What follows belongs to an exercise in optimizing a design on an open flow for small area, a short achievable clock period and few clock cycles; a production flow would make more cautious choices. RTL that was checked went through simulation tests only; none was proved equivalent to the original. Not every run is shown, and edits may drop behaviour that the tests do not exercise. The RTL of runs 2 to 8 was laid out without a check of its function.

### flow/design.v
`timescale 1ns/100ps
`default_nettype none
module milestone1 (
      input logic CLOCK_50_I,     
		input logic resetn,
		output logic SRAM_we_n,  
		output logic [17:0] SRAM_address,
		output logic [15:0] SRAM_write_data,
		input logic[15:0] SRAM_read_data,
		input logic M1_enable,
		output logic M1_finish
);
typedef enum logic [6:0]{
	S_M1_IDLE,
	S_LI_0,
	S_LI_1,
	S_LI_2,
	S_LI_3,
	S_LI_4,
	S_LI_5,
	S_LI_6,
	S_LI_7,
	S_LI_8,
	S_LI_9,
	S_LI_10,
	S_LI_11,
	S_COMMON_0,
	S_COMMON_1,
	S_COMMON_2,
	S_COMMON_3,
	S_COMMON_4,
	S_COMMON_5,
	S_COMMON_6,
	S_COMMON_7,
	S_COMMON_8,
	S_COMMON_9,
	S_COMMON_10,
	S_COMMON_11,
	S_LO_0,
	S_LO_1,
	S_LO_2,
	S_LO_3,
	S_LO_4,
	S_LO_5,
	S_LO_6,
	S_LO_7,
	S_LO_8,
	S_LO_9,
	S_LO_10,
	S_LO_11,
	S_LO_12,
	S_LO_13,
	S_LO_14,
	S_LO_15,
	S_LO_16,
	S_LO_17,
	S_LO_18,
	S_LO_19,
	S_LO_20,
	S_LO_21
} milestone1_state_type;
localparam logic [17:0] U_OFFSET = 18'd38400,
	  V_OFFSET = 18'd57600,
	  RGB_OFFSET = 18'd146944;
milestone1_state_type M1_state;
logic [17:0] Y_counter;
logic [17:0] UV_counter;
logic [17:0] RGB_counter;
logic [17:0] LO_counter;  
logic [7:0] U_shift_reg [5:0];
logic [31:0] U_32_unsigned [5:0];
logic [7:0] V_shift_reg [5:0];
logic [31:0] V_32_unsigned [5:0];
logic [7:0] Y_reg [5:0];
logic [31:0] Y_32_unsigned [5:0];
assign U_32_unsigned[0] = {24'b0,U_shift_reg[0]},
	    U_32_unsigned[1] = {24'b0,U_shift_reg[1]},
		 U_32_unsigned[2] = {24'b0,U_shift_reg[2]},
		 U_32_unsigned[3] = {24'b0,U_shift_reg[3]},
		 U_32_unsigned[4] = {24'b0,U_shift_reg[4]},
		 U_32_unsigned[5] = {24'b0,U_shift_reg[5]};
assign V_32_unsigned[0] = {24'b0,V_shift_reg[0]},
	    V_32_unsigned[1] = {24'b0,V_shift_reg[1]},
		 V_32_unsigned[2] = {24'b0,V_shift_reg[2]},
		 V_32_unsigned[3] = {24'b0,V_shift_reg[3]},
		 V_32_unsigned[4] = {24'b0,V_shift_reg[4]},
		 V_32_unsigned[5] = {24'b0,V_shift_reg[5]};
assign Y_32_unsigned[0] = {24'b0,Y_reg[0]},
	    Y_32_unsigned[1] = {24'b0,Y_reg[1]},
		 Y_32_unsigned[2] = {24'b0,Y_reg[2]},
		 Y_32_unsigned[3] = {24'b0,Y_reg[3]},
		 Y_32_unsigned[4] = {24'b0,Y_reg[4]},
		 Y_32_unsigned[5] = {24'b0,Y_reg[5]};
logic [31:0] Mul_op_1, Mul_op_2, Mul_op_3, Mul_op_4, Mul_op_5, Mul_op_6, Mul_op_7, Mul_op_8;
logic [31:0] Mul_result_1, Mul_result_2, Mul_result_3, Mul_result_4;
logic [63:0] Mul_result_long_1, Mul_result_long_2, Mul_result_long_3, Mul_result_long_4;
assign Mul_result_long_1 = Mul_op_1 * Mul_op_2,
		 Mul_result_long_2 = Mul_op_3 * Mul_op_4,
		 Mul_result_long_3 = Mul_op_5 * Mul_op_6,
		 Mul_result_long_4 = Mul_op_7 * Mul_op_8;
assign Mul_result_1 = Mul_result_long_1[31:0],
		 Mul_result_2 = Mul_result_long_2[31:0],
	  	 Mul_result_3 = Mul_result_long_3[31:0],
		 Mul_result_4 = Mul_result_long_4[31:0];
logic [7:0] Y_buf, U_buf, V_buf;
logic signed [31:0] Uprime_even, Uprime_odd, Vprime_even, Vprime_odd; 
logic signed [31:0] US_Y_buf_1, US_Y_buf_2, US_Y_buf_3, US_Y_buf_4, US_Y_buf_5, US_Y_buf_6;
logic signed [31:0] R_0, R_1, R_2, R_3;
logic signed [31:0] G_0, G_1, G_2, G_3;
logic signed [31:0] B_0, B_1, B_2, B_3;
logic [7:0] R_out [3:0];
logic [7:0] G_out [3:0];
logic [7:0] B_out [3:0];
assign R_out[0] = R_0[31] ? 8'd0 : |R_0[30:24] ? 8'd255 : R_0[23:16],
       R_out[1] = R_1[31] ? 8'd0 : |R_1[30:24] ? 8'd255 : R_1[23:16],
       R_out[2] = R_2[31] ? 8'd0 : |R_2[30:24] ? 8'd255 : R_2[23:16],
       R_out[3] = R_3[31] ? 8'd0 : |R_3[30:24] ? 8'd255 : R_3[23:16];
assign G_out[0] = G_0[31] ? 8'd0 : |G_0[30:24] ? 8'd255 : G_0[23:16],
       G_out[1] = G_1[31] ? 8'd0 : |G_1[30:24] ? 8'd255 : G_1[23:16],
       G_out[2] = G_2[31] ? 8'd0 : |G_2[30:24] ? 8'd255 : G_2[23:16],
       G_out[3] = G_3[31] ? 8'd0 : |G_3[30:24] ? 8'd255 : G_3[23:16];
assign B_out[0] = B_0[31] ? 8'd0 : |B_0[30:24] ? 8'd255 : B_0[23:16],
       B_out[1] = B_1[31] ? 8'd0 : |B_1[30:24] ? 8'd255 : B_1[23:16],
       B_out[2] = B_2[31] ? 8'd0 : |B_2[30:24] ? 8'd255 : B_2[23:16],
       B_out[3] = B_3[31] ? 8'd0 : |B_3[30:24] ? 8'd255 : B_3[23:16];
always_ff @ (posedge CLOCK_50_I or negedge resetn) begin
    if (resetn == 1'b0) begin
		M1_state <= S_M1_IDLE;
		M1_finish <= 1'b0;
      SRAM_we_n <= 1'b1;
      SRAM_write_data <= 16'd0;
		SRAM_address <= 18'd0;
		Y_counter <= 18'd0;
		UV_counter <= 18'd0;
		RGB_counter <= 18'd0;
		LO_counter <= 18'd0;
		U_shift_reg[0] <= 8'd0;
		U_shift_reg[1] <= 8'd0;
		U_shift_reg[2] <= 8'd0;
		U_shift_reg[3] <= 8'd0;
		U_shift_reg[4] <= 8'd0;
		U_shift_reg[5] <= 8'd0;
		U_buf <= 8'd0;
		V_shift_reg[0] <= 8'd0;
		V_shift_reg[1] <= 8'd0;
		V_shift_reg[2] <= 8'd0;
		V_shift_reg[3] <= 8'd0;
		V_shift_reg[4] <= 8'd0;
		V_shift_reg[5] <= 8'd0;
		V_buf <= 8'd0;
		Y_reg[0] <= 8'd0;
		Y_reg[1] <= 8'd0;
		Y_reg[2] <= 8'd0;
		Y_reg[3] <= 8'd0;
		Y_reg[4] <= 8'd0;
		Y_reg[5] <= 8'd0;
		Uprime_odd <= 32'd0;
		Uprime_even <= 32'd0;
		Vprime_odd <= 32'd0;
		Vprime_even <= 32'd0;
		US_Y_buf_1 <= 32'd0;
		US_Y_buf_2 <= 32'd0;
		US_Y_buf_3 <= 32'd0;
		US_Y_buf_4 <= 32'd0;
		US_Y_buf_5 <= 32'd0;
		US_Y_buf_6 <= 32'd0;
		R_0 <= 32'd0;
		R_1 <= 32'd0;
		R_2 <= 32'd0;
		R_3 <= 32'd0;
		G_0 <= 32'd0;
		G_1 <= 32'd0;
		G_2 <= 32'd0;
		G_3 <= 32'd0;
		B_0 <= 32'd0;
		B_1 <= 32'd0;
		B_2 <= 32'd0;
		B_3 <= 32'd0;
		Mul_op_1 <= 32'd0;
		Mul_op_2 <= 32'd0;
		Mul_op_3 <= 32'd0;
		Mul_op_4 <= 32'd0;
		Mul_op_5 <= 32'd0;
		Mul_op_6 <= 32'd0;
		Mul_op_7 <= 32'd0;
		Mul_op_8 <= 32'd0;
    end else begin
        case (M1_state)
            S_M1_IDLE: begin
					if(M1_finish == 1'b1) begin
						SRAM_we_n <= 1'b1;
					end else begin
					if(M1_enable == 1'b1) begin
						LO_counter <= 18'd0;
						SRAM_we_n <= 1'b1;
						SRAM_address <= UV_counter + U_OFFSET;
						M1_state <= S_LI_0;
					end
				end
			end
		S_LI_0: begin
			SRAM_address <= UV_counter + V_OFFSET;
			UV_counter <= UV_counter + 18'd1;
         M1_state <= S_LI_1;
		end
		S_LI_1: begin
			SRAM_address <= UV_counter + U_OFFSET;
         M1_state <= S_LI_2;
		end
		S_LI_2: begin
			U_shift_reg[0] <= SRAM_read_data[15:8];  
			U_shift_reg[1] <= SRAM_read_data[15:8];  
			U_shift_reg[2] <= SRAM_read_data[15:8];  
			U_shift_reg[3] <= SRAM_read_data[7:0];  
			SRAM_address <= UV_counter + V_OFFSET;
			UV_counter <= UV_counter + 18'd1;
         M1_state <= S_LI_3;
		end
		S_LI_3: begin
			V_shift_reg[0] <= SRAM_read_data[15:8];  
			V_shift_reg[1] <= SRAM_read_data[15:8];  
			V_shift_reg[2] <= SRAM_read_data[15:8];  
			V_shift_reg[3] <= SRAM_read_data[7:0];  
			Mul_op_1 <= 32'd21;
			Mul_op_2 <= U_32_unsigned[0];
			Mul_op_3 <= 32'd52;
			Mul_op_4 <= U_32_unsigned[1];
			Mul_op_5 <= 32'd159;
			Mul_op_6 <= U_32_unsigned[2];
			Mul_op_7 <= 32'd159;
			Mul_op_8 <= U_32_unsigned[3];
			SRAM_address <= Y_counter;
			Y_counter <= Y_counter + 18'd1;
         M1_state <= S_LI_4;
		end
		S_LI_4: begin
			U_shift_reg[4] <= SRAM_read_data[15:8];  
			U_shift_reg[5] <= SRAM_read_data[7:0];  
			Uprime_odd <= $signed(Mul_result_1 - Mul_result_2 + Mul_result_3 + Mul_result_4);
			Mul_op_1 <= 32'd21;
			Mul_op_2 <= V_32_unsigned[0];
			Mul_op_3 <= 32'd52;
			Mul_op_4 <= V_32_unsigned[1];
			Mul_op_5 <= 32'd159;
			Mul_op_6 <= V_32_unsigned[2];
			Mul_op_7 <= 32'd159;
			Mul_op_8 <= V_32_unsigned[3];
			M1_state <= S_LI_5;
		end
		S_LI_5: begin
			V_shift_reg[4] <= SRAM_read_data[15:8];  
			V_shift_reg[5] <= SRAM_read_data[7:0];  
			Vprime_odd <= $signed(Mul_result_1 - Mul_result_2 + Mul_result_3 + Mul_result_4);
			Mul_op_1 <= 32'd52;
			Mul_op_2 <= U_32_unsigned[4];
			Mul_op_3 <= 32'd21;
			Mul_op_4 <= U_32_unsigned[5];
			M1_state <= S_LI_6;
		end
		S_LI_6: begin
			Mul_op_5 <= 32'd52;
			Mul_op_6 <= V_32_unsigned[4];
			Mul_op_7 <= 32'd21;
			Mul_op_8 <= V_32_unsigned[5];
			Uprime_even <= U_shift_reg[2]; 
			Uprime_odd <= $signed(Uprime_odd - Mul_result_1 + Mul_result_2 + 32'd128)>>>8;
			Y_reg[0] <= SRAM_read_data[15:8]; 
         Y_reg[1] <= SRAM_read_data[7:0]; 
			M1_state <= S_LI_7;
		end
		S_LI_7: begin
			Vprime_even <= V_shift_reg[2]; 
			Vprime_odd <= $signed(Vprime_odd - Mul_result_3 + Mul_result_4 + 32'd128)>>>8;
			Mul_op_1 <= 32'd76284;
         Mul_op_2 <= Y_32_unsigned[0]-(32'd16);
			Mul_op_3 <= 32'd76284;
         Mul_op_4 <= Y_32_unsigned[1]-(32'd16);
			SRAM_address <= UV_counter + U_OFFSET;
			M1_state <= S_LI_8;
		end
		S_LI_8: begin
			US_Y_buf_1 <= Mul_result_1;
			US_Y_buf_2 <= Mul_result_2;
         Mul_op_1 <= 32'd104595;
         Mul_op_2 <= Vprime_even - (32'd128);
			Mul_op_3 <= 32'd25624;
         Mul_op_4 <= Uprime_even - (32'd128);
			Mul_op_5 <= 32'd53281;
         Mul_op_6 <= Vprime_even - (32'd128);
			Mul_op_7 <= 32'd132251;
         Mul_op_8 <= Uprime_even - (32'd128);
			SRAM_address <= UV_counter + V_OFFSET;
			UV_counter <= UV_counter + 18'd1;
			M1_state <= S_LI_9;
		end
		S_LI_9: begin
			R_0 <= US_Y_buf_1 + Mul_result_1;
			G_0 <= US_Y_buf_1 - Mul_result_2 - Mul_result_3;
			B_0 <= US_Y_buf_1 + Mul_result_4;
         Mul_op_1 <= 32'd104595;
         Mul_op_2 <= Vprime_odd - (32'd128);
			Mul_op_3 <= 32'd25624;
         Mul_op_4 <= Uprime_odd - (32'd128);
			Mul_op_5 <= 32'd53281;
         Mul_op_6 <= Vprime_odd - (32'd128);
			Mul_op_7 <= 32'd132251;
         Mul_op_8 <= Uprime_odd - (32'd128);
			M1_state <= S_LI_10;
		end
		S_LI_10: begin
			R_1 <= US_Y_buf_2 + Mul_result_1;
			G_1 <= US_Y_buf_2 - Mul_result_2 - Mul_result_3;
			B_1 <= US_Y_buf_2 + Mul_result_4;
			U_shift_reg[0] <= U_shift_reg[1];  
			U_shift_reg[1] <= U_shift_reg[2];  
			U_shift_reg[2] <= U_shift_reg[3];  
			U_shift_reg[3] <= U_shift_reg[4];  
			U_shift_reg[4] <= U_shift_reg[5];  
			U_shift_reg[5] <= SRAM_read_data[15:8];  
			U_buf <= SRAM_read_data[7:0];  
			SRAM_address <= Y_counter;
			Y_counter <= Y_counter + 18'd1;
			M1_state <= S_LI_11;
		end
		S_LI_11: begin
			V_shift_reg[0] <= V_shift_reg[1];  
			V_shift_reg[1] <= V_shift_reg[2];  
			V_shift_reg[2] <= V_shift_reg[3];  
			V_shift_reg[3] <= V_shift_reg[4];  
			V_shift_reg[4] <= V_shift_reg[5];  
			V_shift_reg[5] <= SRAM_read_data[15:8];  
			V_buf <= SRAM_read_data[7:0];  
			LO_counter <= 18'd1;
			SRAM_address <= Y_counter;
			Y_counter <= Y_counter + 18'd1;
			M1_state <= S_COMMON_0;
		end
		S_COMMON_0: begin		
			Mul_op_1 <= 32'd21;
			Mul_op_2 <= U_32_unsigned[0];
			Mul_op_3 <= 32'd52;
			Mul_op_4 <= U_32_unsigned[1];
			Mul_op_5 <= 32'd159;
			Mul_op_6 <= U_32_unsigned[2];
			Mul_op_7 <= 32'd159;
			Mul_op_8 <= U_32_unsigned[3];
			M1_state <= S_COMMON_1;
		end
		S_COMMON_1: begin
			Uprime_odd <= $signed(Mul_result_1 - Mul_result_2 + Mul_result_3 + Mul_result_4);
			Mul_op_1 <= 32'd21;
			Mul_op_2 <= V_32_unsigned[0];
			Mul_op_3 <= 32'd52;
			Mul_op_4 <= V_32_unsigned[1];
			Mul_op_5 <= 32'd159;
			Mul_op_6 <= V_32_unsigned[2];
			Mul_op_7 <= 32'd159;
			Mul_op_8 <= V_32_unsigned[3];
			Y_reg[0] <= SRAM_read_data[15:8]; 
         Y_reg[1] <= SRAM_read_data[7:0]; 
			M1_state <= S_COMMON_2;
		end
		S_COMMON_2: begin
			Vprime_odd <= $signed(Mul_result_1 - Mul_result_2 + Mul_result_3 + Mul_result_4);
			Mul_op_1 <= 32'd52;
			Mul_op_2 <= U_32_unsigned[4];
			Mul_op_3 <= 32'd21;
			Mul_op_4 <= U_32_unsigned[5];
			Mul_op_5 <= 32'd52;
			Mul_op_6 <= V_32_unsigned[4];
			Mul_op_7 <= 32'd21;
			Mul_op_8 <= V_32_unsigned[5];
			Y_reg[2] <= SRAM_read_data[15:8]; 
         Y_reg[3] <= SRAM_read_data[7:0]; 
			SRAM_we_n <= 1'b0;
			SRAM_address <= RGB_counter+RGB_OFFSET;
			RGB_counter <= RGB_counter + 18'd1;
         SRAM_write_data <= {R_out[0],G_out[0]}; 
			M1_state <= S_COMMON_3;
		end
		S_COMMON_3: begin
			Uprime_even <= U_shift_reg[2]; 
			Uprime_odd <= $signed(Uprime_odd - Mul_result_1 + Mul_result_2 + 32'd128)>>>8;
			Vprime_even <= V_shift_reg[2]; 
			Vprime_odd <= $signed(Vprime_odd - Mul_result_3 + Mul_result_4 + 32'd128)>>>8;		
			Mul_op_1 <= 32'd76284;
         Mul_op_2 <= Y_32_unsigned[0]-(32'd16);
			Mul_op_3 <= 32'd76284;
         Mul_op_4 <= Y_32_unsigned[1] - (32'd16);
			Mul_op_5 <= 32'd76284;
         Mul_op_6 <= Y_32_unsigned[2]-(32'd16);
			Mul_op_7 <= 32'd76284;
         Mul_op_8 <= Y_32_unsigned[3] - (32'd16);
			SRAM_address <= RGB_counter+RGB_OFFSET;
			RGB_counter <= RGB_counter + 18'd1;
         SRAM_write_data <= {B_out[0],R_out[1]}; 
			M1_state <= S_COMMON_4;
		end
		S_COMMON_4: begin
			US_Y_buf_1 <= Mul_result_1;
			US_Y_buf_2 <= Mul_result_2;
			US_Y_buf_3 <= Mul_result_3;
			US_Y_buf_4 <= Mul_result_4;
         Mul_op_1 <= 32'd104595;
         Mul_op_2 <= Vprime_even - (32'd128);
			Mul_op_3 <= 32'd25624;
         Mul_op_4 <= Uprime_even - (32'd128);
			Mul_op_5 <= 32'd53281;
         Mul_op_6 <= Vprime_even - (32'd128);
			Mul_op_7 <= 32'd132251;
         Mul_op_8 <= Uprime_even - (32'd128);
			SRAM_address <= RGB_counter +RGB_OFFSET;
			RGB_counter <= RGB_counter + 18'd1;
         SRAM_write_data <= {G_out[1],B_out[1]}; 
			LO_counter <= LO_counter + 18'd4;
			M1_state <= S_COMMON_5;
		end
		S_COMMON_5: begin
			R_2 <= US_Y_buf_1 + Mul_result_1;
			G_2 <= US_Y_buf_1 - Mul_result_2 - Mul_result_3;
			B_2 <= US_Y_buf_1 + Mul_result_4;
         Mul_op_1 <= 32'd104595;
         Mul_op_2 <= Vprime_odd - (32'd128);
			Mul_op_3 <= 32'd25624;
         Mul_op_4 <= Uprime_odd - (32'd128);
			Mul_op_5 <= 32'd53281;
         Mul_op_6 <= Vprime_odd - (32'd128);
			Mul_op_7 <= 32'd132251;
         Mul_op_8 <= Uprime_odd - (32'd128);
			U_shift_reg[0] <= U_shift_reg[1];  
			U_shift_reg[1] <= U_shift_reg[2];  
			U_shift_reg[2] <= U_shift_reg[3];  
			U_shift_reg[3] <= U_shift_reg[4];  
			U_shift_reg[4] <= U_shift_reg[5];  
			U_shift_reg[5] <= U_buf;
			SRAM_we_n <= 1'b1; 
			if (LO_counter != 18'd313) begin
				SRAM_address <= UV_counter + U_OFFSET;
			end
			M1_state <= S_COMMON_6;
		end
		S_COMMON_6: begin
			R_3 <= US_Y_buf_2 + Mul_result_1;
			G_3 <= US_Y_buf_2 - Mul_result_2 - Mul_result_3;
			B_3 <= US_Y_buf_2 + Mul_result_4;
			Mul_op_1 <= 32'd21;
			Mul_op_2 <= U_32_unsigned[0];
			Mul_op_3 <= 32'd52;
			Mul_op_4 <= U_32_unsigned[1];
			Mul_op_5 <= 32'd159;
			Mul_op_6 <= U_32_unsigned[2];
			Mul_op_7 <= 32'd159;
			Mul_op_8 <= U_32_unsigned[3];
			V_shift_reg[0] <= V_shift_reg[1];  
			V_shift_reg[1] <= V_shift_reg[2];  
			V_shift_reg[2] <= V_shift_reg[3];  
			V_shift_reg[3] <= V_shift_reg[4];  
			V_shift_reg[4] <= V_shift_reg[5];  
			V_shift_reg[5] <= V_buf; 
			if (LO_counter != 18'd313) begin
				SRAM_address <= UV_counter + V_OFFSET;
				UV_counter <= UV_counter + 18'd1;
			end
			M1_state <= S_COMMON_7;
		end
		S_COMMON_7: begin
			Uprime_odd <= $signed(Mul_result_1 - Mul_result_2 + Mul_result_3 + Mul_result_4);
			Mul_op_1 <= 32'd21;
			Mul_op_2 <= V_32_unsigned[0];
			Mul_op_3 <= 32'd52;
			Mul_op_4 <= V_32_unsigned[1];
			Mul_op_5 <= 32'd159;
			Mul_op_6 <= V_32_unsigned[2];
			Mul_op_7 <= 32'd159;
			Mul_op_8 <= V_32_unsigned[3];
			SRAM_we_n <= 1'b0; 
			SRAM_address <= RGB_counter + RGB_OFFSET;
			RGB_counter <= RGB_counter + 18'd1;
         SRAM_write_data <= {R_out[2],G_out[2]}; 
			M1_state <= S_COMMON_8;
		end
		S_COMMON_8: begin
			Vprime_odd <= $signed(Mul_result_1 - Mul_result_2 + Mul_result_3 + Mul_result_4);
			Mul_op_1 <= 32'd52;
			Mul_op_2 <= U_32_unsigned[4];
			Mul_op_3 <= 32'd21;
			Mul_op_4 <= U_32_unsigned[5];
			Mul_op_5 <= 32'd52;
			Mul_op_6 <= V_32_unsigned[4];
			Mul_op_7 <= 32'd21;
			Mul_op_8 <= V_32_unsigned[5];
			Uprime_even <= U_shift_reg[2]; 
			Vprime_even <= V_shift_reg[2]; 
			if (LO_counter != 18'd313) begin
				U_shift_reg[0] <= U_shift_reg[1];  
				U_shift_reg[1] <= U_shift_reg[2];  
				U_shift_reg[2] <= U_shift_reg[3];  
				U_shift_reg[3] <= U_shift_reg[4];  
				U_shift_reg[4] <= U_shift_reg[5];  
				U_shift_reg[5] <= SRAM_read_data[15:8];  
				U_buf <= SRAM_read_data[7:0];  
			end
			SRAM_address <= RGB_counter+RGB_OFFSET;
			RGB_counter <= RGB_counter + 18'd1;
         SRAM_write_data <= {B_out[2],R_out[3]}; 
			M1_state <= S_COMMON_9;
		end
		S_COMMON_9: begin
			Uprime_odd <= $signed(Uprime_odd - Mul_result_1 + Mul_result_2 + 32'd128)>>>8;
			Vprime_odd <= $signed(Vprime_odd - Mul_result_3 + Mul_result_4 + 32'd128)>>>8;
         Mul_op_1 <= 32'd104595;
         Mul_op_2 <= Vprime_even - (32'd128);
			Mul_op_3 <= 32'd25624;
         Mul_op_4 <= Uprime_even - (32'd128);
			Mul_op_5 <= 32'd53281;
         Mul_op_6 <= Vprime_even - (32'd128);
			Mul_op_7 <= 32'd132251;
         Mul_op_8 <= Uprime_even - (32'd128);
			if (LO_counter != 18'd313) begin
				V_shift_reg[0] <= V_shift_reg[1];  
				V_shift_reg[1] <= V_shift_reg[2];  
				V_shift_reg[2] <= V_shift_reg[3];  
				V_shift_reg[3] <= V_shift_reg[4];  
				V_shift_reg[4] <= V_shift_reg[5];  
				V_shift_reg[5] <= SRAM_read_data[15:8];  
				V_buf <= SRAM_read_data[7:0];  
			end
			SRAM_address <= RGB_counter+RGB_OFFSET;
			RGB_counter <= RGB_counter + 18'd1;
         SRAM_write_data <= {G_out[3],B_out[3]}; 
			M1_state <= S_COMMON_10;
		end
		S_COMMON_10: begin
			R_0 <= US_Y_buf_3 + Mul_result_1;
			G_0 <= US_Y_buf_3 - Mul_result_2 - Mul_result_3;
			B_0 <= US_Y_buf_3 + Mul_result_4;
         Mul_op_1 <= 32'd104595;
         Mul_op_2 <= Vprime_odd - (32'd128);
			Mul_op_3 <= 32'd25624;
         Mul_op_4 <= Uprime_odd - (32'd128);
			Mul_op_5 <= 32'd53281;
         Mul_op_6 <= Vprime_odd - (32'd128);
			Mul_op_7 <= 32'd132251;
         Mul_op_8 <= Uprime_odd - (32'd128);
			SRAM_we_n <= 1'b1; 
			SRAM_address <= Y_counter;
			Y_counter <= Y_counter + 18'd1;
  		   M1_state <= S_COMMON_11;
		end
		S_COMMON_11: begin
			R_1 <= US_Y_buf_4 + Mul_result_1;
			G_1 <= US_Y_buf_4 - Mul_result_2 - Mul_result_3;
			B_1 <= US_Y_buf_4 + Mul_result_4;
			SRAM_we_n <= 1'b1; 
			SRAM_address <= Y_counter;
			Y_counter <= Y_counter + 18'd1;
			if (LO_counter == 18'd313) begin
				M1_state <= S_LO_0;
			end else begin
				M1_state <= S_COMMON_0;
			end
		end
		S_LO_0: begin
			SRAM_address <= Y_counter;
			Y_counter <= Y_counter + 18'd1;
			U_shift_reg[0] <= U_shift_reg[1];
			U_shift_reg[1] <= U_shift_reg[2];
			U_shift_reg[2] <= U_shift_reg[3];
			U_shift_reg[3] <= U_shift_reg[4];
			U_shift_reg[4] <= U_shift_reg[5];
			U_shift_reg[5] <= U_shift_reg[5];
			V_shift_reg[0] <= V_shift_reg[1];
			V_shift_reg[1] <= V_shift_reg[2];
			V_shift_reg[2] <= V_shift_reg[3];
			V_shift_reg[3] <= V_shift_reg[4];
			V_shift_reg[4] <= V_shift_reg[5];
			V_shift_reg[5] <= V_shift_reg[5];
			M1_state <= S_LO_1;
		end
		S_LO_1: begin	
			Y_reg[0] <= SRAM_read_data[15:8];
         Y_reg[1] <= SRAM_read_data[7:0]; 
			Mul_op_1 <= 32'd21;
			Mul_op_2 <= U_32_unsigned[0];
			Mul_op_3 <= 32'd52;
			Mul_op_4 <= U_32_unsigned[1];
			Mul_op_5 <= 32'd159;
			Mul_op_6 <= U_32_unsigned[2];
			Mul_op_7 <= 32'd159;
			Mul_op_8 <= U_32_unsigned[3];
			M1_state <= S_LO_2;
		end
		S_LO_2: begin
			Y_reg[2] <= SRAM_read_data[15:8];
         Y_reg[3] <= SRAM_read_data[7:0]; 
			Uprime_odd <= $signed(Mul_result_1 - Mul_result_2 + Mul_result_3 + Mul_result_4);
			Mul_op_1 <= 32'd21;
			Mul_op_2 <= V_32_unsigned[0];
			Mul_op_3 <= 32'd52;
			Mul_op_4 <= V_32_unsigned[1];
			Mul_op_5 <= 32'd159;
			Mul_op_6 <= V_32_unsigned[2];
			Mul_op_7 <= 32'd159;
			Mul_op_8 <= V_32_unsigned[3];
			M1_state <= S_LO_3;
		end
		S_LO_3: begin
			Y_reg[4] <= SRAM_read_data[15:8];
         Y_reg[5] <= SRAM_read_data[7:0]; 
			Vprime_odd <= $signed(Mul_result_1 - Mul_result_2 + Mul_result_3 + Mul_result_4);
			Mul_op_1 <= 32'd52;
			Mul_op_2 <= U_32_unsigned[4];
			Mul_op_3 <= 32'd21;
			Mul_op_4 <= U_32_unsigned[5];
			Mul_op_5 <= 32'd52;
			Mul_op_6 <= V_32_unsigned[4];
			Mul_op_7 <= 32'd21;
			Mul_op_8 <= V_32_unsigned[5];
			M1_state <= S_LO_4;
		end
		S_LO_4: begin
			Uprime_even <= U_shift_reg[2]; 
			Vprime_even <= V_shift_reg[2]; 
			Uprime_odd <= $signed(Uprime_odd - Mul_result_1 + Mul_result_2 + 32'd128)>>>8;
			Vprime_odd <= $signed(Vprime_odd - Mul_result_3 + Mul_result_4 + 32'd128)>>>8;
			Mul_op_1 <= 32'd76284;
         Mul_op_2 <= Y_32_unsigned[0]-(32'd16);
			Mul_op_3 <= 32'd76284;
         Mul_op_4 <= Y_32_unsigned[1] - (32'd16);
			Mul_op_5 <= 32'd76284;
         Mul_op_6 <= Y_32_unsigned[2]-(32'd16);
			Mul_op_7 <= 32'd76284;
         Mul_op_8 <= Y_32_unsigned[3]-(32'd16);
			SRAM_we_n <= 1'b0;  
			SRAM_address <= RGB_counter+RGB_OFFSET;
			RGB_counter <= RGB_counter + 18'd1;
         SRAM_write_data <= {R_out[0],G_out[0]};
			M1_state <= S_LO_5;
		end
		S_LO_5: begin
			US_Y_buf_1 <= Mul_result_1;
			US_Y_buf_2 <= Mul_result_2;
			US_Y_buf_3 <= Mul_result_3;
			US_Y_buf_4 <= Mul_result_4;
         Mul_op_1 <= 32'd104595;
         Mul_op_2 <= Vprime_even - (32'd128);
			Mul_op_3 <= 32'd25624;
         Mul_op_4 <= Uprime_even - (32'd128);
			Mul_op_5 <= 32'd53281;
         Mul_op_6 <= Vprime_even - (32'd128);
			Mul_op_7 <= 32'd132251;
         Mul_op_8 <= Uprime_even - (32'd128);
			SRAM_address <= RGB_counter+RGB_OFFSET;
			RGB_counter <= RGB_counter + 18'd1;
         SRAM_write_data <= {B_out[0],R_out[1]};
			M1_state <= S_LO_6;
		end
		S_LO_6: begin
			R_2 <= US_Y_buf_1 + Mul_result_1;
			G_2 <= US_Y_buf_1 - Mul_result_2 - Mul_result_3;
			B_2 <= US_Y_buf_1 + Mul_result_4;
			Mul_op_1 <= 32'd76284;
         Mul_op_2 <= Y_32_unsigned[4]-(32'd16);
			Mul_op_3 <= 32'd76284;
         Mul_op_4 <= Y_32_unsigned[5] - (32'd16);
			SRAM_address <= RGB_counter+RGB_OFFSET;
			RGB_counter <= RGB_counter + 18'd1;
         SRAM_write_data <= {G_out[1],B_out[1]};
			M1_state <= S_LO_7;
		end
		S_LO_7: begin
			US_Y_buf_5 <= Mul_result_1;
			US_Y_buf_6 <= Mul_result_2;
         Mul_op_1 <= 32'd104595;
         Mul_op_2 <= Vprime_odd - (32'd128);
			Mul_op_3 <= 32'd25624;
         Mul_op_4 <= Uprime_odd - (32'd128);
			Mul_op_5 <= 32'd53281;
         Mul_op_6 <= Vprime_odd - (32'd128);
			Mul_op_7 <= 32'd132251;
         Mul_op_8 <= Uprime_odd - (32'd128);
			U_shift_reg[0] <= U_shift_reg[1];
			U_shift_reg[1] <= U_shift_reg[2];
			U_shift_reg[2] <= U_shift_reg[3];
			U_shift_reg[3] <= U_shift_reg[4];
			U_shift_reg[4] <= U_shift_reg[5];
			U_shift_reg[5] <= U_shift_reg[5];
			SRAM_address <= RGB_counter+RGB_OFFSET;
			RGB_counter <= RGB_counter + 18'd1;
         SRAM_write_data <= {R_out[2],G_out[2]};
			M1_state <= S_LO_8;
		end
		S_LO_8: begin
			R_3 <= US_Y_buf_2 + Mul_result_1;
			G_3 <= US_Y_buf_2 - Mul_result_2 - Mul_result_3;
			B_3 <= US_Y_buf_2 + Mul_result_4;
			SRAM_we_n <= 1'b1; 
			Mul_op_1 <= 32'd21;
			Mul_op_2 <= U_32_unsigned[0];
			Mul_op_3 <= 32'd52;
			Mul_op_4 <= U_32_unsigned[1];
			Mul_op_5 <= 32'd159;
			Mul_op_6 <= U_32_unsigned[2];
			Mul_op_7 <= 32'd159;
			Mul_op_8 <= U_32_unsigned[3];
			V_shift_reg[0] <= V_shift_reg[1];
			V_shift_reg[1] <= V_shift_reg[2];
			V_shift_reg[2] <= V_shift_reg[3];
			V_shift_reg[3] <= V_shift_reg[4];
			V_shift_reg[4] <= V_shift_reg[5];
			V_shift_reg[5] <= V_shift_reg[5];
			M1_state <= S_LO_9;
		end
		S_LO_9: begin
			Uprime_odd <= $signed(Mul_result_1 - Mul_result_2 + Mul_result_3 + Mul_result_4);
			Mul_op_1 <= 32'd21;
			Mul_op_2 <= V_32_unsigned[0];
			Mul_op_3 <= 32'd52;
			Mul_op_4 <= V_32_unsigned[1];
			Mul_op_5 <= 32'd159;
			Mul_op_6 <= V_32_unsigned[2];
			Mul_op_7 <= 32'd159;
			Mul_op_8 <= V_32_unsigned[3];
			SRAM_we_n <= 1'b0;	
			SRAM_address <= RGB_counter+RGB_OFFSET;
			RGB_counter <= RGB_counter + 18'd1;
         SRAM_write_data <= {B_out[2],R_out[3]};
  		   M1_state <= S_LO_10;
		end
		S_LO_10: begin
			Vprime_odd <= $signed(Mul_result_1 - Mul_result_2 + Mul_result_3 + Mul_result_4);
			Mul_op_1 <= 32'd52;
			Mul_op_2 <= U_32_unsigned[4];
			Mul_op_3 <= 32'd21;
			Mul_op_4 <= U_32_unsigned[5];
			Mul_op_5 <= 32'd52;
			Mul_op_6 <= V_32_unsigned[4];
			Mul_op_7 <= 32'd21;
			Mul_op_8 <= V_32_unsigned[5];
			Uprime_even <= U_shift_reg[2]; 
			Vprime_even <= V_shift_reg[2]; 
			SRAM_address <= RGB_counter+RGB_OFFSET;
			RGB_counter <= RGB_counter + 18'd1;
         SRAM_write_data <= {G_out[3],B_out[3]};
			M1_state <= S_LO_11;
		end
		S_LO_11: begin
         Mul_op_1 <= 32'd104595;
         Mul_op_2 <= Vprime_even - (32'd128);
			Mul_op_3 <= 32'd25624;
         Mul_op_4 <= Uprime_even - (32'd128);
			Mul_op_5 <= 32'd53281;
         Mul_op_6 <= Vprime_even - (32'd128);
			Mul_op_7 <= 32'd132251;
         Mul_op_8 <= Uprime_even - (32'd128);
			SRAM_we_n <= 1'b1; 
			Uprime_odd <= $signed(Uprime_odd - Mul_result_1 + Mul_result_2 + 32'd128)>>>8;
			Vprime_odd <= $signed(Vprime_odd - Mul_result_3 + Mul_result_4 + 32'd128)>>>8;
			M1_state <= S_LO_12;
		end
		S_LO_12: begin
			R_0 <= US_Y_buf_3 + Mul_result_1;
			G_0 <= US_Y_buf_3 - Mul_result_2 - Mul_result_3;
			B_0 <= US_Y_buf_3 + Mul_result_4;
         Mul_op_1 <= 32'd104595;
         Mul_op_2 <= Vprime_odd - (32'd128);
			Mul_op_3 <= 32'd25624;
         Mul_op_4 <= Uprime_odd - (32'd128);
			Mul_op_5 <= 32'd53281;
         Mul_op_6 <= Vprime_odd - (32'd128);
			Mul_op_7 <= 32'd132251;
         Mul_op_8 <= Uprime_odd - (32'd128);
			U_shift_reg[0] <= U_shift_reg[1];
			U_shift_reg[1] <= U_shift_reg[2];
			U_shift_reg[2] <= U_shift_reg[3];
			U_shift_reg[3] <= U_shift_reg[4];
			U_shift_reg[4] <= U_shift_reg[5];
			U_shift_reg[5] <= U_shift_reg[5];
			M1_state <= S_LO_13;
		end
		S_LO_13: begin
			R_1 <= US_Y_buf_4 + Mul_result_1;
			G_1 <= US_Y_buf_4 - Mul_result_2 - Mul_result_3;
			B_1 <= US_Y_buf_4 + Mul_result_4;
			Mul_op_1 <= 32'd21;
			Mul_op_2 <= U_32_unsigned[0];
			Mul_op_3 <= 32'd52;
			Mul_op_4 <= U_32_unsigned[1];
			Mul_op_5 <= 32'd159;
			Mul_op_6 <= U_32_unsigned[2];
			Mul_op_7 <= 32'd159;
			Mul_op_8 <= U_32_unsigned[3];
			V_shift_reg[0] <= V_shift_reg[1];
			V_shift_reg[1] <= V_shift_reg[2];
			V_shift_reg[2] <= V_shift_reg[3];
			V_shift_reg[3] <= V_shift_reg[4];
			V_shift_reg[4] <= V_shift_reg[5];
			V_shift_reg[5] <= V_shift_reg[5];
			SRAM_we_n <= 1'b0; 
			SRAM_address <= RGB_counter+RGB_OFFSET;
			RGB_counter <= RGB_counter + 18'd1;
         SRAM_write_data <= {R_out[0],G_out[0]};
			M1_state <= S_LO_14;
		end
		S_LO_14: begin
			Uprime_odd <= $signed(Mul_result_1 - Mul_result_2 + Mul_result_3 + Mul_result_4);
			Mul_op_1 <= 32'd21;
			Mul_op_2 <= V_32_unsigned[0];
			Mul_op_3 <= 32'd52;
			Mul_op_4 <= V_32_unsigned[1];
			Mul_op_5 <= 32'd159;
			Mul_op_6 <= V_32_unsigned[2];
			Mul_op_7 <= 32'd159;
			Mul_op_8 <= V_32_unsigned[3];
			SRAM_address <= RGB_counter+RGB_OFFSET;
			RGB_counter <= RGB_counter + 18'd1;
         SRAM_write_data <= {B_out[0],R_out[1]};
			M1_state <= S_LO_15;
		end
		S_LO_15: begin
			Vprime_odd <= $signed(Mul_result_1 - Mul_result_2 + Mul_result_3 + Mul_result_4);
			Mul_op_1 <= 32'd52;
			Mul_op_2 <= U_32_unsigned[4];
			Mul_op_3 <= 32'd21;
			Mul_op_4 <= U_32_unsigned[5];
			Mul_op_5 <= 32'd52;
			Mul_op_6 <= V_32_unsigned[4];
			Mul_op_7 <= 32'd21;
			Mul_op_8 <= V_32_unsigned[5];
			Uprime_even <= U_shift_reg[2]; 
			Vprime_even <= V_shift_reg[2]; 
			SRAM_address <= RGB_counter+RGB_OFFSET;
			RGB_counter <= RGB_counter + 18'd1;
         SRAM_write_data <= {G_out[1],B_out[1]};
			M1_state <= S_LO_16;
		end
		S_LO_16: begin
         Mul_op_1 <= 32'd104595;
         Mul_op_2 <= Vprime_even - (32'd128);
			Mul_op_3 <= 32'd25624;
         Mul_op_4 <= Uprime_even - (32'd128);
			Mul_op_5 <= 32'd53281;
         Mul_op_6 <= Vprime_even - (32'd128);
			Mul_op_7 <= 32'd132251;
         Mul_op_8 <= Uprime_even - (32'd128);
			Uprime_odd <= $signed(Uprime_odd - Mul_result_1 + Mul_result_2 + 32'd128)>>>8;
			Vprime_odd <= $signed(Vprime_odd - Mul_result_3 + Mul_result_4 + 32'd128)>>>8;
			SRAM_we_n <= 1'b1; 
			M1_state <= S_LO_17;
		end
		S_LO_17: begin
			R_2 <= US_Y_buf_5 + Mul_result_1;
			G_2 <= US_Y_buf_5 - Mul_result_2 - Mul_result_3;
			B_2 <= US_Y_buf_5 + Mul_result_4;
         Mul_op_1 <= 32'd104595;
         Mul_op_2 <= Vprime_odd - (32'd128);
			Mul_op_3 <= 32'd25624;
         Mul_op_4 <= Uprime_odd - (32'd128);
			Mul_op_5 <= 32'd53281;
         Mul_op_6 <= Vprime_odd - (32'd128);
			Mul_op_7 <= 32'd132251;
         Mul_op_8 <= Uprime_odd - (32'd128);
			M1_state <= S_LO_18;
		end
		S_LO_18: begin
			R_3 <= US_Y_buf_6 + Mul_result_1;
			G_3 <= US_Y_buf_6 - Mul_result_2 - Mul_result_3;
			B_3 <= US_Y_buf_6 + Mul_result_4;
			SRAM_we_n <= 1'b0;
			SRAM_address <= RGB_counter+RGB_OFFSET;
			RGB_counter <= RGB_counter + 18'd1;
         SRAM_write_data <= {R_out[2],G_out[2]};
			M1_state <= S_LO_19;
		end
		S_LO_19: begin
			SRAM_address <= RGB_counter+RGB_OFFSET;
			RGB_counter <= RGB_counter + 18'd1;
         SRAM_write_data <= {B_out[2],R_out[3]};
			M1_state <= S_LO_20;
		end
		S_LO_20: begin
			SRAM_address <= RGB_counter+RGB_OFFSET;
			RGB_counter <= RGB_counter + 18'd1;
         SRAM_write_data <= {G_out[3],B_out[3]};
			if(Y_counter == 18'd38400) begin  
				M1_state <= S_LO_21;
			end else begin
				M1_state <= S_M1_IDLE;
			end
		end
		S_LO_21: begin
			UV_counter <= 18'd0; 
			Y_counter <= 18'd0;
			LO_counter <= 18'd0;
			M1_finish <= 1'b1;  
			M1_state <= S_M1_IDLE;
		end
       default: M1_state <= S_M1_IDLE;
       endcase
    end
end
endmodule
### flow/run.sh
#!/bin/bash
# synth_recipe.tcl (not shown) runs the flow's synth.tcl, then flattens the netlist and writes it again
# the make line also repeats each setting of config.mk as NAME=value (left out here)
make -C /OpenROAD-flow-scripts/flow DESIGN_CONFIG=/design/flow/config.mk WORK_HOME=/design/flow/orfs CLKGATE_MAP_FILE= SYNTH_SCRIPT=/design/flow/synth_recipe.tcl finish
### flow/config.mk
export PLATFORM = sky130hd
export DESIGN_NAME = milestone1
export DESIGN_NICKNAME = milestone1
export VERILOG_FILES = /design/flow/design.v
export SDC_FILE = /design/flow/constraint.sdc
export NUM_CORES = 4
export LEC_CHECK = 0
export CAP_MARGIN = 20
export CORE_MARGIN = 2
export CORE_UTILIZATION = 40
export PLACE_DENSITY = 0.6
export SLEW_MARGIN = 20
### flow/constraint.sdc
create_clock -name core_clock -period 14.0 [get_ports {CLOCK_50_I}]
set_input_delay 2.8000 -clock core_clock [delete_from_list [all_inputs] [get_ports {CLOCK_50_I}]]
set_output_delay 2.8000 -clock core_clock [all_outputs]
set_load 0.01 [all_outputs]
run_1/pdn.png
Bar = 200 um. Pins as bars on the die edge.
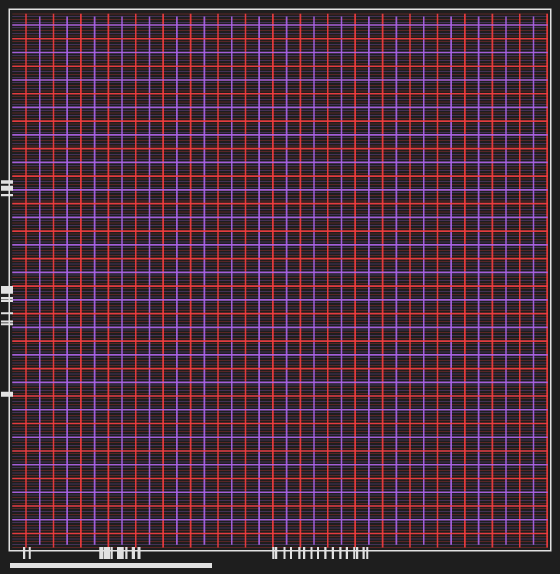
purple -> VDD
red -> VSS
met4 straps = 39
met5 straps = 38

run_1/cell_classes.png
Bar = 200 um. Fill, decap, tap and diode cells in gray.
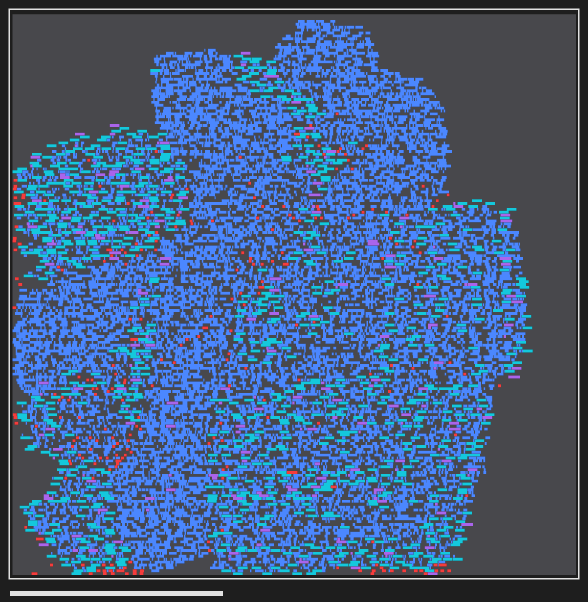
cyan -> flip-flops  # cells 884, share of their area 19%
purple -> clock drivers and dummy loads  # cells 208, share of their area 3.3%
red -> other buffers and delay cells  # cells 254, share of their area 1.8%
blue -> all other logic  # cells 10824, share of their area 76%

run_1/clock_map.png
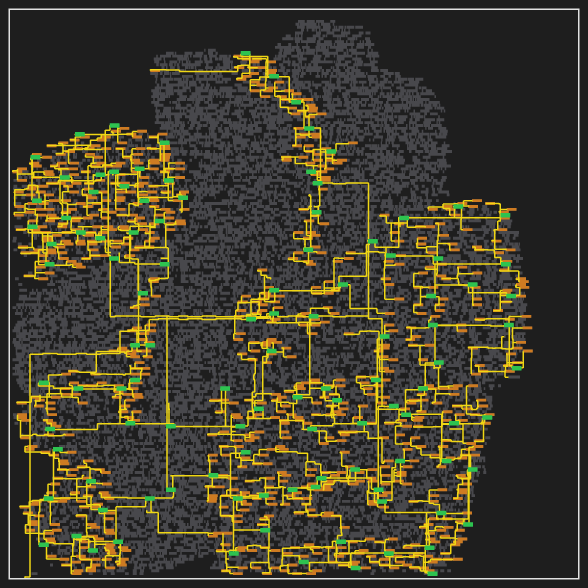
yellow -> clock wires  # length 15600 um
orange -> flip-flops  # count 884
green -> cells driving clock nets  # count 111
flops lie = widely spread
routed clock nets = 112

run_1/met4.png
Bar = 200 um.
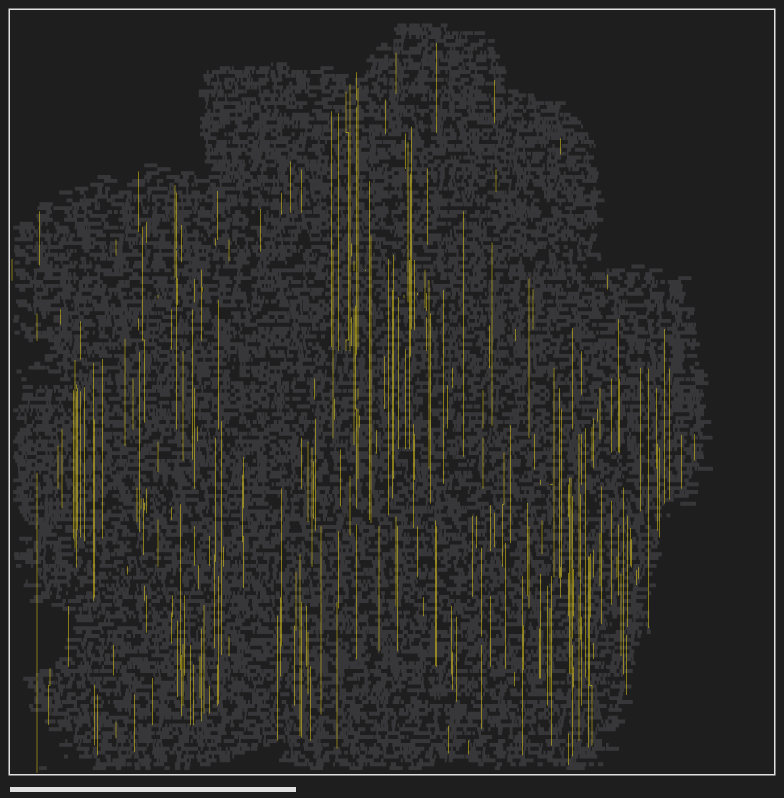
share of all routed wire = 4.4%
nets with wire on the layer = 186
main direction = vertical
longest straight run = 237 um

==> impl_metrics.ini, run 1 <==
[timing]
clock_skew_ns = 0.125
slew_viol_final = 0
setup_violations = 0
tns_ns = 0
rsz0062_at_grt = no

[routing]
wl_mm = 373
first_iter_violations = 7821
wl_met1_mm = 165
drc = 0
drtAntennaViolNets = 0
avgViaCountPerCell = 5.52
drt-wirelength-per-cell_um = 23.5

[worst_hold_path]
hp-class = reg2reg
hold_end = RGB_counter[3]

[logic_synthesis]
postSynthAreaPerCell_um2 = 9.30
yosys.area.top_type_share_pct = 22.6
synthXorXnorAreaFrac_pct = 5.53
netlist_area_mm2 = 0.112
ys_seq_area_share_pct = 19.7
ys_types = 100
synthTopCellsByCount = 1895 x inv_1, 1568 x ha_1, 1270 x fa_1, 1048 x nand2_1, 883 x dfrtp_1
synthArstFlopShare_pct = 100
synth_area_leaders = fa_1 23%, dfrtp_1 20%, ha_1 17%
netlist_instances = 12100

[die]
die_area_mm2 = 0.286
rows = 194

[clock_tree]
cts_htree_levels = 3
cts.repair.resized = 0
post_cts_buffers = 0
clkSinkCount = 884

[global_route]
grt-ovfl-total = 0
grt_pass1_wl_mm = 560
track_usage_pct = 26.0

[finish]
seqCellArea_mm2 = 0.0221

[status]
status = finished clean

[placement]
gp_congestion = 0.977
place_inst = 15700
port_buffers = 54

[setup_path]
cpPeakStageDelay_ns = 0.76
ff2ff_path_depth = 38
crit_fanout = 35
startpoint_type = flip-flop
endpoint_kind = flip-flop
Testbench counts for the RTL of run 1, summed over its fixed seeds: cycles 1,862,416.
run 1: final cells by class:
type / instances / area share (%)
clock inverters: 49 / 0.524
clock buffers: 159 / 2.62
multi-input cells: 8926 / 67.4
flip-flops and latches: 884 / 18.1
diodes: 4 / 0.00820
inverters: 1898 / 5.83
repair buffers: 254 / 1.72
well taps: 3724 / 3.81
run 1: logic make-up after synthesis:
| family | count (synthesis) |
|---|---|
| DFF | 884 |
| muxes | 127 |
| xor gates and xnor gates | 696 |
| AOI/OAI and AO/OA | 2392 |
| adders and majority gates | 2838 |
| and+or+nand+nor | 2873 |
| buffers and inverters | 2286 |
run 1: placed cells by master, fill, tap and decap left out, drive strengths merged, types with 428 or more instances in the layout:
cell type,instances
ha,1568
o21ai,725
and2,507
inv,1904
dfrtp,883
nand2,1048
fa,1270
xnor2,428
nor2,580
a21oi,517
run 1: worst max-delay path, delay by kind of cell, from the launching register on:
family | cells | cell delay, ns
fa+ha+maj | 11 | 4.66
buf+inv | 8 | 1.35
compound gates | 14 | 3.63
simple gates | 3 | 0.69
xor+xnor | 2 | 0.90
flops | 1 | 0.64
run 1: worst max path at each step:
stage	to
3_3_place_gp	G_0[31]
5_1_grt	G_0[31]
6_report	G_0[31]
2_1_floorplan	Vprime_odd[26]
4_1_cts	G_0[31]
3_5_place_dp	G_0[31]
run 1: routing by layer:
layer	GRT usage, %	up-vias
li1	-	40200
met5	0	-
met1	36.8	43800
met4	10.2	8
met2	40.1	3059
met3	3.61	574
==> run 2: a larger rewrite; changed files in full <==
==> flow/design.v <==
`timescale 1ns/100ps
`default_nettype none
module milestone1 (
		input logic CLOCK_50_I,
		input logic resetn,
		output logic SRAM_we_n,
		output logic [17:0] SRAM_address,
		output logic [15:0] SRAM_write_data,
		input logic [15:0] SRAM_read_data,
		input logic M1_enable,
		output logic M1_finish
);
localparam logic [17:0] U_OFFSET = 18'd38400,
	  V_OFFSET = 18'd57600,
	  RGB_OFFSET = 18'd146944;
logic        run;
logic [2:0]  ph;
logic        par;         
logic        wr_ok;       
logic [2:0]  pro;         
logic [7:0]  m;           
logic [15:0] yaddr;
logic [14:0] uvw;         
logic [17:0] waddr;
logic [7:0]  qu [0:5];
logic [7:0]  qv [0:5];
logic [7:0]  ulb;
logic [15:0] vb;
logic [15:0] yreg;
logic [8:0]  u1r, v1r;    
logic [7:0]  b0;
logic [7:0] fa, fb, fc, fd, fe, ff;
logic [7:0] w0, w1, w2, w3, w4, w5;
logic       sel_u;
assign sel_u = (ph == 3'd2);
assign w0 = sel_u ? qu[0] : qv[0];
assign w1 = sel_u ? qu[1] : qv[1];
assign w2 = sel_u ? qu[2] : qv[2];
assign w3 = sel_u ? qu[3] : qv[3];
assign w4 = sel_u ? qu[4] : qv[4];
assign w5 = sel_u ? qu[5] : qv[5];
always_comb begin
	fc = w2;
	fa = (m == 8'd0) ? w2 : (m == 8'd1) ? w1 : w0;
	fb = (m == 8'd0) ? w2 : w1;
	fd = (m == 8'd159) ? w2 : w3;
	fe = (m == 8'd159) ? w2 : (m == 8'd158) ? w3 : w4;
	ff = (m == 8'd159) ? w2 : (m == 8'd158) ? w3 : (m == 8'd157) ? w4 : w5;
end
logic [16:0] fsum;
assign fsum = 17'd21 * ({9'd0, fa} + {9'd0, ff})
            - 17'd52 * ({9'd0, fb} + {9'd0, fe})
            + 17'd159 * ({9'd0, fc} + {9'd0, fd})
            + 17'd32896;
logic [8:0] fout;
assign fout = fsum[16:8];
logic [7:0] py;
logic [8:0] pu, pv;
always_comb begin
	if (ph == 3'd0) begin
		py = yreg[15:8];
		pu = {qu[2][7], ~qu[2][7], qu[2][6:0]};
		pv = {qv[2][7], ~qv[2][7], qv[2][6:0]};
	end else begin
		py = yreg[7:0];
		pu = u1r;
		pv = v1r;
	end
end
logic [26:0] tr, tg, tb;
assign tr = 27'd76284 * py + 27'd104595 * pv - 27'd27996864;
assign tg = 27'd76284 * py - 27'd25624 * pu - 27'd53281 * pv + 27'd18979136;
assign tb = 27'd76284 * py + 27'd132251 * pu - 27'd35076800;
function automatic logic [7:0] clip(input logic [26:0] t);
	clip = t[26] ? 8'd0 : (|t[25:24]) ? 8'd255 : t[23:16];
endfunction
logic [7:0] cr, cg, cb;
assign cr = clip(tr);
assign cg = clip(tg);
assign cb = clip(tb);
always_ff @(posedge CLOCK_50_I) begin
	if (ph == 3'd1) begin
		qu[0] <= qu[1]; qu[1] <= qu[2]; qu[2] <= qu[3]; qu[3] <= qu[4]; qu[4] <= qu[5];
		qv[0] <= qv[1]; qv[1] <= qv[2]; qv[2] <= qv[3]; qv[3] <= qv[4]; qv[4] <= qv[5];
		if (!par) begin
			qu[5] <= SRAM_read_data[15:8];
			ulb <= SRAM_read_data[7:0];
			qv[5] <= vb[15:8];
		end else begin
			qu[5] <= ulb;
			qv[5] <= vb[7:0];
			vb <= SRAM_read_data;
		end
	end
	if (ph == 3'd2) begin
		yreg <= SRAM_read_data;
		u1r <= fout;
	end
	if (ph == 3'd3) v1r <= fout;
	if (ph == 3'd0) b0 <= cb;
	case (ph)
		3'd0: SRAM_write_data <= {cr, cg};
		3'd1: SRAM_write_data <= {b0, cr};
		3'd2: SRAM_write_data <= {cg, cb};
		default: ;
	endcase
end
always_ff @(posedge CLOCK_50_I or negedge resetn) begin
	if (!resetn) begin
		run <= 1'b0;
		M1_finish <= 1'b0;
		SRAM_we_n <= 1'b1;
		SRAM_address <= 18'd0;
		ph <= 3'd0;
		par <= 1'b0;
		pro <= 3'd0;
		wr_ok <= 1'b0;
		m <= 8'd155;
		yaddr <= 16'hFFFC;
		uvw <= 15'd0;
		waddr <= RGB_OFFSET;
	end else if (run) begin
		ph <= (ph == 3'd4) ? 3'd0 : ph + 3'd1;
		if (ph == 3'd4) begin
			par <= ~par;
			m <= (m == 8'd159) ? 8'd0 : m + 8'd1;
			if (par) uvw <= uvw + 15'd1;
			if (pro != 3'd6) pro <= pro + 3'd1;
			if (pro == 3'd5) wr_ok <= 1'b1;
		end
		SRAM_we_n <= 1'b1;
		case (ph)
			3'd4: begin
				SRAM_address <= {2'b00, yaddr};
				yaddr <= yaddr + 16'd1;
			end
			3'd0, 3'd1, 3'd2: begin
				SRAM_address <= waddr;
				if (wr_ok) begin
					SRAM_we_n <= 1'b0;
					waddr <= waddr + 18'd1;
					if (ph == 3'd2 && waddr == 18'h3FFFF) begin
						M1_finish <= 1'b1;
						run <= 1'b0;
					end
				end
			end
			default: begin
				SRAM_address <= (par ? U_OFFSET : V_OFFSET) + {3'd0, uvw};
			end
		endcase
	end else begin
		SRAM_we_n <= 1'b1;
		if (M1_enable && !M1_finish) run <= 1'b1;
	end
end
endmodule
==> impl_metrics.ini, run 2 <==
[clock_tree]
post_cts_buffers = 0
cts_htree_levels = 1
clkSinkCount = 264
cts.repair.resized = 0

[routing]
wl_mm = 70.6
drtAntennaViolNets = 0
drt-wirelength-per-cell_um = 18.6
dr.pass1.iters = 5
drc = 0

[logic_synthesis]
yosys_warnings = 3
netlist_instances = 2770
synthTopCellsByCount = 556 x inv_1, 490 x ha_1, 250 x fa_1, 205 x nand2_1, 178 x edfxtp_1
netlist_area_mm2 = 0.0284
ys_seq_area_share_pct = 26.5
synthArstFlopShare_pct = 32.6
synth_area_leaders = ha_1 22%, edfxtp_1 19%, fa_1 18%

[status]
status = finished clean

[worst_hold_path]
min_from = qv[5][6]
hp-class = reg2reg

[global_route]
grt-ovfl-total = 0
grt_pass1_wl_mm = 113
track_usage_pct = 19.5

[finish]
layout_common_cells = 555 x inv_1, 490 x ha_1, 250 x fa_1
n_antenna_cell = 0
layout_commonest_cell = inv_1
seqCellArea_mm2 = 0.00753

[timing]
rsz0062_at_grt = no
max-slew-margin-rel_pct = 28.2
tns_ns = 0
setup_violations = 0
slew_viol_final = 0

[setup_path]
worstReg2RegEnd = u1r[8]
timing.critical_path.buf_inv = 10
cpPeakStageDelay_ns = 0.70
endpoint_kind = flip-flop
crit_family = adder cells
crit_fanout = 41

[die]
die_area_mm2 = 0.0732
rows = 97

[placement]
port_buffers = 54
place_inst = 3738
gp_congestion = 0.914
==> run 2: worst max path at each step <==
stage	from	depth (start not counted)	to	slack [ns]
finish	ph[0]	44	u1r[8]	2.19
global route	ph[0]	44	u1r[8]	1.37
CTS	ph[0]	44	u1r[8]	2.22
detailed placement	ph[0]	44	v1r[8]	2.24
global placement	ph[0]	44	u1r[8]	2.47
floorplan	ph[0]	44	u1r[8]	2.39
==> run 2: through the flow <==
stage	utilization [%]	hold WS (ns)	worst slack, ns
finish	44.2	0.449	2.19
global route	44.2	0.456	1.37
CTS	44.2	0.446	2.22
detailed placement	42.9	0.432	2.24
global placement	42.9	0.435	2.47
floorplan	-	0.421	2.39
==> run 2: routing by layer <==
metal / part of all wire [%] / wire length [um] / GRT usage, %
met1: 45 / 31700 / 25.8
met2: 48 / 33900 / 33.5
met3: 3.9 / 2780 / 2.06
met4: 3.1 / 2210 / 5.77
met5: 0 / 0 / 0
==> run 2: area by class of cell <==
class                   instances  share of cell area [%]
inverters                     559                    6.79
repair buffers                 69                    2.11
well taps                     940                    3.79
flip-flops and latches        264                    24.3
clock inverters                16                   0.585
clock buffers                  32                    2.27
multi-input cells            1906                    60.2
==> run 2: kinds of logic after synthesis <==
family                   count (synthesis)  synth area share [%]
XOR/XNOR                               168                  5.17
adder cells (fa/ha/maj)                740                  39.2
AO/OA/AOI/OAI                          382                  9.11
flip-flops                             264                  26.5
AND/OR/NAND/NOR                        545                  8.77
multiplexers                            71                  3.33
buffers and inverters                  600                  7.96
run_2/pdn.png
Bar = 100 um. Pins as bars on the die edge.
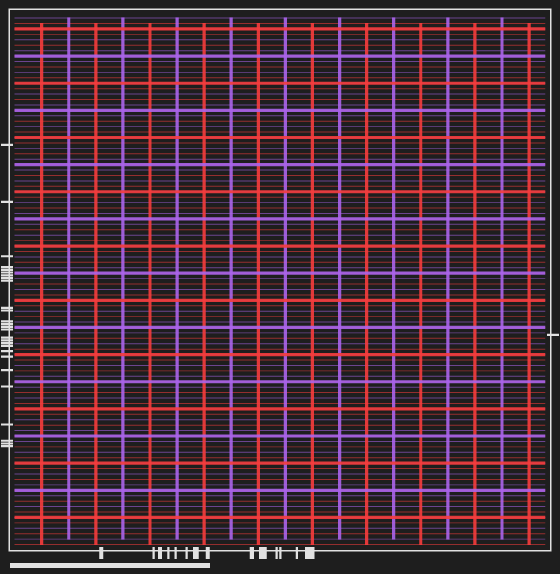
core box area: 0.0701 mm2
Die Y: 271 um
die width: 271 um

run_2/registers.png
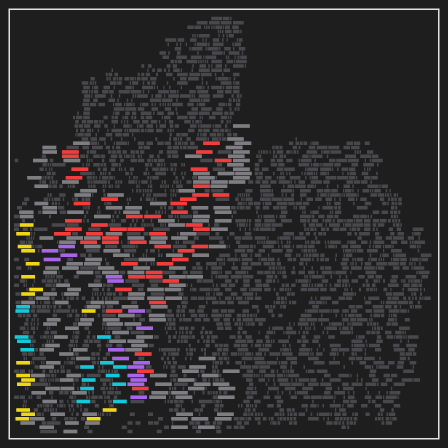
cyan -> uvw  # flops 15, where lower left
red -> qv  # flops 48
yellow -> SRAM_address  # flops 18
purple -> vb  # flops 16, where lower left

run_2/final_congestion.png
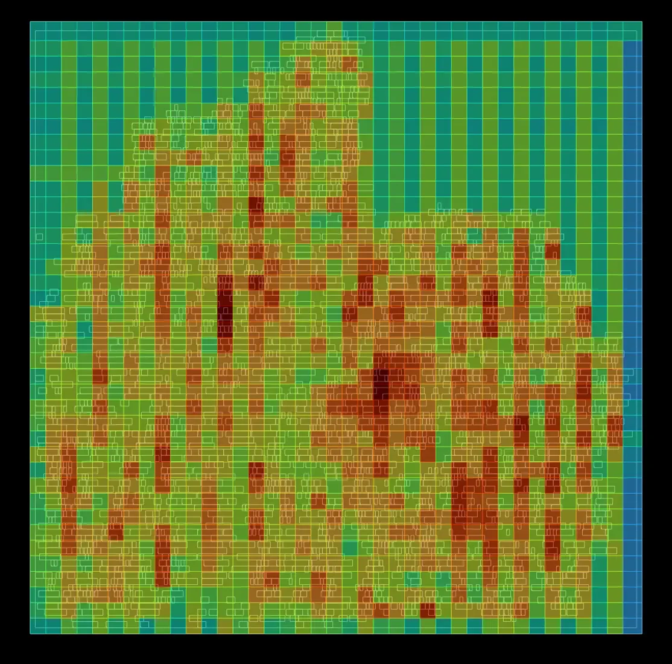
post-layout util: 44.2%
GRT busiest layer: met2

run_2/clock_map.png
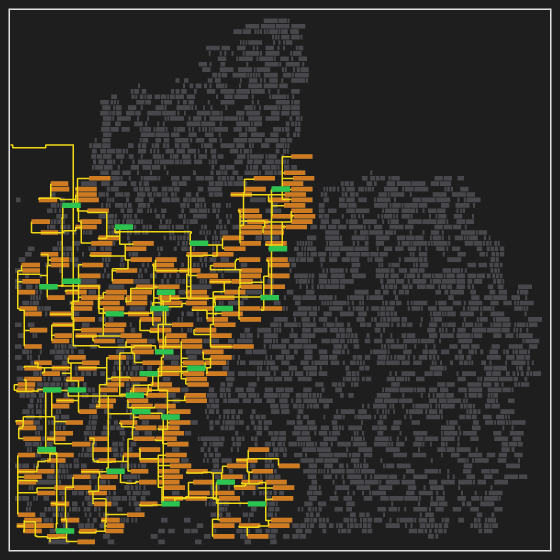
green -> cells driving clock nets  # count 26
yellow -> clock wires  # length 3160 um
orange -> flip-flops  # count 264
routed clock nets = 27

run_2/cell_classes.png
Bar = 100 um. Fill, decap, tap and diode cells in gray.
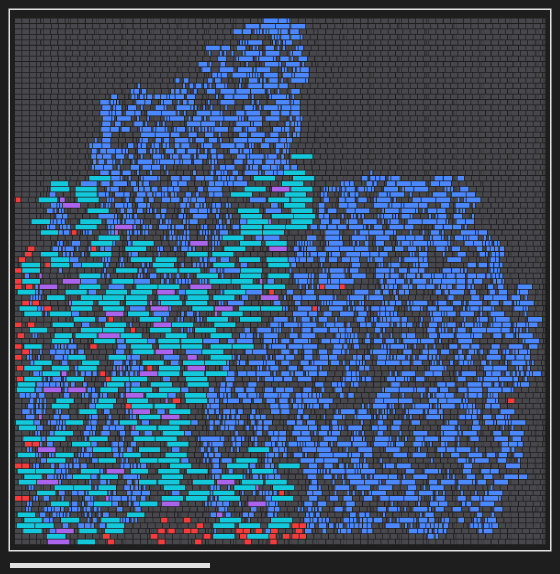

--- run 3 (changed files replaced; the others as in run 2) ---
==> flow/design.v <==
`timescale 1ns/100ps
`default_nettype none
module milestone1 (
		input logic CLOCK_50_I,
		input logic resetn,
		output logic SRAM_we_n,
		output logic [17:0] SRAM_address,
		output logic [15:0] SRAM_write_data,
		input logic [15:0] SRAM_read_data,
		input logic M1_enable,
		output logic M1_finish
);
localparam logic [17:0] U_OFFSET = 18'd38400,
	  V_OFFSET = 18'd57600,
	  RGB_OFFSET = 18'd146944;
logic        run;
logic        p0, p1, p2, p3, p4;    
logic        par;                   
logic        wr_ok;                 
logic [2:0]  pro;                   
logic [7:0]  m;                     
logic [15:0] yaddr;
logic [14:0] uvw;                   
logic [17:0] waddr;
logic [7:0]  qu [0:5];
logic [7:0]  qv [0:5];
logic [7:0]  ulb;
logic [15:0] vb;
logic [7:0]  ylo, ysel_r;
logic [8:0]  s1r, s2r, s3r;         
logic [8:0]  v1r;                   
logic [22:0] ytr;                   
logic [8:0]  pur, pvr;              
logic [7:0]  b0;
logic [10:0] trr, tgr, tbr;         
logic [7:0] w0, w1, w2, w3, w4, w5;
assign w0 = p2 ? qv[0] : qu[0];
assign w1 = p2 ? qv[1] : qu[1];
assign w2 = p2 ? qv[2] : qu[2];
assign w3 = p2 ? qv[3] : qu[3];
assign w4 = p2 ? qv[4] : qu[4];
assign w5 = p2 ? qv[5] : qu[5];
logic m0, m1, m157, m158, m159;
assign m0 = (m == 8'd0);
assign m1 = (m == 8'd1);
assign m157 = (m == 8'd157);
assign m158 = (m == 8'd158);
assign m159 = (m == 8'd159);
logic [7:0] fa, fb, fc, fd, fe, ff;
always_comb begin
	fc = w2;
	fa = m0 ? w2 : m1 ? w1 : w0;
	fb = m0 ? w2 : w1;
	fd = m159 ? w2 : w3;
	fe = m159 ? w2 : m158 ? w3 : w4;
	ff = m159 ? w2 : m158 ? w3 : m157 ? w4 : w5;
end
wire fsum_w1, fsum_w2;
m1_ha fsum_w1_ha (.a(1'b1), .b(s1r[7]), .s(fsum_w1), .co(fsum_w2));
wire fsum_w3, fsum_w4;
m1_ha fsum_w3_ha (.a(s1r[8]), .b(s1r[6]), .s(fsum_w3), .co(fsum_w4));
wire fsum_w5, fsum_w6;
m1_ha fsum_w5_ha (.a(s1r[5]), .b(s1r[3]), .s(fsum_w5), .co(fsum_w6));
wire fsum_w7, fsum_w8;
m1_fa fsum_w7_fa (.a(1'b1), .b(s1r[6]), .c(s1r[4]), .s(fsum_w7), .co(fsum_w8));
wire fsum_w9, fsum_w10;
m1_fa fsum_w9_fa (.a(s1r[2]), .b(~s2r[4]), .c(s2r[2]), .s(fsum_w9), .co(fsum_w10));
wire fsum_w11, fsum_w12;
m1_fa fsum_w11_fa (.a(s1r[5]), .b(s1r[3]), .c(~s2r[5]), .s(fsum_w11), .co(fsum_w12));
wire fsum_w13, fsum_w14;
m1_fa fsum_w13_fa (.a(s2r[3]), .b(~s2r[1]), .c(~s3r[7]), .s(fsum_w13), .co(fsum_w14));
wire fsum_w15, fsum_w16;
m1_ha fsum_w15_ha (.a(s3r[2]), .b(s3r[0]), .s(fsum_w15), .co(fsum_w16));
wire fsum_w17, fsum_w18;
m1_fa fsum_w17_fa (.a(s1r[4]), .b(~s2r[6]), .c(s2r[4]), .s(fsum_w17), .co(fsum_w18));
wire fsum_w19, fsum_w20;
m1_fa fsum_w19_fa (.a(~s2r[2]), .b(~s3r[8]), .c(s3r[3]), .s(fsum_w19), .co(fsum_w20));
wire fsum_w21, fsum_w22;
m1_fa fsum_w21_fa (.a(s3r[1]), .b(fsum_w2), .c(fsum_w3), .s(fsum_w21), .co(fsum_w22));
wire fsum_w23, fsum_w24;
m1_fa fsum_w23_fa (.a(1'b1), .b(s1r[7]), .c(s1r[5]), .s(fsum_w23), .co(fsum_w24));
wire fsum_w25, fsum_w26;
m1_fa fsum_w25_fa (.a(~s2r[7]), .b(s2r[5]), .c(~s2r[3]), .s(fsum_w25), .co(fsum_w26));
wire fsum_w27, fsum_w28;
m1_fa fsum_w27_fa (.a(s3r[4]), .b(s3r[2]), .c(fsum_w4), .s(fsum_w27), .co(fsum_w28));
wire fsum_w29, fsum_w30;
m1_fa fsum_w29_fa (.a(1'b1), .b(s1r[8]), .c(s1r[6]), .s(fsum_w29), .co(fsum_w30));
wire fsum_w31, fsum_w32;
m1_fa fsum_w31_fa (.a(~s2r[8]), .b(s2r[6]), .c(~s2r[4]), .s(fsum_w31), .co(fsum_w32));
wire fsum_w33, fsum_w34;
m1_ha fsum_w33_ha (.a(s3r[5]), .b(s3r[3]), .s(fsum_w33), .co(fsum_w34));
wire fsum_w35, fsum_w36;
m1_fa fsum_w35_fa (.a(s1r[7]), .b(s2r[7]), .c(~s2r[5]), .s(fsum_w35), .co(fsum_w36));
wire fsum_w37, fsum_w38;
m1_ha fsum_w37_ha (.a(1'b1), .b(s1r[8]), .s(fsum_w37), .co(fsum_w38));
wire fsum_w39, fsum_w40;
m1_ha fsum_w39_ha (.a(1'b1), .b(s1r[2]), .s(fsum_w39), .co(fsum_w40));
wire fsum_w41, fsum_w42;
m1_ha fsum_w41_ha (.a(s1r[3]), .b(s1r[1]), .s(fsum_w41), .co(fsum_w42));
wire fsum_w43, fsum_w44;
m1_fa fsum_w43_fa (.a(s1r[4]), .b(s1r[2]), .c(s1r[0]), .s(fsum_w43), .co(fsum_w44));
wire fsum_w45, fsum_w46;
m1_ha fsum_w45_ha (.a(~s2r[2]), .b(s2r[0]), .s(fsum_w45), .co(fsum_w46));
wire fsum_w47, fsum_w48;
m1_fa fsum_w47_fa (.a(s1r[1]), .b(~s2r[3]), .c(s2r[1]), .s(fsum_w47), .co(fsum_w48));
wire fsum_w49, fsum_w50;
m1_fa fsum_w49_fa (.a(~s3r[5]), .b(s3r[0]), .c(fsum_w5), .s(fsum_w49), .co(fsum_w50));
wire fsum_w51, fsum_w52;
m1_fa fsum_w51_fa (.a(~s2r[0]), .b(~s3r[6]), .c(s3r[1]), .s(fsum_w51), .co(fsum_w52));
wire fsum_w53, fsum_w54;
m1_fa fsum_w53_fa (.a(fsum_w6), .b(fsum_w7), .c(fsum_w9), .s(fsum_w53), .co(fsum_w54));
wire fsum_w55, fsum_w56;
m1_fa fsum_w55_fa (.a(fsum_w1), .b(fsum_w15), .c(fsum_w8), .s(fsum_w55), .co(fsum_w56));
wire fsum_w57, fsum_w58;
m1_fa fsum_w57_fa (.a(fsum_w10), .b(fsum_w11), .c(fsum_w13), .s(fsum_w57), .co(fsum_w58));
wire fsum_w59, fsum_w60;
m1_fa fsum_w59_fa (.a(fsum_w16), .b(fsum_w12), .c(fsum_w14), .s(fsum_w59), .co(fsum_w60));
wire fsum_w61, fsum_w62;
m1_fa fsum_w61_fa (.a(fsum_w17), .b(fsum_w19), .c(fsum_w21), .s(fsum_w61), .co(fsum_w62));
wire fsum_w63, fsum_w64;
m1_fa fsum_w63_fa (.a(fsum_w18), .b(fsum_w20), .c(fsum_w23), .s(fsum_w63), .co(fsum_w64));
wire fsum_w65, fsum_w66;
m1_fa fsum_w65_fa (.a(fsum_w25), .b(fsum_w27), .c(fsum_w22), .s(fsum_w65), .co(fsum_w66));
wire fsum_w67, fsum_w68;
m1_fa fsum_w67_fa (.a(fsum_w33), .b(fsum_w24), .c(fsum_w26), .s(fsum_w67), .co(fsum_w68));
wire fsum_w69, fsum_w70;
m1_fa fsum_w69_fa (.a(fsum_w29), .b(fsum_w31), .c(fsum_w28), .s(fsum_w69), .co(fsum_w70));
wire fsum_w71, fsum_w72;
m1_fa fsum_w71_fa (.a(s3r[6]), .b(s3r[4]), .c(fsum_w34), .s(fsum_w71), .co(fsum_w72));
wire fsum_w73, fsum_w74;
m1_fa fsum_w73_fa (.a(fsum_w30), .b(fsum_w32), .c(fsum_w35), .s(fsum_w73), .co(fsum_w74));
wire fsum_w75, fsum_w76;
m1_fa fsum_w75_fa (.a(s2r[8]), .b(~s2r[6]), .c(s3r[7]), .s(fsum_w75), .co(fsum_w76));
wire fsum_w77, fsum_w78;
m1_fa fsum_w77_fa (.a(s3r[5]), .b(fsum_w37), .c(fsum_w36), .s(fsum_w77), .co(fsum_w78));
wire fsum_w79, fsum_w80;
m1_fa fsum_w79_fa (.a(1'b1), .b(~s2r[7]), .c(s3r[8]), .s(fsum_w79), .co(fsum_w80));
wire fsum_w81, fsum_w82;
m1_ha fsum_w81_ha (.a(s3r[6]), .b(fsum_w38), .s(fsum_w81), .co(fsum_w82));
wire fsum_w83, fsum_w84;
m1_ha fsum_w83_ha (.a(1'b1), .b(~s2r[8]), .s(fsum_w83), .co(fsum_w84));
wire fsum_w85, fsum_w86;
m1_ha fsum_w85_ha (.a(s1r[0]), .b(~s2r[0]), .s(fsum_w85), .co(fsum_w86));
wire fsum_w87, fsum_w88;
m1_fa fsum_w87_fa (.a(~s2r[1]), .b(~s3r[3]), .c(fsum_w40), .s(fsum_w87), .co(fsum_w88));
wire fsum_w89, fsum_w90;
m1_fa fsum_w89_fa (.a(~s3r[4]), .b(fsum_w42), .c(fsum_w45), .s(fsum_w89), .co(fsum_w90));
wire fsum_w91, fsum_w92;
m1_fa fsum_w91_fa (.a(fsum_w46), .b(fsum_w44), .c(fsum_w47), .s(fsum_w91), .co(fsum_w92));
wire fsum_w93, fsum_w94;
m1_fa fsum_w93_fa (.a(fsum_w48), .b(fsum_w51), .c(fsum_w50), .s(fsum_w93), .co(fsum_w94));
wire fsum_w95, fsum_w96;
m1_fa fsum_w95_fa (.a(fsum_w52), .b(fsum_w55), .c(fsum_w54), .s(fsum_w95), .co(fsum_w96));
wire fsum_w97, fsum_w98;
m1_fa fsum_w97_fa (.a(fsum_w56), .b(fsum_w59), .c(fsum_w58), .s(fsum_w97), .co(fsum_w98));
wire fsum_w99, fsum_w100;
m1_fa fsum_w99_fa (.a(fsum_w60), .b(fsum_w63), .c(fsum_w65), .s(fsum_w99), .co(fsum_w100));
wire fsum_w101, fsum_w102;
m1_fa fsum_w101_fa (.a(fsum_w67), .b(fsum_w64), .c(fsum_w69), .s(fsum_w101), .co(fsum_w102));
wire fsum_w103, fsum_w104;
m1_fa fsum_w103_fa (.a(fsum_w71), .b(fsum_w68), .c(fsum_w73), .s(fsum_w103), .co(fsum_w104));
wire fsum_w105, fsum_w106;
m1_fa fsum_w105_fa (.a(fsum_w75), .b(fsum_w72), .c(fsum_w77), .s(fsum_w105), .co(fsum_w106));
wire fsum_w107, fsum_w108;
m1_fa fsum_w107_fa (.a(fsum_w76), .b(fsum_w79), .c(fsum_w81), .s(fsum_w107), .co(fsum_w108));
wire fsum_w109, fsum_w110;
m1_fa fsum_w109_fa (.a(s3r[7]), .b(fsum_w83), .c(fsum_w80), .s(fsum_w109), .co(fsum_w110));
wire fsum_w111, fsum_w112;
m1_ha fsum_w111_ha (.a(1'b1), .b(s3r[8]), .s(fsum_w111), .co(fsum_w112));
wire fsum_w113, fsum_w114;
m1_ha fsum_w113_ha (.a(1'b1), .b(s1r[0]), .s(fsum_w113), .co(fsum_w114));
wire fsum_w115, fsum_w116;
m1_ha fsum_w115_ha (.a(s1r[1]), .b(~s3r[1]), .s(fsum_w115), .co(fsum_w116));
wire fsum_w117, fsum_w118;
m1_fa fsum_w117_fa (.a(~s3r[2]), .b(fsum_w39), .c(fsum_w85), .s(fsum_w117), .co(fsum_w118));
wire fsum_w119, fsum_w120;
m1_fa fsum_w119_fa (.a(fsum_w86), .b(fsum_w41), .c(fsum_w87), .s(fsum_w119), .co(fsum_w120));
wire fsum_w121, fsum_w122;
m1_fa fsum_w121_fa (.a(fsum_w43), .b(fsum_w88), .c(fsum_w89), .s(fsum_w121), .co(fsum_w122));
wire fsum_w123, fsum_w124;
m1_fa fsum_w123_fa (.a(fsum_w90), .b(fsum_w49), .c(fsum_w91), .s(fsum_w123), .co(fsum_w124));
wire fsum_w125, fsum_w126;
m1_fa fsum_w125_fa (.a(fsum_w92), .b(fsum_w53), .c(fsum_w93), .s(fsum_w125), .co(fsum_w126));
wire fsum_w127, fsum_w128;
m1_fa fsum_w127_fa (.a(fsum_w57), .b(fsum_w94), .c(fsum_w95), .s(fsum_w127), .co(fsum_w128));
wire fsum_w129, fsum_w130;
m1_fa fsum_w129_fa (.a(fsum_w61), .b(fsum_w96), .c(fsum_w97), .s(fsum_w129), .co(fsum_w130));
wire fsum_w131, fsum_w132;
m1_fa fsum_w131_fa (.a(fsum_w62), .b(fsum_w98), .c(fsum_w99), .s(fsum_w131), .co(fsum_w132));
wire fsum_w133, fsum_w134;
m1_fa fsum_w133_fa (.a(fsum_w66), .b(fsum_w101), .c(fsum_w100), .s(fsum_w133), .co(fsum_w134));
wire fsum_w135, fsum_w136;
m1_fa fsum_w135_fa (.a(fsum_w70), .b(fsum_w103), .c(fsum_w102), .s(fsum_w135), .co(fsum_w136));
wire fsum_w137, fsum_w138;
m1_fa fsum_w137_fa (.a(fsum_w74), .b(fsum_w105), .c(fsum_w104), .s(fsum_w137), .co(fsum_w138));
wire fsum_w139, fsum_w140;
m1_fa fsum_w139_fa (.a(fsum_w78), .b(fsum_w107), .c(fsum_w106), .s(fsum_w139), .co(fsum_w140));
wire fsum_w141, fsum_w142;
m1_fa fsum_w141_fa (.a(fsum_w82), .b(fsum_w109), .c(fsum_w108), .s(fsum_w141), .co(fsum_w142));
wire fsum_w143, fsum_w144;
m1_fa fsum_w143_fa (.a(fsum_w84), .b(fsum_w111), .c(fsum_w110), .s(fsum_w143), .co(fsum_w144));
wire fsum_w145, fsum_w146;
m1_ha fsum_w145_ha (.a(1'b1), .b(fsum_w112), .s(fsum_w145), .co(fsum_w146));
wire [16:0] fsum_w147 = {fsum_w145, fsum_w143, fsum_w141, fsum_w139, fsum_w137, fsum_w135, fsum_w133, fsum_w131, fsum_w129, fsum_w127, fsum_w125, fsum_w123, fsum_w121, fsum_w119, fsum_w117, fsum_w115, ~s3r[0]};
wire [16:0] fsum_w148 = {fsum_w144, fsum_w142, fsum_w140, fsum_w138, fsum_w136, fsum_w134, fsum_w132, fsum_w130, fsum_w128, fsum_w126, fsum_w124, fsum_w122, fsum_w120, fsum_w118, fsum_w116, fsum_w114, fsum_w113};
wire [16:0] fsum = fsum_w147 + fsum_w148;
logic [8:0] fout;
assign fout = fsum[16:8];
wire yt_w1, yt_w2;
m1_ha yt_w1_ha (.a(1'b1), .b(ysel_r[7]), .s(yt_w1), .co(yt_w2));
wire yt_w3, yt_w4;
m1_ha yt_w3_ha (.a(1'b1), .b(ysel_r[6]), .s(yt_w3), .co(yt_w4));
wire yt_w5, yt_w6;
m1_ha yt_w5_ha (.a(1'b1), .b(ysel_r[7]), .s(yt_w5), .co(yt_w6));
wire yt_w7, yt_w8;
m1_ha yt_w7_ha (.a(1'b1), .b(ysel_r[4]), .s(yt_w7), .co(yt_w8));
wire yt_w9, yt_w10;
m1_fa yt_w9_fa (.a(1'b1), .b(ysel_r[5]), .c(ysel_r[3]), .s(yt_w9), .co(yt_w10));
wire yt_w11, yt_w12;
m1_fa yt_w11_fa (.a(1'b1), .b(ysel_r[6]), .c(ysel_r[4]), .s(yt_w11), .co(yt_w12));
wire yt_w13, yt_w14;
m1_fa yt_w13_fa (.a(ysel_r[5]), .b(ysel_r[3]), .c(ysel_r[0]), .s(yt_w13), .co(yt_w14));
wire yt_w15, yt_w16;
m1_fa yt_w15_fa (.a(ysel_r[4]), .b(ysel_r[1]), .c(yt_w2), .s(yt_w15), .co(yt_w16));
wire yt_w17, yt_w18;
m1_fa yt_w17_fa (.a(ysel_r[5]), .b(ysel_r[2]), .c(yt_w4), .s(yt_w17), .co(yt_w18));
wire yt_w19, yt_w20;
m1_fa yt_w19_fa (.a(1'b1), .b(ysel_r[6]), .c(ysel_r[3]), .s(yt_w19), .co(yt_w20));
wire yt_w21, yt_w22;
m1_ha yt_w21_ha (.a(1'b1), .b(ysel_r[7]), .s(yt_w21), .co(yt_w22));
wire yt_w23, yt_w24;
m1_ha yt_w23_ha (.a(1'b1), .b(ysel_r[2]), .s(yt_w23), .co(yt_w24));
wire yt_w25, yt_w26;
m1_fa yt_w25_fa (.a(1'b1), .b(ysel_r[3]), .c(ysel_r[1]), .s(yt_w25), .co(yt_w26));
wire yt_w27, yt_w28;
m1_fa yt_w27_fa (.a(ysel_r[2]), .b(ysel_r[0]), .c(yt_w7), .s(yt_w27), .co(yt_w28));
wire yt_w29, yt_w30;
m1_fa yt_w29_fa (.a(ysel_r[1]), .b(yt_w8), .c(yt_w9), .s(yt_w29), .co(yt_w30));
wire yt_w31, yt_w32;
m1_fa yt_w31_fa (.a(ysel_r[2]), .b(yt_w10), .c(yt_w11), .s(yt_w31), .co(yt_w32));
wire yt_w33, yt_w34;
m1_fa yt_w33_fa (.a(yt_w1), .b(yt_w12), .c(yt_w13), .s(yt_w33), .co(yt_w34));
wire yt_w35, yt_w36;
m1_fa yt_w35_fa (.a(yt_w3), .b(yt_w14), .c(yt_w15), .s(yt_w35), .co(yt_w36));
wire yt_w37, yt_w38;
m1_fa yt_w37_fa (.a(yt_w5), .b(yt_w16), .c(yt_w17), .s(yt_w37), .co(yt_w38));
wire yt_w39, yt_w40;
m1_fa yt_w39_fa (.a(yt_w6), .b(yt_w19), .c(yt_w18), .s(yt_w39), .co(yt_w40));
wire yt_w41, yt_w42;
m1_fa yt_w41_fa (.a(ysel_r[4]), .b(yt_w21), .c(yt_w20), .s(yt_w41), .co(yt_w42));
wire yt_w43, yt_w44;
m1_fa yt_w43_fa (.a(1'b1), .b(ysel_r[5]), .c(yt_w22), .s(yt_w43), .co(yt_w44));
wire yt_w45, yt_w46;
m1_ha yt_w45_ha (.a(1'b1), .b(ysel_r[6]), .s(yt_w45), .co(yt_w46));
wire yt_w47, yt_w48;
m1_ha yt_w47_ha (.a(1'b1), .b(ysel_r[7]), .s(yt_w47), .co(yt_w48));
wire [24:0] yt_w49 = {1'b1, yt_w47, yt_w45, yt_w43, yt_w41, yt_w39, yt_w37, yt_w35, yt_w33, yt_w31, yt_w29, yt_w27, yt_w25, ysel_r[0], 1'b1, ~ysel_r[7], ~ysel_r[6], ~ysel_r[5], ~ysel_r[4], ~ysel_r[3], ~ysel_r[2], ~ysel_r[1], 1'b1, 1'b0, 1'b0};
wire [24:0] yt_w50 = {yt_w48, yt_w46, yt_w44, yt_w42, yt_w40, yt_w38, yt_w36, yt_w34, yt_w32, yt_w30, yt_w28, yt_w26, yt_w24, yt_w23, ysel_r[1], ysel_r[0], 1'b0, 1'b0, 1'b0, 1'b0, 1'b0, 1'b0, ~ysel_r[0], 1'b0, 1'b0};
wire [24:0] yt = yt_w49 + yt_w50;
wire tr_w1, tr_w2;
m1_ha tr_w1_ha (.a(1'b1), .b(ytr[4]), .s(tr_w1), .co(tr_w2));
wire tr_w3, tr_w4;
m1_fa tr_w3_fa (.a(ytr[5]), .b(~pvr[7]), .c(pvr[5]), .s(tr_w3), .co(tr_w4));
wire tr_w5, tr_w6;
m1_fa tr_w5_fa (.a(1'b1), .b(ytr[6]), .c(~pvr[8]), .s(tr_w5), .co(tr_w6));
wire tr_w7, tr_w8;
m1_ha tr_w7_ha (.a(pvr[6]), .b(pvr[4]), .s(tr_w7), .co(tr_w8));
wire tr_w9, tr_w10;
m1_fa tr_w9_fa (.a(1'b1), .b(ytr[7]), .c(pvr[7]), .s(tr_w9), .co(tr_w10));
wire tr_w11, tr_w12;
m1_ha tr_w11_ha (.a(pvr[5]), .b(pvr[2]), .s(tr_w11), .co(tr_w12));
wire tr_w13, tr_w14;
m1_fa tr_w13_fa (.a(ytr[8]), .b(pvr[8]), .c(pvr[6]), .s(tr_w13), .co(tr_w14));
wire tr_w15, tr_w16;
m1_ha tr_w15_ha (.a(ytr[9]), .b(pvr[7]), .s(tr_w15), .co(tr_w16));
wire tr_w17, tr_w18;
m1_fa tr_w17_fa (.a(1'b1), .b(ytr[10]), .c(pvr[8]), .s(tr_w17), .co(tr_w18));
wire tr_w19, tr_w20;
m1_ha tr_w19_ha (.a(ytr[11]), .b(pvr[6]), .s(tr_w19), .co(tr_w20));
wire tr_w21, tr_w22;
m1_fa tr_w21_fa (.a(1'b1), .b(ytr[12]), .c(pvr[7]), .s(tr_w21), .co(tr_w22));
wire tr_w23, tr_w24;
m1_fa tr_w23_fa (.a(ytr[13]), .b(pvr[8]), .c(~pvr[4]), .s(tr_w23), .co(tr_w24));
wire tr_w25, tr_w26;
m1_fa tr_w25_fa (.a(1'b1), .b(ytr[14]), .c(~pvr[5]), .s(tr_w25), .co(tr_w26));
wire tr_w27, tr_w28;
m1_fa tr_w27_fa (.a(ytr[15]), .b(~pvr[6]), .c(pvr[4]), .s(tr_w27), .co(tr_w28));
wire tr_w29, tr_w30;
m1_fa tr_w29_fa (.a(1'b1), .b(ytr[16]), .c(~pvr[7]), .s(tr_w29), .co(tr_w30));
wire tr_w31, tr_w32;
m1_ha tr_w31_ha (.a(pvr[5]), .b(~pvr[3]), .s(tr_w31), .co(tr_w32));
wire tr_w33, tr_w34;
m1_fa tr_w33_fa (.a(ytr[17]), .b(~pvr[8]), .c(pvr[6]), .s(tr_w33), .co(tr_w34));
wire tr_w35, tr_w36;
m1_ha tr_w35_ha (.a(~pvr[4]), .b(pvr[2]), .s(tr_w35), .co(tr_w36));
wire tr_w37, tr_w38;
m1_fa tr_w37_fa (.a(ytr[18]), .b(pvr[7]), .c(~pvr[5]), .s(tr_w37), .co(tr_w38));
wire tr_w39, tr_w40;
m1_ha tr_w39_ha (.a(ytr[19]), .b(pvr[8]), .s(tr_w39), .co(tr_w40));
wire tr_w41, tr_w42;
m1_ha tr_w41_ha (.a(1'b1), .b(ytr[20]), .s(tr_w41), .co(tr_w42));
wire tr_w43, tr_w44;
m1_ha tr_w43_ha (.a(ytr[2]), .b(~pvr[4]), .s(tr_w43), .co(tr_w44));
wire tr_w45, tr_w46;
m1_fa tr_w45_fa (.a(ytr[3]), .b(~pvr[5]), .c(pvr[3]), .s(tr_w45), .co(tr_w46));
wire tr_w47, tr_w48;
m1_fa tr_w47_fa (.a(~pvr[6]), .b(pvr[4]), .c(pvr[2]), .s(tr_w47), .co(tr_w48));
wire tr_w49, tr_w50;
m1_fa tr_w49_fa (.a(pvr[3]), .b(pvr[0]), .c(tr_w2), .s(tr_w49), .co(tr_w50));
wire tr_w51, tr_w52;
m1_fa tr_w51_fa (.a(pvr[1]), .b(tr_w7), .c(tr_w4), .s(tr_w51), .co(tr_w52));
wire tr_w53, tr_w54;
m1_fa tr_w53_fa (.a(tr_w8), .b(tr_w11), .c(tr_w6), .s(tr_w53), .co(tr_w54));
wire tr_w55, tr_w56;
m1_fa tr_w55_fa (.a(pvr[3]), .b(tr_w12), .c(tr_w10), .s(tr_w55), .co(tr_w56));
wire tr_w57, tr_w58;
m1_fa tr_w57_fa (.a(pvr[4]), .b(~pvr[0]), .c(tr_w15), .s(tr_w57), .co(tr_w58));
wire tr_w59, tr_w60;
m1_fa tr_w59_fa (.a(pvr[5]), .b(~pvr[1]), .c(tr_w16), .s(tr_w59), .co(tr_w60));
wire tr_w61, tr_w62;
m1_fa tr_w61_fa (.a(~pvr[2]), .b(pvr[0]), .c(tr_w19), .s(tr_w61), .co(tr_w62));
wire tr_w63, tr_w64;
m1_fa tr_w63_fa (.a(~pvr[3]), .b(pvr[1]), .c(tr_w20), .s(tr_w63), .co(tr_w64));
wire tr_w65, tr_w66;
m1_fa tr_w65_fa (.a(pvr[2]), .b(~pvr[0]), .c(tr_w22), .s(tr_w65), .co(tr_w66));
wire tr_w67, tr_w68;
m1_fa tr_w67_fa (.a(pvr[3]), .b(~pvr[1]), .c(tr_w24), .s(tr_w67), .co(tr_w68));
wire tr_w69, tr_w70;
m1_fa tr_w69_fa (.a(~pvr[2]), .b(pvr[0]), .c(tr_w26), .s(tr_w69), .co(tr_w70));
wire tr_w71, tr_w72;
m1_fa tr_w71_fa (.a(pvr[1]), .b(tr_w31), .c(tr_w28), .s(tr_w71), .co(tr_w72));
wire tr_w73, tr_w74;
m1_fa tr_w73_fa (.a(tr_w32), .b(tr_w35), .c(tr_w30), .s(tr_w73), .co(tr_w74));
wire tr_w75, tr_w76;
m1_fa tr_w75_fa (.a(pvr[3]), .b(tr_w36), .c(tr_w34), .s(tr_w75), .co(tr_w76));
wire tr_w77, tr_w78;
m1_fa tr_w77_fa (.a(~pvr[6]), .b(pvr[4]), .c(tr_w39), .s(tr_w77), .co(tr_w78));
wire tr_w79, tr_w80;
m1_fa tr_w79_fa (.a(~pvr[7]), .b(pvr[5]), .c(tr_w40), .s(tr_w79), .co(tr_w80));
wire tr_w81, tr_w82;
m1_fa tr_w81_fa (.a(ytr[21]), .b(~pvr[8]), .c(pvr[6]), .s(tr_w81), .co(tr_w82));
wire tr_w83, tr_w84;
m1_ha tr_w83_ha (.a(1'b1), .b(ytr[22]), .s(tr_w83), .co(tr_w84));
wire tr_w85, tr_w86;
m1_ha tr_w85_ha (.a(ytr[0]), .b(~pvr[2]), .s(tr_w85), .co(tr_w86));
wire tr_w87, tr_w88;
m1_fa tr_w87_fa (.a(ytr[1]), .b(~pvr[3]), .c(pvr[1]), .s(tr_w87), .co(tr_w88));
wire tr_w89, tr_w90;
m1_fa tr_w89_fa (.a(pvr[2]), .b(pvr[0]), .c(tr_w43), .s(tr_w89), .co(tr_w90));
wire tr_w91, tr_w92;
m1_fa tr_w91_fa (.a(pvr[1]), .b(tr_w44), .c(tr_w45), .s(tr_w91), .co(tr_w92));
wire tr_w93, tr_w94;
m1_fa tr_w93_fa (.a(tr_w1), .b(tr_w46), .c(tr_w47), .s(tr_w93), .co(tr_w94));
wire tr_w95, tr_w96;
m1_fa tr_w95_fa (.a(tr_w48), .b(tr_w3), .c(tr_w49), .s(tr_w95), .co(tr_w96));
wire tr_w97, tr_w98;
m1_fa tr_w97_fa (.a(tr_w5), .b(tr_w50), .c(tr_w51), .s(tr_w97), .co(tr_w98));
wire tr_w99, tr_w100;
m1_fa tr_w99_fa (.a(tr_w9), .b(tr_w52), .c(tr_w53), .s(tr_w99), .co(tr_w100));
wire tr_w101, tr_w102;
m1_fa tr_w101_fa (.a(tr_w13), .b(tr_w54), .c(tr_w55), .s(tr_w101), .co(tr_w102));
wire tr_w103, tr_w104;
m1_fa tr_w103_fa (.a(tr_w14), .b(tr_w57), .c(tr_w56), .s(tr_w103), .co(tr_w104));
wire tr_w105, tr_w106;
m1_fa tr_w105_fa (.a(tr_w17), .b(tr_w59), .c(tr_w58), .s(tr_w105), .co(tr_w106));
wire tr_w107, tr_w108;
m1_fa tr_w107_fa (.a(tr_w18), .b(tr_w60), .c(tr_w61), .s(tr_w107), .co(tr_w108));
wire tr_w109, tr_w110;
m1_fa tr_w109_fa (.a(tr_w21), .b(tr_w63), .c(tr_w62), .s(tr_w109), .co(tr_w110));
wire tr_w111, tr_w112;
m1_fa tr_w111_fa (.a(tr_w23), .b(tr_w64), .c(tr_w65), .s(tr_w111), .co(tr_w112));
wire tr_w113, tr_w114;
m1_fa tr_w113_fa (.a(tr_w25), .b(tr_w66), .c(tr_w67), .s(tr_w113), .co(tr_w114));
wire tr_w115, tr_w116;
m1_fa tr_w115_fa (.a(tr_w27), .b(tr_w68), .c(tr_w69), .s(tr_w115), .co(tr_w116));
wire tr_w117, tr_w118;
m1_fa tr_w117_fa (.a(tr_w29), .b(tr_w70), .c(tr_w71), .s(tr_w117), .co(tr_w118));
wire tr_w119, tr_w120;
m1_fa tr_w119_fa (.a(tr_w33), .b(tr_w72), .c(tr_w73), .s(tr_w119), .co(tr_w120));
wire tr_w121, tr_w122;
m1_fa tr_w121_fa (.a(tr_w37), .b(tr_w74), .c(tr_w75), .s(tr_w121), .co(tr_w122));
wire tr_w123, tr_w124;
m1_fa tr_w123_fa (.a(tr_w38), .b(tr_w77), .c(tr_w76), .s(tr_w123), .co(tr_w124));
wire tr_w125, tr_w126;
m1_fa tr_w125_fa (.a(tr_w41), .b(tr_w79), .c(tr_w78), .s(tr_w125), .co(tr_w126));
wire tr_w127, tr_w128;
m1_fa tr_w127_fa (.a(tr_w42), .b(tr_w81), .c(tr_w80), .s(tr_w127), .co(tr_w128));
wire tr_w129, tr_w130;
m1_fa tr_w129_fa (.a(pvr[7]), .b(tr_w83), .c(tr_w82), .s(tr_w129), .co(tr_w130));
wire tr_w131, tr_w132;
m1_ha tr_w131_ha (.a(pvr[8]), .b(tr_w84), .s(tr_w131), .co(tr_w132));
wire [26:0] tr_w133 = {1'b1, tr_w131, tr_w129, tr_w127, tr_w125, tr_w123, tr_w121, tr_w119, tr_w117, tr_w115, tr_w113, tr_w111, tr_w109, tr_w107, tr_w105, tr_w103, tr_w101, tr_w99, tr_w97, tr_w95, tr_w93, tr_w91, tr_w89, tr_w87, pvr[0], ~pvr[1], 1'b1};
wire [26:0] tr_w134 = {tr_w132, tr_w130, tr_w128, tr_w126, tr_w124, tr_w122, tr_w120, tr_w118, tr_w116, tr_w114, tr_w112, tr_w110, tr_w108, tr_w106, tr_w104, tr_w102, tr_w100, tr_w98, tr_w96, tr_w94, tr_w92, tr_w90, tr_w88, tr_w86, tr_w85, 1'b0, ~pvr[0]};
wire [26:0] tr = tr_w133 + tr_w134;
wire tg_w1, tg_w2;
m1_ha tg_w1_ha (.a(1'b1), .b(ytr[11]), .s(tg_w1), .co(tg_w2));
wire tg_w3, tg_w4;
m1_ha tg_w3_ha (.a(1'b1), .b(ytr[13]), .s(tg_w3), .co(tg_w4));
wire tg_w5, tg_w6;
m1_fa tg_w5_fa (.a(ytr[14]), .b(~pur[6]), .c(pur[3]), .s(tg_w5), .co(tg_w6));
wire tg_w7, tg_w8;
m1_fa tg_w7_fa (.a(1'b1), .b(ytr[15]), .c(~pur[7]), .s(tg_w7), .co(tg_w8));
wire tg_w9, tg_w10;
m1_ha tg_w9_ha (.a(pur[4]), .b(~pur[2]), .s(tg_w9), .co(tg_w10));
wire tg_w11, tg_w12;
m1_fa tg_w11_fa (.a(ytr[16]), .b(~pur[8]), .c(pur[5]), .s(tg_w11), .co(tg_w12));
wire tg_w13, tg_w14;
m1_ha tg_w13_ha (.a(~pur[3]), .b(~pvr[6]), .s(tg_w13), .co(tg_w14));
wire tg_w15, tg_w16;
m1_fa tg_w15_fa (.a(1'b1), .b(ytr[17]), .c(pur[6]), .s(tg_w15), .co(tg_w16));
wire tg_w17, tg_w18;
m1_ha tg_w17_ha (.a(~pur[4]), .b(~pvr[7]), .s(tg_w17), .co(tg_w18));
wire tg_w19, tg_w20;
m1_fa tg_w19_fa (.a(1'b1), .b(ytr[18]), .c(pur[7]), .s(tg_w19), .co(tg_w20));
wire tg_w21, tg_w22;
m1_ha tg_w21_ha (.a(~pur[5]), .b(~pvr[8]), .s(tg_w21), .co(tg_w22));
wire tg_w23, tg_w24;
m1_fa tg_w23_fa (.a(1'b1), .b(ytr[19]), .c(pur[8]), .s(tg_w23), .co(tg_w24));
wire tg_w25, tg_w26;
m1_ha tg_w25_ha (.a(ytr[3]), .b(pur[2]), .s(tg_w25), .co(tg_w26));
wire tg_w27, tg_w28;
m1_fa tg_w27_fa (.a(ytr[4]), .b(pur[3]), .c(~pur[1]), .s(tg_w27), .co(tg_w28));
wire tg_w29, tg_w30;
m1_fa tg_w29_fa (.a(1'b1), .b(ytr[5]), .c(pur[4]), .s(tg_w29), .co(tg_w30));
wire tg_w31, tg_w32;
m1_ha tg_w31_ha (.a(~pur[2]), .b(~pvr[7]), .s(tg_w31), .co(tg_w32));
wire tg_w33, tg_w34;
m1_fa tg_w33_fa (.a(1'b1), .b(ytr[6]), .c(pur[5]), .s(tg_w33), .co(tg_w34));
wire tg_w35, tg_w36;
m1_fa tg_w35_fa (.a(~pur[3]), .b(~pvr[8]), .c(~pvr[3]), .s(tg_w35), .co(tg_w36));
wire tg_w37, tg_w38;
m1_fa tg_w37_fa (.a(1'b1), .b(ytr[7]), .c(pur[6]), .s(tg_w37), .co(tg_w38));
wire tg_w39, tg_w40;
m1_ha tg_w39_ha (.a(~pur[4]), .b(~pvr[4]), .s(tg_w39), .co(tg_w40));
wire tg_w41, tg_w42;
m1_fa tg_w41_fa (.a(ytr[8]), .b(pur[7]), .c(~pur[5]), .s(tg_w41), .co(tg_w42));
wire tg_w43, tg_w44;
m1_ha tg_w43_ha (.a(~pur[0]), .b(~pvr[5]), .s(tg_w43), .co(tg_w44));
wire tg_w45, tg_w46;
m1_fa tg_w45_fa (.a(1'b1), .b(ytr[9]), .c(pur[8]), .s(tg_w45), .co(tg_w46));
wire tg_w47, tg_w48;
m1_fa tg_w47_fa (.a(~pur[6]), .b(~pur[1]), .c(~pvr[6]), .s(tg_w47), .co(tg_w48));
wire tg_w49, tg_w50;
m1_fa tg_w49_fa (.a(ytr[10]), .b(~pur[7]), .c(~pur[2]), .s(tg_w49), .co(tg_w50));
wire tg_w51, tg_w52;
m1_ha tg_w51_ha (.a(~pvr[7]), .b(~pvr[0]), .s(tg_w51), .co(tg_w52));
wire tg_w53, tg_w54;
m1_fa tg_w53_fa (.a(~pur[8]), .b(~pur[3]), .c(pur[0]), .s(tg_w53), .co(tg_w54));
wire tg_w55, tg_w56;
m1_fa tg_w55_fa (.a(~pvr[8]), .b(~pvr[1]), .c(tg_w1), .s(tg_w55), .co(tg_w56));
wire tg_w57, tg_w58;
m1_fa tg_w57_fa (.a(ytr[12]), .b(~pur[4]), .c(pur[1]), .s(tg_w57), .co(tg_w58));
wire tg_w59, tg_w60;
m1_fa tg_w59_fa (.a(~pvr[2]), .b(pvr[0]), .c(tg_w2), .s(tg_w59), .co(tg_w60));
wire tg_w61, tg_w62;
m1_fa tg_w61_fa (.a(~pur[5]), .b(pur[2]), .c(~pur[0]), .s(tg_w61), .co(tg_w62));
wire tg_w63, tg_w64;
m1_fa tg_w63_fa (.a(~pvr[3]), .b(pvr[1]), .c(tg_w3), .s(tg_w63), .co(tg_w64));
wire tg_w65, tg_w66;
m1_fa tg_w65_fa (.a(~pur[1]), .b(~pvr[4]), .c(pvr[2]), .s(tg_w65), .co(tg_w66));
wire tg_w67, tg_w68;
m1_fa tg_w67_fa (.a(~pvr[0]), .b(tg_w4), .c(tg_w5), .s(tg_w67), .co(tg_w68));
wire tg_w69, tg_w70;
m1_fa tg_w69_fa (.a(~pvr[5]), .b(pvr[3]), .c(~pvr[1]), .s(tg_w69), .co(tg_w70));
wire tg_w71, tg_w72;
m1_fa tg_w71_fa (.a(tg_w9), .b(tg_w6), .c(tg_w7), .s(tg_w71), .co(tg_w72));
wire tg_w73, tg_w74;
m1_fa tg_w73_fa (.a(pvr[4]), .b(~pvr[2]), .c(tg_w10), .s(tg_w73), .co(tg_w74));
wire tg_w75, tg_w76;
m1_fa tg_w75_fa (.a(tg_w13), .b(tg_w8), .c(tg_w11), .s(tg_w75), .co(tg_w76));
wire tg_w77, tg_w78;
m1_fa tg_w77_fa (.a(pvr[5]), .b(~pvr[3]), .c(tg_w14), .s(tg_w77), .co(tg_w78));
wire tg_w79, tg_w80;
m1_fa tg_w79_fa (.a(tg_w17), .b(tg_w12), .c(tg_w15), .s(tg_w79), .co(tg_w80));
wire tg_w81, tg_w82;
m1_fa tg_w81_fa (.a(pvr[6]), .b(~pvr[4]), .c(tg_w18), .s(tg_w81), .co(tg_w82));
wire tg_w83, tg_w84;
m1_fa tg_w83_fa (.a(tg_w21), .b(tg_w16), .c(tg_w19), .s(tg_w83), .co(tg_w84));
wire tg_w85, tg_w86;
m1_fa tg_w85_fa (.a(~pur[6]), .b(pvr[7]), .c(~pvr[5]), .s(tg_w85), .co(tg_w86));
wire tg_w87, tg_w88;
m1_fa tg_w87_fa (.a(tg_w22), .b(tg_w20), .c(tg_w23), .s(tg_w87), .co(tg_w88));
wire tg_w89, tg_w90;
m1_fa tg_w89_fa (.a(1'b1), .b(ytr[20]), .c(~pur[7]), .s(tg_w89), .co(tg_w90));
wire tg_w91, tg_w92;
m1_fa tg_w91_fa (.a(pvr[8]), .b(~pvr[6]), .c(tg_w24), .s(tg_w91), .co(tg_w92));
wire tg_w93, tg_w94;
m1_fa tg_w93_fa (.a(1'b1), .b(ytr[21]), .c(~pur[8]), .s(tg_w93), .co(tg_w94));
wire tg_w95, tg_w96;
m1_ha tg_w95_ha (.a(~pur[0]), .b(~pvr[5]), .s(tg_w95), .co(tg_w96));
wire tg_w97, tg_w98;
m1_fa tg_w97_fa (.a(~pvr[6]), .b(~pvr[1]), .c(tg_w26), .s(tg_w97), .co(tg_w98));
wire tg_w99, tg_w100;
m1_fa tg_w99_fa (.a(~pvr[2]), .b(tg_w31), .c(tg_w28), .s(tg_w99), .co(tg_w100));
wire tg_w101, tg_w102;
m1_fa tg_w101_fa (.a(tg_w32), .b(tg_w30), .c(tg_w33), .s(tg_w101), .co(tg_w102));
wire tg_w103, tg_w104;
m1_fa tg_w103_fa (.a(tg_w39), .b(tg_w34), .c(tg_w36), .s(tg_w103), .co(tg_w104));
wire tg_w105, tg_w106;
m1_fa tg_w105_fa (.a(tg_w40), .b(tg_w43), .c(tg_w38), .s(tg_w105), .co(tg_w106));
wire tg_w107, tg_w108;
m1_fa tg_w107_fa (.a(tg_w44), .b(tg_w42), .c(tg_w45), .s(tg_w107), .co(tg_w108));
wire tg_w109, tg_w110;
m1_fa tg_w109_fa (.a(tg_w51), .b(tg_w46), .c(tg_w48), .s(tg_w109), .co(tg_w110));
wire tg_w111, tg_w112;
m1_fa tg_w111_fa (.a(tg_w52), .b(tg_w50), .c(tg_w53), .s(tg_w111), .co(tg_w112));
wire tg_w113, tg_w114;
m1_fa tg_w113_fa (.a(tg_w54), .b(tg_w57), .c(tg_w59), .s(tg_w113), .co(tg_w114));
wire tg_w115, tg_w116;
m1_fa tg_w115_fa (.a(tg_w58), .b(tg_w61), .c(tg_w60), .s(tg_w115), .co(tg_w116));
wire tg_w117, tg_w118;
m1_fa tg_w117_fa (.a(tg_w62), .b(tg_w65), .c(tg_w64), .s(tg_w117), .co(tg_w118));
wire tg_w119, tg_w120;
m1_fa tg_w119_fa (.a(tg_w66), .b(tg_w69), .c(tg_w68), .s(tg_w119), .co(tg_w120));
wire tg_w121, tg_w122;
m1_fa tg_w121_fa (.a(tg_w70), .b(tg_w73), .c(tg_w72), .s(tg_w121), .co(tg_w122));
wire tg_w123, tg_w124;
m1_fa tg_w123_fa (.a(tg_w74), .b(tg_w77), .c(tg_w76), .s(tg_w123), .co(tg_w124));
wire tg_w125, tg_w126;
m1_fa tg_w125_fa (.a(tg_w78), .b(tg_w81), .c(tg_w80), .s(tg_w125), .co(tg_w126));
wire tg_w127, tg_w128;
m1_fa tg_w127_fa (.a(tg_w85), .b(tg_w82), .c(tg_w84), .s(tg_w127), .co(tg_w128));
wire tg_w129, tg_w130;
m1_fa tg_w129_fa (.a(tg_w86), .b(tg_w89), .c(tg_w91), .s(tg_w129), .co(tg_w130));
wire tg_w131, tg_w132;
m1_fa tg_w131_fa (.a(~pvr[7]), .b(tg_w90), .c(tg_w93), .s(tg_w131), .co(tg_w132));
wire tg_w133, tg_w134;
m1_fa tg_w133_fa (.a(1'b1), .b(ytr[22]), .c(~pvr[8]), .s(tg_w133), .co(tg_w134));
wire tg_w135, tg_w136;
m1_ha tg_w135_ha (.a(ytr[1]), .b(pur[0]), .s(tg_w135), .co(tg_w136));
wire tg_w137, tg_w138;
m1_fa tg_w137_fa (.a(ytr[2]), .b(pur[1]), .c(~pvr[4]), .s(tg_w137), .co(tg_w138));
wire tg_w139, tg_w140;
m1_fa tg_w139_fa (.a(~pvr[0]), .b(tg_w25), .c(tg_w95), .s(tg_w139), .co(tg_w140));
wire tg_w141, tg_w142;
m1_fa tg_w141_fa (.a(tg_w96), .b(tg_w27), .c(tg_w97), .s(tg_w141), .co(tg_w142));
wire tg_w143, tg_w144;
m1_fa tg_w143_fa (.a(tg_w29), .b(tg_w98), .c(tg_w99), .s(tg_w143), .co(tg_w144));
wire tg_w145, tg_w146;
m1_fa tg_w145_fa (.a(tg_w35), .b(tg_w100), .c(tg_w101), .s(tg_w145), .co(tg_w146));
wire tg_w147, tg_w148;
m1_fa tg_w147_fa (.a(tg_w37), .b(tg_w103), .c(tg_w102), .s(tg_w147), .co(tg_w148));
wire tg_w149, tg_w150;
m1_fa tg_w149_fa (.a(tg_w41), .b(tg_w104), .c(tg_w105), .s(tg_w149), .co(tg_w150));
wire tg_w151, tg_w152;
m1_fa tg_w151_fa (.a(tg_w47), .b(tg_w106), .c(tg_w107), .s(tg_w151), .co(tg_w152));
wire tg_w153, tg_w154;
m1_fa tg_w153_fa (.a(tg_w49), .b(tg_w109), .c(tg_w108), .s(tg_w153), .co(tg_w154));
wire tg_w155, tg_w156;
m1_fa tg_w155_fa (.a(tg_w55), .b(tg_w110), .c(tg_w111), .s(tg_w155), .co(tg_w156));
wire tg_w157, tg_w158;
m1_fa tg_w157_fa (.a(tg_w56), .b(tg_w112), .c(tg_w113), .s(tg_w157), .co(tg_w158));
wire tg_w159, tg_w160;
m1_fa tg_w159_fa (.a(tg_w63), .b(tg_w115), .c(tg_w114), .s(tg_w159), .co(tg_w160));
wire tg_w161, tg_w162;
m1_fa tg_w161_fa (.a(tg_w67), .b(tg_w116), .c(tg_w117), .s(tg_w161), .co(tg_w162));
wire tg_w163, tg_w164;
m1_fa tg_w163_fa (.a(tg_w71), .b(tg_w118), .c(tg_w119), .s(tg_w163), .co(tg_w164));
wire tg_w165, tg_w166;
m1_fa tg_w165_fa (.a(tg_w75), .b(tg_w120), .c(tg_w121), .s(tg_w165), .co(tg_w166));
wire tg_w167, tg_w168;
m1_fa tg_w167_fa (.a(tg_w79), .b(tg_w122), .c(tg_w123), .s(tg_w167), .co(tg_w168));
wire tg_w169, tg_w170;
m1_fa tg_w169_fa (.a(tg_w83), .b(tg_w124), .c(tg_w125), .s(tg_w169), .co(tg_w170));
wire tg_w171, tg_w172;
m1_fa tg_w171_fa (.a(tg_w87), .b(tg_w126), .c(tg_w127), .s(tg_w171), .co(tg_w172));
wire tg_w173, tg_w174;
m1_fa tg_w173_fa (.a(tg_w88), .b(tg_w128), .c(tg_w129), .s(tg_w173), .co(tg_w174));
wire tg_w175, tg_w176;
m1_fa tg_w175_fa (.a(tg_w92), .b(tg_w131), .c(tg_w130), .s(tg_w175), .co(tg_w176));
wire tg_w177, tg_w178;
m1_fa tg_w177_fa (.a(tg_w94), .b(tg_w133), .c(tg_w132), .s(tg_w177), .co(tg_w178));
wire [26:0] tg_w179 = {1'b1, tg_w134, tg_w177, tg_w175, tg_w173, tg_w171, tg_w169, tg_w167, tg_w165, tg_w163, tg_w161, tg_w159, tg_w157, tg_w155, tg_w153, tg_w151, tg_w149, tg_w147, tg_w145, tg_w143, tg_w141, tg_w139, tg_w137, ~pvr[3], ytr[0], ~pvr[1], 1'b1};
wire [26:0] tg_w180 = {1'b0, tg_w178, tg_w176, tg_w174, tg_w172, tg_w170, tg_w168, tg_w166, tg_w164, tg_w162, tg_w160, tg_w158, tg_w156, tg_w154, tg_w152, tg_w150, tg_w148, tg_w146, tg_w144, tg_w142, tg_w140, tg_w138, tg_w136, tg_w135, ~pvr[2], 1'b0, ~pvr[0]};
wire [26:0] tg = tg_w179 + tg_w180;
wire tb_w1, tb_w2;
m1_ha tb_w1_ha (.a(1'b1), .b(ytr[4]), .s(tb_w1), .co(tb_w2));
wire tb_w3, tb_w4;
m1_fa tb_w3_fa (.a(ytr[5]), .b(~pur[7]), .c(~pur[5]), .s(tb_w3), .co(tb_w4));
wire tb_w5, tb_w6;
m1_fa tb_w5_fa (.a(1'b1), .b(ytr[6]), .c(~pur[8]), .s(tb_w5), .co(tb_w6));
wire tb_w7, tb_w8;
m1_ha tb_w7_ha (.a(~pur[6]), .b(pur[3]), .s(tb_w7), .co(tb_w8));
wire tb_w9, tb_w10;
m1_fa tb_w9_fa (.a(1'b1), .b(ytr[7]), .c(~pur[7]), .s(tb_w9), .co(tb_w10));
wire tb_w11, tb_w12;
m1_ha tb_w11_ha (.a(pur[4]), .b(pur[2]), .s(tb_w11), .co(tb_w12));
wire tb_w13, tb_w14;
m1_fa tb_w13_fa (.a(ytr[8]), .b(~pur[8]), .c(pur[5]), .s(tb_w13), .co(tb_w14));
wire tb_w15, tb_w16;
m1_ha tb_w15_ha (.a(pur[3]), .b(pur[0]), .s(tb_w15), .co(tb_w16));
wire tb_w17, tb_w18;
m1_fa tb_w17_fa (.a(1'b1), .b(ytr[9]), .c(pur[6]), .s(tb_w17), .co(tb_w18));
wire tb_w19, tb_w20;
m1_ha tb_w19_ha (.a(pur[4]), .b(pur[1]), .s(tb_w19), .co(tb_w20));
wire tb_w21, tb_w22;
m1_fa tb_w21_fa (.a(1'b1), .b(ytr[10]), .c(pur[7]), .s(tb_w21), .co(tb_w22));
wire tb_w23, tb_w24;
m1_ha tb_w23_ha (.a(pur[5]), .b(pur[2]), .s(tb_w23), .co(tb_w24));
wire tb_w25, tb_w26;
m1_fa tb_w25_fa (.a(1'b1), .b(ytr[11]), .c(pur[8]), .s(tb_w25), .co(tb_w26));
wire tb_w27, tb_w28;
m1_ha tb_w27_ha (.a(pur[6]), .b(pur[3]), .s(tb_w27), .co(tb_w28));
wire tb_w29, tb_w30;
m1_ha tb_w29_ha (.a(ytr[12]), .b(pur[7]), .s(tb_w29), .co(tb_w30));
wire tb_w31, tb_w32;
m1_ha tb_w31_ha (.a(1'b1), .b(ytr[13]), .s(tb_w31), .co(tb_w32));
wire tb_w33, tb_w34;
m1_ha tb_w33_ha (.a(1'b1), .b(ytr[0]), .s(tb_w33), .co(tb_w34));
wire tb_w35, tb_w36;
m1_ha tb_w35_ha (.a(ytr[1]), .b(~pur[3]), .s(tb_w35), .co(tb_w36));
wire tb_w37, tb_w38;
m1_ha tb_w37_ha (.a(ytr[2]), .b(~pur[4]), .s(tb_w37), .co(tb_w38));
wire tb_w39, tb_w40;
m1_fa tb_w39_fa (.a(ytr[3]), .b(~pur[5]), .c(~pur[3]), .s(tb_w39), .co(tb_w40));
wire tb_w41, tb_w42;
m1_fa tb_w41_fa (.a(~pur[6]), .b(~pur[4]), .c(pur[1]), .s(tb_w41), .co(tb_w42));
wire tb_w43, tb_w44;
m1_fa tb_w43_fa (.a(pur[2]), .b(pur[0]), .c(tb_w2), .s(tb_w43), .co(tb_w44));
wire tb_w45, tb_w46;
m1_fa tb_w45_fa (.a(pur[1]), .b(tb_w7), .c(tb_w4), .s(tb_w45), .co(tb_w46));
wire tb_w47, tb_w48;
m1_fa tb_w47_fa (.a(tb_w8), .b(tb_w11), .c(tb_w6), .s(tb_w47), .co(tb_w48));
wire tb_w49, tb_w50;
m1_fa tb_w49_fa (.a(tb_w12), .b(tb_w15), .c(tb_w10), .s(tb_w49), .co(tb_w50));
wire tb_w51, tb_w52;
m1_fa tb_w51_fa (.a(tb_w16), .b(tb_w19), .c(tb_w14), .s(tb_w51), .co(tb_w52));
wire tb_w53, tb_w54;
m1_fa tb_w53_fa (.a(tb_w20), .b(tb_w23), .c(tb_w18), .s(tb_w53), .co(tb_w54));
wire tb_w55, tb_w56;
m1_fa tb_w55_fa (.a(tb_w24), .b(tb_w27), .c(tb_w22), .s(tb_w55), .co(tb_w56));
wire tb_w57, tb_w58;
m1_fa tb_w57_fa (.a(pur[4]), .b(tb_w28), .c(tb_w29), .s(tb_w57), .co(tb_w58));
wire tb_w59, tb_w60;
m1_fa tb_w59_fa (.a(pur[8]), .b(pur[5]), .c(tb_w30), .s(tb_w59), .co(tb_w60));
wire tb_w61, tb_w62;
m1_ha tb_w61_ha (.a(ytr[14]), .b(pur[6]), .s(tb_w61), .co(tb_w62));
wire tb_w63, tb_w64;
m1_ha tb_w63_ha (.a(ytr[15]), .b(pur[7]), .s(tb_w63), .co(tb_w64));
wire tb_w65, tb_w66;
m1_ha tb_w65_ha (.a(ytr[16]), .b(pur[8]), .s(tb_w65), .co(tb_w66));
wire tb_w67, tb_w68;
m1_ha tb_w67_ha (.a(1'b1), .b(ytr[17]), .s(tb_w67), .co(tb_w68));
wire tb_w69, tb_w70;
m1_ha tb_w69_ha (.a(~pur[2]), .b(~pur[0]), .s(tb_w69), .co(tb_w70));
wire tb_w71, tb_w72;
m1_fa tb_w71_fa (.a(~pur[1]), .b(tb_w34), .c(tb_w35), .s(tb_w71), .co(tb_w72));
wire tb_w73, tb_w74;
m1_fa tb_w73_fa (.a(~pur[2]), .b(tb_w36), .c(tb_w37), .s(tb_w73), .co(tb_w74));
wire tb_w75, tb_w76;
m1_fa tb_w75_fa (.a(pur[0]), .b(tb_w38), .c(tb_w39), .s(tb_w75), .co(tb_w76));
wire tb_w77, tb_w78;
m1_fa tb_w77_fa (.a(tb_w1), .b(tb_w40), .c(tb_w41), .s(tb_w77), .co(tb_w78));
wire tb_w79, tb_w80;
m1_fa tb_w79_fa (.a(tb_w42), .b(tb_w3), .c(tb_w43), .s(tb_w79), .co(tb_w80));
wire tb_w81, tb_w82;
m1_fa tb_w81_fa (.a(tb_w5), .b(tb_w44), .c(tb_w45), .s(tb_w81), .co(tb_w82));
wire tb_w83, tb_w84;
m1_fa tb_w83_fa (.a(tb_w9), .b(tb_w46), .c(tb_w47), .s(tb_w83), .co(tb_w84));
wire tb_w85, tb_w86;
m1_fa tb_w85_fa (.a(tb_w13), .b(tb_w48), .c(tb_w49), .s(tb_w85), .co(tb_w86));
wire tb_w87, tb_w88;
m1_fa tb_w87_fa (.a(tb_w17), .b(tb_w50), .c(tb_w51), .s(tb_w87), .co(tb_w88));
wire tb_w89, tb_w90;
m1_fa tb_w89_fa (.a(tb_w21), .b(tb_w52), .c(tb_w53), .s(tb_w89), .co(tb_w90));
wire tb_w91, tb_w92;
m1_fa tb_w91_fa (.a(tb_w25), .b(tb_w54), .c(tb_w55), .s(tb_w91), .co(tb_w92));
wire tb_w93, tb_w94;
m1_fa tb_w93_fa (.a(tb_w26), .b(tb_w57), .c(tb_w56), .s(tb_w93), .co(tb_w94));
wire tb_w95, tb_w96;
m1_fa tb_w95_fa (.a(tb_w31), .b(tb_w59), .c(tb_w58), .s(tb_w95), .co(tb_w96));
wire tb_w97, tb_w98;
m1_fa tb_w97_fa (.a(tb_w32), .b(tb_w61), .c(tb_w60), .s(tb_w97), .co(tb_w98));
wire tb_w99, tb_w100;
m1_fa tb_w99_fa (.a(pur[0]), .b(tb_w62), .c(tb_w63), .s(tb_w99), .co(tb_w100));
wire tb_w101, tb_w102;
m1_fa tb_w101_fa (.a(pur[1]), .b(tb_w64), .c(tb_w65), .s(tb_w101), .co(tb_w102));
wire tb_w103, tb_w104;
m1_fa tb_w103_fa (.a(pur[2]), .b(tb_w66), .c(tb_w67), .s(tb_w103), .co(tb_w104));
wire tb_w105, tb_w106;
m1_fa tb_w105_fa (.a(ytr[18]), .b(pur[3]), .c(tb_w68), .s(tb_w105), .co(tb_w106));
wire tb_w107, tb_w108;
m1_fa tb_w107_fa (.a(1'b1), .b(ytr[19]), .c(pur[4]), .s(tb_w107), .co(tb_w108));
wire tb_w109, tb_w110;
m1_fa tb_w109_fa (.a(1'b1), .b(ytr[20]), .c(pur[5]), .s(tb_w109), .co(tb_w110));
wire tb_w111, tb_w112;
m1_fa tb_w111_fa (.a(1'b1), .b(ytr[21]), .c(pur[6]), .s(tb_w111), .co(tb_w112));
wire tb_w113, tb_w114;
m1_fa tb_w113_fa (.a(1'b1), .b(ytr[22]), .c(pur[7]), .s(tb_w113), .co(tb_w114));
wire [26:0] tb_w115 = {1'b1, pur[8], tb_w113, tb_w111, tb_w109, tb_w107, tb_w105, tb_w103, tb_w101, tb_w99, tb_w97, tb_w95, tb_w93, tb_w91, tb_w89, tb_w87, tb_w85, tb_w83, tb_w81, tb_w79, tb_w77, tb_w75, tb_w73, tb_w71, tb_w33, ~pur[1], 1'b1};
wire [26:0] tb_w116 = {1'b0, tb_w114, tb_w112, tb_w110, tb_w108, tb_w106, tb_w104, tb_w102, tb_w100, tb_w98, tb_w96, tb_w94, tb_w92, tb_w90, tb_w88, tb_w86, tb_w84, tb_w82, tb_w80, tb_w78, tb_w76, tb_w74, tb_w72, tb_w70, tb_w69, 1'b0, ~pur[0]};
wire [26:0] tb = tb_w115 + tb_w116;
function automatic logic [7:0] clip(input logic [10:0] t);
	clip = t[10] ? 8'd0 : (|t[9:8]) ? 8'd255 : t[7:0];
endfunction
logic [7:0] cr, cg, cb;
assign cr = clip(trr);
assign cg = clip(tgr);
assign cb = clip(tbr);
always_ff @(posedge CLOCK_50_I) begin
	if (p1) begin
		qu[0] <= qu[1]; qu[1] <= qu[2]; qu[2] <= qu[3]; qu[3] <= qu[4]; qu[4] <= qu[5];
		qv[0] <= qv[1]; qv[1] <= qv[2]; qv[2] <= qv[3]; qv[3] <= qv[4]; qv[4] <= qv[5];
		if (!par) begin
			qu[5] <= SRAM_read_data[15:8];
			ulb <= SRAM_read_data[7:0];
			qv[5] <= vb[15:8];
		end else begin
			qu[5] <= ulb;
			qv[5] <= vb[7:0];
			vb <= SRAM_read_data;
		end
	end
	if (p2) ylo <= SRAM_read_data[7:0];
	ysel_r <= p2 ? SRAM_read_data[15:8] : ylo;
	s1r <= {1'b0, fa} + {1'b0, ff};
	s2r <= {1'b0, fb} + {1'b0, fe};
	s3r <= {1'b0, fc} + {1'b0, fd};
	if (p3) v1r <= fout;
	ytr <= yt[24:2];
	pur <= p3 ? {qu[2][7], ~qu[2][7], qu[2][6:0]} : fout;
	pvr <= p3 ? {qv[2][7], ~qv[2][7], qv[2][6:0]} : v1r;
	trr <= tr[26:16];
	tgr <= tg[26:16];
	tbr <= tb[26:16];
	b0 <= cb;
	SRAM_write_data <= p0 ? {cr, cg} : p1 ? {b0, cr} : {cg, cb};
end
always_ff @(posedge CLOCK_50_I or negedge resetn) begin
	if (!resetn) begin
		run <= 1'b0;
		M1_finish <= 1'b0;
		SRAM_we_n <= 1'b1;
		p0 <= 1'b1; p1 <= 1'b0; p2 <= 1'b0; p3 <= 1'b0; p4 <= 1'b0;
		par <= 1'b0;
		pro <= 3'd0;
		wr_ok <= 1'b0;
		m <= 8'd154;
		yaddr <= 16'hFFFC;
		uvw <= 15'd0;
		waddr <= RGB_OFFSET;
	end else if (run) begin
		{p0, p1, p2, p3, p4} <= {p4, p0, p1, p2, p3};
		if (p1) m <= m159 ? 8'd0 : m + 8'd1;
		if (p4) begin
			par <= ~par;
			if (par) uvw <= uvw + 15'd1;
			if (pro != 3'd6) pro <= pro + 3'd1;
			if (pro == 3'd5) wr_ok <= 1'b1;
			yaddr <= yaddr + 16'd1;
		end
		SRAM_we_n <= 1'b1;
		if ((p0 | p1 | p2) && wr_ok) begin
			SRAM_we_n <= 1'b0;
			waddr <= waddr + 18'd1;
			if (p2 && waddr == 18'h3FFFF) begin
				M1_finish <= 1'b1;
				run <= 1'b0;
			end
		end
	end else begin
		SRAM_we_n <= 1'b1;
		if (M1_enable && !M1_finish) run <= 1'b1;
	end
end
always_ff @(posedge CLOCK_50_I) begin
	if (p4) SRAM_address <= {2'b00, yaddr};
	else if (p3) SRAM_address <= (par ? U_OFFSET : V_OFFSET) + {3'd0, uvw};
	else SRAM_address <= waddr;
end
endmodule
module m1_fa (input logic a, b, c, output logic s, co);
	assign s = a ^ b ^ c;
	assign co = (a & b) | (a & c) | (b & c);
endmodule
module m1_ha (input logic a, b, output logic s, co);
	assign s = a ^ b;
	assign co = a & b;
endmodule
==> flow/config.mk <==
export PLATFORM = sky130hd
export DESIGN_NAME = milestone1
export DESIGN_NICKNAME = milestone1
export VERILOG_FILES = /design/flow/design.v
export SDC_FILE = /design/flow/constraint.sdc
export NUM_CORES = 4
export LEC_CHECK = 0
export CAP_MARGIN = 20
export CORE_MARGIN = 2
export CORE_UTILIZATION = 40
export PLACE_DENSITY = 0.6
export SLEW_MARGIN = 20
export SYNTH_HIERARCHICAL = 1
export SYNTH_MINIMUM_KEEP_SIZE = 0
run_3/cell_classes.png
Bar = 50 um. Fill, decap, tap and diode cells in gray.
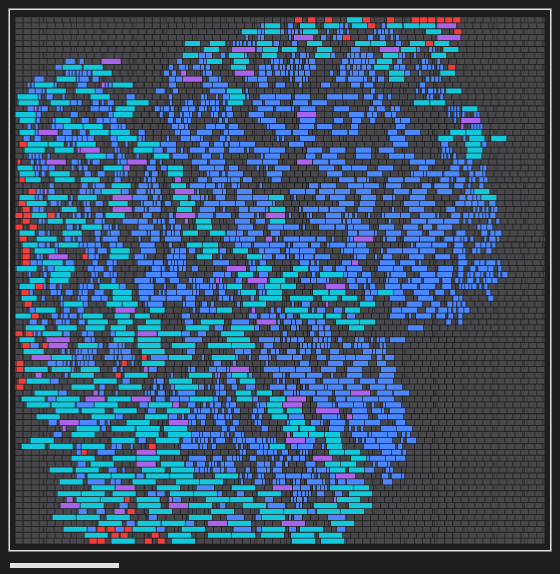
Core Rows: 89
Final Cell Area: 0.0269 mm2
fraction of area in registers: 33.2%
core box area: 0.0589 mm2

run_3/clock_map.png
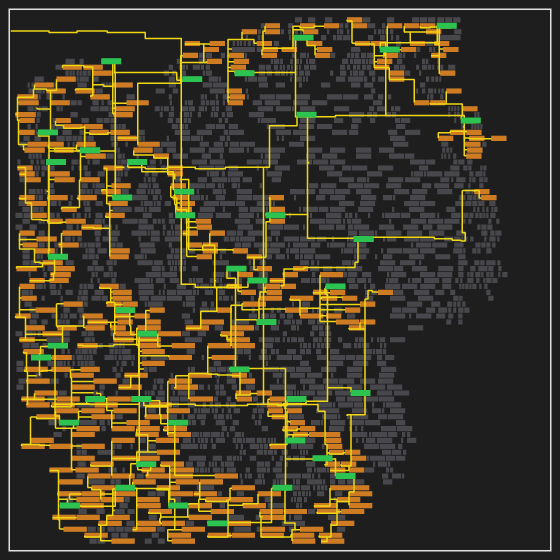
orange -> flip-flops  # count 358
green -> cells driving clock nets  # count 42
yellow -> clock wires  # length 4950 um
routed clock nets = 43

==> impl_metrics.ini, run 3 <==
[status]
status = finished clean

[routing]
avgViaCountPerCell = 5.24
drt-wirelength-per-cell_um = 19.2
drc = 0
drtAntennaViolNets = 0
dr.pass1.iters = 5
first_iter_violations = 876
wl_mm = 55.8
vias = 15200

[setup_path]
endpoint_kind = flip-flop
cpPeakStageDelay_ns = 0.61
required_ns = 14.47
worstPathCellList = inv_1 > fa_1 > fa_1 > fa_1 > ha_1 > inv_1 > nor3_1 > and4_1 > o21ai_0 > a21oi_1 > a31oi_1 > a311oi_1
crit_fanout = 7
startpoint_type = flip-flop
criticalPathCategory = reg2reg
slowest_stage = dfxtp_1
crit_arrival_ns = 5.03
critPathMostFrequentCell = fa_1

[clock_tree]
post_cts_buffers = 0
cts_made_buffers = 42
cts_tree = done
cts.repair.resized = 0
worstSkewPairLatency_ns = 0.58
cts_hold_buf = 0
clkSinkCount = 358
cts_buffer_depth = 3
cts_htree_levels = 2
cts.clk_slew.worst_paths_ns = 0.06
cts_root_buf = clkbuf_16

[timing]
tns_ns = 0
clock_skew_ns = 0.0319
fmax_mhz = 219
slew_viol_final = 0
post-route-period-util_pct = 32.6
worstMarginPinSlew_ns = 1.03
layout_min_cycle_time_ns = 4.56
setup_slack_ns = 9.44
rsz0062_at_grt = no
final_hold_viol_count = 0
setup_violations = 0
holdWs_ns = 0.440
max-slew-margin-rel_pct = 31.2

[die]
fp.dieH_um = 248
die_area_mm2 = 0.0615
boundaryPins = 55
fp.dieW_um = 248
start_util_pct = 40.4

[logic_synthesis]
postSynthAreaPerCell_um2 = 12.0
synth_edf_count = 137
synth_seq_cells = 358
ys_seq_area_share_pct = 37.5
yosys_warnings = 9
netlist_instances = 1986
netlist_area_mm2 = 0.0238
synthArstFlopShare_pct = 19.6
ys.flop_type = dfxtp_1
yosysMostFrequentCell = fa_1
synthTopCellsByCount = 246 x fa_1, 209 x ha_1, 151 x dfxtp_1, 146 x nand2_1, 137 x edfxtp_1
yosysTopAreaCell = fa_1
ys_types = 78
synth_area_leaders = fa_1 21%, edfxtp_1 17%, dfxtp_1 13%
yosys.area.top_type_share_pct = 20.7

[finish]
synthToLayoutAreaGrowth_pct = 12.8
nNetsFinal = 2573
n_antenna_cell = 0
seqCellArea_mm2 = 0.00893
layout_common_cells = 246 x fa_1, 209 x ha_1, 151 x dfxtp_1
layout_commonest_cell = fa_1
multiInputGateArea_mm2 = 0.0145
fill_cells = 5311
layout-drive-gt1-share_pct = 9.24

[global_route]
grt-ovfl-total = 0
grt_max_degree = 71
track_usage_pct = 19.0
grt_pass1_vias = 16000
antenna_found_initial = 0
grt_pass1_wl_mm = 89.9

[placement]
post-place-ws_ns = 9.45
port_buffers = 54
place_hpwl_mm = 43.6
placed_area_mm2 = 0.0254
gp_congestion = 0.929

[flow_run]
maxCapViolations = 0

[worst_hold_path]
hp-class = reg2reg
run_3/pdn.png
Bar = 50 um. Pins as bars on the die edge.
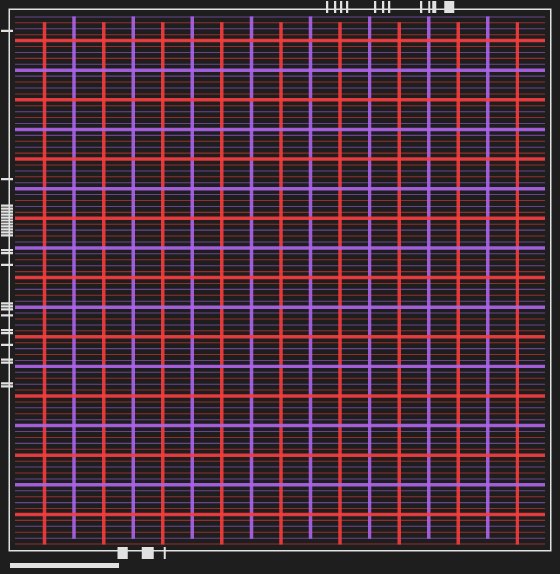
purple -> VDD
red -> VSS
met4 straps = 17
met5 straps = 17

run_3/registers.png
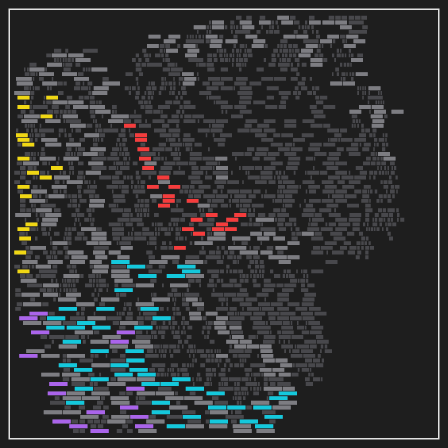
yellow -> SRAM_address  # flops 18
red -> ytr  # flops 23, where center
purple -> vb  # flops 16, where lower left
cyan -> qv  # flops 48
not colored = 253

[run 3: changes by cell type in the layout (fill, tap and decap cells not counted), sizes merged, moves of 50 or more]
cell   delta
inv     -452
o21ai    +50
conb     +59
nand2    -59
dfxtp   +151
ha      -281
[run 3: critical path, delay by kind of cell (launching register included)]
family | cells | cell delay, ns
buffers and inverters | 2 | 0.35
adders and majority gates | 4 | 1.69
and+or+nand+nor | 2 | 0.72
AOI/OAI and AO/OA | 4 | 1.07
DFF | 1 | 0.61
[run 3: cells by family (layout without fill, tap and decap cells)]
logic type	Yosys count	count (layout)	synth area share (%)
compound gates	374	374	10.0
xor+xnor	118	118	4.34
fa+ha+maj	455	455	31.7
buf+inv	151	240	2.42
flops	358	358	37.5
mux	108	108	5.65
other cells	1	59	0.0158
simple gates	421	421	8.41
[run 3: routing by layer]
layer,global-route usage (%),routed length (um),vias to the layer above
met5,0,0,-
met4,5.42,1360,0
met3,3.04,2390,88
met2,30.8,26100,294
met1,26.5,25900,7615
li1,-,-,7217
[run 3: through the flow]
step / util, % / instances
global placement: 43.1 / 2828
floorplan: - / 2044
CTS: 45.6 / 2906
finish: 45.6 / 2906
global route: 45.6 / 2906
detailed placement: 43.1 / 2828
[run 3: worst paths after layout]
path | start | to | slack [ns] | cells past startpoint
worst min-delay path | qv[5][2] | qv[4][2] | 0.44 | 0
worst min register to register | qv[5][2] | qv[4][2] | 0.44 | 0
min in group asynchronous | resetn | yaddr[1] | 2.46 | 2
max in group asynchronous | resetn | p1 | 10.88 | 2
worst max-delay path | pur[8] | tbr[9] | 9.44 | 12
worst max register to register | pur[8] | tbr[9] | 9.44 | 12
[run 3: per-module statistics from Yosys, one instance, submodules excluded]
| module | flops+latches | cells |
|---|---|---|
| m1_ha | 0 | 1 |
| milestone1 | 358 | 1677 |
| m1_fa | 0 | 1 |
[run 3: layout make-up]
type | instances | share of cell area, %
Clock buffer | 53 | 4.34
Clock inverter | 25 | 1.11
Inverter | 100 | 1.40
Multi-Input combinational cell | 1535 | 54.1
Sequential cell | 358 | 33.2
Tap cell | 773 | 3.60
Timing Repair Buffer | 62 | 2.22
==> run 4: changes to the inputs <==
--- a/flow/design.v
+++ b/flow/design.v
@@ -16,11 +16,12 @@
 logic        run;
 logic        p0, p1, p2, p3, p4;    
-logic        par;                   
 logic        wr_ok;                 
-logic [2:0]  pro;                   
 logic [7:0]  m;                     
-logic [15:0] yaddr;
-logic [14:0] uvw;                   
+logic [15:0] yaddr;                 
 logic [17:0] waddr;
+logic        par;                   
+logic [14:0] uvw;                   
+assign par = yaddr[0];
+assign uvw = yaddr[15:1] + 15'd2;
 logic [7:0]  qu [0:5];
 logic [7:0]  qv [0:5];
@@ -56,12 +57,12 @@
 	ff = m159 ? w2 : m158 ? w3 : m157 ? w4 : w5;
 end
-wire fsum_w1, fsum_w2;
-m1_ha fsum_w1_ha (.a(1'b1), .b(s1r[7]), .s(fsum_w1), .co(fsum_w2));
+wire fsum_w1 = ~s1r[7];
+wire fsum_w2 = s1r[7];
 wire fsum_w3, fsum_w4;
 m1_ha fsum_w3_ha (.a(s1r[8]), .b(s1r[6]), .s(fsum_w3), .co(fsum_w4));
 wire fsum_w5, fsum_w6;
 m1_ha fsum_w5_ha (.a(s1r[5]), .b(s1r[3]), .s(fsum_w5), .co(fsum_w6));
-wire fsum_w7, fsum_w8;
-m1_fa fsum_w7_fa (.a(1'b1), .b(s1r[6]), .c(s1r[4]), .s(fsum_w7), .co(fsum_w8));
+wire fsum_w7 = ~(s1r[6] ^ s1r[4]);
+wire fsum_w8 = s1r[6] | s1r[4];
 wire fsum_w9, fsum_w10;
 m1_fa fsum_w9_fa (.a(s1r[2]), .b(~s2r[4]), .c(s2r[2]), .s(fsum_w9), .co(fsum_w10));
@@ -78,12 +79,12 @@
 wire fsum_w21, fsum_w22;
 m1_fa fsum_w21_fa (.a(s3r[1]), .b(fsum_w2), .c(fsum_w3), .s(fsum_w21), .co(fsum_w22));
-wire fsum_w23, fsum_w24;
-m1_fa fsum_w23_fa (.a(1'b1), .b(s1r[7]), .c(s1r[5]), .s(fsum_w23), .co(fsum_w24));
+wire fsum_w23 = ~(s1r[7] ^ s1r[5]);
+wire fsum_w24 = s1r[7] | s1r[5];
 wire fsum_w25, fsum_w26;
 m1_fa fsum_w25_fa (.a(~s2r[7]), .b(s2r[5]), .c(~s2r[3]), .s(fsum_w25), .co(fsum_w26));
 wire fsum_w27, fsum_w28;
 m1_fa fsum_w27_fa (.a(s3r[4]), .b(s3r[2]), .c(fsum_w4), .s(fsum_w27), .co(fsum_w28));
-wire fsum_w29, fsum_w30;
-m1_fa fsum_w29_fa (.a(1'b1), .b(s1r[8]), .c(s1r[6]), .s(fsum_w29), .co(fsum_w30));
+wire fsum_w29 = ~(s1r[8] ^ s1r[6]);
+wire fsum_w30 = s1r[8] | s1r[6];
 wire fsum_w31, fsum_w32;
 m1_fa fsum_w31_fa (.a(~s2r[8]), .b(s2r[6]), .c(~s2r[4]), .s(fsum_w31), .co(fsum_w32));
@@ -92,8 +93,8 @@
 wire fsum_w35, fsum_w36;
 m1_fa fsum_w35_fa (.a(s1r[7]), .b(s2r[7]), .c(~s2r[5]), .s(fsum_w35), .co(fsum_w36));
-wire fsum_w37, fsum_w38;
-m1_ha fsum_w37_ha (.a(1'b1), .b(s1r[8]), .s(fsum_w37), .co(fsum_w38));
-wire fsum_w39, fsum_w40;
-m1_ha fsum_w39_ha (.a(1'b1), .b(s1r[2]), .s(fsum_w39), .co(fsum_w40));
+wire fsum_w37 = ~s1r[8];
+wire fsum_w38 = s1r[8];
+wire fsum_w39 = ~s1r[2];
+wire fsum_w40 = s1r[2];
 wire fsum_w41, fsum_w42;
 m1_ha fsum_w41_ha (.a(s1r[3]), .b(s1r[1]), .s(fsum_w41), .co(fsum_w42));
@@ -134,10 +135,10 @@
 wire fsum_w77, fsum_w78;
 m1_fa fsum_w77_fa (.a(s3r[5]), .b(fsum_w37), .c(fsum_w36), .s(fsum_w77), .co(fsum_w78));
-wire fsum_w79, fsum_w80;
-m1_fa fsum_w79_fa (.a(1'b1), .b(~s2r[7]), .c(s3r[8]), .s(fsum_w79), .co(fsum_w80));
+wire fsum_w79 = ~(~s2r[7] ^ s3r[8]);
+wire fsum_w80 = ~s2r[7] | s3r[8];
 wire fsum_w81, fsum_w82;
 m1_ha fsum_w81_ha (.a(s3r[6]), .b(fsum_w38), .s(fsum_w81), .co(fsum_w82));
-wire fsum_w83, fsum_w84;
-m1_ha fsum_w83_ha (.a(1'b1), .b(~s2r[8]), .s(fsum_w83), .co(fsum_w84));
+wire fsum_w83 = ~~s2r[8];
+wire fsum_w84 = ~s2r[8];
 wire fsum_w85, fsum_w86;
 m1_ha fsum_w85_ha (.a(s1r[0]), .b(~s2r[0]), .s(fsum_w85), .co(fsum_w86));
@@ -166,8 +167,8 @@
 wire fsum_w109, fsum_w110;
 m1_fa fsum_w109_fa (.a(s3r[7]), .b(fsum_w83), .c(fsum_w80), .s(fsum_w109), .co(fsum_w110));
-wire fsum_w111, fsum_w112;
-m1_ha fsum_w111_ha (.a(1'b1), .b(s3r[8]), .s(fsum_w111), .co(fsum_w112));
-wire fsum_w113, fsum_w114;
-m1_ha fsum_w113_ha (.a(1'b1), .b(s1r[0]), .s(fsum_w113), .co(fsum_w114));
+wire fsum_w111 = ~s3r[8];
+wire fsum_w112 = s3r[8];
+wire fsum_w113 = ~s1r[0];
+wire fsum_w114 = s1r[0];
 wire fsum_w115, fsum_w116;
 m1_ha fsum_w115_ha (.a(s1r[1]), .b(~s3r[1]), .s(fsum_w115), .co(fsum_w116));
@@ -200,6 +201,6 @@
 wire fsum_w143, fsum_w144;
 m1_fa fsum_w143_fa (.a(fsum_w84), .b(fsum_w111), .c(fsum_w110), .s(fsum_w143), .co(fsum_w144));
-wire fsum_w145, fsum_w146;
-m1_ha fsum_w145_ha (.a(1'b1), .b(fsum_w112), .s(fsum_w145), .co(fsum_w146));
+wire fsum_w145 = ~fsum_w112;
+wire fsum_w146 = fsum_w112;
 wire [16:0] fsum_w147 = {fsum_w145, fsum_w143, fsum_w141, fsum_w139, fsum_w137, fsum_w135, fsum_w133, fsum_w131, fsum_w129, fsum_w127, fsum_w125, fsum_w123, fsum_w121, fsum_w119, fsum_w117, fsum_w115, ~s3r[0]};
 wire [16:0] fsum_w148 = {fsum_w144, fsum_w142, fsum_w140, fsum_w138, fsum_w136, fsum_w134, fsum_w132, fsum_w130, fsum_w128, fsum_w126, fsum_w124, fsum_w122, fsum_w120, fsum_w118, fsum_w116, fsum_w114, fsum_w113};
@@ -207,16 +208,16 @@
 logic [8:0] fout;
 assign fout = fsum[16:8];
-wire yt_w1, yt_w2;
-m1_ha yt_w1_ha (.a(1'b1), .b(ysel_r[7]), .s(yt_w1), .co(yt_w2));
-wire yt_w3, yt_w4;
-m1_ha yt_w3_ha (.a(1'b1), .b(ysel_r[6]), .s(yt_w3), .co(yt_w4));
-wire yt_w5, yt_w6;
-m1_ha yt_w5_ha (.a(1'b1), .b(ysel_r[7]), .s(yt_w5), .co(yt_w6));
-wire yt_w7, yt_w8;
-m1_ha yt_w7_ha (.a(1'b1), .b(ysel_r[4]), .s(yt_w7), .co(yt_w8));
-wire yt_w9, yt_w10;
-m1_fa yt_w9_fa (.a(1'b1), .b(ysel_r[5]), .c(ysel_r[3]), .s(yt_w9), .co(yt_w10));
-wire yt_w11, yt_w12;
-m1_fa yt_w11_fa (.a(1'b1), .b(ysel_r[6]), .c(ysel_r[4]), .s(yt_w11), .co(yt_w12));
+wire yt_w1 = ~ysel_r[7];
+wire yt_w2 = ysel_r[7];
+wire yt_w3 = ~ysel_r[6];
+wire yt_w4 = ysel_r[6];
+wire yt_w5 = ~ysel_r[7];
+wire yt_w6 = ysel_r[7];
+wire yt_w7 = ~ysel_r[4];
+wire yt_w8 = ysel_r[4];
+wire yt_w9 = ~(ysel_r[5] ^ ysel_r[3]);
+wire yt_w10 = ysel_r[5] | ysel_r[3];
+wire yt_w11 = ~(ysel_r[6] ^ ysel_r[4]);
+wire yt_w12 = ysel_r[6] | ysel_r[4];
 wire yt_w13, yt_w14;
 m1_fa yt_w13_fa (.a(ysel_r[5]), .b(ysel_r[3]), .c(ysel_r[0]), .s(yt_w13), .co(yt_w14));
@@ -225,12 +226,12 @@
 wire yt_w17, yt_w18;
 m1_fa yt_w17_fa (.a(ysel_r[5]), .b(ysel_r[2]), .c(yt_w4), .s(yt_w17), .co(yt_w18));
-wire yt_w19, yt_w20;
-m1_fa yt_w19_fa (.a(1'b1), .b(ysel_r[6]), .c(ysel_r[3]), .s(yt_w19), .co(yt_w20));
-wire yt_w21, yt_w22;
-m1_ha yt_w21_ha (.a(1'b1), .b(ysel_r[7]), .s(yt_w21), .co(yt_w22));
-wire yt_w23, yt_w24;
-m1_ha yt_w23_ha (.a(1'b1), .b(ysel_r[2]), .s(yt_w23), .co(yt_w24));
-wire yt_w25, yt_w26;
-m1_fa yt_w25_fa (.a(1'b1), .b(ysel_r[3]), .c(ysel_r[1]), .s(yt_w25), .co(yt_w26));
+wire yt_w19 = ~(ysel_r[6] ^ ysel_r[3]);
+wire yt_w20 = ysel_r[6] | ysel_r[3];
+wire yt_w21 = ~ysel_r[7];
+wire yt_w22 = ysel_r[7];
+wire yt_w23 = ~ysel_r[2];
+wire yt_w24 = ysel_r[2];
+wire yt_w25 = ~(ysel_r[3] ^ ysel_r[1]);
+wire yt_w26 = ysel_r[3] | ysel_r[1];
 wire yt_w27, yt_w28;
 m1_fa yt_w27_fa (.a(ysel_r[2]), .b(ysel_r[0]), .c(yt_w7), .s(yt_w27), .co(yt_w28));
@@ -249,23 +250,23 @@
 wire yt_w41, yt_w42;
 m1_fa yt_w41_fa (.a(ysel_r[4]), .b(yt_w21), .c(yt_w20), .s(yt_w41), .co(yt_w42));
-wire yt_w43, yt_w44;
-m1_fa yt_w43_fa (.a(1'b1), .b(ysel_r[5]), .c(yt_w22), .s(yt_w43), .co(yt_w44));
-wire yt_w45, yt_w46;
-m1_ha yt_w45_ha (.a(1'b1), .b(ysel_r[6]), .s(yt_w45), .co(yt_w46));
-wire yt_w47, yt_w48;
-m1_ha yt_w47_ha (.a(1'b1), .b(ysel_r[7]), .s(yt_w47), .co(yt_w48));
+wire yt_w43 = ~(ysel_r[5] ^ yt_w22);
+wire yt_w44 = ysel_r[5] | yt_w22;
+wire yt_w45 = ~ysel_r[6];
+wire yt_w46 = ysel_r[6];
+wire yt_w47 = ~ysel_r[7];
+wire yt_w48 = ysel_r[7];
 wire [24:0] yt_w49 = {1'b1, yt_w47, yt_w45, yt_w43, yt_w41, yt_w39, yt_w37, yt_w35, yt_w33, yt_w31, yt_w29, yt_w27, yt_w25, ysel_r[0], 1'b1, ~ysel_r[7], ~ysel_r[6], ~ysel_r[5], ~ysel_r[4], ~ysel_r[3], ~ysel_r[2], ~ysel_r[1], 1'b1, 1'b0, 1'b0};
 wire [24:0] yt_w50 = {yt_w48, yt_w46, yt_w44, yt_w42, yt_w40, yt_w38, yt_w36, yt_w34, yt_w32, yt_w30, yt_w28, yt_w26, yt_w24, yt_w23, ysel_r[1], ysel_r[0], 1'b0, 1'b0, 1'b0, 1'b0, 1'b0, 1'b0, ~ysel_r[0], 1'b0, 1'b0};
 wire [24:0] yt = yt_w49 + yt_w50;
-wire tr_w1, tr_w2;
-m1_ha tr_w1_ha (.a(1'b1), .b(ytr[4]), .s(tr_w1), .co(tr_w2));
+wire tr_w1 = ~ytr[4];
+wire tr_w2 = ytr[4];
 wire tr_w3, tr_w4;
 m1_fa tr_w3_fa (.a(ytr[5]), .b(~pvr[7]), .c(pvr[5]), .s(tr_w3), .co(tr_w4));
-wire tr_w5, tr_w6;
-m1_fa tr_w5_fa (.a(1'b1), .b(ytr[6]), .c(~pvr[8]), .s(tr_w5), .co(tr_w6));
+wire tr_w5 = ~(ytr[6] ^ ~pvr[8]);
+wire tr_w6 = ytr[6] | ~pvr[8];
 wire tr_w7, tr_w8;
 m1_ha tr_w7_ha (.a(pvr[6]), .b(pvr[4]), .s(tr_w7), .co(tr_w8));
-wire tr_w9, tr_w10;
-m1_fa tr_w9_fa (.a(1'b1), .b(ytr[7]), .c(pvr[7]), .s(tr_w9), .co(tr_w10));
+wire tr_w9 = ~(ytr[7] ^ pvr[7]);
+wire tr_w10 = ytr[7] | pvr[7];
 wire tr_w11, tr_w12;
 m1_ha tr_w11_ha (.a(pvr[5]), .b(pvr[2]), .s(tr_w11), .co(tr_w12));
@@ -274,18 +275,18 @@
 wire tr_w15, tr_w16;
 m1_ha tr_w15_ha (.a(ytr[9]), .b(pvr[7]), .s(tr_w15), .co(tr_w16));
-wire tr_w17, tr_w18;
-m1_fa tr_w17_fa (.a(1'b1), .b(ytr[10]), .c(pvr[8]), .s(tr_w17), .co(tr_w18));
+wire tr_w17 = ~(ytr[10] ^ pvr[8]);
+wire tr_w18 = ytr[10] | pvr[8];
 wire tr_w19, tr_w20;
 m1_ha tr_w19_ha (.a(ytr[11]), .b(pvr[6]), .s(tr_w19), .co(tr_w20));
-wire tr_w21, tr_w22;
-m1_fa tr_w21_fa (.a(1'b1), .b(ytr[12]), .c(pvr[7]), .s(tr_w21), .co(tr_w22));
+wire tr_w21 = ~(ytr[12] ^ pvr[7]);
+wire tr_w22 = ytr[12] | pvr[7];
 wire tr_w23, tr_w24;
 m1_fa tr_w23_fa (.a(ytr[13]), .b(pvr[8]), .c(~pvr[4]), .s(tr_w23), .co(tr_w24));
-wire tr_w25, tr_w26;
-m1_fa tr_w25_fa (.a(1'b1), .b(ytr[14]), .c(~pvr[5]), .s(tr_w25), .co(tr_w26));
+wire tr_w25 = ~(ytr[14] ^ ~pvr[5]);
+wire tr_w26 = ytr[14] | ~pvr[5];
 wire tr_w27, tr_w28;
 m1_fa tr_w27_fa (.a(ytr[15]), .b(~pvr[6]), .c(pvr[4]), .s(tr_w27), .co(tr_w28));
-wire tr_w29, tr_w30;
-m1_fa tr_w29_fa (.a(1'b1), .b(ytr[16]), .c(~pvr[7]), .s(tr_w29), .co(tr_w30));
+wire tr_w29 = ~(ytr[16] ^ ~pvr[7]);
+wire tr_w30 = ytr[16] | ~pvr[7];
 wire tr_w31, tr_w32;
 m1_ha tr_w31_ha (.a(pvr[5]), .b(~pvr[3]), .s(tr_w31), .co(tr_w32));
@@ -298,6 +299,6 @@
 wire tr_w39, tr_w40;
 m1_ha tr_w39_ha (.a(ytr[19]), .b(pvr[8]), .s(tr_w39), .co(tr_w40));
-wire tr_w41, tr_w42;
-m1_ha tr_w41_ha (.a(1'b1), .b(ytr[20]), .s(tr_w41), .co(tr_w42));
+wire tr_w41 = ~ytr[20];
+wire tr_w42 = ytr[20];
 wire tr_w43, tr_w44;
 m1_ha tr_w43_ha (.a(ytr[2]), .b(~pvr[4]), .s(tr_w43), .co(tr_w44));
@@ -340,6 +341,6 @@
 wire tr_w81, tr_w82;
 m1_fa tr_w81_fa (.a(ytr[21]), .b(~pvr[8]), .c(pvr[6]), .s(tr_w81), .co(tr_w82));
-wire tr_w83, tr_w84;
-m1_ha tr_w83_ha (.a(1'b1), .b(ytr[22]), .s(tr_w83), .co(tr_w84));
+wire tr_w83 = ~ytr[22];
+wire tr_w84 = ytr[22];
 wire tr_w85, tr_w86;
 m1_ha tr_w85_ha (.a(ytr[0]), .b(~pvr[2]), .s(tr_w85), .co(tr_w86));
@@ -393,12 +394,12 @@
 wire [26:0] tr_w134 = {tr_w132, tr_w130, tr_w128, tr_w126, tr_w124, tr_w122, tr_w120, tr_w118, tr_w116, tr_w114, tr_w112, tr_w110, tr_w108, tr_w106, tr_w104, tr_w102, tr_w100, tr_w98, tr_w96, tr_w94, tr_w92, tr_w90, tr_w88, tr_w86, tr_w85, 1'b0, ~pvr[0]};
 wire [26:0] tr = tr_w133 + tr_w134;
-wire tg_w1, tg_w2;
-m1_ha tg_w1_ha (.a(1'b1), .b(ytr[11]), .s(tg_w1), .co(tg_w2));
-wire tg_w3, tg_w4;
-m1_ha tg_w3_ha (.a(1'b1), .b(ytr[13]), .s(tg_w3), .co(tg_w4));
+wire tg_w1 = ~ytr[11];
+wire tg_w2 = ytr[11];
+wire tg_w3 = ~ytr[13];
+wire tg_w4 = ytr[13];
 wire tg_w5, tg_w6;
 m1_fa tg_w5_fa (.a(ytr[14]), .b(~pur[6]), .c(pur[3]), .s(tg_w5), .co(tg_w6));
-wire tg_w7, tg_w8;
-m1_fa tg_w7_fa (.a(1'b1), .b(ytr[15]), .c(~pur[7]), .s(tg_w7), .co(tg_w8));
+wire tg_w7 = ~(ytr[15] ^ ~pur[7]);
+wire tg_w8 = ytr[15] | ~pur[7];
 wire tg_w9, tg_w10;
 m1_ha tg_w9_ha (.a(pur[4]), .b(~pur[2]), .s(tg_w9), .co(tg_w10));
@@ -407,28 +408,28 @@
 wire tg_w13, tg_w14;
 m1_ha tg_w13_ha (.a(~pur[3]), .b(~pvr[6]), .s(tg_w13), .co(tg_w14));
-wire tg_w15, tg_w16;
-m1_fa tg_w15_fa (.a(1'b1), .b(ytr[17]), .c(pur[6]), .s(tg_w15), .co(tg_w16));
+wire tg_w15 = ~(ytr[17] ^ pur[6]);
+wire tg_w16 = ytr[17] | pur[6];
 wire tg_w17, tg_w18;
 m1_ha tg_w17_ha (.a(~pur[4]), .b(~pvr[7]), .s(tg_w17), .co(tg_w18));
-wire tg_w19, tg_w20;
-m1_fa tg_w19_fa (.a(1'b1), .b(ytr[18]), .c(pur[7]), .s(tg_w19), .co(tg_w20));
+wire tg_w19 = ~(ytr[18] ^ pur[7]);
+wire tg_w20 = ytr[18] | pur[7];
 wire tg_w21, tg_w22;
 m1_ha tg_w21_ha (.a(~pur[5]), .b(~pvr[8]), .s(tg_w21), .co(tg_w22));
-wire tg_w23, tg_w24;
-m1_fa tg_w23_fa (.a(1'b1), .b(ytr[19]), .c(pur[8]), .s(tg_w23), .co(tg_w24));
+wire tg_w23 = ~(ytr[19] ^ pur[8]);
+wire tg_w24 = ytr[19] | pur[8];
 wire tg_w25, tg_w26;
 m1_ha tg_w25_ha (.a(ytr[3]), .b(pur[2]), .s(tg_w25), .co(tg_w26));
 wire tg_w27, tg_w28;
 m1_fa tg_w27_fa (.a(ytr[4]), .b(pur[3]), .c(~pur[1]), .s(tg_w27), .co(tg_w28));
-wire tg_w29, tg_w30;
-m1_fa tg_w29_fa (.a(1'b1), .b(ytr[5]), .c(pur[4]), .s(tg_w29), .co(tg_w30));
+wire tg_w29 = ~(ytr[5] ^ pur[4]);
+wire tg_w30 = ytr[5] | pur[4];
 wire tg_w31, tg_w32;
 m1_ha tg_w31_ha (.a(~pur[2]), .b(~pvr[7]), .s(tg_w31), .co(tg_w32));
-wire tg_w33, tg_w34;
-m1_fa tg_w33_fa (.a(1'b1), .b(ytr[6]), .c(pur[5]), .s(tg_w33), .co(tg_w34));
+wire tg_w33 = ~(ytr[6] ^ pur[5]);
+wire tg_w34 = ytr[6] | pur[5];
 wire tg_w35, tg_w36;
 m1_fa tg_w35_fa (.a(~pur[3]), .b(~pvr[8]), .c(~pvr[3]), .s(tg_w35), .co(tg_w36));
-wire tg_w37, tg_w38;
-m1_fa tg_w37_fa (.a(1'b1), .b(ytr[7]), .c(pur[6]), .s(tg_w37), .co(tg_w38));
+wire tg_w37 = ~(ytr[7] ^ pur[6]);
+wire tg_w38 = ytr[7] | pur[6];
 wire tg_w39, tg_w40;
 m1_ha tg_w39_ha (.a(~pur[4]), .b(~pvr[4]), .s(tg_w39), .co(tg_w40));
@@ -437,6 +438,6 @@
 wire tg_w43, tg_w44;
 m1_ha tg_w43_ha (.a(~pur[0]), .b(~pvr[5]), .s(tg_w43), .co(tg_w44));
-wire tg_w45, tg_w46;
-m1_fa tg_w45_fa (.a(1'b1), .b(ytr[9]), .c(pur[8]), .s(tg_w45), .co(tg_w46));
+wire tg_w45 = ~(ytr[9] ^ pur[8]);
+wire tg_w46 = ytr[9] | pur[8];
 wire tg_w47, tg_w48;
 m1_fa tg_w47_fa (.a(~pur[6]), .b(~pur[1]), .c(~pvr[6]), .s(tg_w47), .co(tg_w48));
@@ -481,10 +482,10 @@
 wire tg_w87, tg_w88;
 m1_fa tg_w87_fa (.a(tg_w22), .b(tg_w20), .c(tg_w23), .s(tg_w87), .co(tg_w88));
-wire tg_w89, tg_w90;
-m1_fa tg_w89_fa (.a(1'b1), .b(ytr[20]), .c(~pur[7]), .s(tg_w89), .co(tg_w90));
+wire tg_w89 = ~(ytr[20] ^ ~pur[7]);
+wire tg_w90 = ytr[20] | ~pur[7];
 wire tg_w91, tg_w92;
 m1_fa tg_w91_fa (.a(pvr[8]), .b(~pvr[6]), .c(tg_w24), .s(tg_w91), .co(tg_w92));
-wire tg_w93, tg_w94;
-m1_fa tg_w93_fa (.a(1'b1), .b(ytr[21]), .c(~pur[8]), .s(tg_w93), .co(tg_w94));
+wire tg_w93 = ~(ytr[21] ^ ~pur[8]);
+wire tg_w94 = ytr[21] | ~pur[8];
 wire tg_w95, tg_w96;
 m1_ha tg_w95_ha (.a(~pur[0]), .b(~pvr[5]), .s(tg_w95), .co(tg_w96));
@@ -525,6 +526,6 @@
 wire tg_w131, tg_w132;
 m1_fa tg_w131_fa (.a(~pvr[7]), .b(tg_w90), .c(tg_w93), .s(tg_w131), .co(tg_w132));
-wire tg_w133, tg_w134;
-m1_fa tg_w133_fa (.a(1'b1), .b(ytr[22]), .c(~pvr[8]), .s(tg_w133), .co(tg_w134));
+wire tg_w133 = ~(ytr[22] ^ ~pvr[8]);
+wire tg_w134 = ytr[22] | ~pvr[8];
 wire tg_w135, tg_w136;
 m1_ha tg_w135_ha (.a(ytr[1]), .b(pur[0]), .s(tg_w135), .co(tg_w136));
@@ -574,14 +575,14 @@
 wire [26:0] tg_w180 = {1'b0, tg_w178, tg_w176, tg_w174, tg_w172, tg_w170, tg_w168, tg_w166, tg_w164, tg_w162, tg_w160, tg_w158, tg_w156, tg_w154, tg_w152, tg_w150, tg_w148, tg_w146, tg_w144, tg_w142, tg_w140, tg_w138, tg_w136, tg_w135, ~pvr[2], 1'b0, ~pvr[0]};
 wire [26:0] tg = tg_w179 + tg_w180;
-wire tb_w1, tb_w2;
-m1_ha tb_w1_ha (.a(1'b1), .b(ytr[4]), .s(tb_w1), .co(tb_w2));
+wire tb_w1 = ~ytr[4];
+wire tb_w2 = ytr[4];
 wire tb_w3, tb_w4;
 m1_fa tb_w3_fa (.a(ytr[5]), .b(~pur[7]), .c(~pur[5]), .s(tb_w3), .co(tb_w4));
-wire tb_w5, tb_w6;
-m1_fa tb_w5_fa (.a(1'b1), .b(ytr[6]), .c(~pur[8]), .s(tb_w5), .co(tb_w6));
+wire tb_w5 = ~(ytr[6] ^ ~pur[8]);
+wire tb_w6 = ytr[6] | ~pur[8];
 wire tb_w7, tb_w8;
 m1_ha tb_w7_ha (.a(~pur[6]), .b(pur[3]), .s(tb_w7), .co(tb_w8));
-wire tb_w9, tb_w10;
-m1_fa tb_w9_fa (.a(1'b1), .b(ytr[7]), .c(~pur[7]), .s(tb_w9), .co(tb_w10));
+wire tb_w9 = ~(ytr[7] ^ ~pur[7]);
+wire tb_w10 = ytr[7] | ~pur[7];
 wire tb_w11, tb_w12;
 m1_ha tb_w11_ha (.a(pur[4]), .b(pur[2]), .s(tb_w11), .co(tb_w12));
@@ -590,22 +591,22 @@
 wire tb_w15, tb_w16;
 m1_ha tb_w15_ha (.a(pur[3]), .b(pur[0]), .s(tb_w15), .co(tb_w16));
-wire tb_w17, tb_w18;
-m1_fa tb_w17_fa (.a(1'b1), .b(ytr[9]), .c(pur[6]), .s(tb_w17), .co(tb_w18));
+wire tb_w17 = ~(ytr[9] ^ pur[6]);
+wire tb_w18 = ytr[9] | pur[6];
 wire tb_w19, tb_w20;
 m1_ha tb_w19_ha (.a(pur[4]), .b(pur[1]), .s(tb_w19), .co(tb_w20));
-wire tb_w21, tb_w22;
-m1_fa tb_w21_fa (.a(1'b1), .b(ytr[10]), .c(pur[7]), .s(tb_w21), .co(tb_w22));
+wire tb_w21 = ~(ytr[10] ^ pur[7]);
+wire tb_w22 = ytr[10] | pur[7];
 wire tb_w23, tb_w24;
 m1_ha tb_w23_ha (.a(pur[5]), .b(pur[2]), .s(tb_w23), .co(tb_w24));
-wire tb_w25, tb_w26;
-m1_fa tb_w25_fa (.a(1'b1), .b(ytr[11]), .c(pur[8]), .s(tb_w25), .co(tb_w26));
+wire tb_w25 = ~(ytr[11] ^ pur[8]);
+wire tb_w26 = ytr[11] | pur[8];
 wire tb_w27, tb_w28;
 m1_ha tb_w27_ha (.a(pur[6]), .b(pur[3]), .s(tb_w27), .co(tb_w28));
 wire tb_w29, tb_w30;
 m1_ha tb_w29_ha (.a(ytr[12]), .b(pur[7]), .s(tb_w29), .co(tb_w30));
-wire tb_w31, tb_w32;
-m1_ha tb_w31_ha (.a(1'b1), .b(ytr[13]), .s(tb_w31), .co(tb_w32));
-wire tb_w33, tb_w34;
-m1_ha tb_w33_ha (.a(1'b1), .b(ytr[0]), .s(tb_w33), .co(tb_w34));
+wire tb_w31 = ~ytr[13];
+wire tb_w32 = ytr[13];
+wire tb_w33 = ~ytr[0];
+wire tb_w34 = ytr[0];
 wire tb_w35, tb_w36;
 m1_ha tb_w35_ha (.a(ytr[1]), .b(~pur[3]), .s(tb_w35), .co(tb_w36));
@@ -640,6 +641,6 @@
 wire tb_w65, tb_w66;
 m1_ha tb_w65_ha (.a(ytr[16]), .b(pur[8]), .s(tb_w65), .co(tb_w66));
-wire tb_w67, tb_w68;
-m1_ha tb_w67_ha (.a(1'b1), .b(ytr[17]), .s(tb_w67), .co(tb_w68));
+wire tb_w67 = ~ytr[17];
+wire tb_w68 = ytr[17];
 wire tb_w69, tb_w70;
 m1_ha tb_w69_ha (.a(~pur[2]), .b(~pur[0]), .s(tb_w69), .co(tb_w70));
@@ -680,12 +681,12 @@
 wire tb_w105, tb_w106;
 m1_fa tb_w105_fa (.a(ytr[18]), .b(pur[3]), .c(tb_w68), .s(tb_w105), .co(tb_w106));
-wire tb_w107, tb_w108;
-m1_fa tb_w107_fa (.a(1'b1), .b(ytr[19]), .c(pur[4]), .s(tb_w107), .co(tb_w108));
-wire tb_w109, tb_w110;
-m1_fa tb_w109_fa (.a(1'b1), .b(ytr[20]), .c(pur[5]), .s(tb_w109), .co(tb_w110));
-wire tb_w111, tb_w112;
-m1_fa tb_w111_fa (.a(1'b1), .b(ytr[21]), .c(pur[6]), .s(tb_w111), .co(tb_w112));
-wire tb_w113, tb_w114;
-m1_fa tb_w113_fa (.a(1'b1), .b(ytr[22]), .c(pur[7]), .s(tb_w113), .co(tb_w114));
+wire tb_w107 = ~(ytr[19] ^ pur[4]);
+wire tb_w108 = ytr[19] | pur[4];
+wire tb_w109 = ~(ytr[20] ^ pur[5]);
+wire tb_w110 = ytr[20] | pur[5];
+wire tb_w111 = ~(ytr[21] ^ pur[6]);
+wire tb_w112 = ytr[21] | pur[6];
+wire tb_w113 = ~(ytr[22] ^ pur[7]);
+wire tb_w114 = ytr[22] | pur[7];
 wire [26:0] tb_w115 = {1'b1, pur[8], tb_w113, tb_w111, tb_w109, tb_w107, tb_w105, tb_w103, tb_w101, tb_w99, tb_w97, tb_w95, tb_w93, tb_w91, tb_w89, tb_w87, tb_w85, tb_w83, tb_w81, tb_w79, tb_w77, tb_w75, tb_w73, tb_w71, tb_w33, ~pur[1], 1'b1};
 wire [26:0] tb_w116 = {1'b0, tb_w114, tb_w112, tb_w110, tb_w108, tb_w106, tb_w104, tb_w102, tb_w100, tb_w98, tb_w96, tb_w94, tb_w92, tb_w90, tb_w88, tb_w86, tb_w84, tb_w82, tb_w80, tb_w78, tb_w76, tb_w74, tb_w72, tb_w70, tb_w69, 1'b0, ~pur[0]};
@@ -733,10 +734,7 @@
 		SRAM_we_n <= 1'b1;
 		p0 <= 1'b1; p1 <= 1'b0; p2 <= 1'b0; p3 <= 1'b0; p4 <= 1'b0;
-		par <= 1'b0;
-		pro <= 3'd0;
 		wr_ok <= 1'b0;
 		m <= 8'd154;
 		yaddr <= 16'hFFFC;
-		uvw <= 15'd0;
 		waddr <= RGB_OFFSET;
 	end else if (run) begin
@@ -744,8 +742,5 @@
 		if (p1) m <= m159 ? 8'd0 : m + 8'd1;
 		if (p4) begin
-			par <= ~par;
-			if (par) uvw <= uvw + 15'd1;
-			if (pro != 3'd6) pro <= pro + 3'd1;
-			if (pro == 3'd5) wr_ok <= 1'b1;
+			if (yaddr == 16'd1) wr_ok <= 1'b1;
 			yaddr <= yaddr + 16'd1;
 		end
==> impl_metrics.ini, run 4 <==
[status]
status = finished clean

[clock_tree]
cts.repair.resized = 0
cts_htree_levels = 2
clkSinkCount = 339
cts_root_buf = clkbuf_16
cts_made_buffers = 38
worstSkewPairLatency_ns = 0.57
cts_hold_buf = 0
post_cts_buffers = 0

[setup_path]
required_ns = 14.46
crit_family = adder cells
ff2ff_path_depth = 13
worst-path-stages = 13
worstReg2RegEnd = tgr[8]
worstPathCellList = inv_1 > ha_1 > fa_1 > fa_1 > fa_1 > ha_1 > a21o_1 > a21o_1 > or3_1 > o221a_2 > a21o_1 > a211oi_1 > nor2_1
timing.critical_path.buf_inv = 1
r2r_slack_ns = 9.16
endpoint = tgr[8]
r2r-start = pvr[6]
startpoint_type = flip-flop
endpoint_kind = flip-flop
criticalPathCategory = reg2reg

[routing]
dr.pass1.iters = 5
wl_mm = 54.8
vias = 14500

[timing]
final_hold_viol_count = 0
layout_min_cycle_time_ns = 4.84
tns_ns = 0
setup_violations = 0
rsz0062_at_grt = no
clock_skew_ns = 0.0284
slew_viol_final = 0
fmax_mhz = 207
worstMarginPinSlew_ns = 0.973

[finish]
fill_cells = 5133
n_antenna_cell = 0
synthToLayoutAreaGrowth_pct = 12.1
layout_commonest_cell = ha_1
seqCellArea_mm2 = 0.00845
layout-drive-gt1-share_pct = 9.22

[logic_synthesis]
synthArstFlopShare_pct = 15.0
synth_edf_count = 137
synth_area_leaders = fa_1 19%, edfxtp_1 18%, dfxtp_1 13%
yosysTopAreaCell = fa_1
ys_seq_area_share_pct = 37.1
yosys.area.top_type_share_pct = 18.6
postSynthAreaPerCell_um2 = 11.6
netlist_area_mm2 = 0.0227
yosysMostFrequentCell = ha_1
synth_seq_cells = 339
synthTopCellsByCount = 220 x ha_1, 211 x fa_1, 190 x inv_1, 151 x dfxtp_1, 137 x edfxtp_1

[die]
die_area_mm2 = 0.0588
start_util_pct = 40.4
rows = 87
boundaryPins = 55

[flow_run]
maxCapViolations = 0

[global_route]
grt_pass1_vias = 15400
antenna_found_initial = 0
grt-ovfl-total = 0
grt_max_degree = 91

[worst_hold_path]
min_from = qv[5][0]
hp-class = reg2reg

[placement]
gp_congestion = 0.923
port_buffers = 54
[run 4: area by class of cell]
type	instances	area share (%)
timing repair buffer	64	2.41
inverter	191	2.81
sequential	339	33.2
tap	756	3.71
clock inverter	18	1.11
multi-input combinational	1376	52.4
clock buffer	52	4.37
[run 4: through the flow]
step / area [um2] / hold slack (ns) / utilization [%] / cells
floorplan: 22700 / 0.421 / - / 1961
global placement: 24100 / 0.428 / 42.8 / 2726
detailed placement: 24100 / 0.429 / 42.8 / 2726
CTS: 25500 / 0.445 / 45.3 / 2796
global route: 25500 / 0.461 / 45.3 / 2796
finish: 25500 / 0.441 / 45.3 / 2796
[run 4: worst min path at each step]
stage	slack [ns]	cells past startpoint	to
floorplan	0.42	0	qu[4][0]
global placement	0.43	0	qv[4][1]
detailed placement	0.43	0	qu[4][5]
CTS	0.44	0	qu[4][5]
global route	0.46	0	qu[2][4]
finish	0.44	0	qv[4][0]
[run 4: kinds of logic after synthesis]
family,Yosys count,share of synthesized area [%]
simple gates,354,7.31
compound gates,359,10.1
mux,112,6.07
fa+ha+maj,431,30.7
flops,339,37.1
buf+inv,246,4.12
xor+xnor,120,4.62
[run 4: worst reg2reg max path, delay by kind of cell, from the launching register on]
family	cells	cell delay, ns
buffers and inverters	1	0.42
AND/OR/NAND/NOR	2	0.38
adder cells (fa/ha/maj)	5	2.17
AO/OA/AOI/OAI	5	1.10
flip-flops	1	0.66
[run 4: modules after synthesis (local to each module, per instance)]
| module | cell area, um2 | cells | times used |
|---|---|---|---|
| milestone1 | 18100 | 1711 | 1 |
| m1_fa | 20.0 | 1 | 207 |
| m1_ha | 12.5 | 1 | 43 |
[run 4: routing by layer]
layer	vias to the layer above	wire length, um
li1	6924	-
met1	7142	25700
met2	295	25000
met3	94	2350
met4	0	1820
met5	-	0
run_4/registers.png
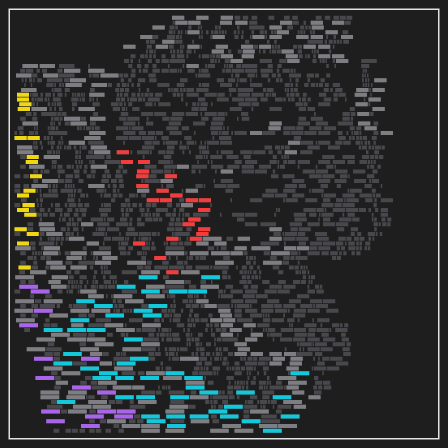
yellow -> SRAM_address  # flops 18
cyan -> qv  # flops 48
red -> ytr  # flops 23
purple -> vb  # flops 16, where lower left
not colored = 234

run_4/pdn.png
Bar = 50 um. Pins as bars on the die edge.
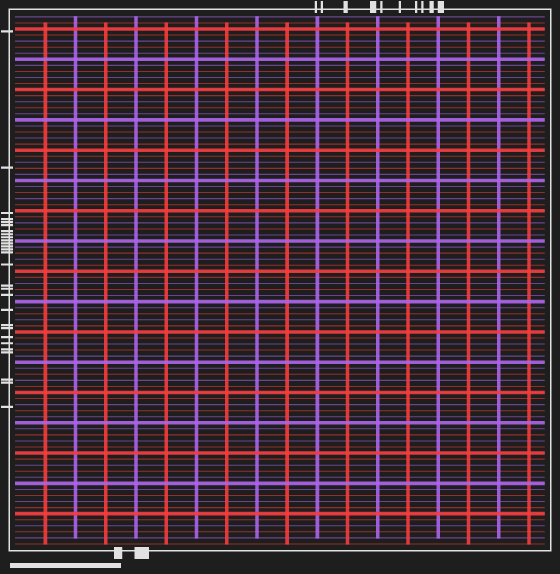
core box area: 0.0563 mm2
die width: 242 um
Die Y: 242 um

run_4/final_congestion.png
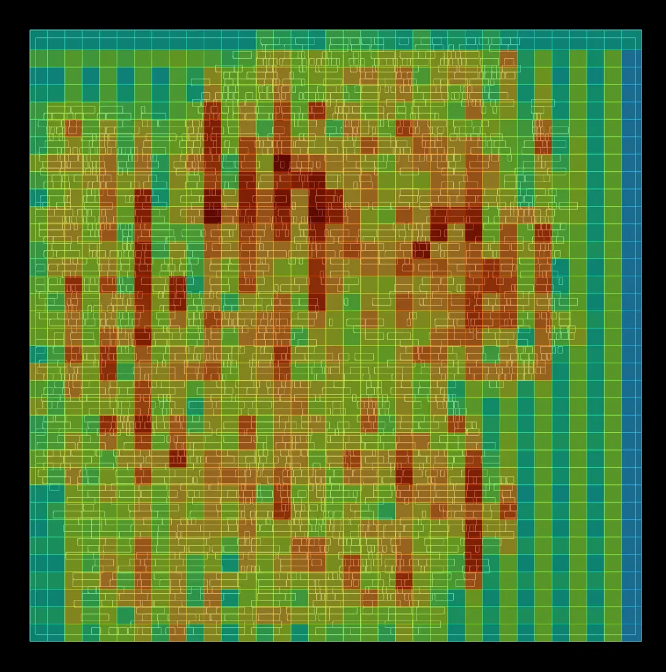
met1 Use GR: 26.5%
met2 Use GR: 30.5%
average wire per standard cell: 19.6 um
gr usage total: 19.1%
met3 Use GR: 3.06%

run_4/cell_classes.png
Bar = 50 um. Fill, decap, tap and diode cells in gray.
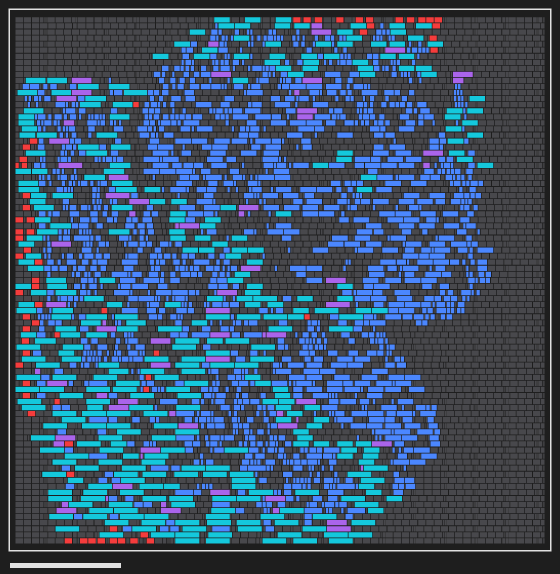
cyan -> flip-flops  # cells 339, share of their area 34%
purple -> clock drivers and dummy loads  # cells 70, share of their area 5.7%
blue -> all other logic  # cells 1567, share of their area 57%
red -> other buffers and delay cells  # cells 64, share of their area 2.5%

==> run 5: changes to the inputs <==
--- a/flow/config.mk
+++ b/flow/config.mk
@@ -9,4 +9,5 @@
 export CORE_MARGIN = 2
 export CORE_UTILIZATION = 40
+export CTS_BUF_LIST = sky130_fd_sc_hd__clkbuf_4 sky130_fd_sc_hd__clkbuf_8
 export PLACE_DENSITY = 0.6
 export SLEW_MARGIN = 20
run_5/cell_classes.png
Bar = 50 um. Fill, decap, tap and diode cells in gray.
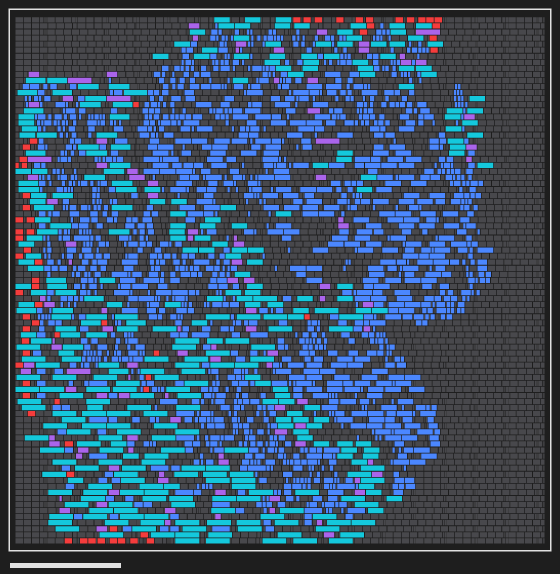
purple -> clock drivers and dummy loads  # cells 107, share of their area 5.6%
blue -> all other logic  # cells 1567, share of their area 57%
cyan -> flip-flops  # cells 339, share of their area 34%
red -> other buffers and delay cells  # cells 64, share of their area 2.5%

run_5/registers.png
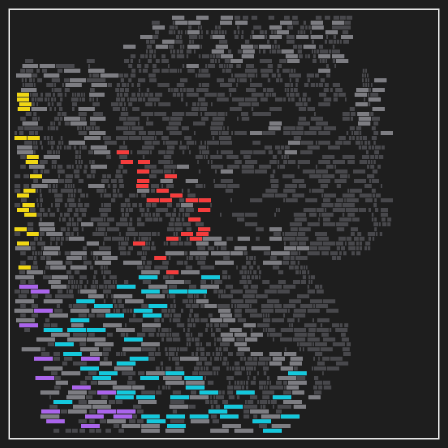
cyan -> qv  # flops 48
purple -> vb  # flops 16, where lower left
red -> ytr  # flops 23
yellow -> SRAM_address  # flops 18
not colored = 234

run_5/final_congestion.png
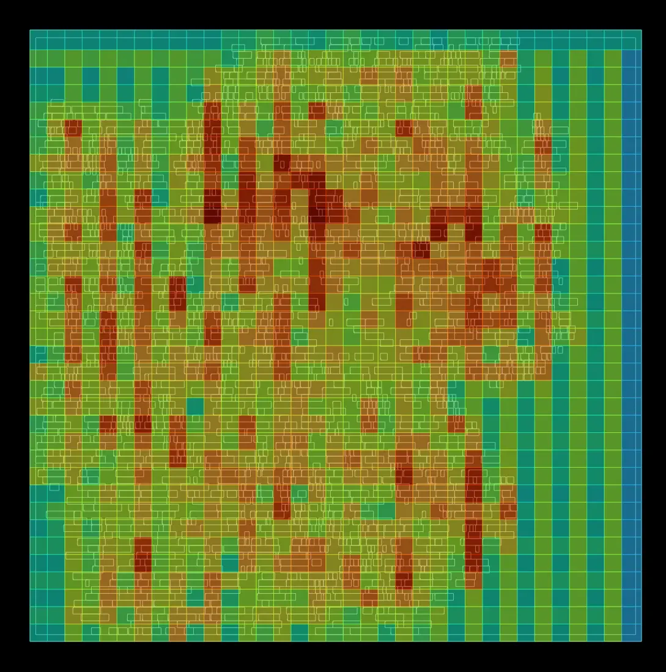
post-layout util: 45.3%
gr usage total: 19.3%

run_5/clock_map.png
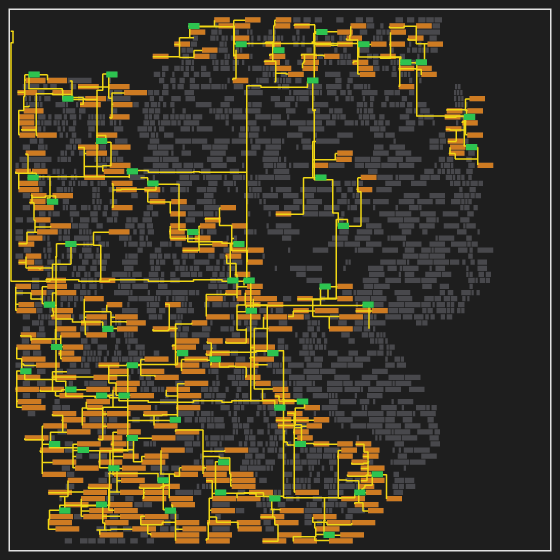
green -> cells driving clock nets  # count 57
orange -> flip-flops  # count 339
yellow -> clock wires  # length 4660 um
routed clock nets = 58

==> impl_metrics.ini, run 5 <==
[timing]
setup_violations = 0
slew_viol_final = 0
holdWs_ns = 0.446
worstMarginPinSlew_ns = 0.881
final_hold_viol_count = 0
post-route-period-util_pct = 34.8
rsz0062_at_grt = no
clock_skew_ns = 0.0420
tns_ns = 0
max-slew-margin-rel_pct = 41.1
fmax_mhz = 206
layout_min_cycle_time_ns = 4.87

[setup_path]
endpoint_kind = flip-flop
criticalPathCategory = reg2reg
r2r_slack_ns = 9.13
startpoint_type = flip-flop
crit_fanout = 7
crit_arrival_ns = 5.39
required_ns = 14.53

[global_route]
grt_pass1_vias = 15600
grt-ovfl-total = 0
antenna_found_initial = 1
grt_pass1_wl_mm = 87.8
grt_max_degree = 91

[logic_synthesis]
synth_top_family_by_area = adder cells
netlist_instances = 1961
synthTopCellsByCount = 220 x ha_1, 211 x fa_1, 190 x inv_1, 151 x dfxtp_1, 137 x edfxtp_1
yosysTopAreaCell = fa_1
netlist_area_mm2 = 0.0227
muxShareOfSynthArea_pct = 6.07
synthXorXnorAreaFrac_pct = 4.62
yosys.area_share.adder_pct = 30.7
synth_seq_cells = 339
synth_area_leaders = fa_1 19%, edfxtp_1 18%, dfxtp_1 13%
yosys.area_share.simple_pct = 7.31
ys_seq_area_share_pct = 37.1
synth-compound-area-share_pct = 10.1
yosys_warnings = 9
synth_edf_count = 137
yosys.area.top_type_share_pct = 18.6
ys.flop_type = dfxtp_1
ys_types = 77
yosysMostFrequentCell = ha_1
synthArstFlopShare_pct = 15.0
postSynthAreaPerCell_um2 = 11.6

[die]
start_util_pct = 40.4
fp.dieW_um = 242
boundaryPins = 55
die_area_mm2 = 0.0588
core_area_mm2 = 0.0563
rows = 87
fp.dieH_um = 242

[clock_tree]
cts_made_buffers = 57
cts.clk_slew.worst_paths_ns = 0.06
cts_tree = done
clkSinkCount = 339
post_cts_buffers = 0
cts_root_buf = clkbuf_8
worstSkewPairLatency_ns = 0.67
cts.repair.resized = 0
cts_htree_levels = 2
cts_hold_buf = 0
cts_buffer_depth = 3

[finish]
layout-drive-gt1-share_pct = 10.9
fill_cells = 5140
layout_common_cells = 220 x ha_1, 211 x fa_1, 190 x inv_1
design_area_mm2 = 0.0255
synthToLayoutAreaGrowth_pct = 12.0
final_cell_count_no_fill = 2834
layout_commonest_cell = ha_1
multiInputGateArea_mm2 = 0.0134
seqCellArea_mm2 = 0.00845
nNetsFinal = 2479

[routing]
drc = 0
first_iter_violations = 814
drtAntennaViolNets = 0
wl_mm = 55.0
dr.pass1.iters = 5
avgViaCountPerCell = 5.15
vias = 14600
drt-wirelength-per-cell_um = 19.4

[placement]
port_buffers = 54
placed_area_mm2 = 0.0241
place_hpwl_mm = 43.5
place_inst = 2726
gp_congestion = 0.923

[flow_run]
maxCapViolations = 0

[status]
status = finished clean

[worst_hold_path]
hp-class = reg2reg
run 5: cell types whose count changed in the layout (fill, tap and decap cells not counted), sizes merged:
cell,change
clkbuf,+34
clkinv,+5
inv,-3
bufinv,+1
diode,+1
run 5: Yosys stat by module (local to each module, per instance):
module	cells	flip-flops and latches	area, um2
milestone1	1711	339	18100
m1_fa	1	0	20.0
m1_ha	1	0	12.5
run 5: kinds of logic (layout without fill, tap and decap cells):
family | Yosys count | count (layout)
AOI/OAI and AO/OA | 359 | 359
xor gates and xnor gates | 120 | 120
adders and majority gates | 431 | 431
buffers and inverters | 246 | 362
DFF | 339 | 339
muxes | 112 | 112
other | 0 | 1
and+or+nand+nor | 354 | 354
run 5: critical path, cell delays in order (launching register included):
cell and delay (ns):
dfxtp_1 0.66, inv_1 0.42, ha_1 0.42, fa_1 0.45, fa_1 0.54, fa_1 0.42
ha_1 0.35, a21o_1 0.17, a21o_1 0.20, or3_1 0.31, o221a_2 0.28, a21o_1 0.21
a211oi_1 0.24, nor2_1 0.07
run 5: worst paths after layout:
kind	from	to	depth (start not counted)
max	pvr[6]	tgr[8]	13
min	qu[5][5]	qu[4][5]	0
max reg2reg	pvr[6]	tgr[8]	13
min reg2reg	qu[5][5]	qu[4][5]	0
max in group asynchronous	resetn	p1	2
min in group asynchronous	resetn	waddr[15]	2
run 5: area by class of cell:
cell class                 instances  area share, %
inverter                         191           2.81
clock buffer                      86           4.18
timing repair buffer              64           2.41
sequential                       339           33.2
multi-input combinational       1376           52.5
clock inverter                    21           1.18
tap                              756           3.71
antenna                            1        0.00983
run 5: per-layer routing:
layer | part of all wire, % | track usage [%] | vias up
met5 | 0 | 0 | -
met4 | 3.1 | 6.43 | 0
met3 | 4.8 | 3.23 | 91
met2 | 46 | 30.8 | 316
met1 | 46 | 26.5 | 7222
li1 | - | - | 6963
run 5: per-stage QoR:
| step | setup slack (ns) | util (%) |
|---|---|---|
| 2_1_floorplan | 9.72 | - |
| 3_3_place_gp | 9.18 | 42.8 |
| 3_5_place_dp | 9.18 | 42.8 |
| 4_1_cts | 9.14 | 45.2 |
| 5_1_grt | 8.93 | 45.3 |
| 6_report | 9.13 | 45.3 |
==> run 6: changes to the inputs <==
==> flow/flow/run.sh (new file) <==
#!/bin/bash
# Standard layout, with repair_timing asked for extra setup margin so that the
# optimiser works on paths well inside the design's clock period.
# Each step's full output goes to a log file of its own in this folder.
set -euo pipefail
MARGIN=${MARGIN:-10}
bash standard.sh synth > synth.log 2>&1
bash standard.sh SETUP_SLACK_MARGIN=$MARGIN finish > layout.log 2>&1
==> flow/standard.sh (new file) <==
#!/bin/bash
# synth_recipe.tcl (not shown) runs the flow's synth.tcl, then flattens the netlist and writes it again
# the make line also repeats each setting of config.mk as NAME=value (left out here)
make -C /OpenROAD-flow-scripts/flow DESIGN_CONFIG=/design/flow/config.mk WORK_HOME=/design/flow/orfs CLKGATE_MAP_FILE= SYNTH_SCRIPT=/design/flow/synth_recipe.tcl "${@:-finish}"
--- a/flow/config.mk
+++ b/flow/config.mk
@@ -9,5 +9,4 @@
 export CORE_MARGIN = 2
 export CORE_UTILIZATION = 40
-export CTS_BUF_LIST = sky130_fd_sc_hd__clkbuf_4 sky130_fd_sc_hd__clkbuf_8
 export PLACE_DENSITY = 0.6
 export SLEW_MARGIN = 20
removed: flow/run.sh
==> impl_metrics.ini, run 6 <==
[logic_synthesis]
yosys.area.top_type_share_pct = 18.6
netlist_area_mm2 = 0.0227
ys.flop_type = dfxtp_1
ys_seq_area_share_pct = 37.1
synth_area_leaders = fa_1 19%, edfxtp_1 18%, dfxtp_1 13%
synthArstFlopShare_pct = 15.0
postSynthAreaPerCell_um2 = 11.6
synth_seq_cells = 339
yosys_warnings = 9
synthTopCellsByCount = 220 x ha_1, 211 x fa_1, 190 x inv_1, 151 x dfxtp_1, 137 x edfxtp_1
yosysTopAreaCell = fa_1
netlist_instances = 1961
synth_edf_count = 137
ys_types = 77
yosysMostFrequentCell = ha_1

[routing]
dr.pass1.iters = 5
drc = 0
vias = 14800
wl_mm = 56.0
avgViaCountPerCell = 5.16
drtAntennaViolNets = 0
first_iter_violations = 792

[timing]
max-slew-margin-rel_pct = 33.6
fmax_mhz = 245
setup_slack_ns = 9.92
slew_viol_final = 0
final_hold_viol_count = 0
layout_min_cycle_time_ns = 4.08
post-route-period-util_pct = 29.2
worstMarginPinSlew_ns = 0.996
setup_violations = 0
tns_ns = 0

[setup_path]
critPathMostFrequentCell = fa_1
startpoint_type = flip-flop
worstPathCellList = ha_4 > fa_2 > fa_1 > fa_1 > fa_1 > ha_4 > nand4_1 > inv_1 > o211ai_1 > buf_4 > a21oi_2 > a211o_1 > a21boi_4 > mux2_2
endpoint_kind = flip-flop
slowest_stage = fa_1
crit_fanout = 4
crit_arrival_ns = 4.55
required_ns = 14.47
cpPeakStageDelay_ns = 0.57
criticalPathCategory = reg2reg

[finish]
nNetsFinal = 2541
postLayoutCoreUtil_pct = 47.3
n_antenna_cell = 0
layout-drive-gt1-share_pct = 18.3
layout_commonest_cell = ha_1
layout_common_cells = 205 x ha_1, 197 x fa_1, 168 x inv_1
fill_cells = 5136
final_cell_count_no_fill = 2878
synthToLayoutAreaGrowth_pct = 16.9

[clock_tree]
cts_made_buffers = 39
worstSkewPairLatency_ns = 0.58
clkSinkCount = 339
cts_tree = done
cts_hold_buf = 0
cts.clk_slew.worst_paths_ns = 0.06
cts_htree_levels = 2
cts_root_buf = clkbuf_16
cts_buffer_depth = 3

[global_route]
grt_pass1_wl_mm = 88.2
grt-ovfl-total = 0
grt_pass1_vias = 15600
antenna_found_initial = 0
grt_max_degree = 81

[worst_hold_path]
hp-class = reg2reg

[placement]
post-place-ws_ns = 9.38
place_hpwl_mm = 43.1
place_inst = 2726
port_buffers = 54
gp_congestion = 0.910

[die]
rows = 87
boundaryPins = 55
die_area_mm2 = 0.0588
fp.dieH_um = 242
start_util_pct = 40.4
fp.dieW_um = 242
core_area_mm2 = 0.0563

[flow_run]
maxCapViolations = 0

[status]
status = finished clean
-- run 6: worst paths after layout --
path / start / to / slack, ns / cells after the start
max: s1r[6] / pur[6] / 9.92 / 14
min: qv[5][4] / qv[4][4] / 0.44 / 0
max in group asynchronous: resetn / p2 / 11.16 / 2
min in group asynchronous: resetn / waddr[6] / 2.34 / 2
max reg2reg: s1r[6] / pur[6] / 9.92 / 14
min reg2reg: qv[5][4] / qv[4][4] / 0.44 / 0
-- run 6: cell type report --
type | count | area, um2 | share of cell area [%]
multi-input combinational | 1376 | 13800 | 52.0
inverter | 191 | 786 | 2.95
sequential | 339 | 8550 | 32.2
timing repair buffer | 144 | 1200 | 4.52
tap | 756 | 946 | 3.56
clock inverter | 21 | 243 | 0.913
clock buffer | 51 | 1050 | 3.95
-- run 6: cells by family (layout without fill, tap and decap cells) --
logic type      after synthesis  count (layout)  share of synthesized area (%)
fa+ha+maj                   431             431                           30.7
compound gates              359             359                           10.1
simple gates                354             354                           7.31
flops                       339             339                           37.1
buf+inv                     246             407                           4.12
xor+xnor                    120             120                           4.62
mux                         112             112                           6.07
-- run 6: per-stage QoR --
step	cell area [um2]	hold WS, ns
floorplan	22800	0.421
finish	26600	0.444
global placement	24100	0.427
global route	26600	0.450
CTS	26000	0.445
detailed placement	24100	0.431
-- run 6: routing by layer --
metal | up-vias | GRT usage, % | share of wire (%)
li1 | 7076 | - | -
met1 | 7420 | 26.7 | 47
met5 | - | 0 | 0
met4 | 0 | 5.72 | 2.7
met2 | 267 | 31.3 | 46
met3 | 83 | 2.87 | 3.7
-- run 6: worst max-delay path: cells and delay by family (launching register included) --
| kind | cells | cell delay (ns) |
|---|---|---|
| adder cells (fa/ha/maj) | 6 | 2.40 |
| buffers and inverters | 2 | 0.31 |
| AO/OA/AOI/OAI | 4 | 0.56 |
| multiplexers | 1 | 0.26 |
| flip-flops | 1 | 0.34 |
| AND/OR/NAND/NOR | 1 | 0.11 |
-- run 6: repair_timing --
item                                    4_1_cts  5_1_grt
pin swaps                                    25       43
resized for setup                           136       71
cloned                                        0        0
buffers inserted                             44       36
endpoints found under the setup margin       75       45
-- run 6: modules after synthesis (local to each module, per instance) --
module      copies in the design  cell area, um2  cells  flip-flops and latches
m1_ha                         43            12.5      1                       0
milestone1                     1           18100   1711                     339
m1_fa                        207            20.0      1                       0
run_6/pdn.png
Bar = 50 um. Pins as bars on the die edge.
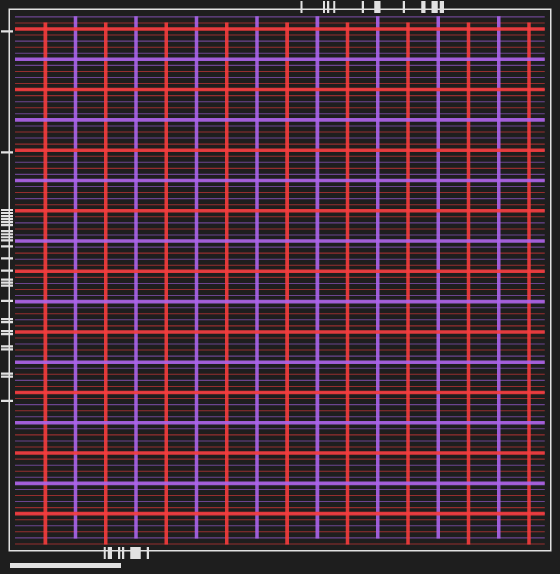
red -> VSS
purple -> VDD
rows = 87
met1 rails = 88

run_6/clock_map.png
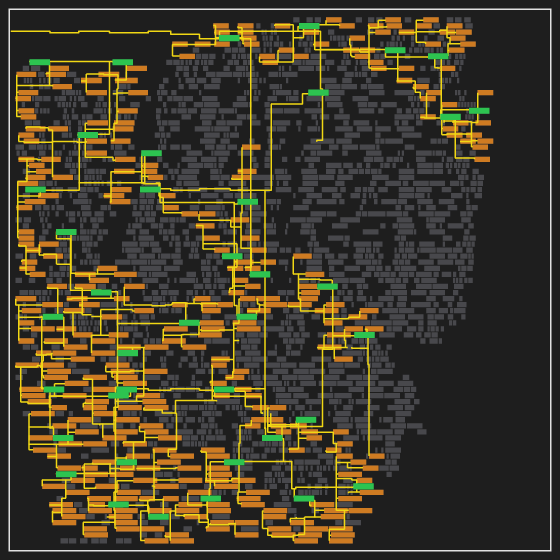
clk_skew: 0.0279 ns

run_6/final_congestion.png
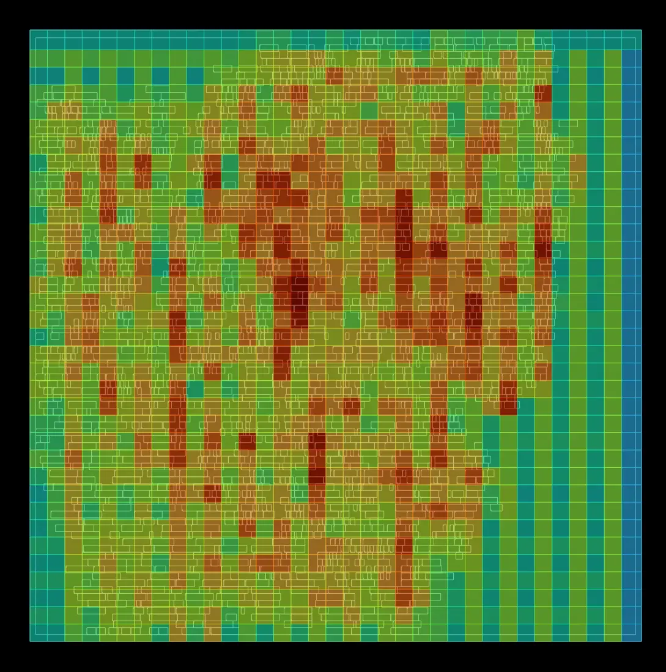
average wire per standard cell: 19.5 um
met1 Use GR: 26.7%
gr usage total: 19.3%

run_6/registers.png
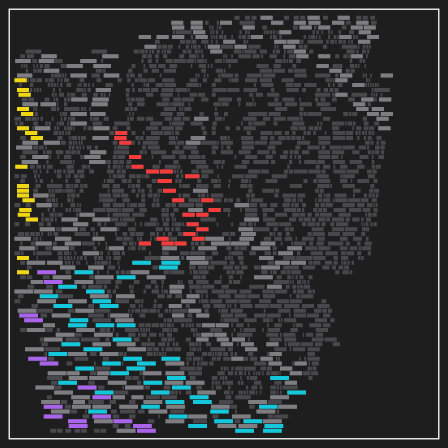
cyan -> qv  # flops 48
purple -> vb  # flops 16, where lower left
red -> ytr  # flops 23
yellow -> SRAM_address  # flops 18
not colored = 234

==> run 7: changes to the inputs <==
--- a/flow/design.v
+++ b/flow/design.v
@@ -34,5 +34,6 @@
 logic [8:0]  pur, pvr;              
 logic [7:0]  b0;
-logic [10:0] trr, tgr, tbr;         
+logic [10:0] tra, trb, tga, tgb, tba, tbb;    
+logic        trc, tgc, tbc;         
 logic [7:0] w0, w1, w2, w3, w4, w5;
 assign w0 = p2 ? qv[0] : qu[0];
@@ -393,5 +394,6 @@
 wire [26:0] tr_w133 = {1'b1, tr_w131, tr_w129, tr_w127, tr_w125, tr_w123, tr_w121, tr_w119, tr_w117, tr_w115, tr_w113, tr_w111, tr_w109, tr_w107, tr_w105, tr_w103, tr_w101, tr_w99, tr_w97, tr_w95, tr_w93, tr_w91, tr_w89, tr_w87, pvr[0], ~pvr[1], 1'b1};
 wire [26:0] tr_w134 = {tr_w132, tr_w130, tr_w128, tr_w126, tr_w124, tr_w122, tr_w120, tr_w118, tr_w116, tr_w114, tr_w112, tr_w110, tr_w108, tr_w106, tr_w104, tr_w102, tr_w100, tr_w98, tr_w96, tr_w94, tr_w92, tr_w90, tr_w88, tr_w86, tr_w85, 1'b0, ~pvr[0]};
-wire [26:0] tr = tr_w133 + tr_w134;
+wire [26:0] tr_a = tr_w133;
+wire [26:0] tr_b = tr_w134;
 wire tg_w1 = ~ytr[11];
 wire tg_w2 = ytr[11];
@@ -574,5 +576,6 @@
 wire [26:0] tg_w179 = {1'b1, tg_w134, tg_w177, tg_w175, tg_w173, tg_w171, tg_w169, tg_w167, tg_w165, tg_w163, tg_w161, tg_w159, tg_w157, tg_w155, tg_w153, tg_w151, tg_w149, tg_w147, tg_w145, tg_w143, tg_w141, tg_w139, tg_w137, ~pvr[3], ytr[0], ~pvr[1], 1'b1};
 wire [26:0] tg_w180 = {1'b0, tg_w178, tg_w176, tg_w174, tg_w172, tg_w170, tg_w168, tg_w166, tg_w164, tg_w162, tg_w160, tg_w158, tg_w156, tg_w154, tg_w152, tg_w150, tg_w148, tg_w146, tg_w144, tg_w142, tg_w140, tg_w138, tg_w136, tg_w135, ~pvr[2], 1'b0, ~pvr[0]};
-wire [26:0] tg = tg_w179 + tg_w180;
+wire [26:0] tg_a = tg_w179;
+wire [26:0] tg_b = tg_w180;
 wire tb_w1 = ~ytr[4];
 wire tb_w2 = ytr[4];
@@ -691,5 +694,14 @@
 wire [26:0] tb_w115 = {1'b1, pur[8], tb_w113, tb_w111, tb_w109, tb_w107, tb_w105, tb_w103, tb_w101, tb_w99, tb_w97, tb_w95, tb_w93, tb_w91, tb_w89, tb_w87, tb_w85, tb_w83, tb_w81, tb_w79, tb_w77, tb_w75, tb_w73, tb_w71, tb_w33, ~pur[1], 1'b1};
 wire [26:0] tb_w116 = {1'b0, tb_w114, tb_w112, tb_w110, tb_w108, tb_w106, tb_w104, tb_w102, tb_w100, tb_w98, tb_w96, tb_w94, tb_w92, tb_w90, tb_w88, tb_w86, tb_w84, tb_w82, tb_w80, tb_w78, tb_w76, tb_w74, tb_w72, tb_w70, tb_w69, 1'b0, ~pur[0]};
-wire [26:0] tb = tb_w115 + tb_w116;
+wire [26:0] tb_a = tb_w115;
+wire [26:0] tb_b = tb_w116;
+logic [16:0] trl, tgl, tbl;
+assign trl = {1'b0, tr_a[15:0]} + {1'b0, tr_b[15:0]};
+assign tgl = {1'b0, tg_a[15:0]} + {1'b0, tg_b[15:0]};
+assign tbl = {1'b0, tb_a[15:0]} + {1'b0, tb_b[15:0]};
+logic [10:0] trr, tgr, tbr;
+assign trr = tra + trb + {10'd0, trc};
+assign tgr = tga + tgb + {10'd0, tgc};
+assign tbr = tba + tbb + {10'd0, tbc};
 function automatic logic [7:0] clip(input logic [10:0] t);
 	clip = t[10] ? 8'd0 : (|t[9:8]) ? 8'd255 : t[7:0];
@@ -722,7 +734,7 @@
 	pur <= p3 ? {qu[2][7], ~qu[2][7], qu[2][6:0]} : fout;
 	pvr <= p3 ? {qv[2][7], ~qv[2][7], qv[2][6:0]} : v1r;
-	trr <= tr[26:16];
-	tgr <= tg[26:16];
-	tbr <= tb[26:16];
+	tra <= tr_a[26:16]; trb <= tr_b[26:16]; trc <= trl[16];
+	tga <= tg_a[26:16]; tgb <= tg_b[26:16]; tgc <= tgl[16];
+	tba <= tb_a[26:16]; tbb <= tb_b[26:16]; tbc <= tbl[16];
 	b0 <= cb;
 	SRAM_write_data <= p0 ? {cr, cg} : p1 ? {b0, cr} : {cg, cb};
run_7/cell_classes.png
Bar = 50 um. Fill, decap, tap and diode cells in gray.
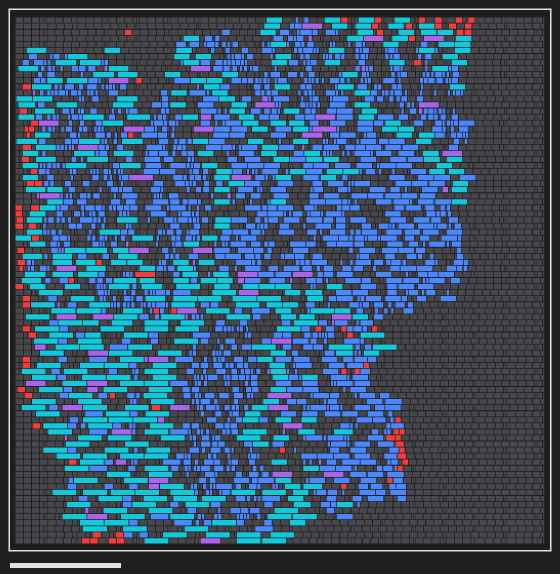
cyan -> flip-flops  # cells 370, share of their area 37%
red -> other buffers and delay cells  # cells 84, share of their area 3.1%
blue -> all other logic  # cells 1481, share of their area 55%
purple -> clock drivers and dummy loads  # cells 76, share of their area 5.3%

run_7/registers.png
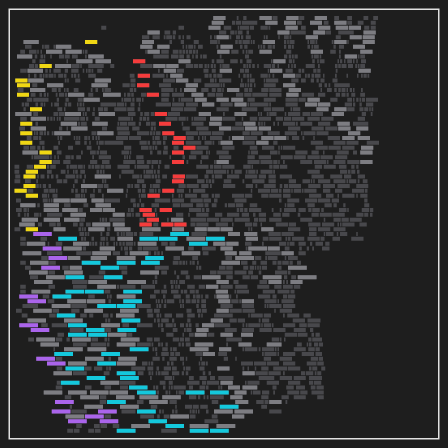
post-layout util: 45.7%
Reg area: 0.00909 mm2
fraction of area in registers: 35.3%

run_7/pdn.png
Bar = 50 um. Pins as bars on the die edge.
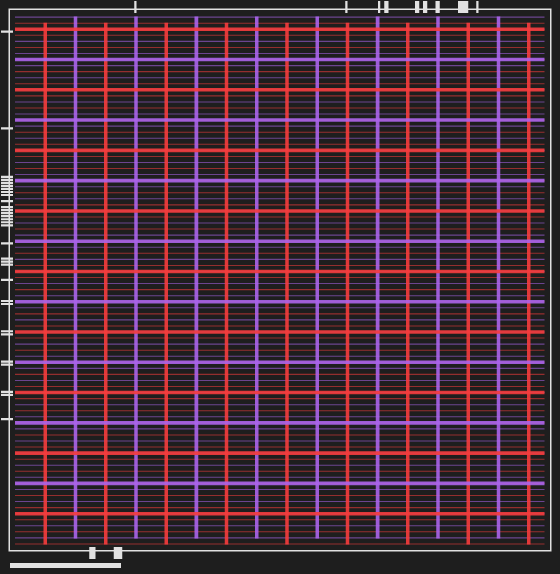
purple -> VDD
red -> VSS
signal pins = 55
met4 straps = 17
met5 straps = 17
rows = 87

run_7/clock_map.png
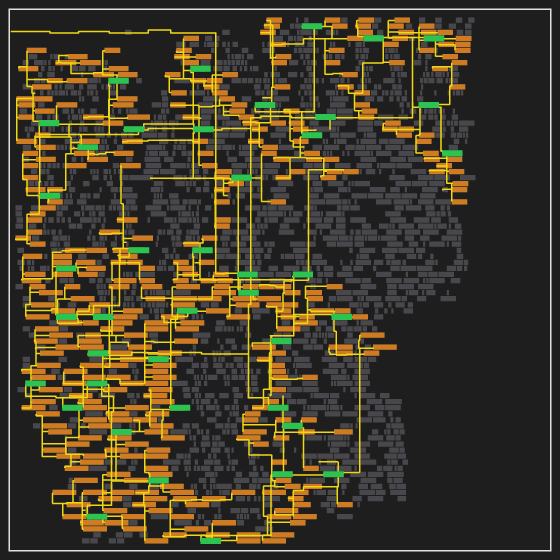
yellow -> clock wires  # length 4860 um
green -> cells driving clock nets  # count 41
orange -> flip-flops  # count 370
routed clock nets = 42

==> impl_metrics.ini, run 7 <==
[die]
rows = 87
start_util_pct = 40.5
boundaryPins = 55

[timing]
tns_ns = 0
setup_slack_ns = 9.64
worstMarginPinSlew_ns = 0.850
final_hold_viol_count = 0
setup_violations = 0

[worst_hold_path]
hp-class = reg2reg

[logic_synthesis]
synth-compound-area-share_pct = 8.47
yosysTopAreaCell = fa_1
netlist_area_mm2 = 0.0228
ys.flop_type = dfxtp_1
synth_edf_count = 137
muxShareOfSynthArea_pct = 6.01

[routing]
met2_length_mm = 23.5
top_layer_used = met4
dr.pass1.iters = 5
first_iter_violations = 806
dr_wl_met3_mm = 2.15
drtAntennaViolNets = 0

[setup_path]
endpoint_kind = flip-flop
crit_family = adder cells
crit_fanout = 2
timing.critical_path.buf_inv = 9
required_ns = 14.47
criticalPathCategory = reg2reg

[clock_tree]
cts_hold_buf = 0
cts_htree_levels = 2
worstSkewPairLatency_ns = 0.59

[finish]
layout_commonest_cell = fa_1
layout_common_cells = 216 x fa_1, 215 x ha_1, 195 x inv_1
nNetsFinal = 2430

[placement]
port_buffers = 54

[global_route]
grt-ovfl-total = 0
grt_pass1_vias = 14800
grt_pass1_wl_mm = 81.6

[status]
status = finished clean
## run 7: logic make-up after synthesis
group           Yosys count
fa+ha+maj               433
flops                   370
simple gates            329
compound gates          304
buf+inv                 240
mux                     110
xor+xnor                109
## run 7: through the flow
stage / area (um2) / hold slack, ns
after floorplan: 22800 / 0.409
after global placement: 24200 / 0.426
after detailed placement: 24200 / 0.431
after CTS: 25600 / 0.448
after global routing: 25700 / 0.459
final: 25700 / 0.446
## run 7: what timing repair did
action,in CTS,in global routing
gates cloned,0,0
setup buffers,14,7
resized for setup,58,29
pin swaps,3,2
setup endpoints to repair,48,30
## run 7: cell type report
| cell class | instances | area share (%) |
|---|---|---|
| antenna | 1 | 0.00973 |
| clock buffer | 58 | 4.43 |
| clock inverter | 18 | 0.666 |
| inverter | 196 | 2.86 |
| multi-input combinational | 1285 | 50.1 |
| sequential | 370 | 35.3 |
| tap | 756 | 3.68 |
| timing repair buffer | 84 | 2.96 |
## run 7: path summary, 6_finish.rpt
check | start | end | slack [ns] | depth (start not counted)
setup / recovery | s1r[2] | pur[0] | 9.64 | 19
hold / removal | qv[5][5] | qv[4][5] | 0.45 | 0
setup reg to reg | s1r[2] | pur[0] | 9.64 | 19
hold reg to reg | qv[5][5] | qv[4][5] | 0.45 | 0
max in group asynchronous | resetn | p1 | 11.16 | 2
min in group asynchronous | resetn | waddr[6] | 2.34 | 2
## run 7: per-layer routing
layer | global-route usage (%) | vias up
met5 | 0 | -
met4 | 4.20 | 0
met3 | 2.63 | 70
met2 | 28.5 | 247
met1 | 24.9 | 6989
li1 | - | 6699
## run 7: modules after synthesis, one instance, submodules excluded
module,cell area [um2],cells
milestone1,18100,1645
m1_fa,20.0,1
m1_ha,12.5,1
==> run 8: changes to the inputs <==
==> flow/run.sh (new file) <==
#!/bin/bash
# synth_recipe.tcl (not shown) runs the flow's synth.tcl, then flattens the netlist and writes it again
# the make line also repeats each setting of config.mk as NAME=value (left out here)
make -C /OpenROAD-flow-scripts/flow DESIGN_CONFIG=/design/flow/config.mk WORK_HOME=/design/flow/orfs CLKGATE_MAP_FILE= SYNTH_SCRIPT=/design/flow/synth_recipe.tcl finish
removed: flow/flow/run.sh
removed: flow/standard.sh
==> impl_metrics.ini, run 8 <==
[logic_synthesis]
yosysMostFrequentCell = fa_1
yosysTopAreaCell = fa_1
ys.flop_type = dfxtp_1
ys_types = 67
netlist_instances = 1895
netlist_area_mm2 = 0.0228
synthArstFlopShare_pct = 13.8
synthTopCellsByCount = 217 x fa_1, 216 x ha_1, 196 x inv_1, 182 x dfxtp_1, 137 x edfxtp_1
synth_area_leaders = fa_1 19%, edfxtp_1 18%, dfxtp_1 16%
yosys.area.top_type_share_pct = 19.1
postSynthAreaPerCell_um2 = 12.0
synth_seq_cells = 370
synth_edf_count = 137
ys_seq_area_share_pct = 39.8

[setup_path]
required_ns = 14.47
crit_fanout = 4
endpoint_kind = flip-flop
ff2ff_path_depth = 14
worstReg2RegEnd = pur[7]
r2r-start = s2r[4]
r2r_slack_ns = 9.42
crit_arrival_ns = 5.05
criticalPathCategory = reg2reg

[routing]
vias = 13900
avgViaCountPerCell = 5.05
first_iter_violations = 783
dr.pass1.iters = 7
drtAntennaViolNets = 0
drc = 0

[global_route]
grt_pass1_vias = 14700
antenna_found_initial = 0
grt_pass1_wl_mm = 80.7
grt_max_degree = 59
grt-ovfl-total = 0

[timing]
holdWs_ns = 0.438
rsz0062_at_grt = no
fmax_mhz = 218
slew_viol_final = 0
worstMarginPinSlew_ns = 0.836
post-route-period-util_pct = 32.7
setup_violations = 0
tns_ns = 0
max-slew-margin-rel_pct = 44.2
final_hold_viol_count = 0

[worst_hold_path]
min_from = b0[6]
hold_depth = 2
hp-class = reg2reg
hold_end = SRAM_write_data[14]

[placement]
gp_congestion = 0.859
place_hpwl_mm = 38.6
port_buffers = 54
place_inst = 2670

[flow_run]
maxCapViolations = 0

[clock_tree]
cts_hold_buf = 0
cts_tree = done
cts_htree_levels = 2
cts.repair.resized = 0
post_cts_buffers = 0
cts_made_buffers = 41
cts_root_buf = clkbuf_16

[finish]
layout-drive-gt1-share_pct = 9.70
synthToLayoutAreaGrowth_pct = 12.3
n_antenna_cell = 0
layout_commonest_cell = fa_1
nNetsFinal = 2409
final_cell_count_no_fill = 2746
layout_common_cells = 217 x fa_1, 216 x ha_1, 196 x inv_1
postLayoutCoreUtil_pct = 45.4

[die]
die_area_mm2 = 0.0588
start_util_pct = 40.5
fp.dieW_um = 243
rows = 87
boundaryPins = 55

[status]
status = finished clean
run 8: kinds of logic (layout without fill, tap and decap cells):
group,Yosys count,count (layout),share of synthesized area (%)
simple gates,329,329,6.55
fa+ha+maj,433,433,31.0
compound gates,304,304,8.47
xor+xnor,109,109,4.19
buf+inv,240,335,4.00
flops,370,370,39.8
mux,110,110,6.01
run 8: critical path, stage by stage, from the launching register on:
cell,delay (ns)
dfxtp_1,0.35
inv_1,0.10
fa_1,0.49
fa_1,0.42
fa_1,0.52
fa_1,0.42
ha_1,0.22
a2111o_1,0.35
a31oi_2,0.20
a21oi_2,0.12
o41a_4,0.40
a211oi_1,0.33
o21bai_1,0.12
xor2_1,0.17
mux2_2,0.26
run 8: layout make-up:
type / count / area (um2)
Tap cell: 756 / 946
Inverter: 196 / 736
Clock inverter: 18 / 225
Multi-Input combinational cell: 1285 / 12800
Fill cell: 5158 / 30700
Clock buffer: 58 / 1190
Timing Repair Buffer: 63 / 603
Sequential cell: 370 / 9070
run 8: through the flow:
stage / setup WS, ns / area, um2
floorplan: 9.74 / 22800
global placement: 9.51 / 24100
detailed placement: 9.45 / 24100
CTS: 9.43 / 25600
global route: 9.26 / 25600
finish: 9.42 / 25600
run 8: worst max-delay path by stage:
| stage | slack [ns] | end | startpoint |
|---|---|---|---|
| 6_report | 9.42 | pur[7] | s2r[4] |
| 5_1_grt | 9.26 | pur[7] | s2r[4] |
| 4_1_cts | 9.43 | pur[7] | s2r[4] |
| 3_5_place_dp | 9.45 | pur[7] | s2r[4] |
| 3_3_place_gp | 9.51 | pur[7] | s2r[4] |
| 2_1_floorplan | 9.74 | pur[7] | s2r[4] |
run 8: per-layer routing:
metal | track usage [%] | vias to the layer above | routed length (um)
li1 | - | 6652 | -
met2 | 28.2 | 267 | 23100
met3 | 2.70 | 52 | 2360
met5 | 0 | - | 0
met1 | 24.5 | 6902 | 23700
met4 | 4.11 | 0 | 875
run 8: modules after synthesis (local to each module, per instance):
module,flops+latches,area (um2)
m1_ha,0,12.5
milestone1,370,18100
m1_fa,0,20.0
run_8/final_congestion.png
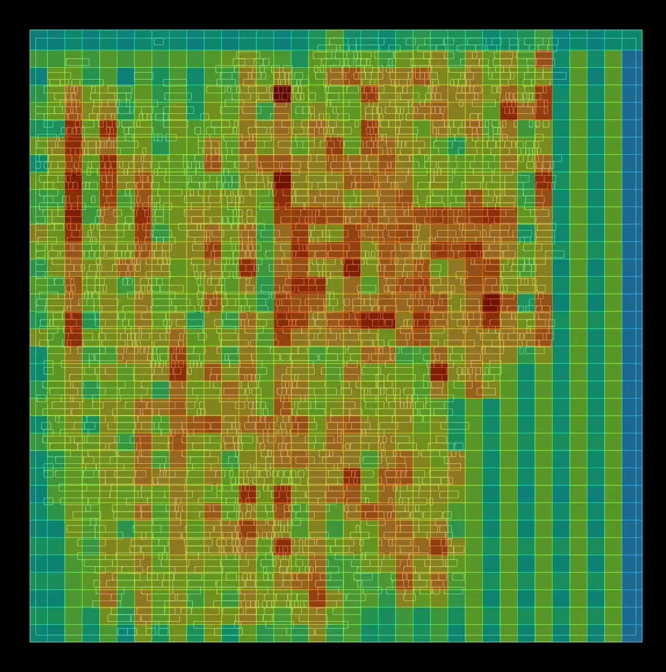
average wire per standard cell: 18.2 um
met3 Use GR: 2.70%
gr usage total: 17.4%
met1 Use GR: 24.5%
met2 Use GR: 28.2%

run_8/clock_map.png
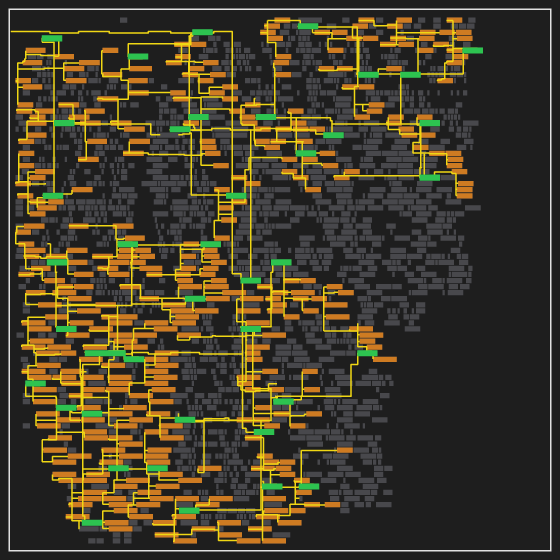
clock latency on the worst-skew pair: 0.58 ns
clk_skew: 0.0250 ns

run_8/cell_classes.png
Bar = 50 um. Fill, decap, tap and diode cells in gray.
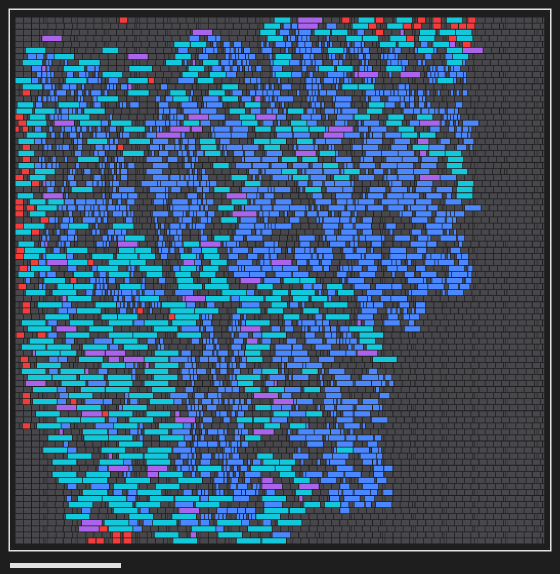
cyan -> flip-flops  # cells 370, share of their area 37%
red -> other buffers and delay cells  # cells 63, share of their area 2.4%
purple -> clock drivers and dummy loads  # cells 76, share of their area 5.7%
blue -> all other logic  # cells 1481, share of their area 55%

run_8/pdn.png
Bar = 50 um. Pins as bars on the die edge.
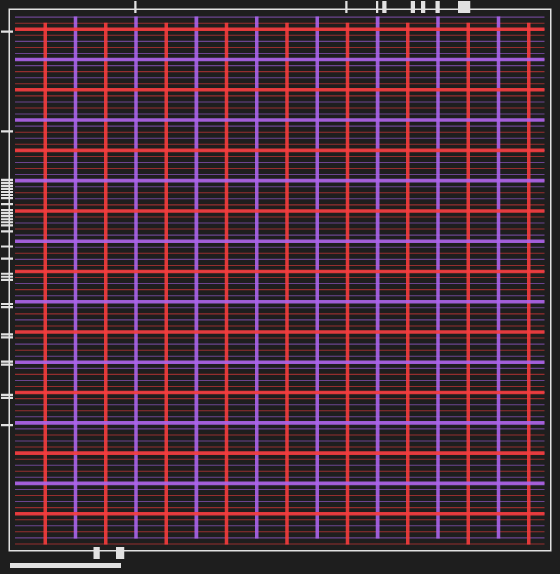
red -> VSS
purple -> VDD
signal pins = 55
rows = 87

==> run 9: changes to the inputs <==
--- a/flow/design.v
+++ b/flow/design.v
@@ -30,5 +30,6 @@
 logic [7:0]  ylo, ysel_r;
 logic [8:0]  s1r, s2r, s3r;         
-logic [8:0]  v1r;                   
+logic [8:0]  fha, fhb;              
+logic        fhc;                   
 logic [22:0] ytr;                   
 logic [8:0]  pur, pvr;              
@@ -206,7 +207,10 @@
 wire [16:0] fsum_w147 = {fsum_w145, fsum_w143, fsum_w141, fsum_w139, fsum_w137, fsum_w135, fsum_w133, fsum_w131, fsum_w129, fsum_w127, fsum_w125, fsum_w123, fsum_w121, fsum_w119, fsum_w117, fsum_w115, ~s3r[0]};
 wire [16:0] fsum_w148 = {fsum_w144, fsum_w142, fsum_w140, fsum_w138, fsum_w136, fsum_w134, fsum_w132, fsum_w130, fsum_w128, fsum_w126, fsum_w124, fsum_w122, fsum_w120, fsum_w118, fsum_w116, fsum_w114, fsum_w113};
-wire [16:0] fsum = fsum_w147 + fsum_w148;
-logic [8:0] fout;
-assign fout = fsum[16:8];
+wire [16:0] fsum_a = fsum_w147;
+wire [16:0] fsum_b = fsum_w148;
+logic [8:0] fsl;
+assign fsl = {1'b0, fsum_a[7:0]} + {1'b0, fsum_b[7:0]};
+logic [8:0] fout;                   
+assign fout = fha + fhb + {8'd0, fhc};
 wire yt_w1 = ~ysel_r[7];
 wire yt_w2 = ysel_r[7];
@@ -730,8 +734,12 @@
 	s2r <= {1'b0, fb} + {1'b0, fe};
 	s3r <= {1'b0, fc} + {1'b0, fd};
-	if (p3) v1r <= fout;
+	fha <= fsum_a[16:8];
+	fhb <= fsum_b[16:8];
+	fhc <= fsl[8];
 	ytr <= yt[24:2];
-	pur <= p3 ? {qu[2][7], ~qu[2][7], qu[2][6:0]} : fout;
-	pvr <= p3 ? {qv[2][7], ~qv[2][7], qv[2][6:0]} : v1r;
+	if (p3) pur <= {qu[2][7], ~qu[2][7], qu[2][6:0]};
+	else if (p0) pur <= fout;
+	if (p3) pvr <= {qv[2][7], ~qv[2][7], qv[2][6:0]};
+	else if (p4) pvr <= fout;
 	tra <= tr_a[26:16]; trb <= tr_b[26:16]; trc <= trl[16];
 	tga <= tg_a[26:16]; tgb <= tg_b[26:16]; tgc <= tgl[16];
==> flow/flow/run.sh (new file) <==
#!/bin/bash
# Standard layout, with repair_timing asked for extra setup margin so that the
# optimiser works on paths well inside the design's clock period.
# Each step's full output goes to a log file of its own in this folder.
set -euo pipefail
MARGIN=${MARGIN:-10.5}
bash standard.sh synth > synth.log 2>&1
bash standard.sh SETUP_SLACK_MARGIN=$MARGIN finish > layout.log 2>&1
==> flow/standard.sh (new file) <==
#!/bin/bash
# synth_recipe.tcl (not shown) runs the flow's synth.tcl, then flattens the netlist and writes it again
# the make line also repeats each setting of config.mk as NAME=value (left out here)
make -C /OpenROAD-flow-scripts/flow DESIGN_CONFIG=/design/flow/config.mk WORK_HOME=/design/flow/orfs CLKGATE_MAP_FILE= SYNTH_SCRIPT=/design/flow/synth_recipe.tcl "${@:-finish}"
removed: flow/run.sh
==> impl_metrics.ini, run 9 <==
[finish]
synthToLayoutAreaGrowth_pct = 14.7
design_area_mm2 = 0.0267
nNetsFinal = 2527
postLayoutCoreUtil_pct = 46.4
multiInputGateArea_mm2 = 0.0130
final_cell_count_no_fill = 2873
layout_common_cells = 218 x fa_1, 215 x ha_1, 200 x inv_1
n_antenna_cell = 0
seqCellArea_mm2 = 0.00939
layout-drive-gt1-share_pct = 15.1
layout_commonest_cell = fa_1
fill_cells = 5197

[routing]
avgViaCountPerCell = 5.08
wl_mm = 52.9
drtAntennaViolNets = 0
first_iter_violations = 589
drc = 0
vias = 14600
drt-wirelength-per-cell_um = 18.4
dr.pass1.iters = 5

[logic_synthesis]
ys_seq_area_share_pct = 40.2
yosysTopAreaCell = edfxtp_1
synth_seq_cells = 380
yosys_warnings = 9
postSynthAreaPerCell_um2 = 11.9
netlist_area_mm2 = 0.0233
ys_types = 82
netlist_instances = 1955
yosysMostFrequentCell = fa_1
synth_area_leaders = edfxtp_1 19%, fa_1 19%, dfxtp_1 16%
synthArstFlopShare_pct = 13.4
ys.flop_type = dfxtp_1
yosys.area.top_type_share_pct = 18.8
synthTopCellsByCount = 219 x fa_1, 215 x ha_1, 208 x inv_1, 183 x dfxtp_1, 146 x edfxtp_1
synth_edf_count = 146

[timing]
post-route-period-util_pct = 28.5
clock_skew_ns = 0.0266
final_hold_viol_count = 0
holdWs_ns = 0.444
max-slew-margin-rel_pct = 36.7
setup_slack_ns = 10.00
rsz0062_at_grt = yes
fmax_mhz = 250
setup_violations = 0
worstMarginPinSlew_ns = 0.949
tns_ns = 0

[clock_tree]
worstSkewPairLatency_ns = 0.59
cts_hold_buf = 0
cts_root_buf = clkbuf_16
cts_htree_levels = 2
cts_tree = done
cts_made_buffers = 43

[die]
boundaryPins = 55
rows = 88
start_util_pct = 40.4
die_area_mm2 = 0.0601

[setup_path]
timing.critical_path.buf_inv = 1
criticalPathCategory = reg2out
crit_family = flip-flops
crit_fanout = 1
cpPeakStageDelay_ns = 0.52
slowest_stage = dfstp_2
worstPathCellList = buf_6
crit_arrival_ns = 1.20
required_ns = 11.20
ff2ff_path_depth = 10
endpoint_kind = primary output
worst-path-stages = 1

[placement]
port_buffers = 54
placed_area_mm2 = 0.0246
post-place-ws_ns = 10.11
place_hpwl_mm = 40.5
gp_congestion = 0.903
place_inst = 2731

[global_route]
grt_max_degree = 75
grt_pass1_wl_mm = 84.1
track_usage_pct = 18.0
grt_pass1_vias = 15400
grt-ovfl-total = 0
antenna_found_initial = 0

[status]
status = finished clean

[worst_hold_path]
hp-class = reg2reg
hold_depth = 2

[flow_run]
maxCapViolations = 0
Testbench counts for the RTL of run 9, summed over its fixed seeds: cycles 1,536,240.
[run 9: cell types whose count changed in the layout (fill, tap and decap cells not counted), moves of 19 or more]
cell / delta
nand2_1: +27
mux2_2: -19
clkdlybuf4s50_1: -36
buf_2: +25
a21oi_1: -34
buf_4: +58
nor2_1: -30
[run 9: cells by family after synthesis]
kind of cell    Yosys count  synth area share, %
buf+inv                 260                 4.28
simple gates            369                 7.51
fa+ha+maj               434                 30.4
compound gates          320                 8.87
mux                      85                 4.70
flops                   380                 40.2
xor+xnor                107                 4.06
[run 9: layout make-up]
class / count / area share (%)
Clock inverter: 17 / 1.08
Clock buffer: 62 / 4.64
Timing Repair Buffer: 126 / 3.83
Tap cell: 765 / 3.58
Inverter: 208 / 3.04
Multi-Input combinational cell: 1315 / 48.7
Sequential cell: 380 / 35.2
[run 9: modules after synthesis (local to each module, per instance)]
module,cell area (um2),times used,flip-flops and latches
m1_fa,20.0,207,0
milestone1,18600,1,380
m1_ha,12.5,43,0
[run 9: metal layers]
| metal | share of wire (%) | up-vias | GRT usage (%) | routed length [um] |
|---|---|---|---|---|
| met2 | 49 | 305 | 31.2 | 26000 |
| met3 | 4.1 | 112 | 2.36 | 2190 |
| met1 | 43 | 7189 | 22.6 | 22600 |
| met4 | 3.9 | 0 | 7.14 | 2070 |
| li1 | - | 6976 | - | - |
| met5 | 0 | - | 0 | 0 |
[run 9: worst paths after layout]
path,start,endpoint,slack [ns]
hold reg to reg,b0[2],SRAM_write_data[10],0.44
setup reg to reg,pvr[6],tgc,10.62
max in group asynchronous,resetn,p2,11.16
hold / removal,b0[2],SRAM_write_data[10],0.44
setup / recovery,SRAM_we_n,SRAM_we_n,10.00
min in group asynchronous,resetn,waddr[7],2.31
[run 9: what timing repair did]
item                                    in CTS  in global routing
endpoints found under the setup margin      51                 54
pin swaps                                    0                  6
buffers inserted                            20                 41
endpoints found under the hold margin        0                  0
gates cloned                                 0                  2
resized for setup                          161                 45
run_9/pdn.png
Bar = 50 um. Pins as bars on the die edge.
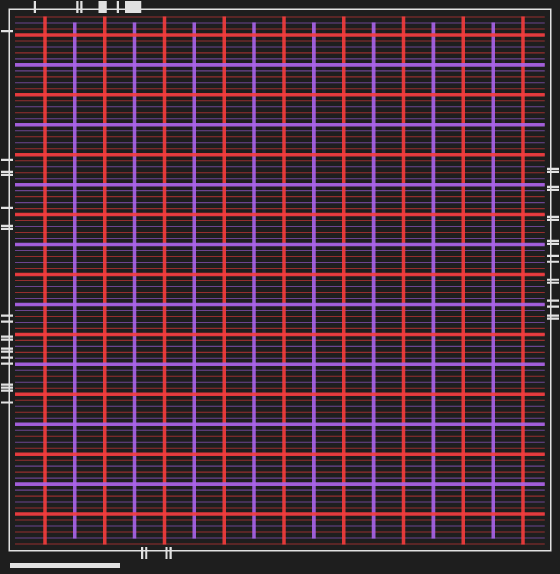
red -> VSS
purple -> VDD
signal pins = 55
met1 rails = 89
rows = 88
met5 straps = 17

run_9/cell_classes.png
Bar = 50 um. Fill, decap, tap and diode cells in gray.
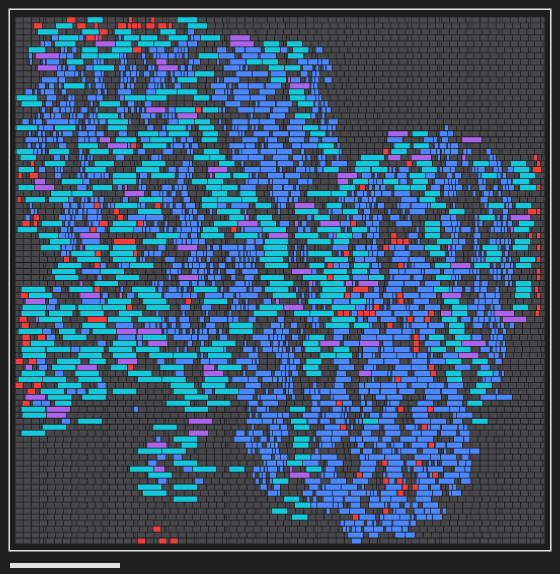
cyan -> flip-flops  # cells 380, share of their area 36%
purple -> clock drivers and dummy loads  # cells 79, share of their area 5.9%
red -> other buffers and delay cells  # cells 126, share of their area 4.0%
blue -> all other logic  # cells 1523, share of their area 54%

run_9/registers.png
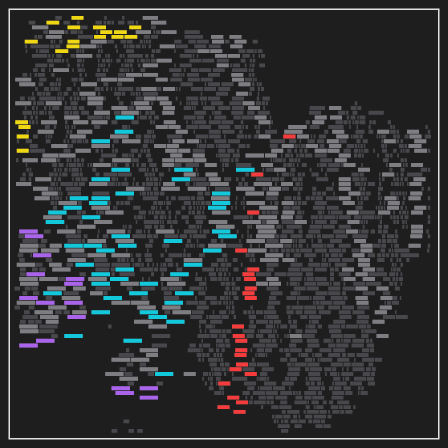
yellow -> SRAM_address  # flops 18, where upper left
red -> ytr  # flops 23
cyan -> qv  # flops 48
purple -> vb  # flops 16
not colored = 275

run_9/clock_map.png
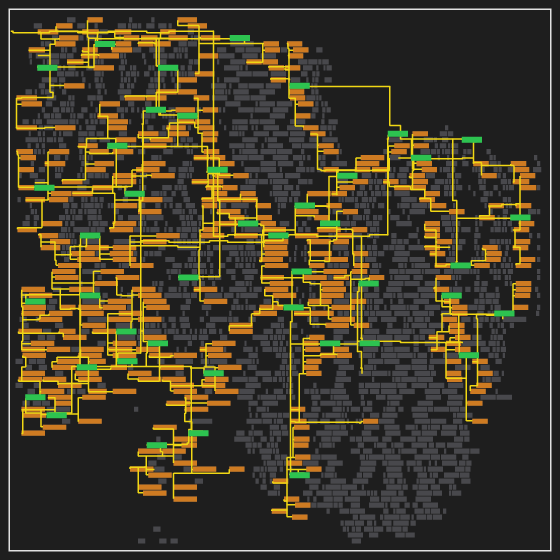
green -> cells driving clock nets  # count 43
orange -> flip-flops  # count 380
yellow -> clock wires  # length 4950 um
routed clock nets = 44

==> run 10: changes to the inputs <==
--- a/flow/flow/run.sh
+++ b/flow/flow/run.sh
@@ -4,5 +4,5 @@
 # Each step's full output goes to a log file of its own in this folder.
 set -euo pipefail
-MARGIN=${MARGIN:-10.5}
+MARGIN=${MARGIN:-11}
 bash standard.sh synth > synth.log 2>&1
 bash standard.sh SETUP_SLACK_MARGIN=$MARGIN finish > layout.log 2>&1
run_10/pdn.png
Bar = 50 um. Pins as bars on the die edge.
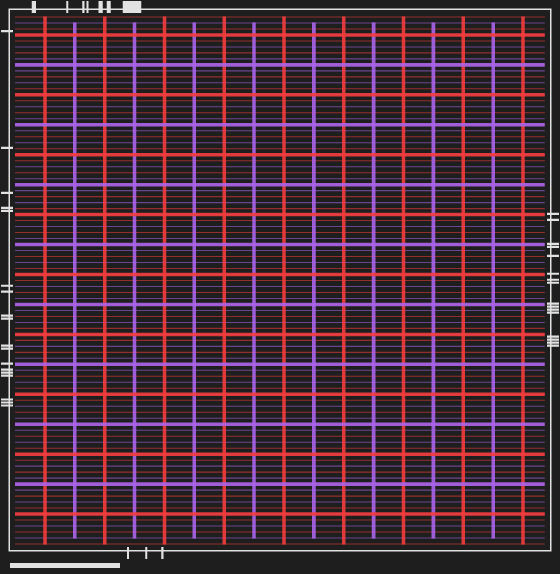
red -> VSS
purple -> VDD
met4 straps = 17
signal pins = 55
met1 rails = 89
met5 straps = 17
rows = 88

run_10/final_congestion.png
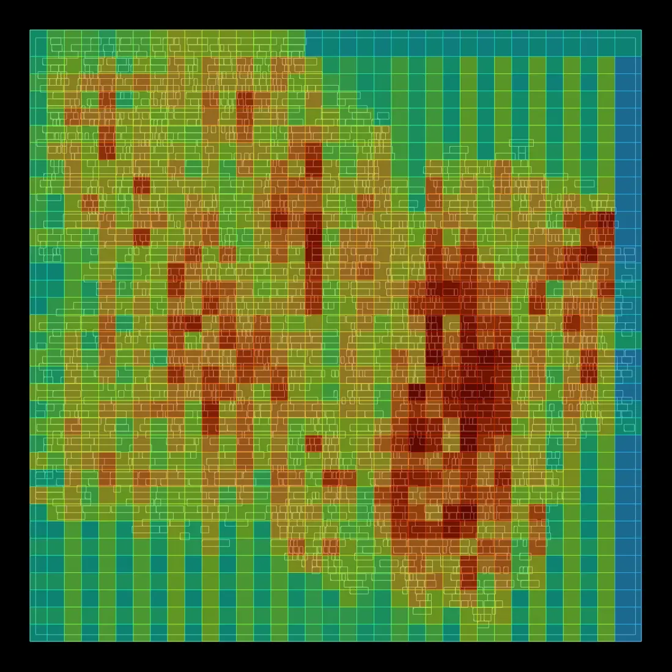
gr usage total: 19.0%
met1 Use GR: 24.0%
post-layout util: 49.4%
met2 Use GR: 33.1%
average wire per standard cell: 19.0 um

==> impl_metrics.ini, run 10 <==
[die]
rows = 88
die_area_mm2 = 0.0601
start_util_pct = 40.4
fp.dieH_um = 245
boundaryPins = 55
fp.dieW_um = 245
core_area_mm2 = 0.0576

[setup_path]
timing.critical_path.buf_inv = 1
crit_family = flip-flops
worstPathCellList = buf_6
criticalPathCategory = reg2out
slowest_stage = dfstp_2
cpPeakStageDelay_ns = 0.53
endpoint_kind = primary output
crit_arrival_ns = 1.21
startpoint_type = flip-flop
crit_fanout = 1
required_ns = 11.20

[clock_tree]
worstSkewPairLatency_ns = 0.59
cts_hold_buf = 0
cts_htree_levels = 2
cts_root_buf = clkbuf_16
cts_made_buffers = 44
clkSinkCount = 380
cts_buffer_depth = 3
cts_tree = done
cts.clk_slew.worst_paths_ns = 0.06

[logic_synthesis]
netlist_area_mm2 = 0.0233
synthXorXnorAreaFrac_pct = 4.06
ys.flop_type = dfxtp_1
yosys.area_share.adder_pct = 30.4
yosysMostFrequentCell = fa_1
muxShareOfSynthArea_pct = 4.70
synthTopCellsByCount = 219 x fa_1, 215 x ha_1, 208 x inv_1, 183 x dfxtp_1, 146 x edfxtp_1
synth-compound-area-share_pct = 8.87
ys_seq_area_share_pct = 40.2
yosys.area.top_type_share_pct = 18.8
synth_edf_count = 146
postSynthAreaPerCell_um2 = 11.9
netlist_instances = 1955
yosysTopAreaCell = edfxtp_1
yosys.area_share.simple_pct = 7.51
synth_top_family_by_area = adder cells
yosys_warnings = 9
synth_area_leaders = edfxtp_1 19%, fa_1 19%, dfxtp_1 16%
ys_types = 82
synthArstFlopShare_pct = 13.4
synth_seq_cells = 380

[placement]
port_buffers = 54
place_inst = 2731
gp_congestion = 0.875
place_hpwl_mm = 40.2
post-place-ws_ns = 10.17

[timing]
layout_min_cycle_time_ns = 4.01
slew_viol_final = 0
fmax_mhz = 249
post-route-period-util_pct = 28.7
setup_violations = 0
max-slew-margin-rel_pct = 42.6
holdWs_ns = 0.437
tns_ns = 0
worstMarginPinSlew_ns = 0.859
rsz0062_at_grt = yes
final_hold_viol_count = 0
setup_slack_ns = 9.99

[flow_run]
maxCapViolations = 0

[routing]
drtAntennaViolNets = 0
avgViaCountPerCell = 5.13
wl_mm = 56.1
first_iter_violations = 770
vias = 15200
drc = 0
dr.pass1.iters = 7

[finish]
layout-drive-gt1-share_pct = 25.5
nNetsFinal = 2610
seqCellArea_mm2 = 0.00944
fill_cells = 5062
multiInputGateArea_mm2 = 0.0138
layout_common_cells = 209 x fa_1, 202 x ha_1, 186 x inv_1
final_cell_count_no_fill = 2958
synthToLayoutAreaGrowth_pct = 22.2
layout_commonest_cell = fa_1

[global_route]
grt_pass1_wl_mm = 88.8
grt_max_degree = 63
antenna_found_initial = 1
grt_pass1_vias = 16000
grt-ovfl-total = 0

[worst_hold_path]
hp-class = reg2reg

[status]
status = finished clean
run_10/registers.png
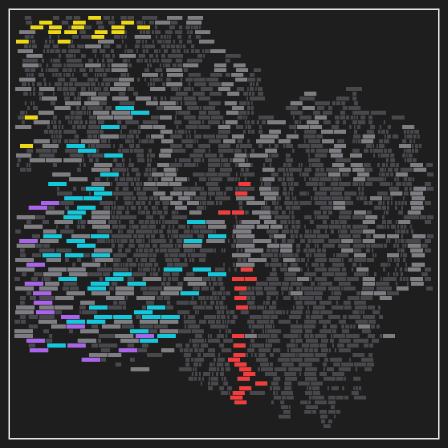
yellow -> SRAM_address  # flops 18, where upper left
purple -> vb  # flops 16
red -> ytr  # flops 23
cyan -> qv  # flops 48

run_10/clock_map.png
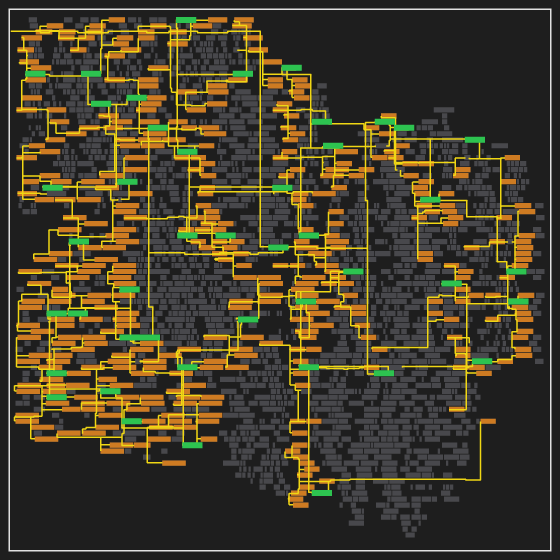
clk_skew: 0.0227 ns

-- run 10: cell counts after synthesis --
Identical to the previous run, type by type.
-- run 10: modules after synthesis, one instance, submodules excluded --
module	flip-flops and latches	cell area [um2]	times used	cells inside
m1_fa	0	20.0	207	1
m1_ha	0	12.5	43	1
milestone1	380	18600	1	1705
-- run 10: final cells by class --
class                      count  area share [%]
clock buffer                  59            4.48
multi-input combinational   1316            48.6
inverter                     208            2.88
tap                          765            3.37
antenna                        1         0.00880
sequential                   380            33.2
clock inverter                22           0.766
timing repair buffer         207            6.75
-- run 10: routing by layer --
layer / vias to the layer above / share of wire (%) / global-route usage, %
li1: 7146 / - / -
met1: 7570 / 43 / 24.0
met2: 337 / 49 / 33.1
met3: 121 / 4.2 / 2.57
met4: 0 / 3.7 / 7.17
met5: - / 0 / 0
-- run 10: cells by family after synthesis --
family	after synthesis
muxes	85
buffers and inverters	260
adders and majority gates	434
and+or+nand+nor	369
xor gates and xnor gates	107
DFF	380
AOI/OAI and AO/OA	320
-- run 10: final timing paths --
kind	start	endpoint	slack (ns)	cells after the start
worst max-delay path	SRAM_we_n	SRAM_we_n	9.99	1
worst min-delay path	b0[2]	SRAM_write_data[10]	0.44	2
worst max register to register	m[7]	s1r[8]	10.72	17
min in group asynchronous	resetn	wr_ok	2.26	2
worst min register to register	b0[2]	SRAM_write_data[10]	0.44	2
max in group asynchronous	resetn	p2	11.35	2
-- run 10: stage by stage --
stage	area [um2]	utilization, %
after floorplan	23500	-
after global placement	24800	43.0
after CTS	27600	47.9
final	28400	49.4
after global routing	28400	49.4
after detailed placement	24800	43.0
-- run 10: worst reg2reg max path: cells and delay by family, from the launching register on --
kind            cells  cell delay [ns]
compound gates      5             0.63
mux                 1             0.36
simple gates        8             0.84
fa+ha+maj           2             0.60
buf+inv             1             0.19
flops               1             0.54
-- run 10: repair_timing --
action,in CTS,in global routing
gates resized for setup,297,105
buffers inserted,93,47
cloned,3,1
setup endpoints to repair,109,83
pin swaps,41,65
==> run 11: changes to the inputs <==
--- a/flow/flow/run.sh
+++ b/flow/flow/run.sh
@@ -4,5 +4,5 @@
 # Each step's full output goes to a log file of its own in this folder.
 set -euo pipefail
-MARGIN=${MARGIN:-11}
+MARGIN=${MARGIN:-10}
 bash standard.sh synth > synth.log 2>&1
 bash standard.sh SETUP_SLACK_MARGIN=$MARGIN finish > layout.log 2>&1
--- a/flow/config.mk
+++ b/flow/config.mk
@@ -9,4 +9,6 @@
 export CORE_MARGIN = 2
 export CORE_UTILIZATION = 40
+export CTS_CLUSTER_DIAMETER = 150
+export CTS_CLUSTER_SIZE = 30
 export PLACE_DENSITY = 0.6
 export SLEW_MARGIN = 20
run_11/registers.png
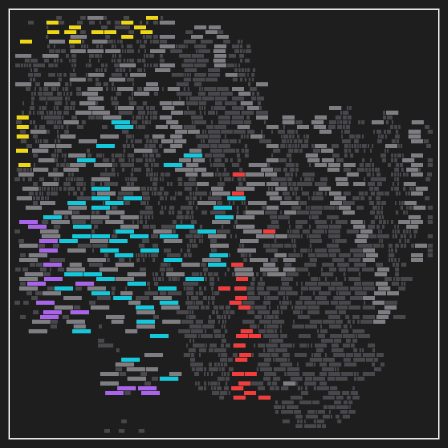
yellow -> SRAM_address  # flops 18
purple -> vb  # flops 16
red -> ytr  # flops 23
cyan -> qv  # flops 48

run_11/clock_map.png
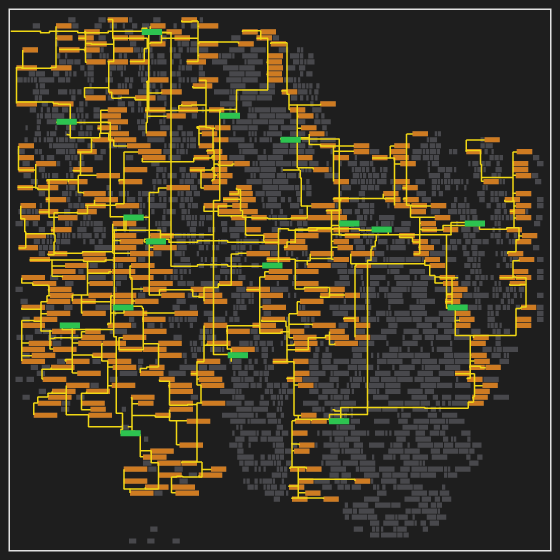
green -> cells driving clock nets  # count 16
yellow -> clock wires  # length 4630 um
orange -> flip-flops  # count 380
routed clock nets = 17

==> impl_metrics.ini, run 11 <==
[timing]
post-route-period-util_pct = 28.6
final_hold_viol_count = 0
tns_ns = 0
slew_viol_final = 0
setup_violations = 0
clock_skew_ns = 0.0468
worstMarginPinSlew_ns = 1.06
layout_min_cycle_time_ns = 4.00
setup_slack_ns = 10.0

[routing]
dr.pass1.iters = 5
avgViaCountPerCell = 5.11
first_iter_violations = 780
vias = 14100
met2_length_mm = 25.5
drtAntennaViolNets = 0
wl_met1_mm = 22.7
wl_mm = 51.7
top_layer_used = met5
drc = 0
dr_wl_met3_mm = 1.94

[setup_path]
crit_arrival_ns = 1.20
startpoint_type = flip-flop
endpoint_kind = primary output
required_ns = 11.20
worst-path-stages = 1
cpPeakStageDelay_ns = 0.55
criticalPathCategory = reg2out
timing.critical_path.buf_inv = 1
ff2ff_path_depth = 9
slowest_stage = dfstp_2
crit_family = flip-flops
worstPathCellList = buf_6
crit_fanout = 1

[finish]
layout-drive-gt1-share_pct = 7.07
nNetsFinal = 2438
fill_cells = 5322
synthToLayoutAreaGrowth_pct = 7.78
layout_common_cells = 219 x fa_1, 215 x ha_1, 208 x inv_1
layout_commonest_cell = fa_1

[logic_synthesis]
synth_area_leaders = edfxtp_1 19%, fa_1 19%, dfxtp_1 16%
ys.flop_type = dfxtp_1
yosys.area.top_type_share_pct = 18.8
netlist_instances = 1955
synth_seq_cells = 380
netlist_area_mm2 = 0.0233
postSynthAreaPerCell_um2 = 11.9
synthArstFlopShare_pct = 13.4
synth_edf_count = 146
yosysMostFrequentCell = fa_1
yosys_warnings = 9
yosysTopAreaCell = edfxtp_1

[die]
start_util_pct = 40.4
rows = 88
boundaryPins = 55
die_area_mm2 = 0.0601

[clock_tree]
cts_htree_levels = 1
clkSinkCount = 380
cts_root_buf = clkbuf_16
cts_tree = done
worstSkewPairLatency_ns = 0.58
cts_made_buffers = 16
cts_buffer_depth = 3

[placement]
post-place-ws_ns = 10.01
gp_congestion = 0.884
port_buffers = 54
place_hpwl_mm = 41.0

[global_route]
grt_pass1_vias = 15300
grt-ovfl-total = 0
antenna_found_initial = 2
track_usage_pct = 17.8
grt_max_degree = 75

[worst_hold_path]
hold_depth = 2
hp-class = reg2reg

[status]
status = finished clean

[flow_run]
maxCapViolations = 0
run_11/pdn.png
Bar = 50 um. Pins as bars on the die edge.
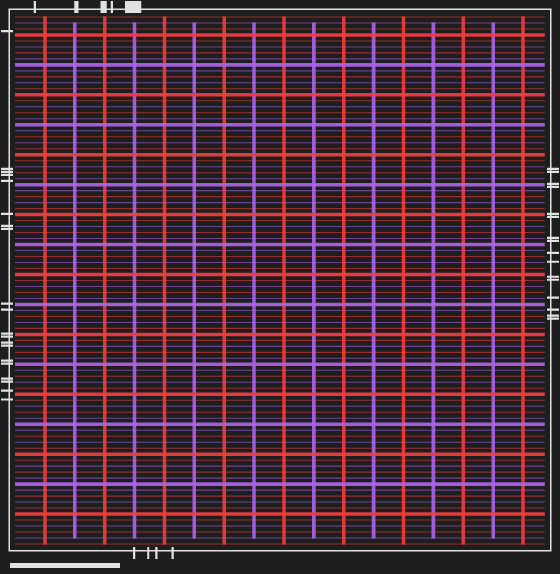
Die Y: 245 um
core box area: 0.0576 mm2
die width: 245 um

run_11/final_congestion.png
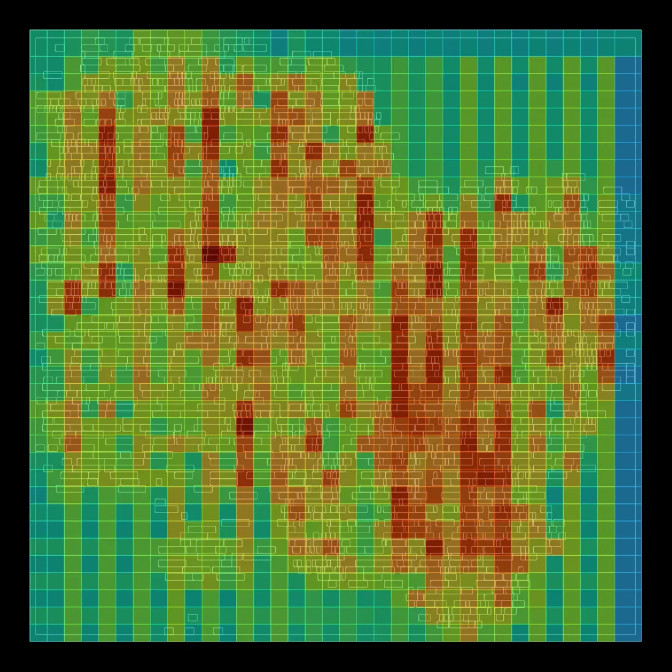
post-layout util: 43.6%
average wire per standard cell: 18.7 um
met1 Use GR: 22.8%
met3 Use GR: 2.41%

-- run 11: cell counts after synthesis --
Identical to the previous run, type by type.
-- run 11: Yosys stat by module (local to each module, per instance) --
module	flops+latches	area [um2]	cells inside
milestone1	380	18600	1705
m1_fa	0	20.0	1
m1_ha	0	12.5	1
-- run 11: metrics by stage --
| step | hold WS, ns | cell area (um2) | instances |
|---|---|---|---|
| after floorplan | 0.415 | 23300 | 1955 |
| after global placement | 0.427 | 24600 | 2731 |
| after detailed placement | 0.428 | 24600 | 2731 |
| after CTS | 0.452 | 25100 | 2760 |
| after global routing | 0.466 | 25100 | 2760 |
| final | 0.454 | 25100 | 2760 |
-- run 11: path summary, 6_finish.rpt --
path                            from                   to  slack (ns)
max in group asynchronous     resetn                   p2       11.18
hold reg to reg                b0[2]  SRAM_write_data[10]        0.45
setup / recovery           SRAM_we_n            SRAM_we_n        10.0
min in group asynchronous     resetn             waddr[8]        2.33
setup reg to reg              pvr[3]                  tgc       10.22
hold / removal                 b0[2]  SRAM_write_data[10]        0.45
-- run 11: repair_timing --
action	in CTS	in global routing
endpoints found under the hold margin	0	0
endpoints found under the setup margin	37	20
resized for setup	43	27
hold buffers	0	0
setup buffers	1	0
-- run 11: tightest hold or removal path, stage by stage, from the launching register on --
cell and delay (ns):
dfxtp_1 0.32, nand2_1 0.04, nand3_1 0.06
-- run 11: logic make-up (layout without fill, tap and decap cells) --
group           count (synthesis)  in the layout  synth area share, %
xor+xnor                      107            107                 4.06
fa+ha+maj                     434            434                 30.4
flops                         380            380                 40.2
simple gates                  369            369                 7.51
buf+inv                       260            300                 4.28
mux                            85             85                 4.70
compound gates                320            320                 8.87
-- run 11: area by class of cell --
cell class                      count  area [um2]  share of cell area [%]
Multi-Input combinational cell   1315       12900                    51.6
Sequential cell                   380        9370                    37.3
Tap cell                          765         957                    3.81
Inverter                          208         781                    3.11
Timing Repair Buffer               64         583                    2.32
Clock buffer                       26         438                    1.75
Clock inverter                      2        27.5                   0.110
-- run 11: routing by layer --
metal,vias to the layer above,track usage (%)
met5,-,0
met4,2,5.18
met3,80,2.41
met2,292,31.4
met1,6964,22.8
li1,6755,-
run_11/cell_classes.png
Bar = 50 um. Fill, decap, tap and diode cells in gray.
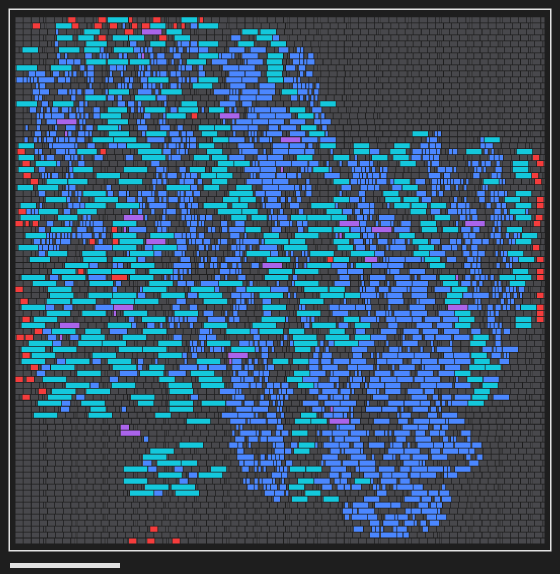

==> run 12: changes to the inputs <==
--- a/flow/config.mk
+++ b/flow/config.mk
@@ -9,6 +9,6 @@
 export CORE_MARGIN = 2
 export CORE_UTILIZATION = 40
-export CTS_CLUSTER_DIAMETER = 150
-export CTS_CLUSTER_SIZE = 30
+export CTS_CLUSTER_DIAMETER = 120
+export CTS_CLUSTER_SIZE = 20
 export PLACE_DENSITY = 0.6
 export SLEW_MARGIN = 20
run_12/cell_classes.png
Bar = 50 um. Fill, decap, tap and diode cells in gray.
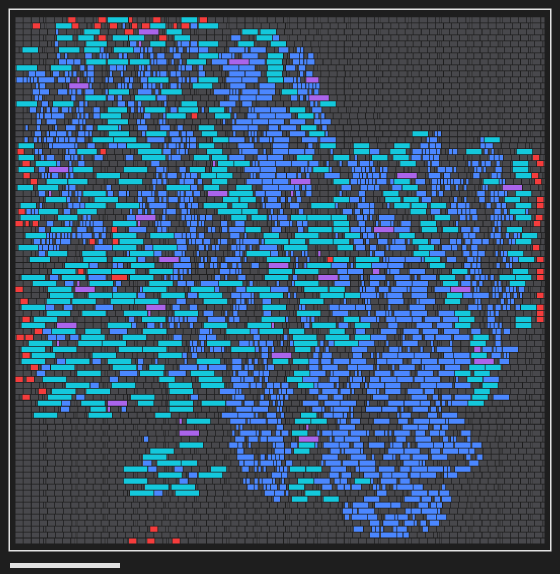
fraction of area in registers: 37.0%
post-layout util: 43.9%
Core Rows: 88
Final Cell Area: 0.0253 mm2

run_12/registers.png
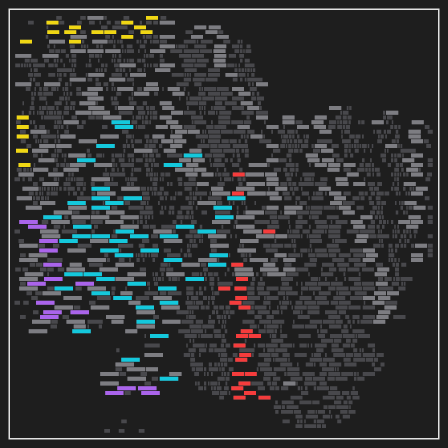
purple -> vb  # flops 16
red -> ytr  # flops 23
cyan -> qv  # flops 48
yellow -> SRAM_address  # flops 18

==> impl_metrics.ini, run 12 <==
[routing]
first_iter_violations = 791
dr.pass1.iters = 5
wl_met1_mm = 22.8
drtAntennaViolNets = 0
drc = 0
vias = 14200
top_layer_used = met5
wl_mm = 51.9
avgViaCountPerCell = 5.11
met2_length_mm = 25.6
dr_wl_met3_mm = 2.00

[setup_path]
r2r-start = pvr[3]
endpoint_kind = primary output
r2r_slack_ns = 10.23
crit_fanout = 1
startpoint_type = flip-flop
timing.critical_path.buf_inv = 1
cpPeakStageDelay_ns = 0.53
worstReg2RegEnd = tgc
crit_arrival_ns = 1.19
required_ns = 11.20
ff2ff_path_depth = 9
criticalPathCategory = reg2out
worstPathCellList = buf_6
slowest_stage = dfstp_2
crit_family = flip-flops

[placement]
gp_congestion = 0.884
post-place-ws_ns = 10.01
place_inst = 2731
place_hpwl_mm = 41.0
port_buffers = 54

[finish]
layout-drive-gt1-share_pct = 7.32
n_antenna_cell = 0
synthToLayoutAreaGrowth_pct = 8.64
layout_common_cells = 219 x fa_1, 215 x ha_1, 208 x inv_1
final_cell_count_no_fill = 2772
nNetsFinal = 2445
layout_commonest_cell = fa_1

[global_route]
antenna_found_initial = 3
grt_pass1_wl_mm = 84.4
grt_max_degree = 75
grt_pass1_vias = 15300
grt-ovfl-total = 0

[logic_synthesis]
postSynthAreaPerCell_um2 = 11.9
yosysMostFrequentCell = fa_1
synth_edf_count = 146
netlist_instances = 1955
synth_area_leaders = edfxtp_1 19%, fa_1 19%, dfxtp_1 16%
yosysTopAreaCell = edfxtp_1
ys.flop_type = dfxtp_1
synthTopCellsByCount = 219 x fa_1, 215 x ha_1, 208 x inv_1, 183 x dfxtp_1, 146 x edfxtp_1
yosys_warnings = 9
synthArstFlopShare_pct = 13.4
synth_seq_cells = 380
ys_seq_area_share_pct = 40.2
yosys.area.top_type_share_pct = 18.8
ys_types = 82
netlist_area_mm2 = 0.0233

[worst_hold_path]
hp-class = reg2reg
min_from = qv[3][6]
hold_end = qv[2][6]
hold_depth = 0

[clock_tree]
cts_tree = done
worstSkewPairLatency_ns = 0.57
cts_htree_levels = 1
cts.clk_slew.worst_paths_ns = 0.10
cts_made_buffers = 23
cts_buffer_depth = 3
cts_root_buf = clkbuf_16
clkSinkCount = 380

[timing]
layout_min_cycle_time_ns = 3.99
final_hold_viol_count = 0
worstMarginPinSlew_ns = 1.06
tns_ns = 0
setup_violations = 0
clock_skew_ns = 0.0220
max-slew-margin-rel_pct = 29.6
setup_slack_ns = 10.01
rsz0062_at_grt = yes
fmax_mhz = 250
slew_viol_final = 0
post-route-period-util_pct = 28.5

[die]
fp.dieH_um = 245
boundaryPins = 55
die_area_mm2 = 0.0601
start_util_pct = 40.4
fp.dieW_um = 245
core_area_mm2 = 0.0576

[flow_run]
maxCapViolations = 0

[status]
status = finished clean
run_12/clock_map.png
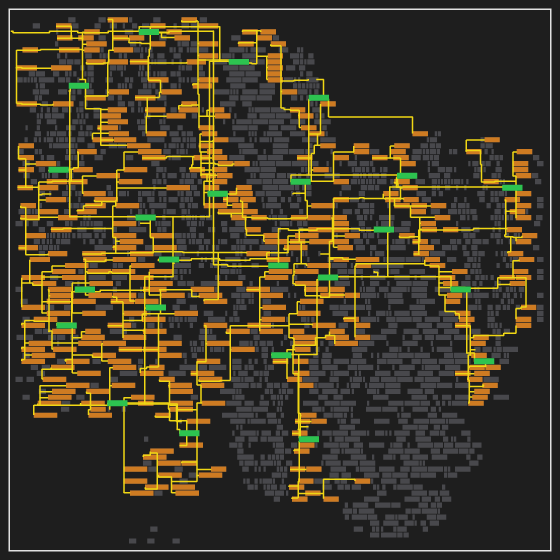
green -> cells driving clock nets  # count 23
yellow -> clock wires  # length 4810 um
orange -> flip-flops  # count 380
routed clock nets = 24

run_12/final_congestion.png
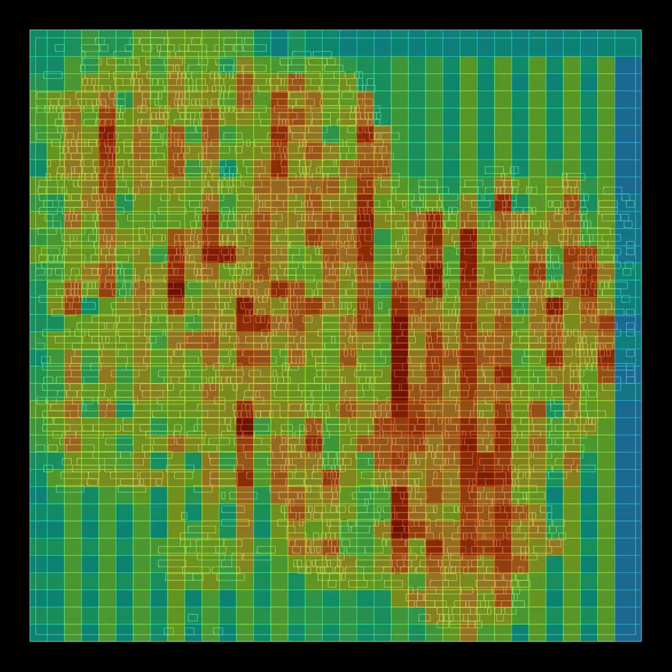
gr usage total: 17.9%
average wire per standard cell: 18.7 um
met3 Use GR: 2.56%
met1 Use GR: 22.9%
met2 Use GR: 31.5%

==> run 12: stage by stage <==
stage | hold WS, ns | area (um2)
finish | 0.440 | 25300
global route | 0.455 | 25300
CTS | 0.441 | 25300
detailed placement | 0.428 | 24600
global placement | 0.427 | 24600
floorplan | 0.415 | 23300
==> run 12: worst max path at each step <==
stage	startpoint	endpoint	cells past startpoint
3_3_place_gp	p2	s1r[8]	14
5_1_grt	SRAM_we_n	SRAM_we_n	1
6_report	SRAM_we_n	SRAM_we_n	1
2_1_floorplan	p1	waddr[15]	8
4_1_cts	SRAM_we_n	SRAM_we_n	1
3_5_place_dp	p2	s1r[8]	14
==> run 12: logic make-up (layout without fill, tap and decap cells) <==
logic type | Yosys count | count (layout) | share of synthesized area, %
buffers and inverters | 260 | 312 | 4.28
xor gates and xnor gates | 107 | 107 | 4.06
AOI/OAI and AO/OA | 320 | 320 | 8.87
adders and majority gates | 434 | 434 | 30.4
and+or+nand+nor | 369 | 369 | 7.51
muxes | 85 | 85 | 4.70
DFF | 380 | 380 | 40.2
==> run 12: Yosys stat by module (local to each module, per instance) <==
module,cells,times used
milestone1,1705,1
m1_fa,1,207
m1_ha,1,43
==> run 12: area by class of cell <==
class,instances,area [um2]
multi-input combinational,1315,12900
clock inverter,3,33.8
fill,5306,32300
tap,765,957
inverter,208,781
sequential,380,9370
clock buffer,37,628
timing repair buffer,64,587
==> run 12: timing repair <==
action	CTS	global route
setup buffers	1	0
pin swaps	0	0
hold buffers	0	0
setup endpoints to repair	37	14
resized for setup	41	22
==> run 12: worst reg2reg max path, stage by stage, from the launching register on <==
cell and delay, ns:
edfxtp_1 0.74, inv_1 0.40, fa_1 0.49, fa_1 0.52
fa_1 0.43, ha_1 0.31, a21o_1 0.18, a21o_1 0.17
a221oi_1 0.29, o21ai_0 0.12
==> run 12: routing by layer <==
metal,vias to the layer above,GRT usage [%]
li1,6774,-
met1,7011,22.9
met2,284,31.5
met3,84,2.56
met4,2,4.75
met5,-,0

-- port drivers added, routing unchanged --
The flow's constraints put no driver on any port. The routed layouts listed below were extracted and timed again, unchanged, in two steps.
Step 1 (the two cells are an assumption about what drives the block):
set clk [get_ports {CLOCK_50_I}]
set_driving_cell -lib_cell sky130_fd_sc_hd__clkbuf_16 $clk
set_driving_cell -lib_cell sky130_fd_sc_hd__buf_2 [delete_from_list [all_inputs] $clk]
Step 2, shift: input delay + t, output delay - t, t = (earliest + latest rising clock arrival at the registers) / 2. This alone moves slack from input paths to output paths.
a / b / c = no drivers / after step 1 / after step 2; a / b = the first two.
| run | t, ns | setup WS [ns] | latest minus earliest clock arrival (ns) | worst data-port slew with drivers (ns) |
|---|---|---|---|---|
| run 1 | 0.888 | 2.025 / 2.025 / 2.025 | 0.125 / 0.125 | 0.11 |
| run 2 | 0.577 | 2.194 / 2.194 / 2.194 | 0.018 / 0.019 | 0.05 |
| run 3 | 0.623 | 9.443 / 9.443 / 9.443 | 0.032 / 0.033 | 0.05 |
| run 4 | 0.611 | 9.158 / 9.158 / 9.158 | 0.029 / 0.029 | 0.07 |
| run 5 | 0.697 | 9.134 / 9.134 / 9.134 | 0.042 / 0.042 | 0.06 |
| run 6 | 0.621 | 9.918 / 9.918 / 9.918 | 0.031 / 0.031 | 0.06 |
| run 7 | 0.626 | 9.639 / 9.639 / 9.639 | 0.027 / 0.028 | 0.06 |
| run 8 | 0.629 | 9.419 / 9.419 / 9.419 | 0.026 / 0.025 | 0.03 |
| run 9 | 0.630 | 10.003 / 9.946 / 10.184 | 0.029 / 0.030 | 0.03 |
| run 10 | 0.644 | 9.988 / 9.926 / 10.392 | 0.024 / 0.024 | 0.04 |
| run 11 | 0.613 | 9.995 / 9.935 / 10.205 | 0.047 / 0.047 | 0.03 |
| run 12 | 0.618 | 10.006 / 9.948 / 10.189 | 0.032 / 0.032 | 0.03 |
After both steps setup and hold are still met in every run listed.
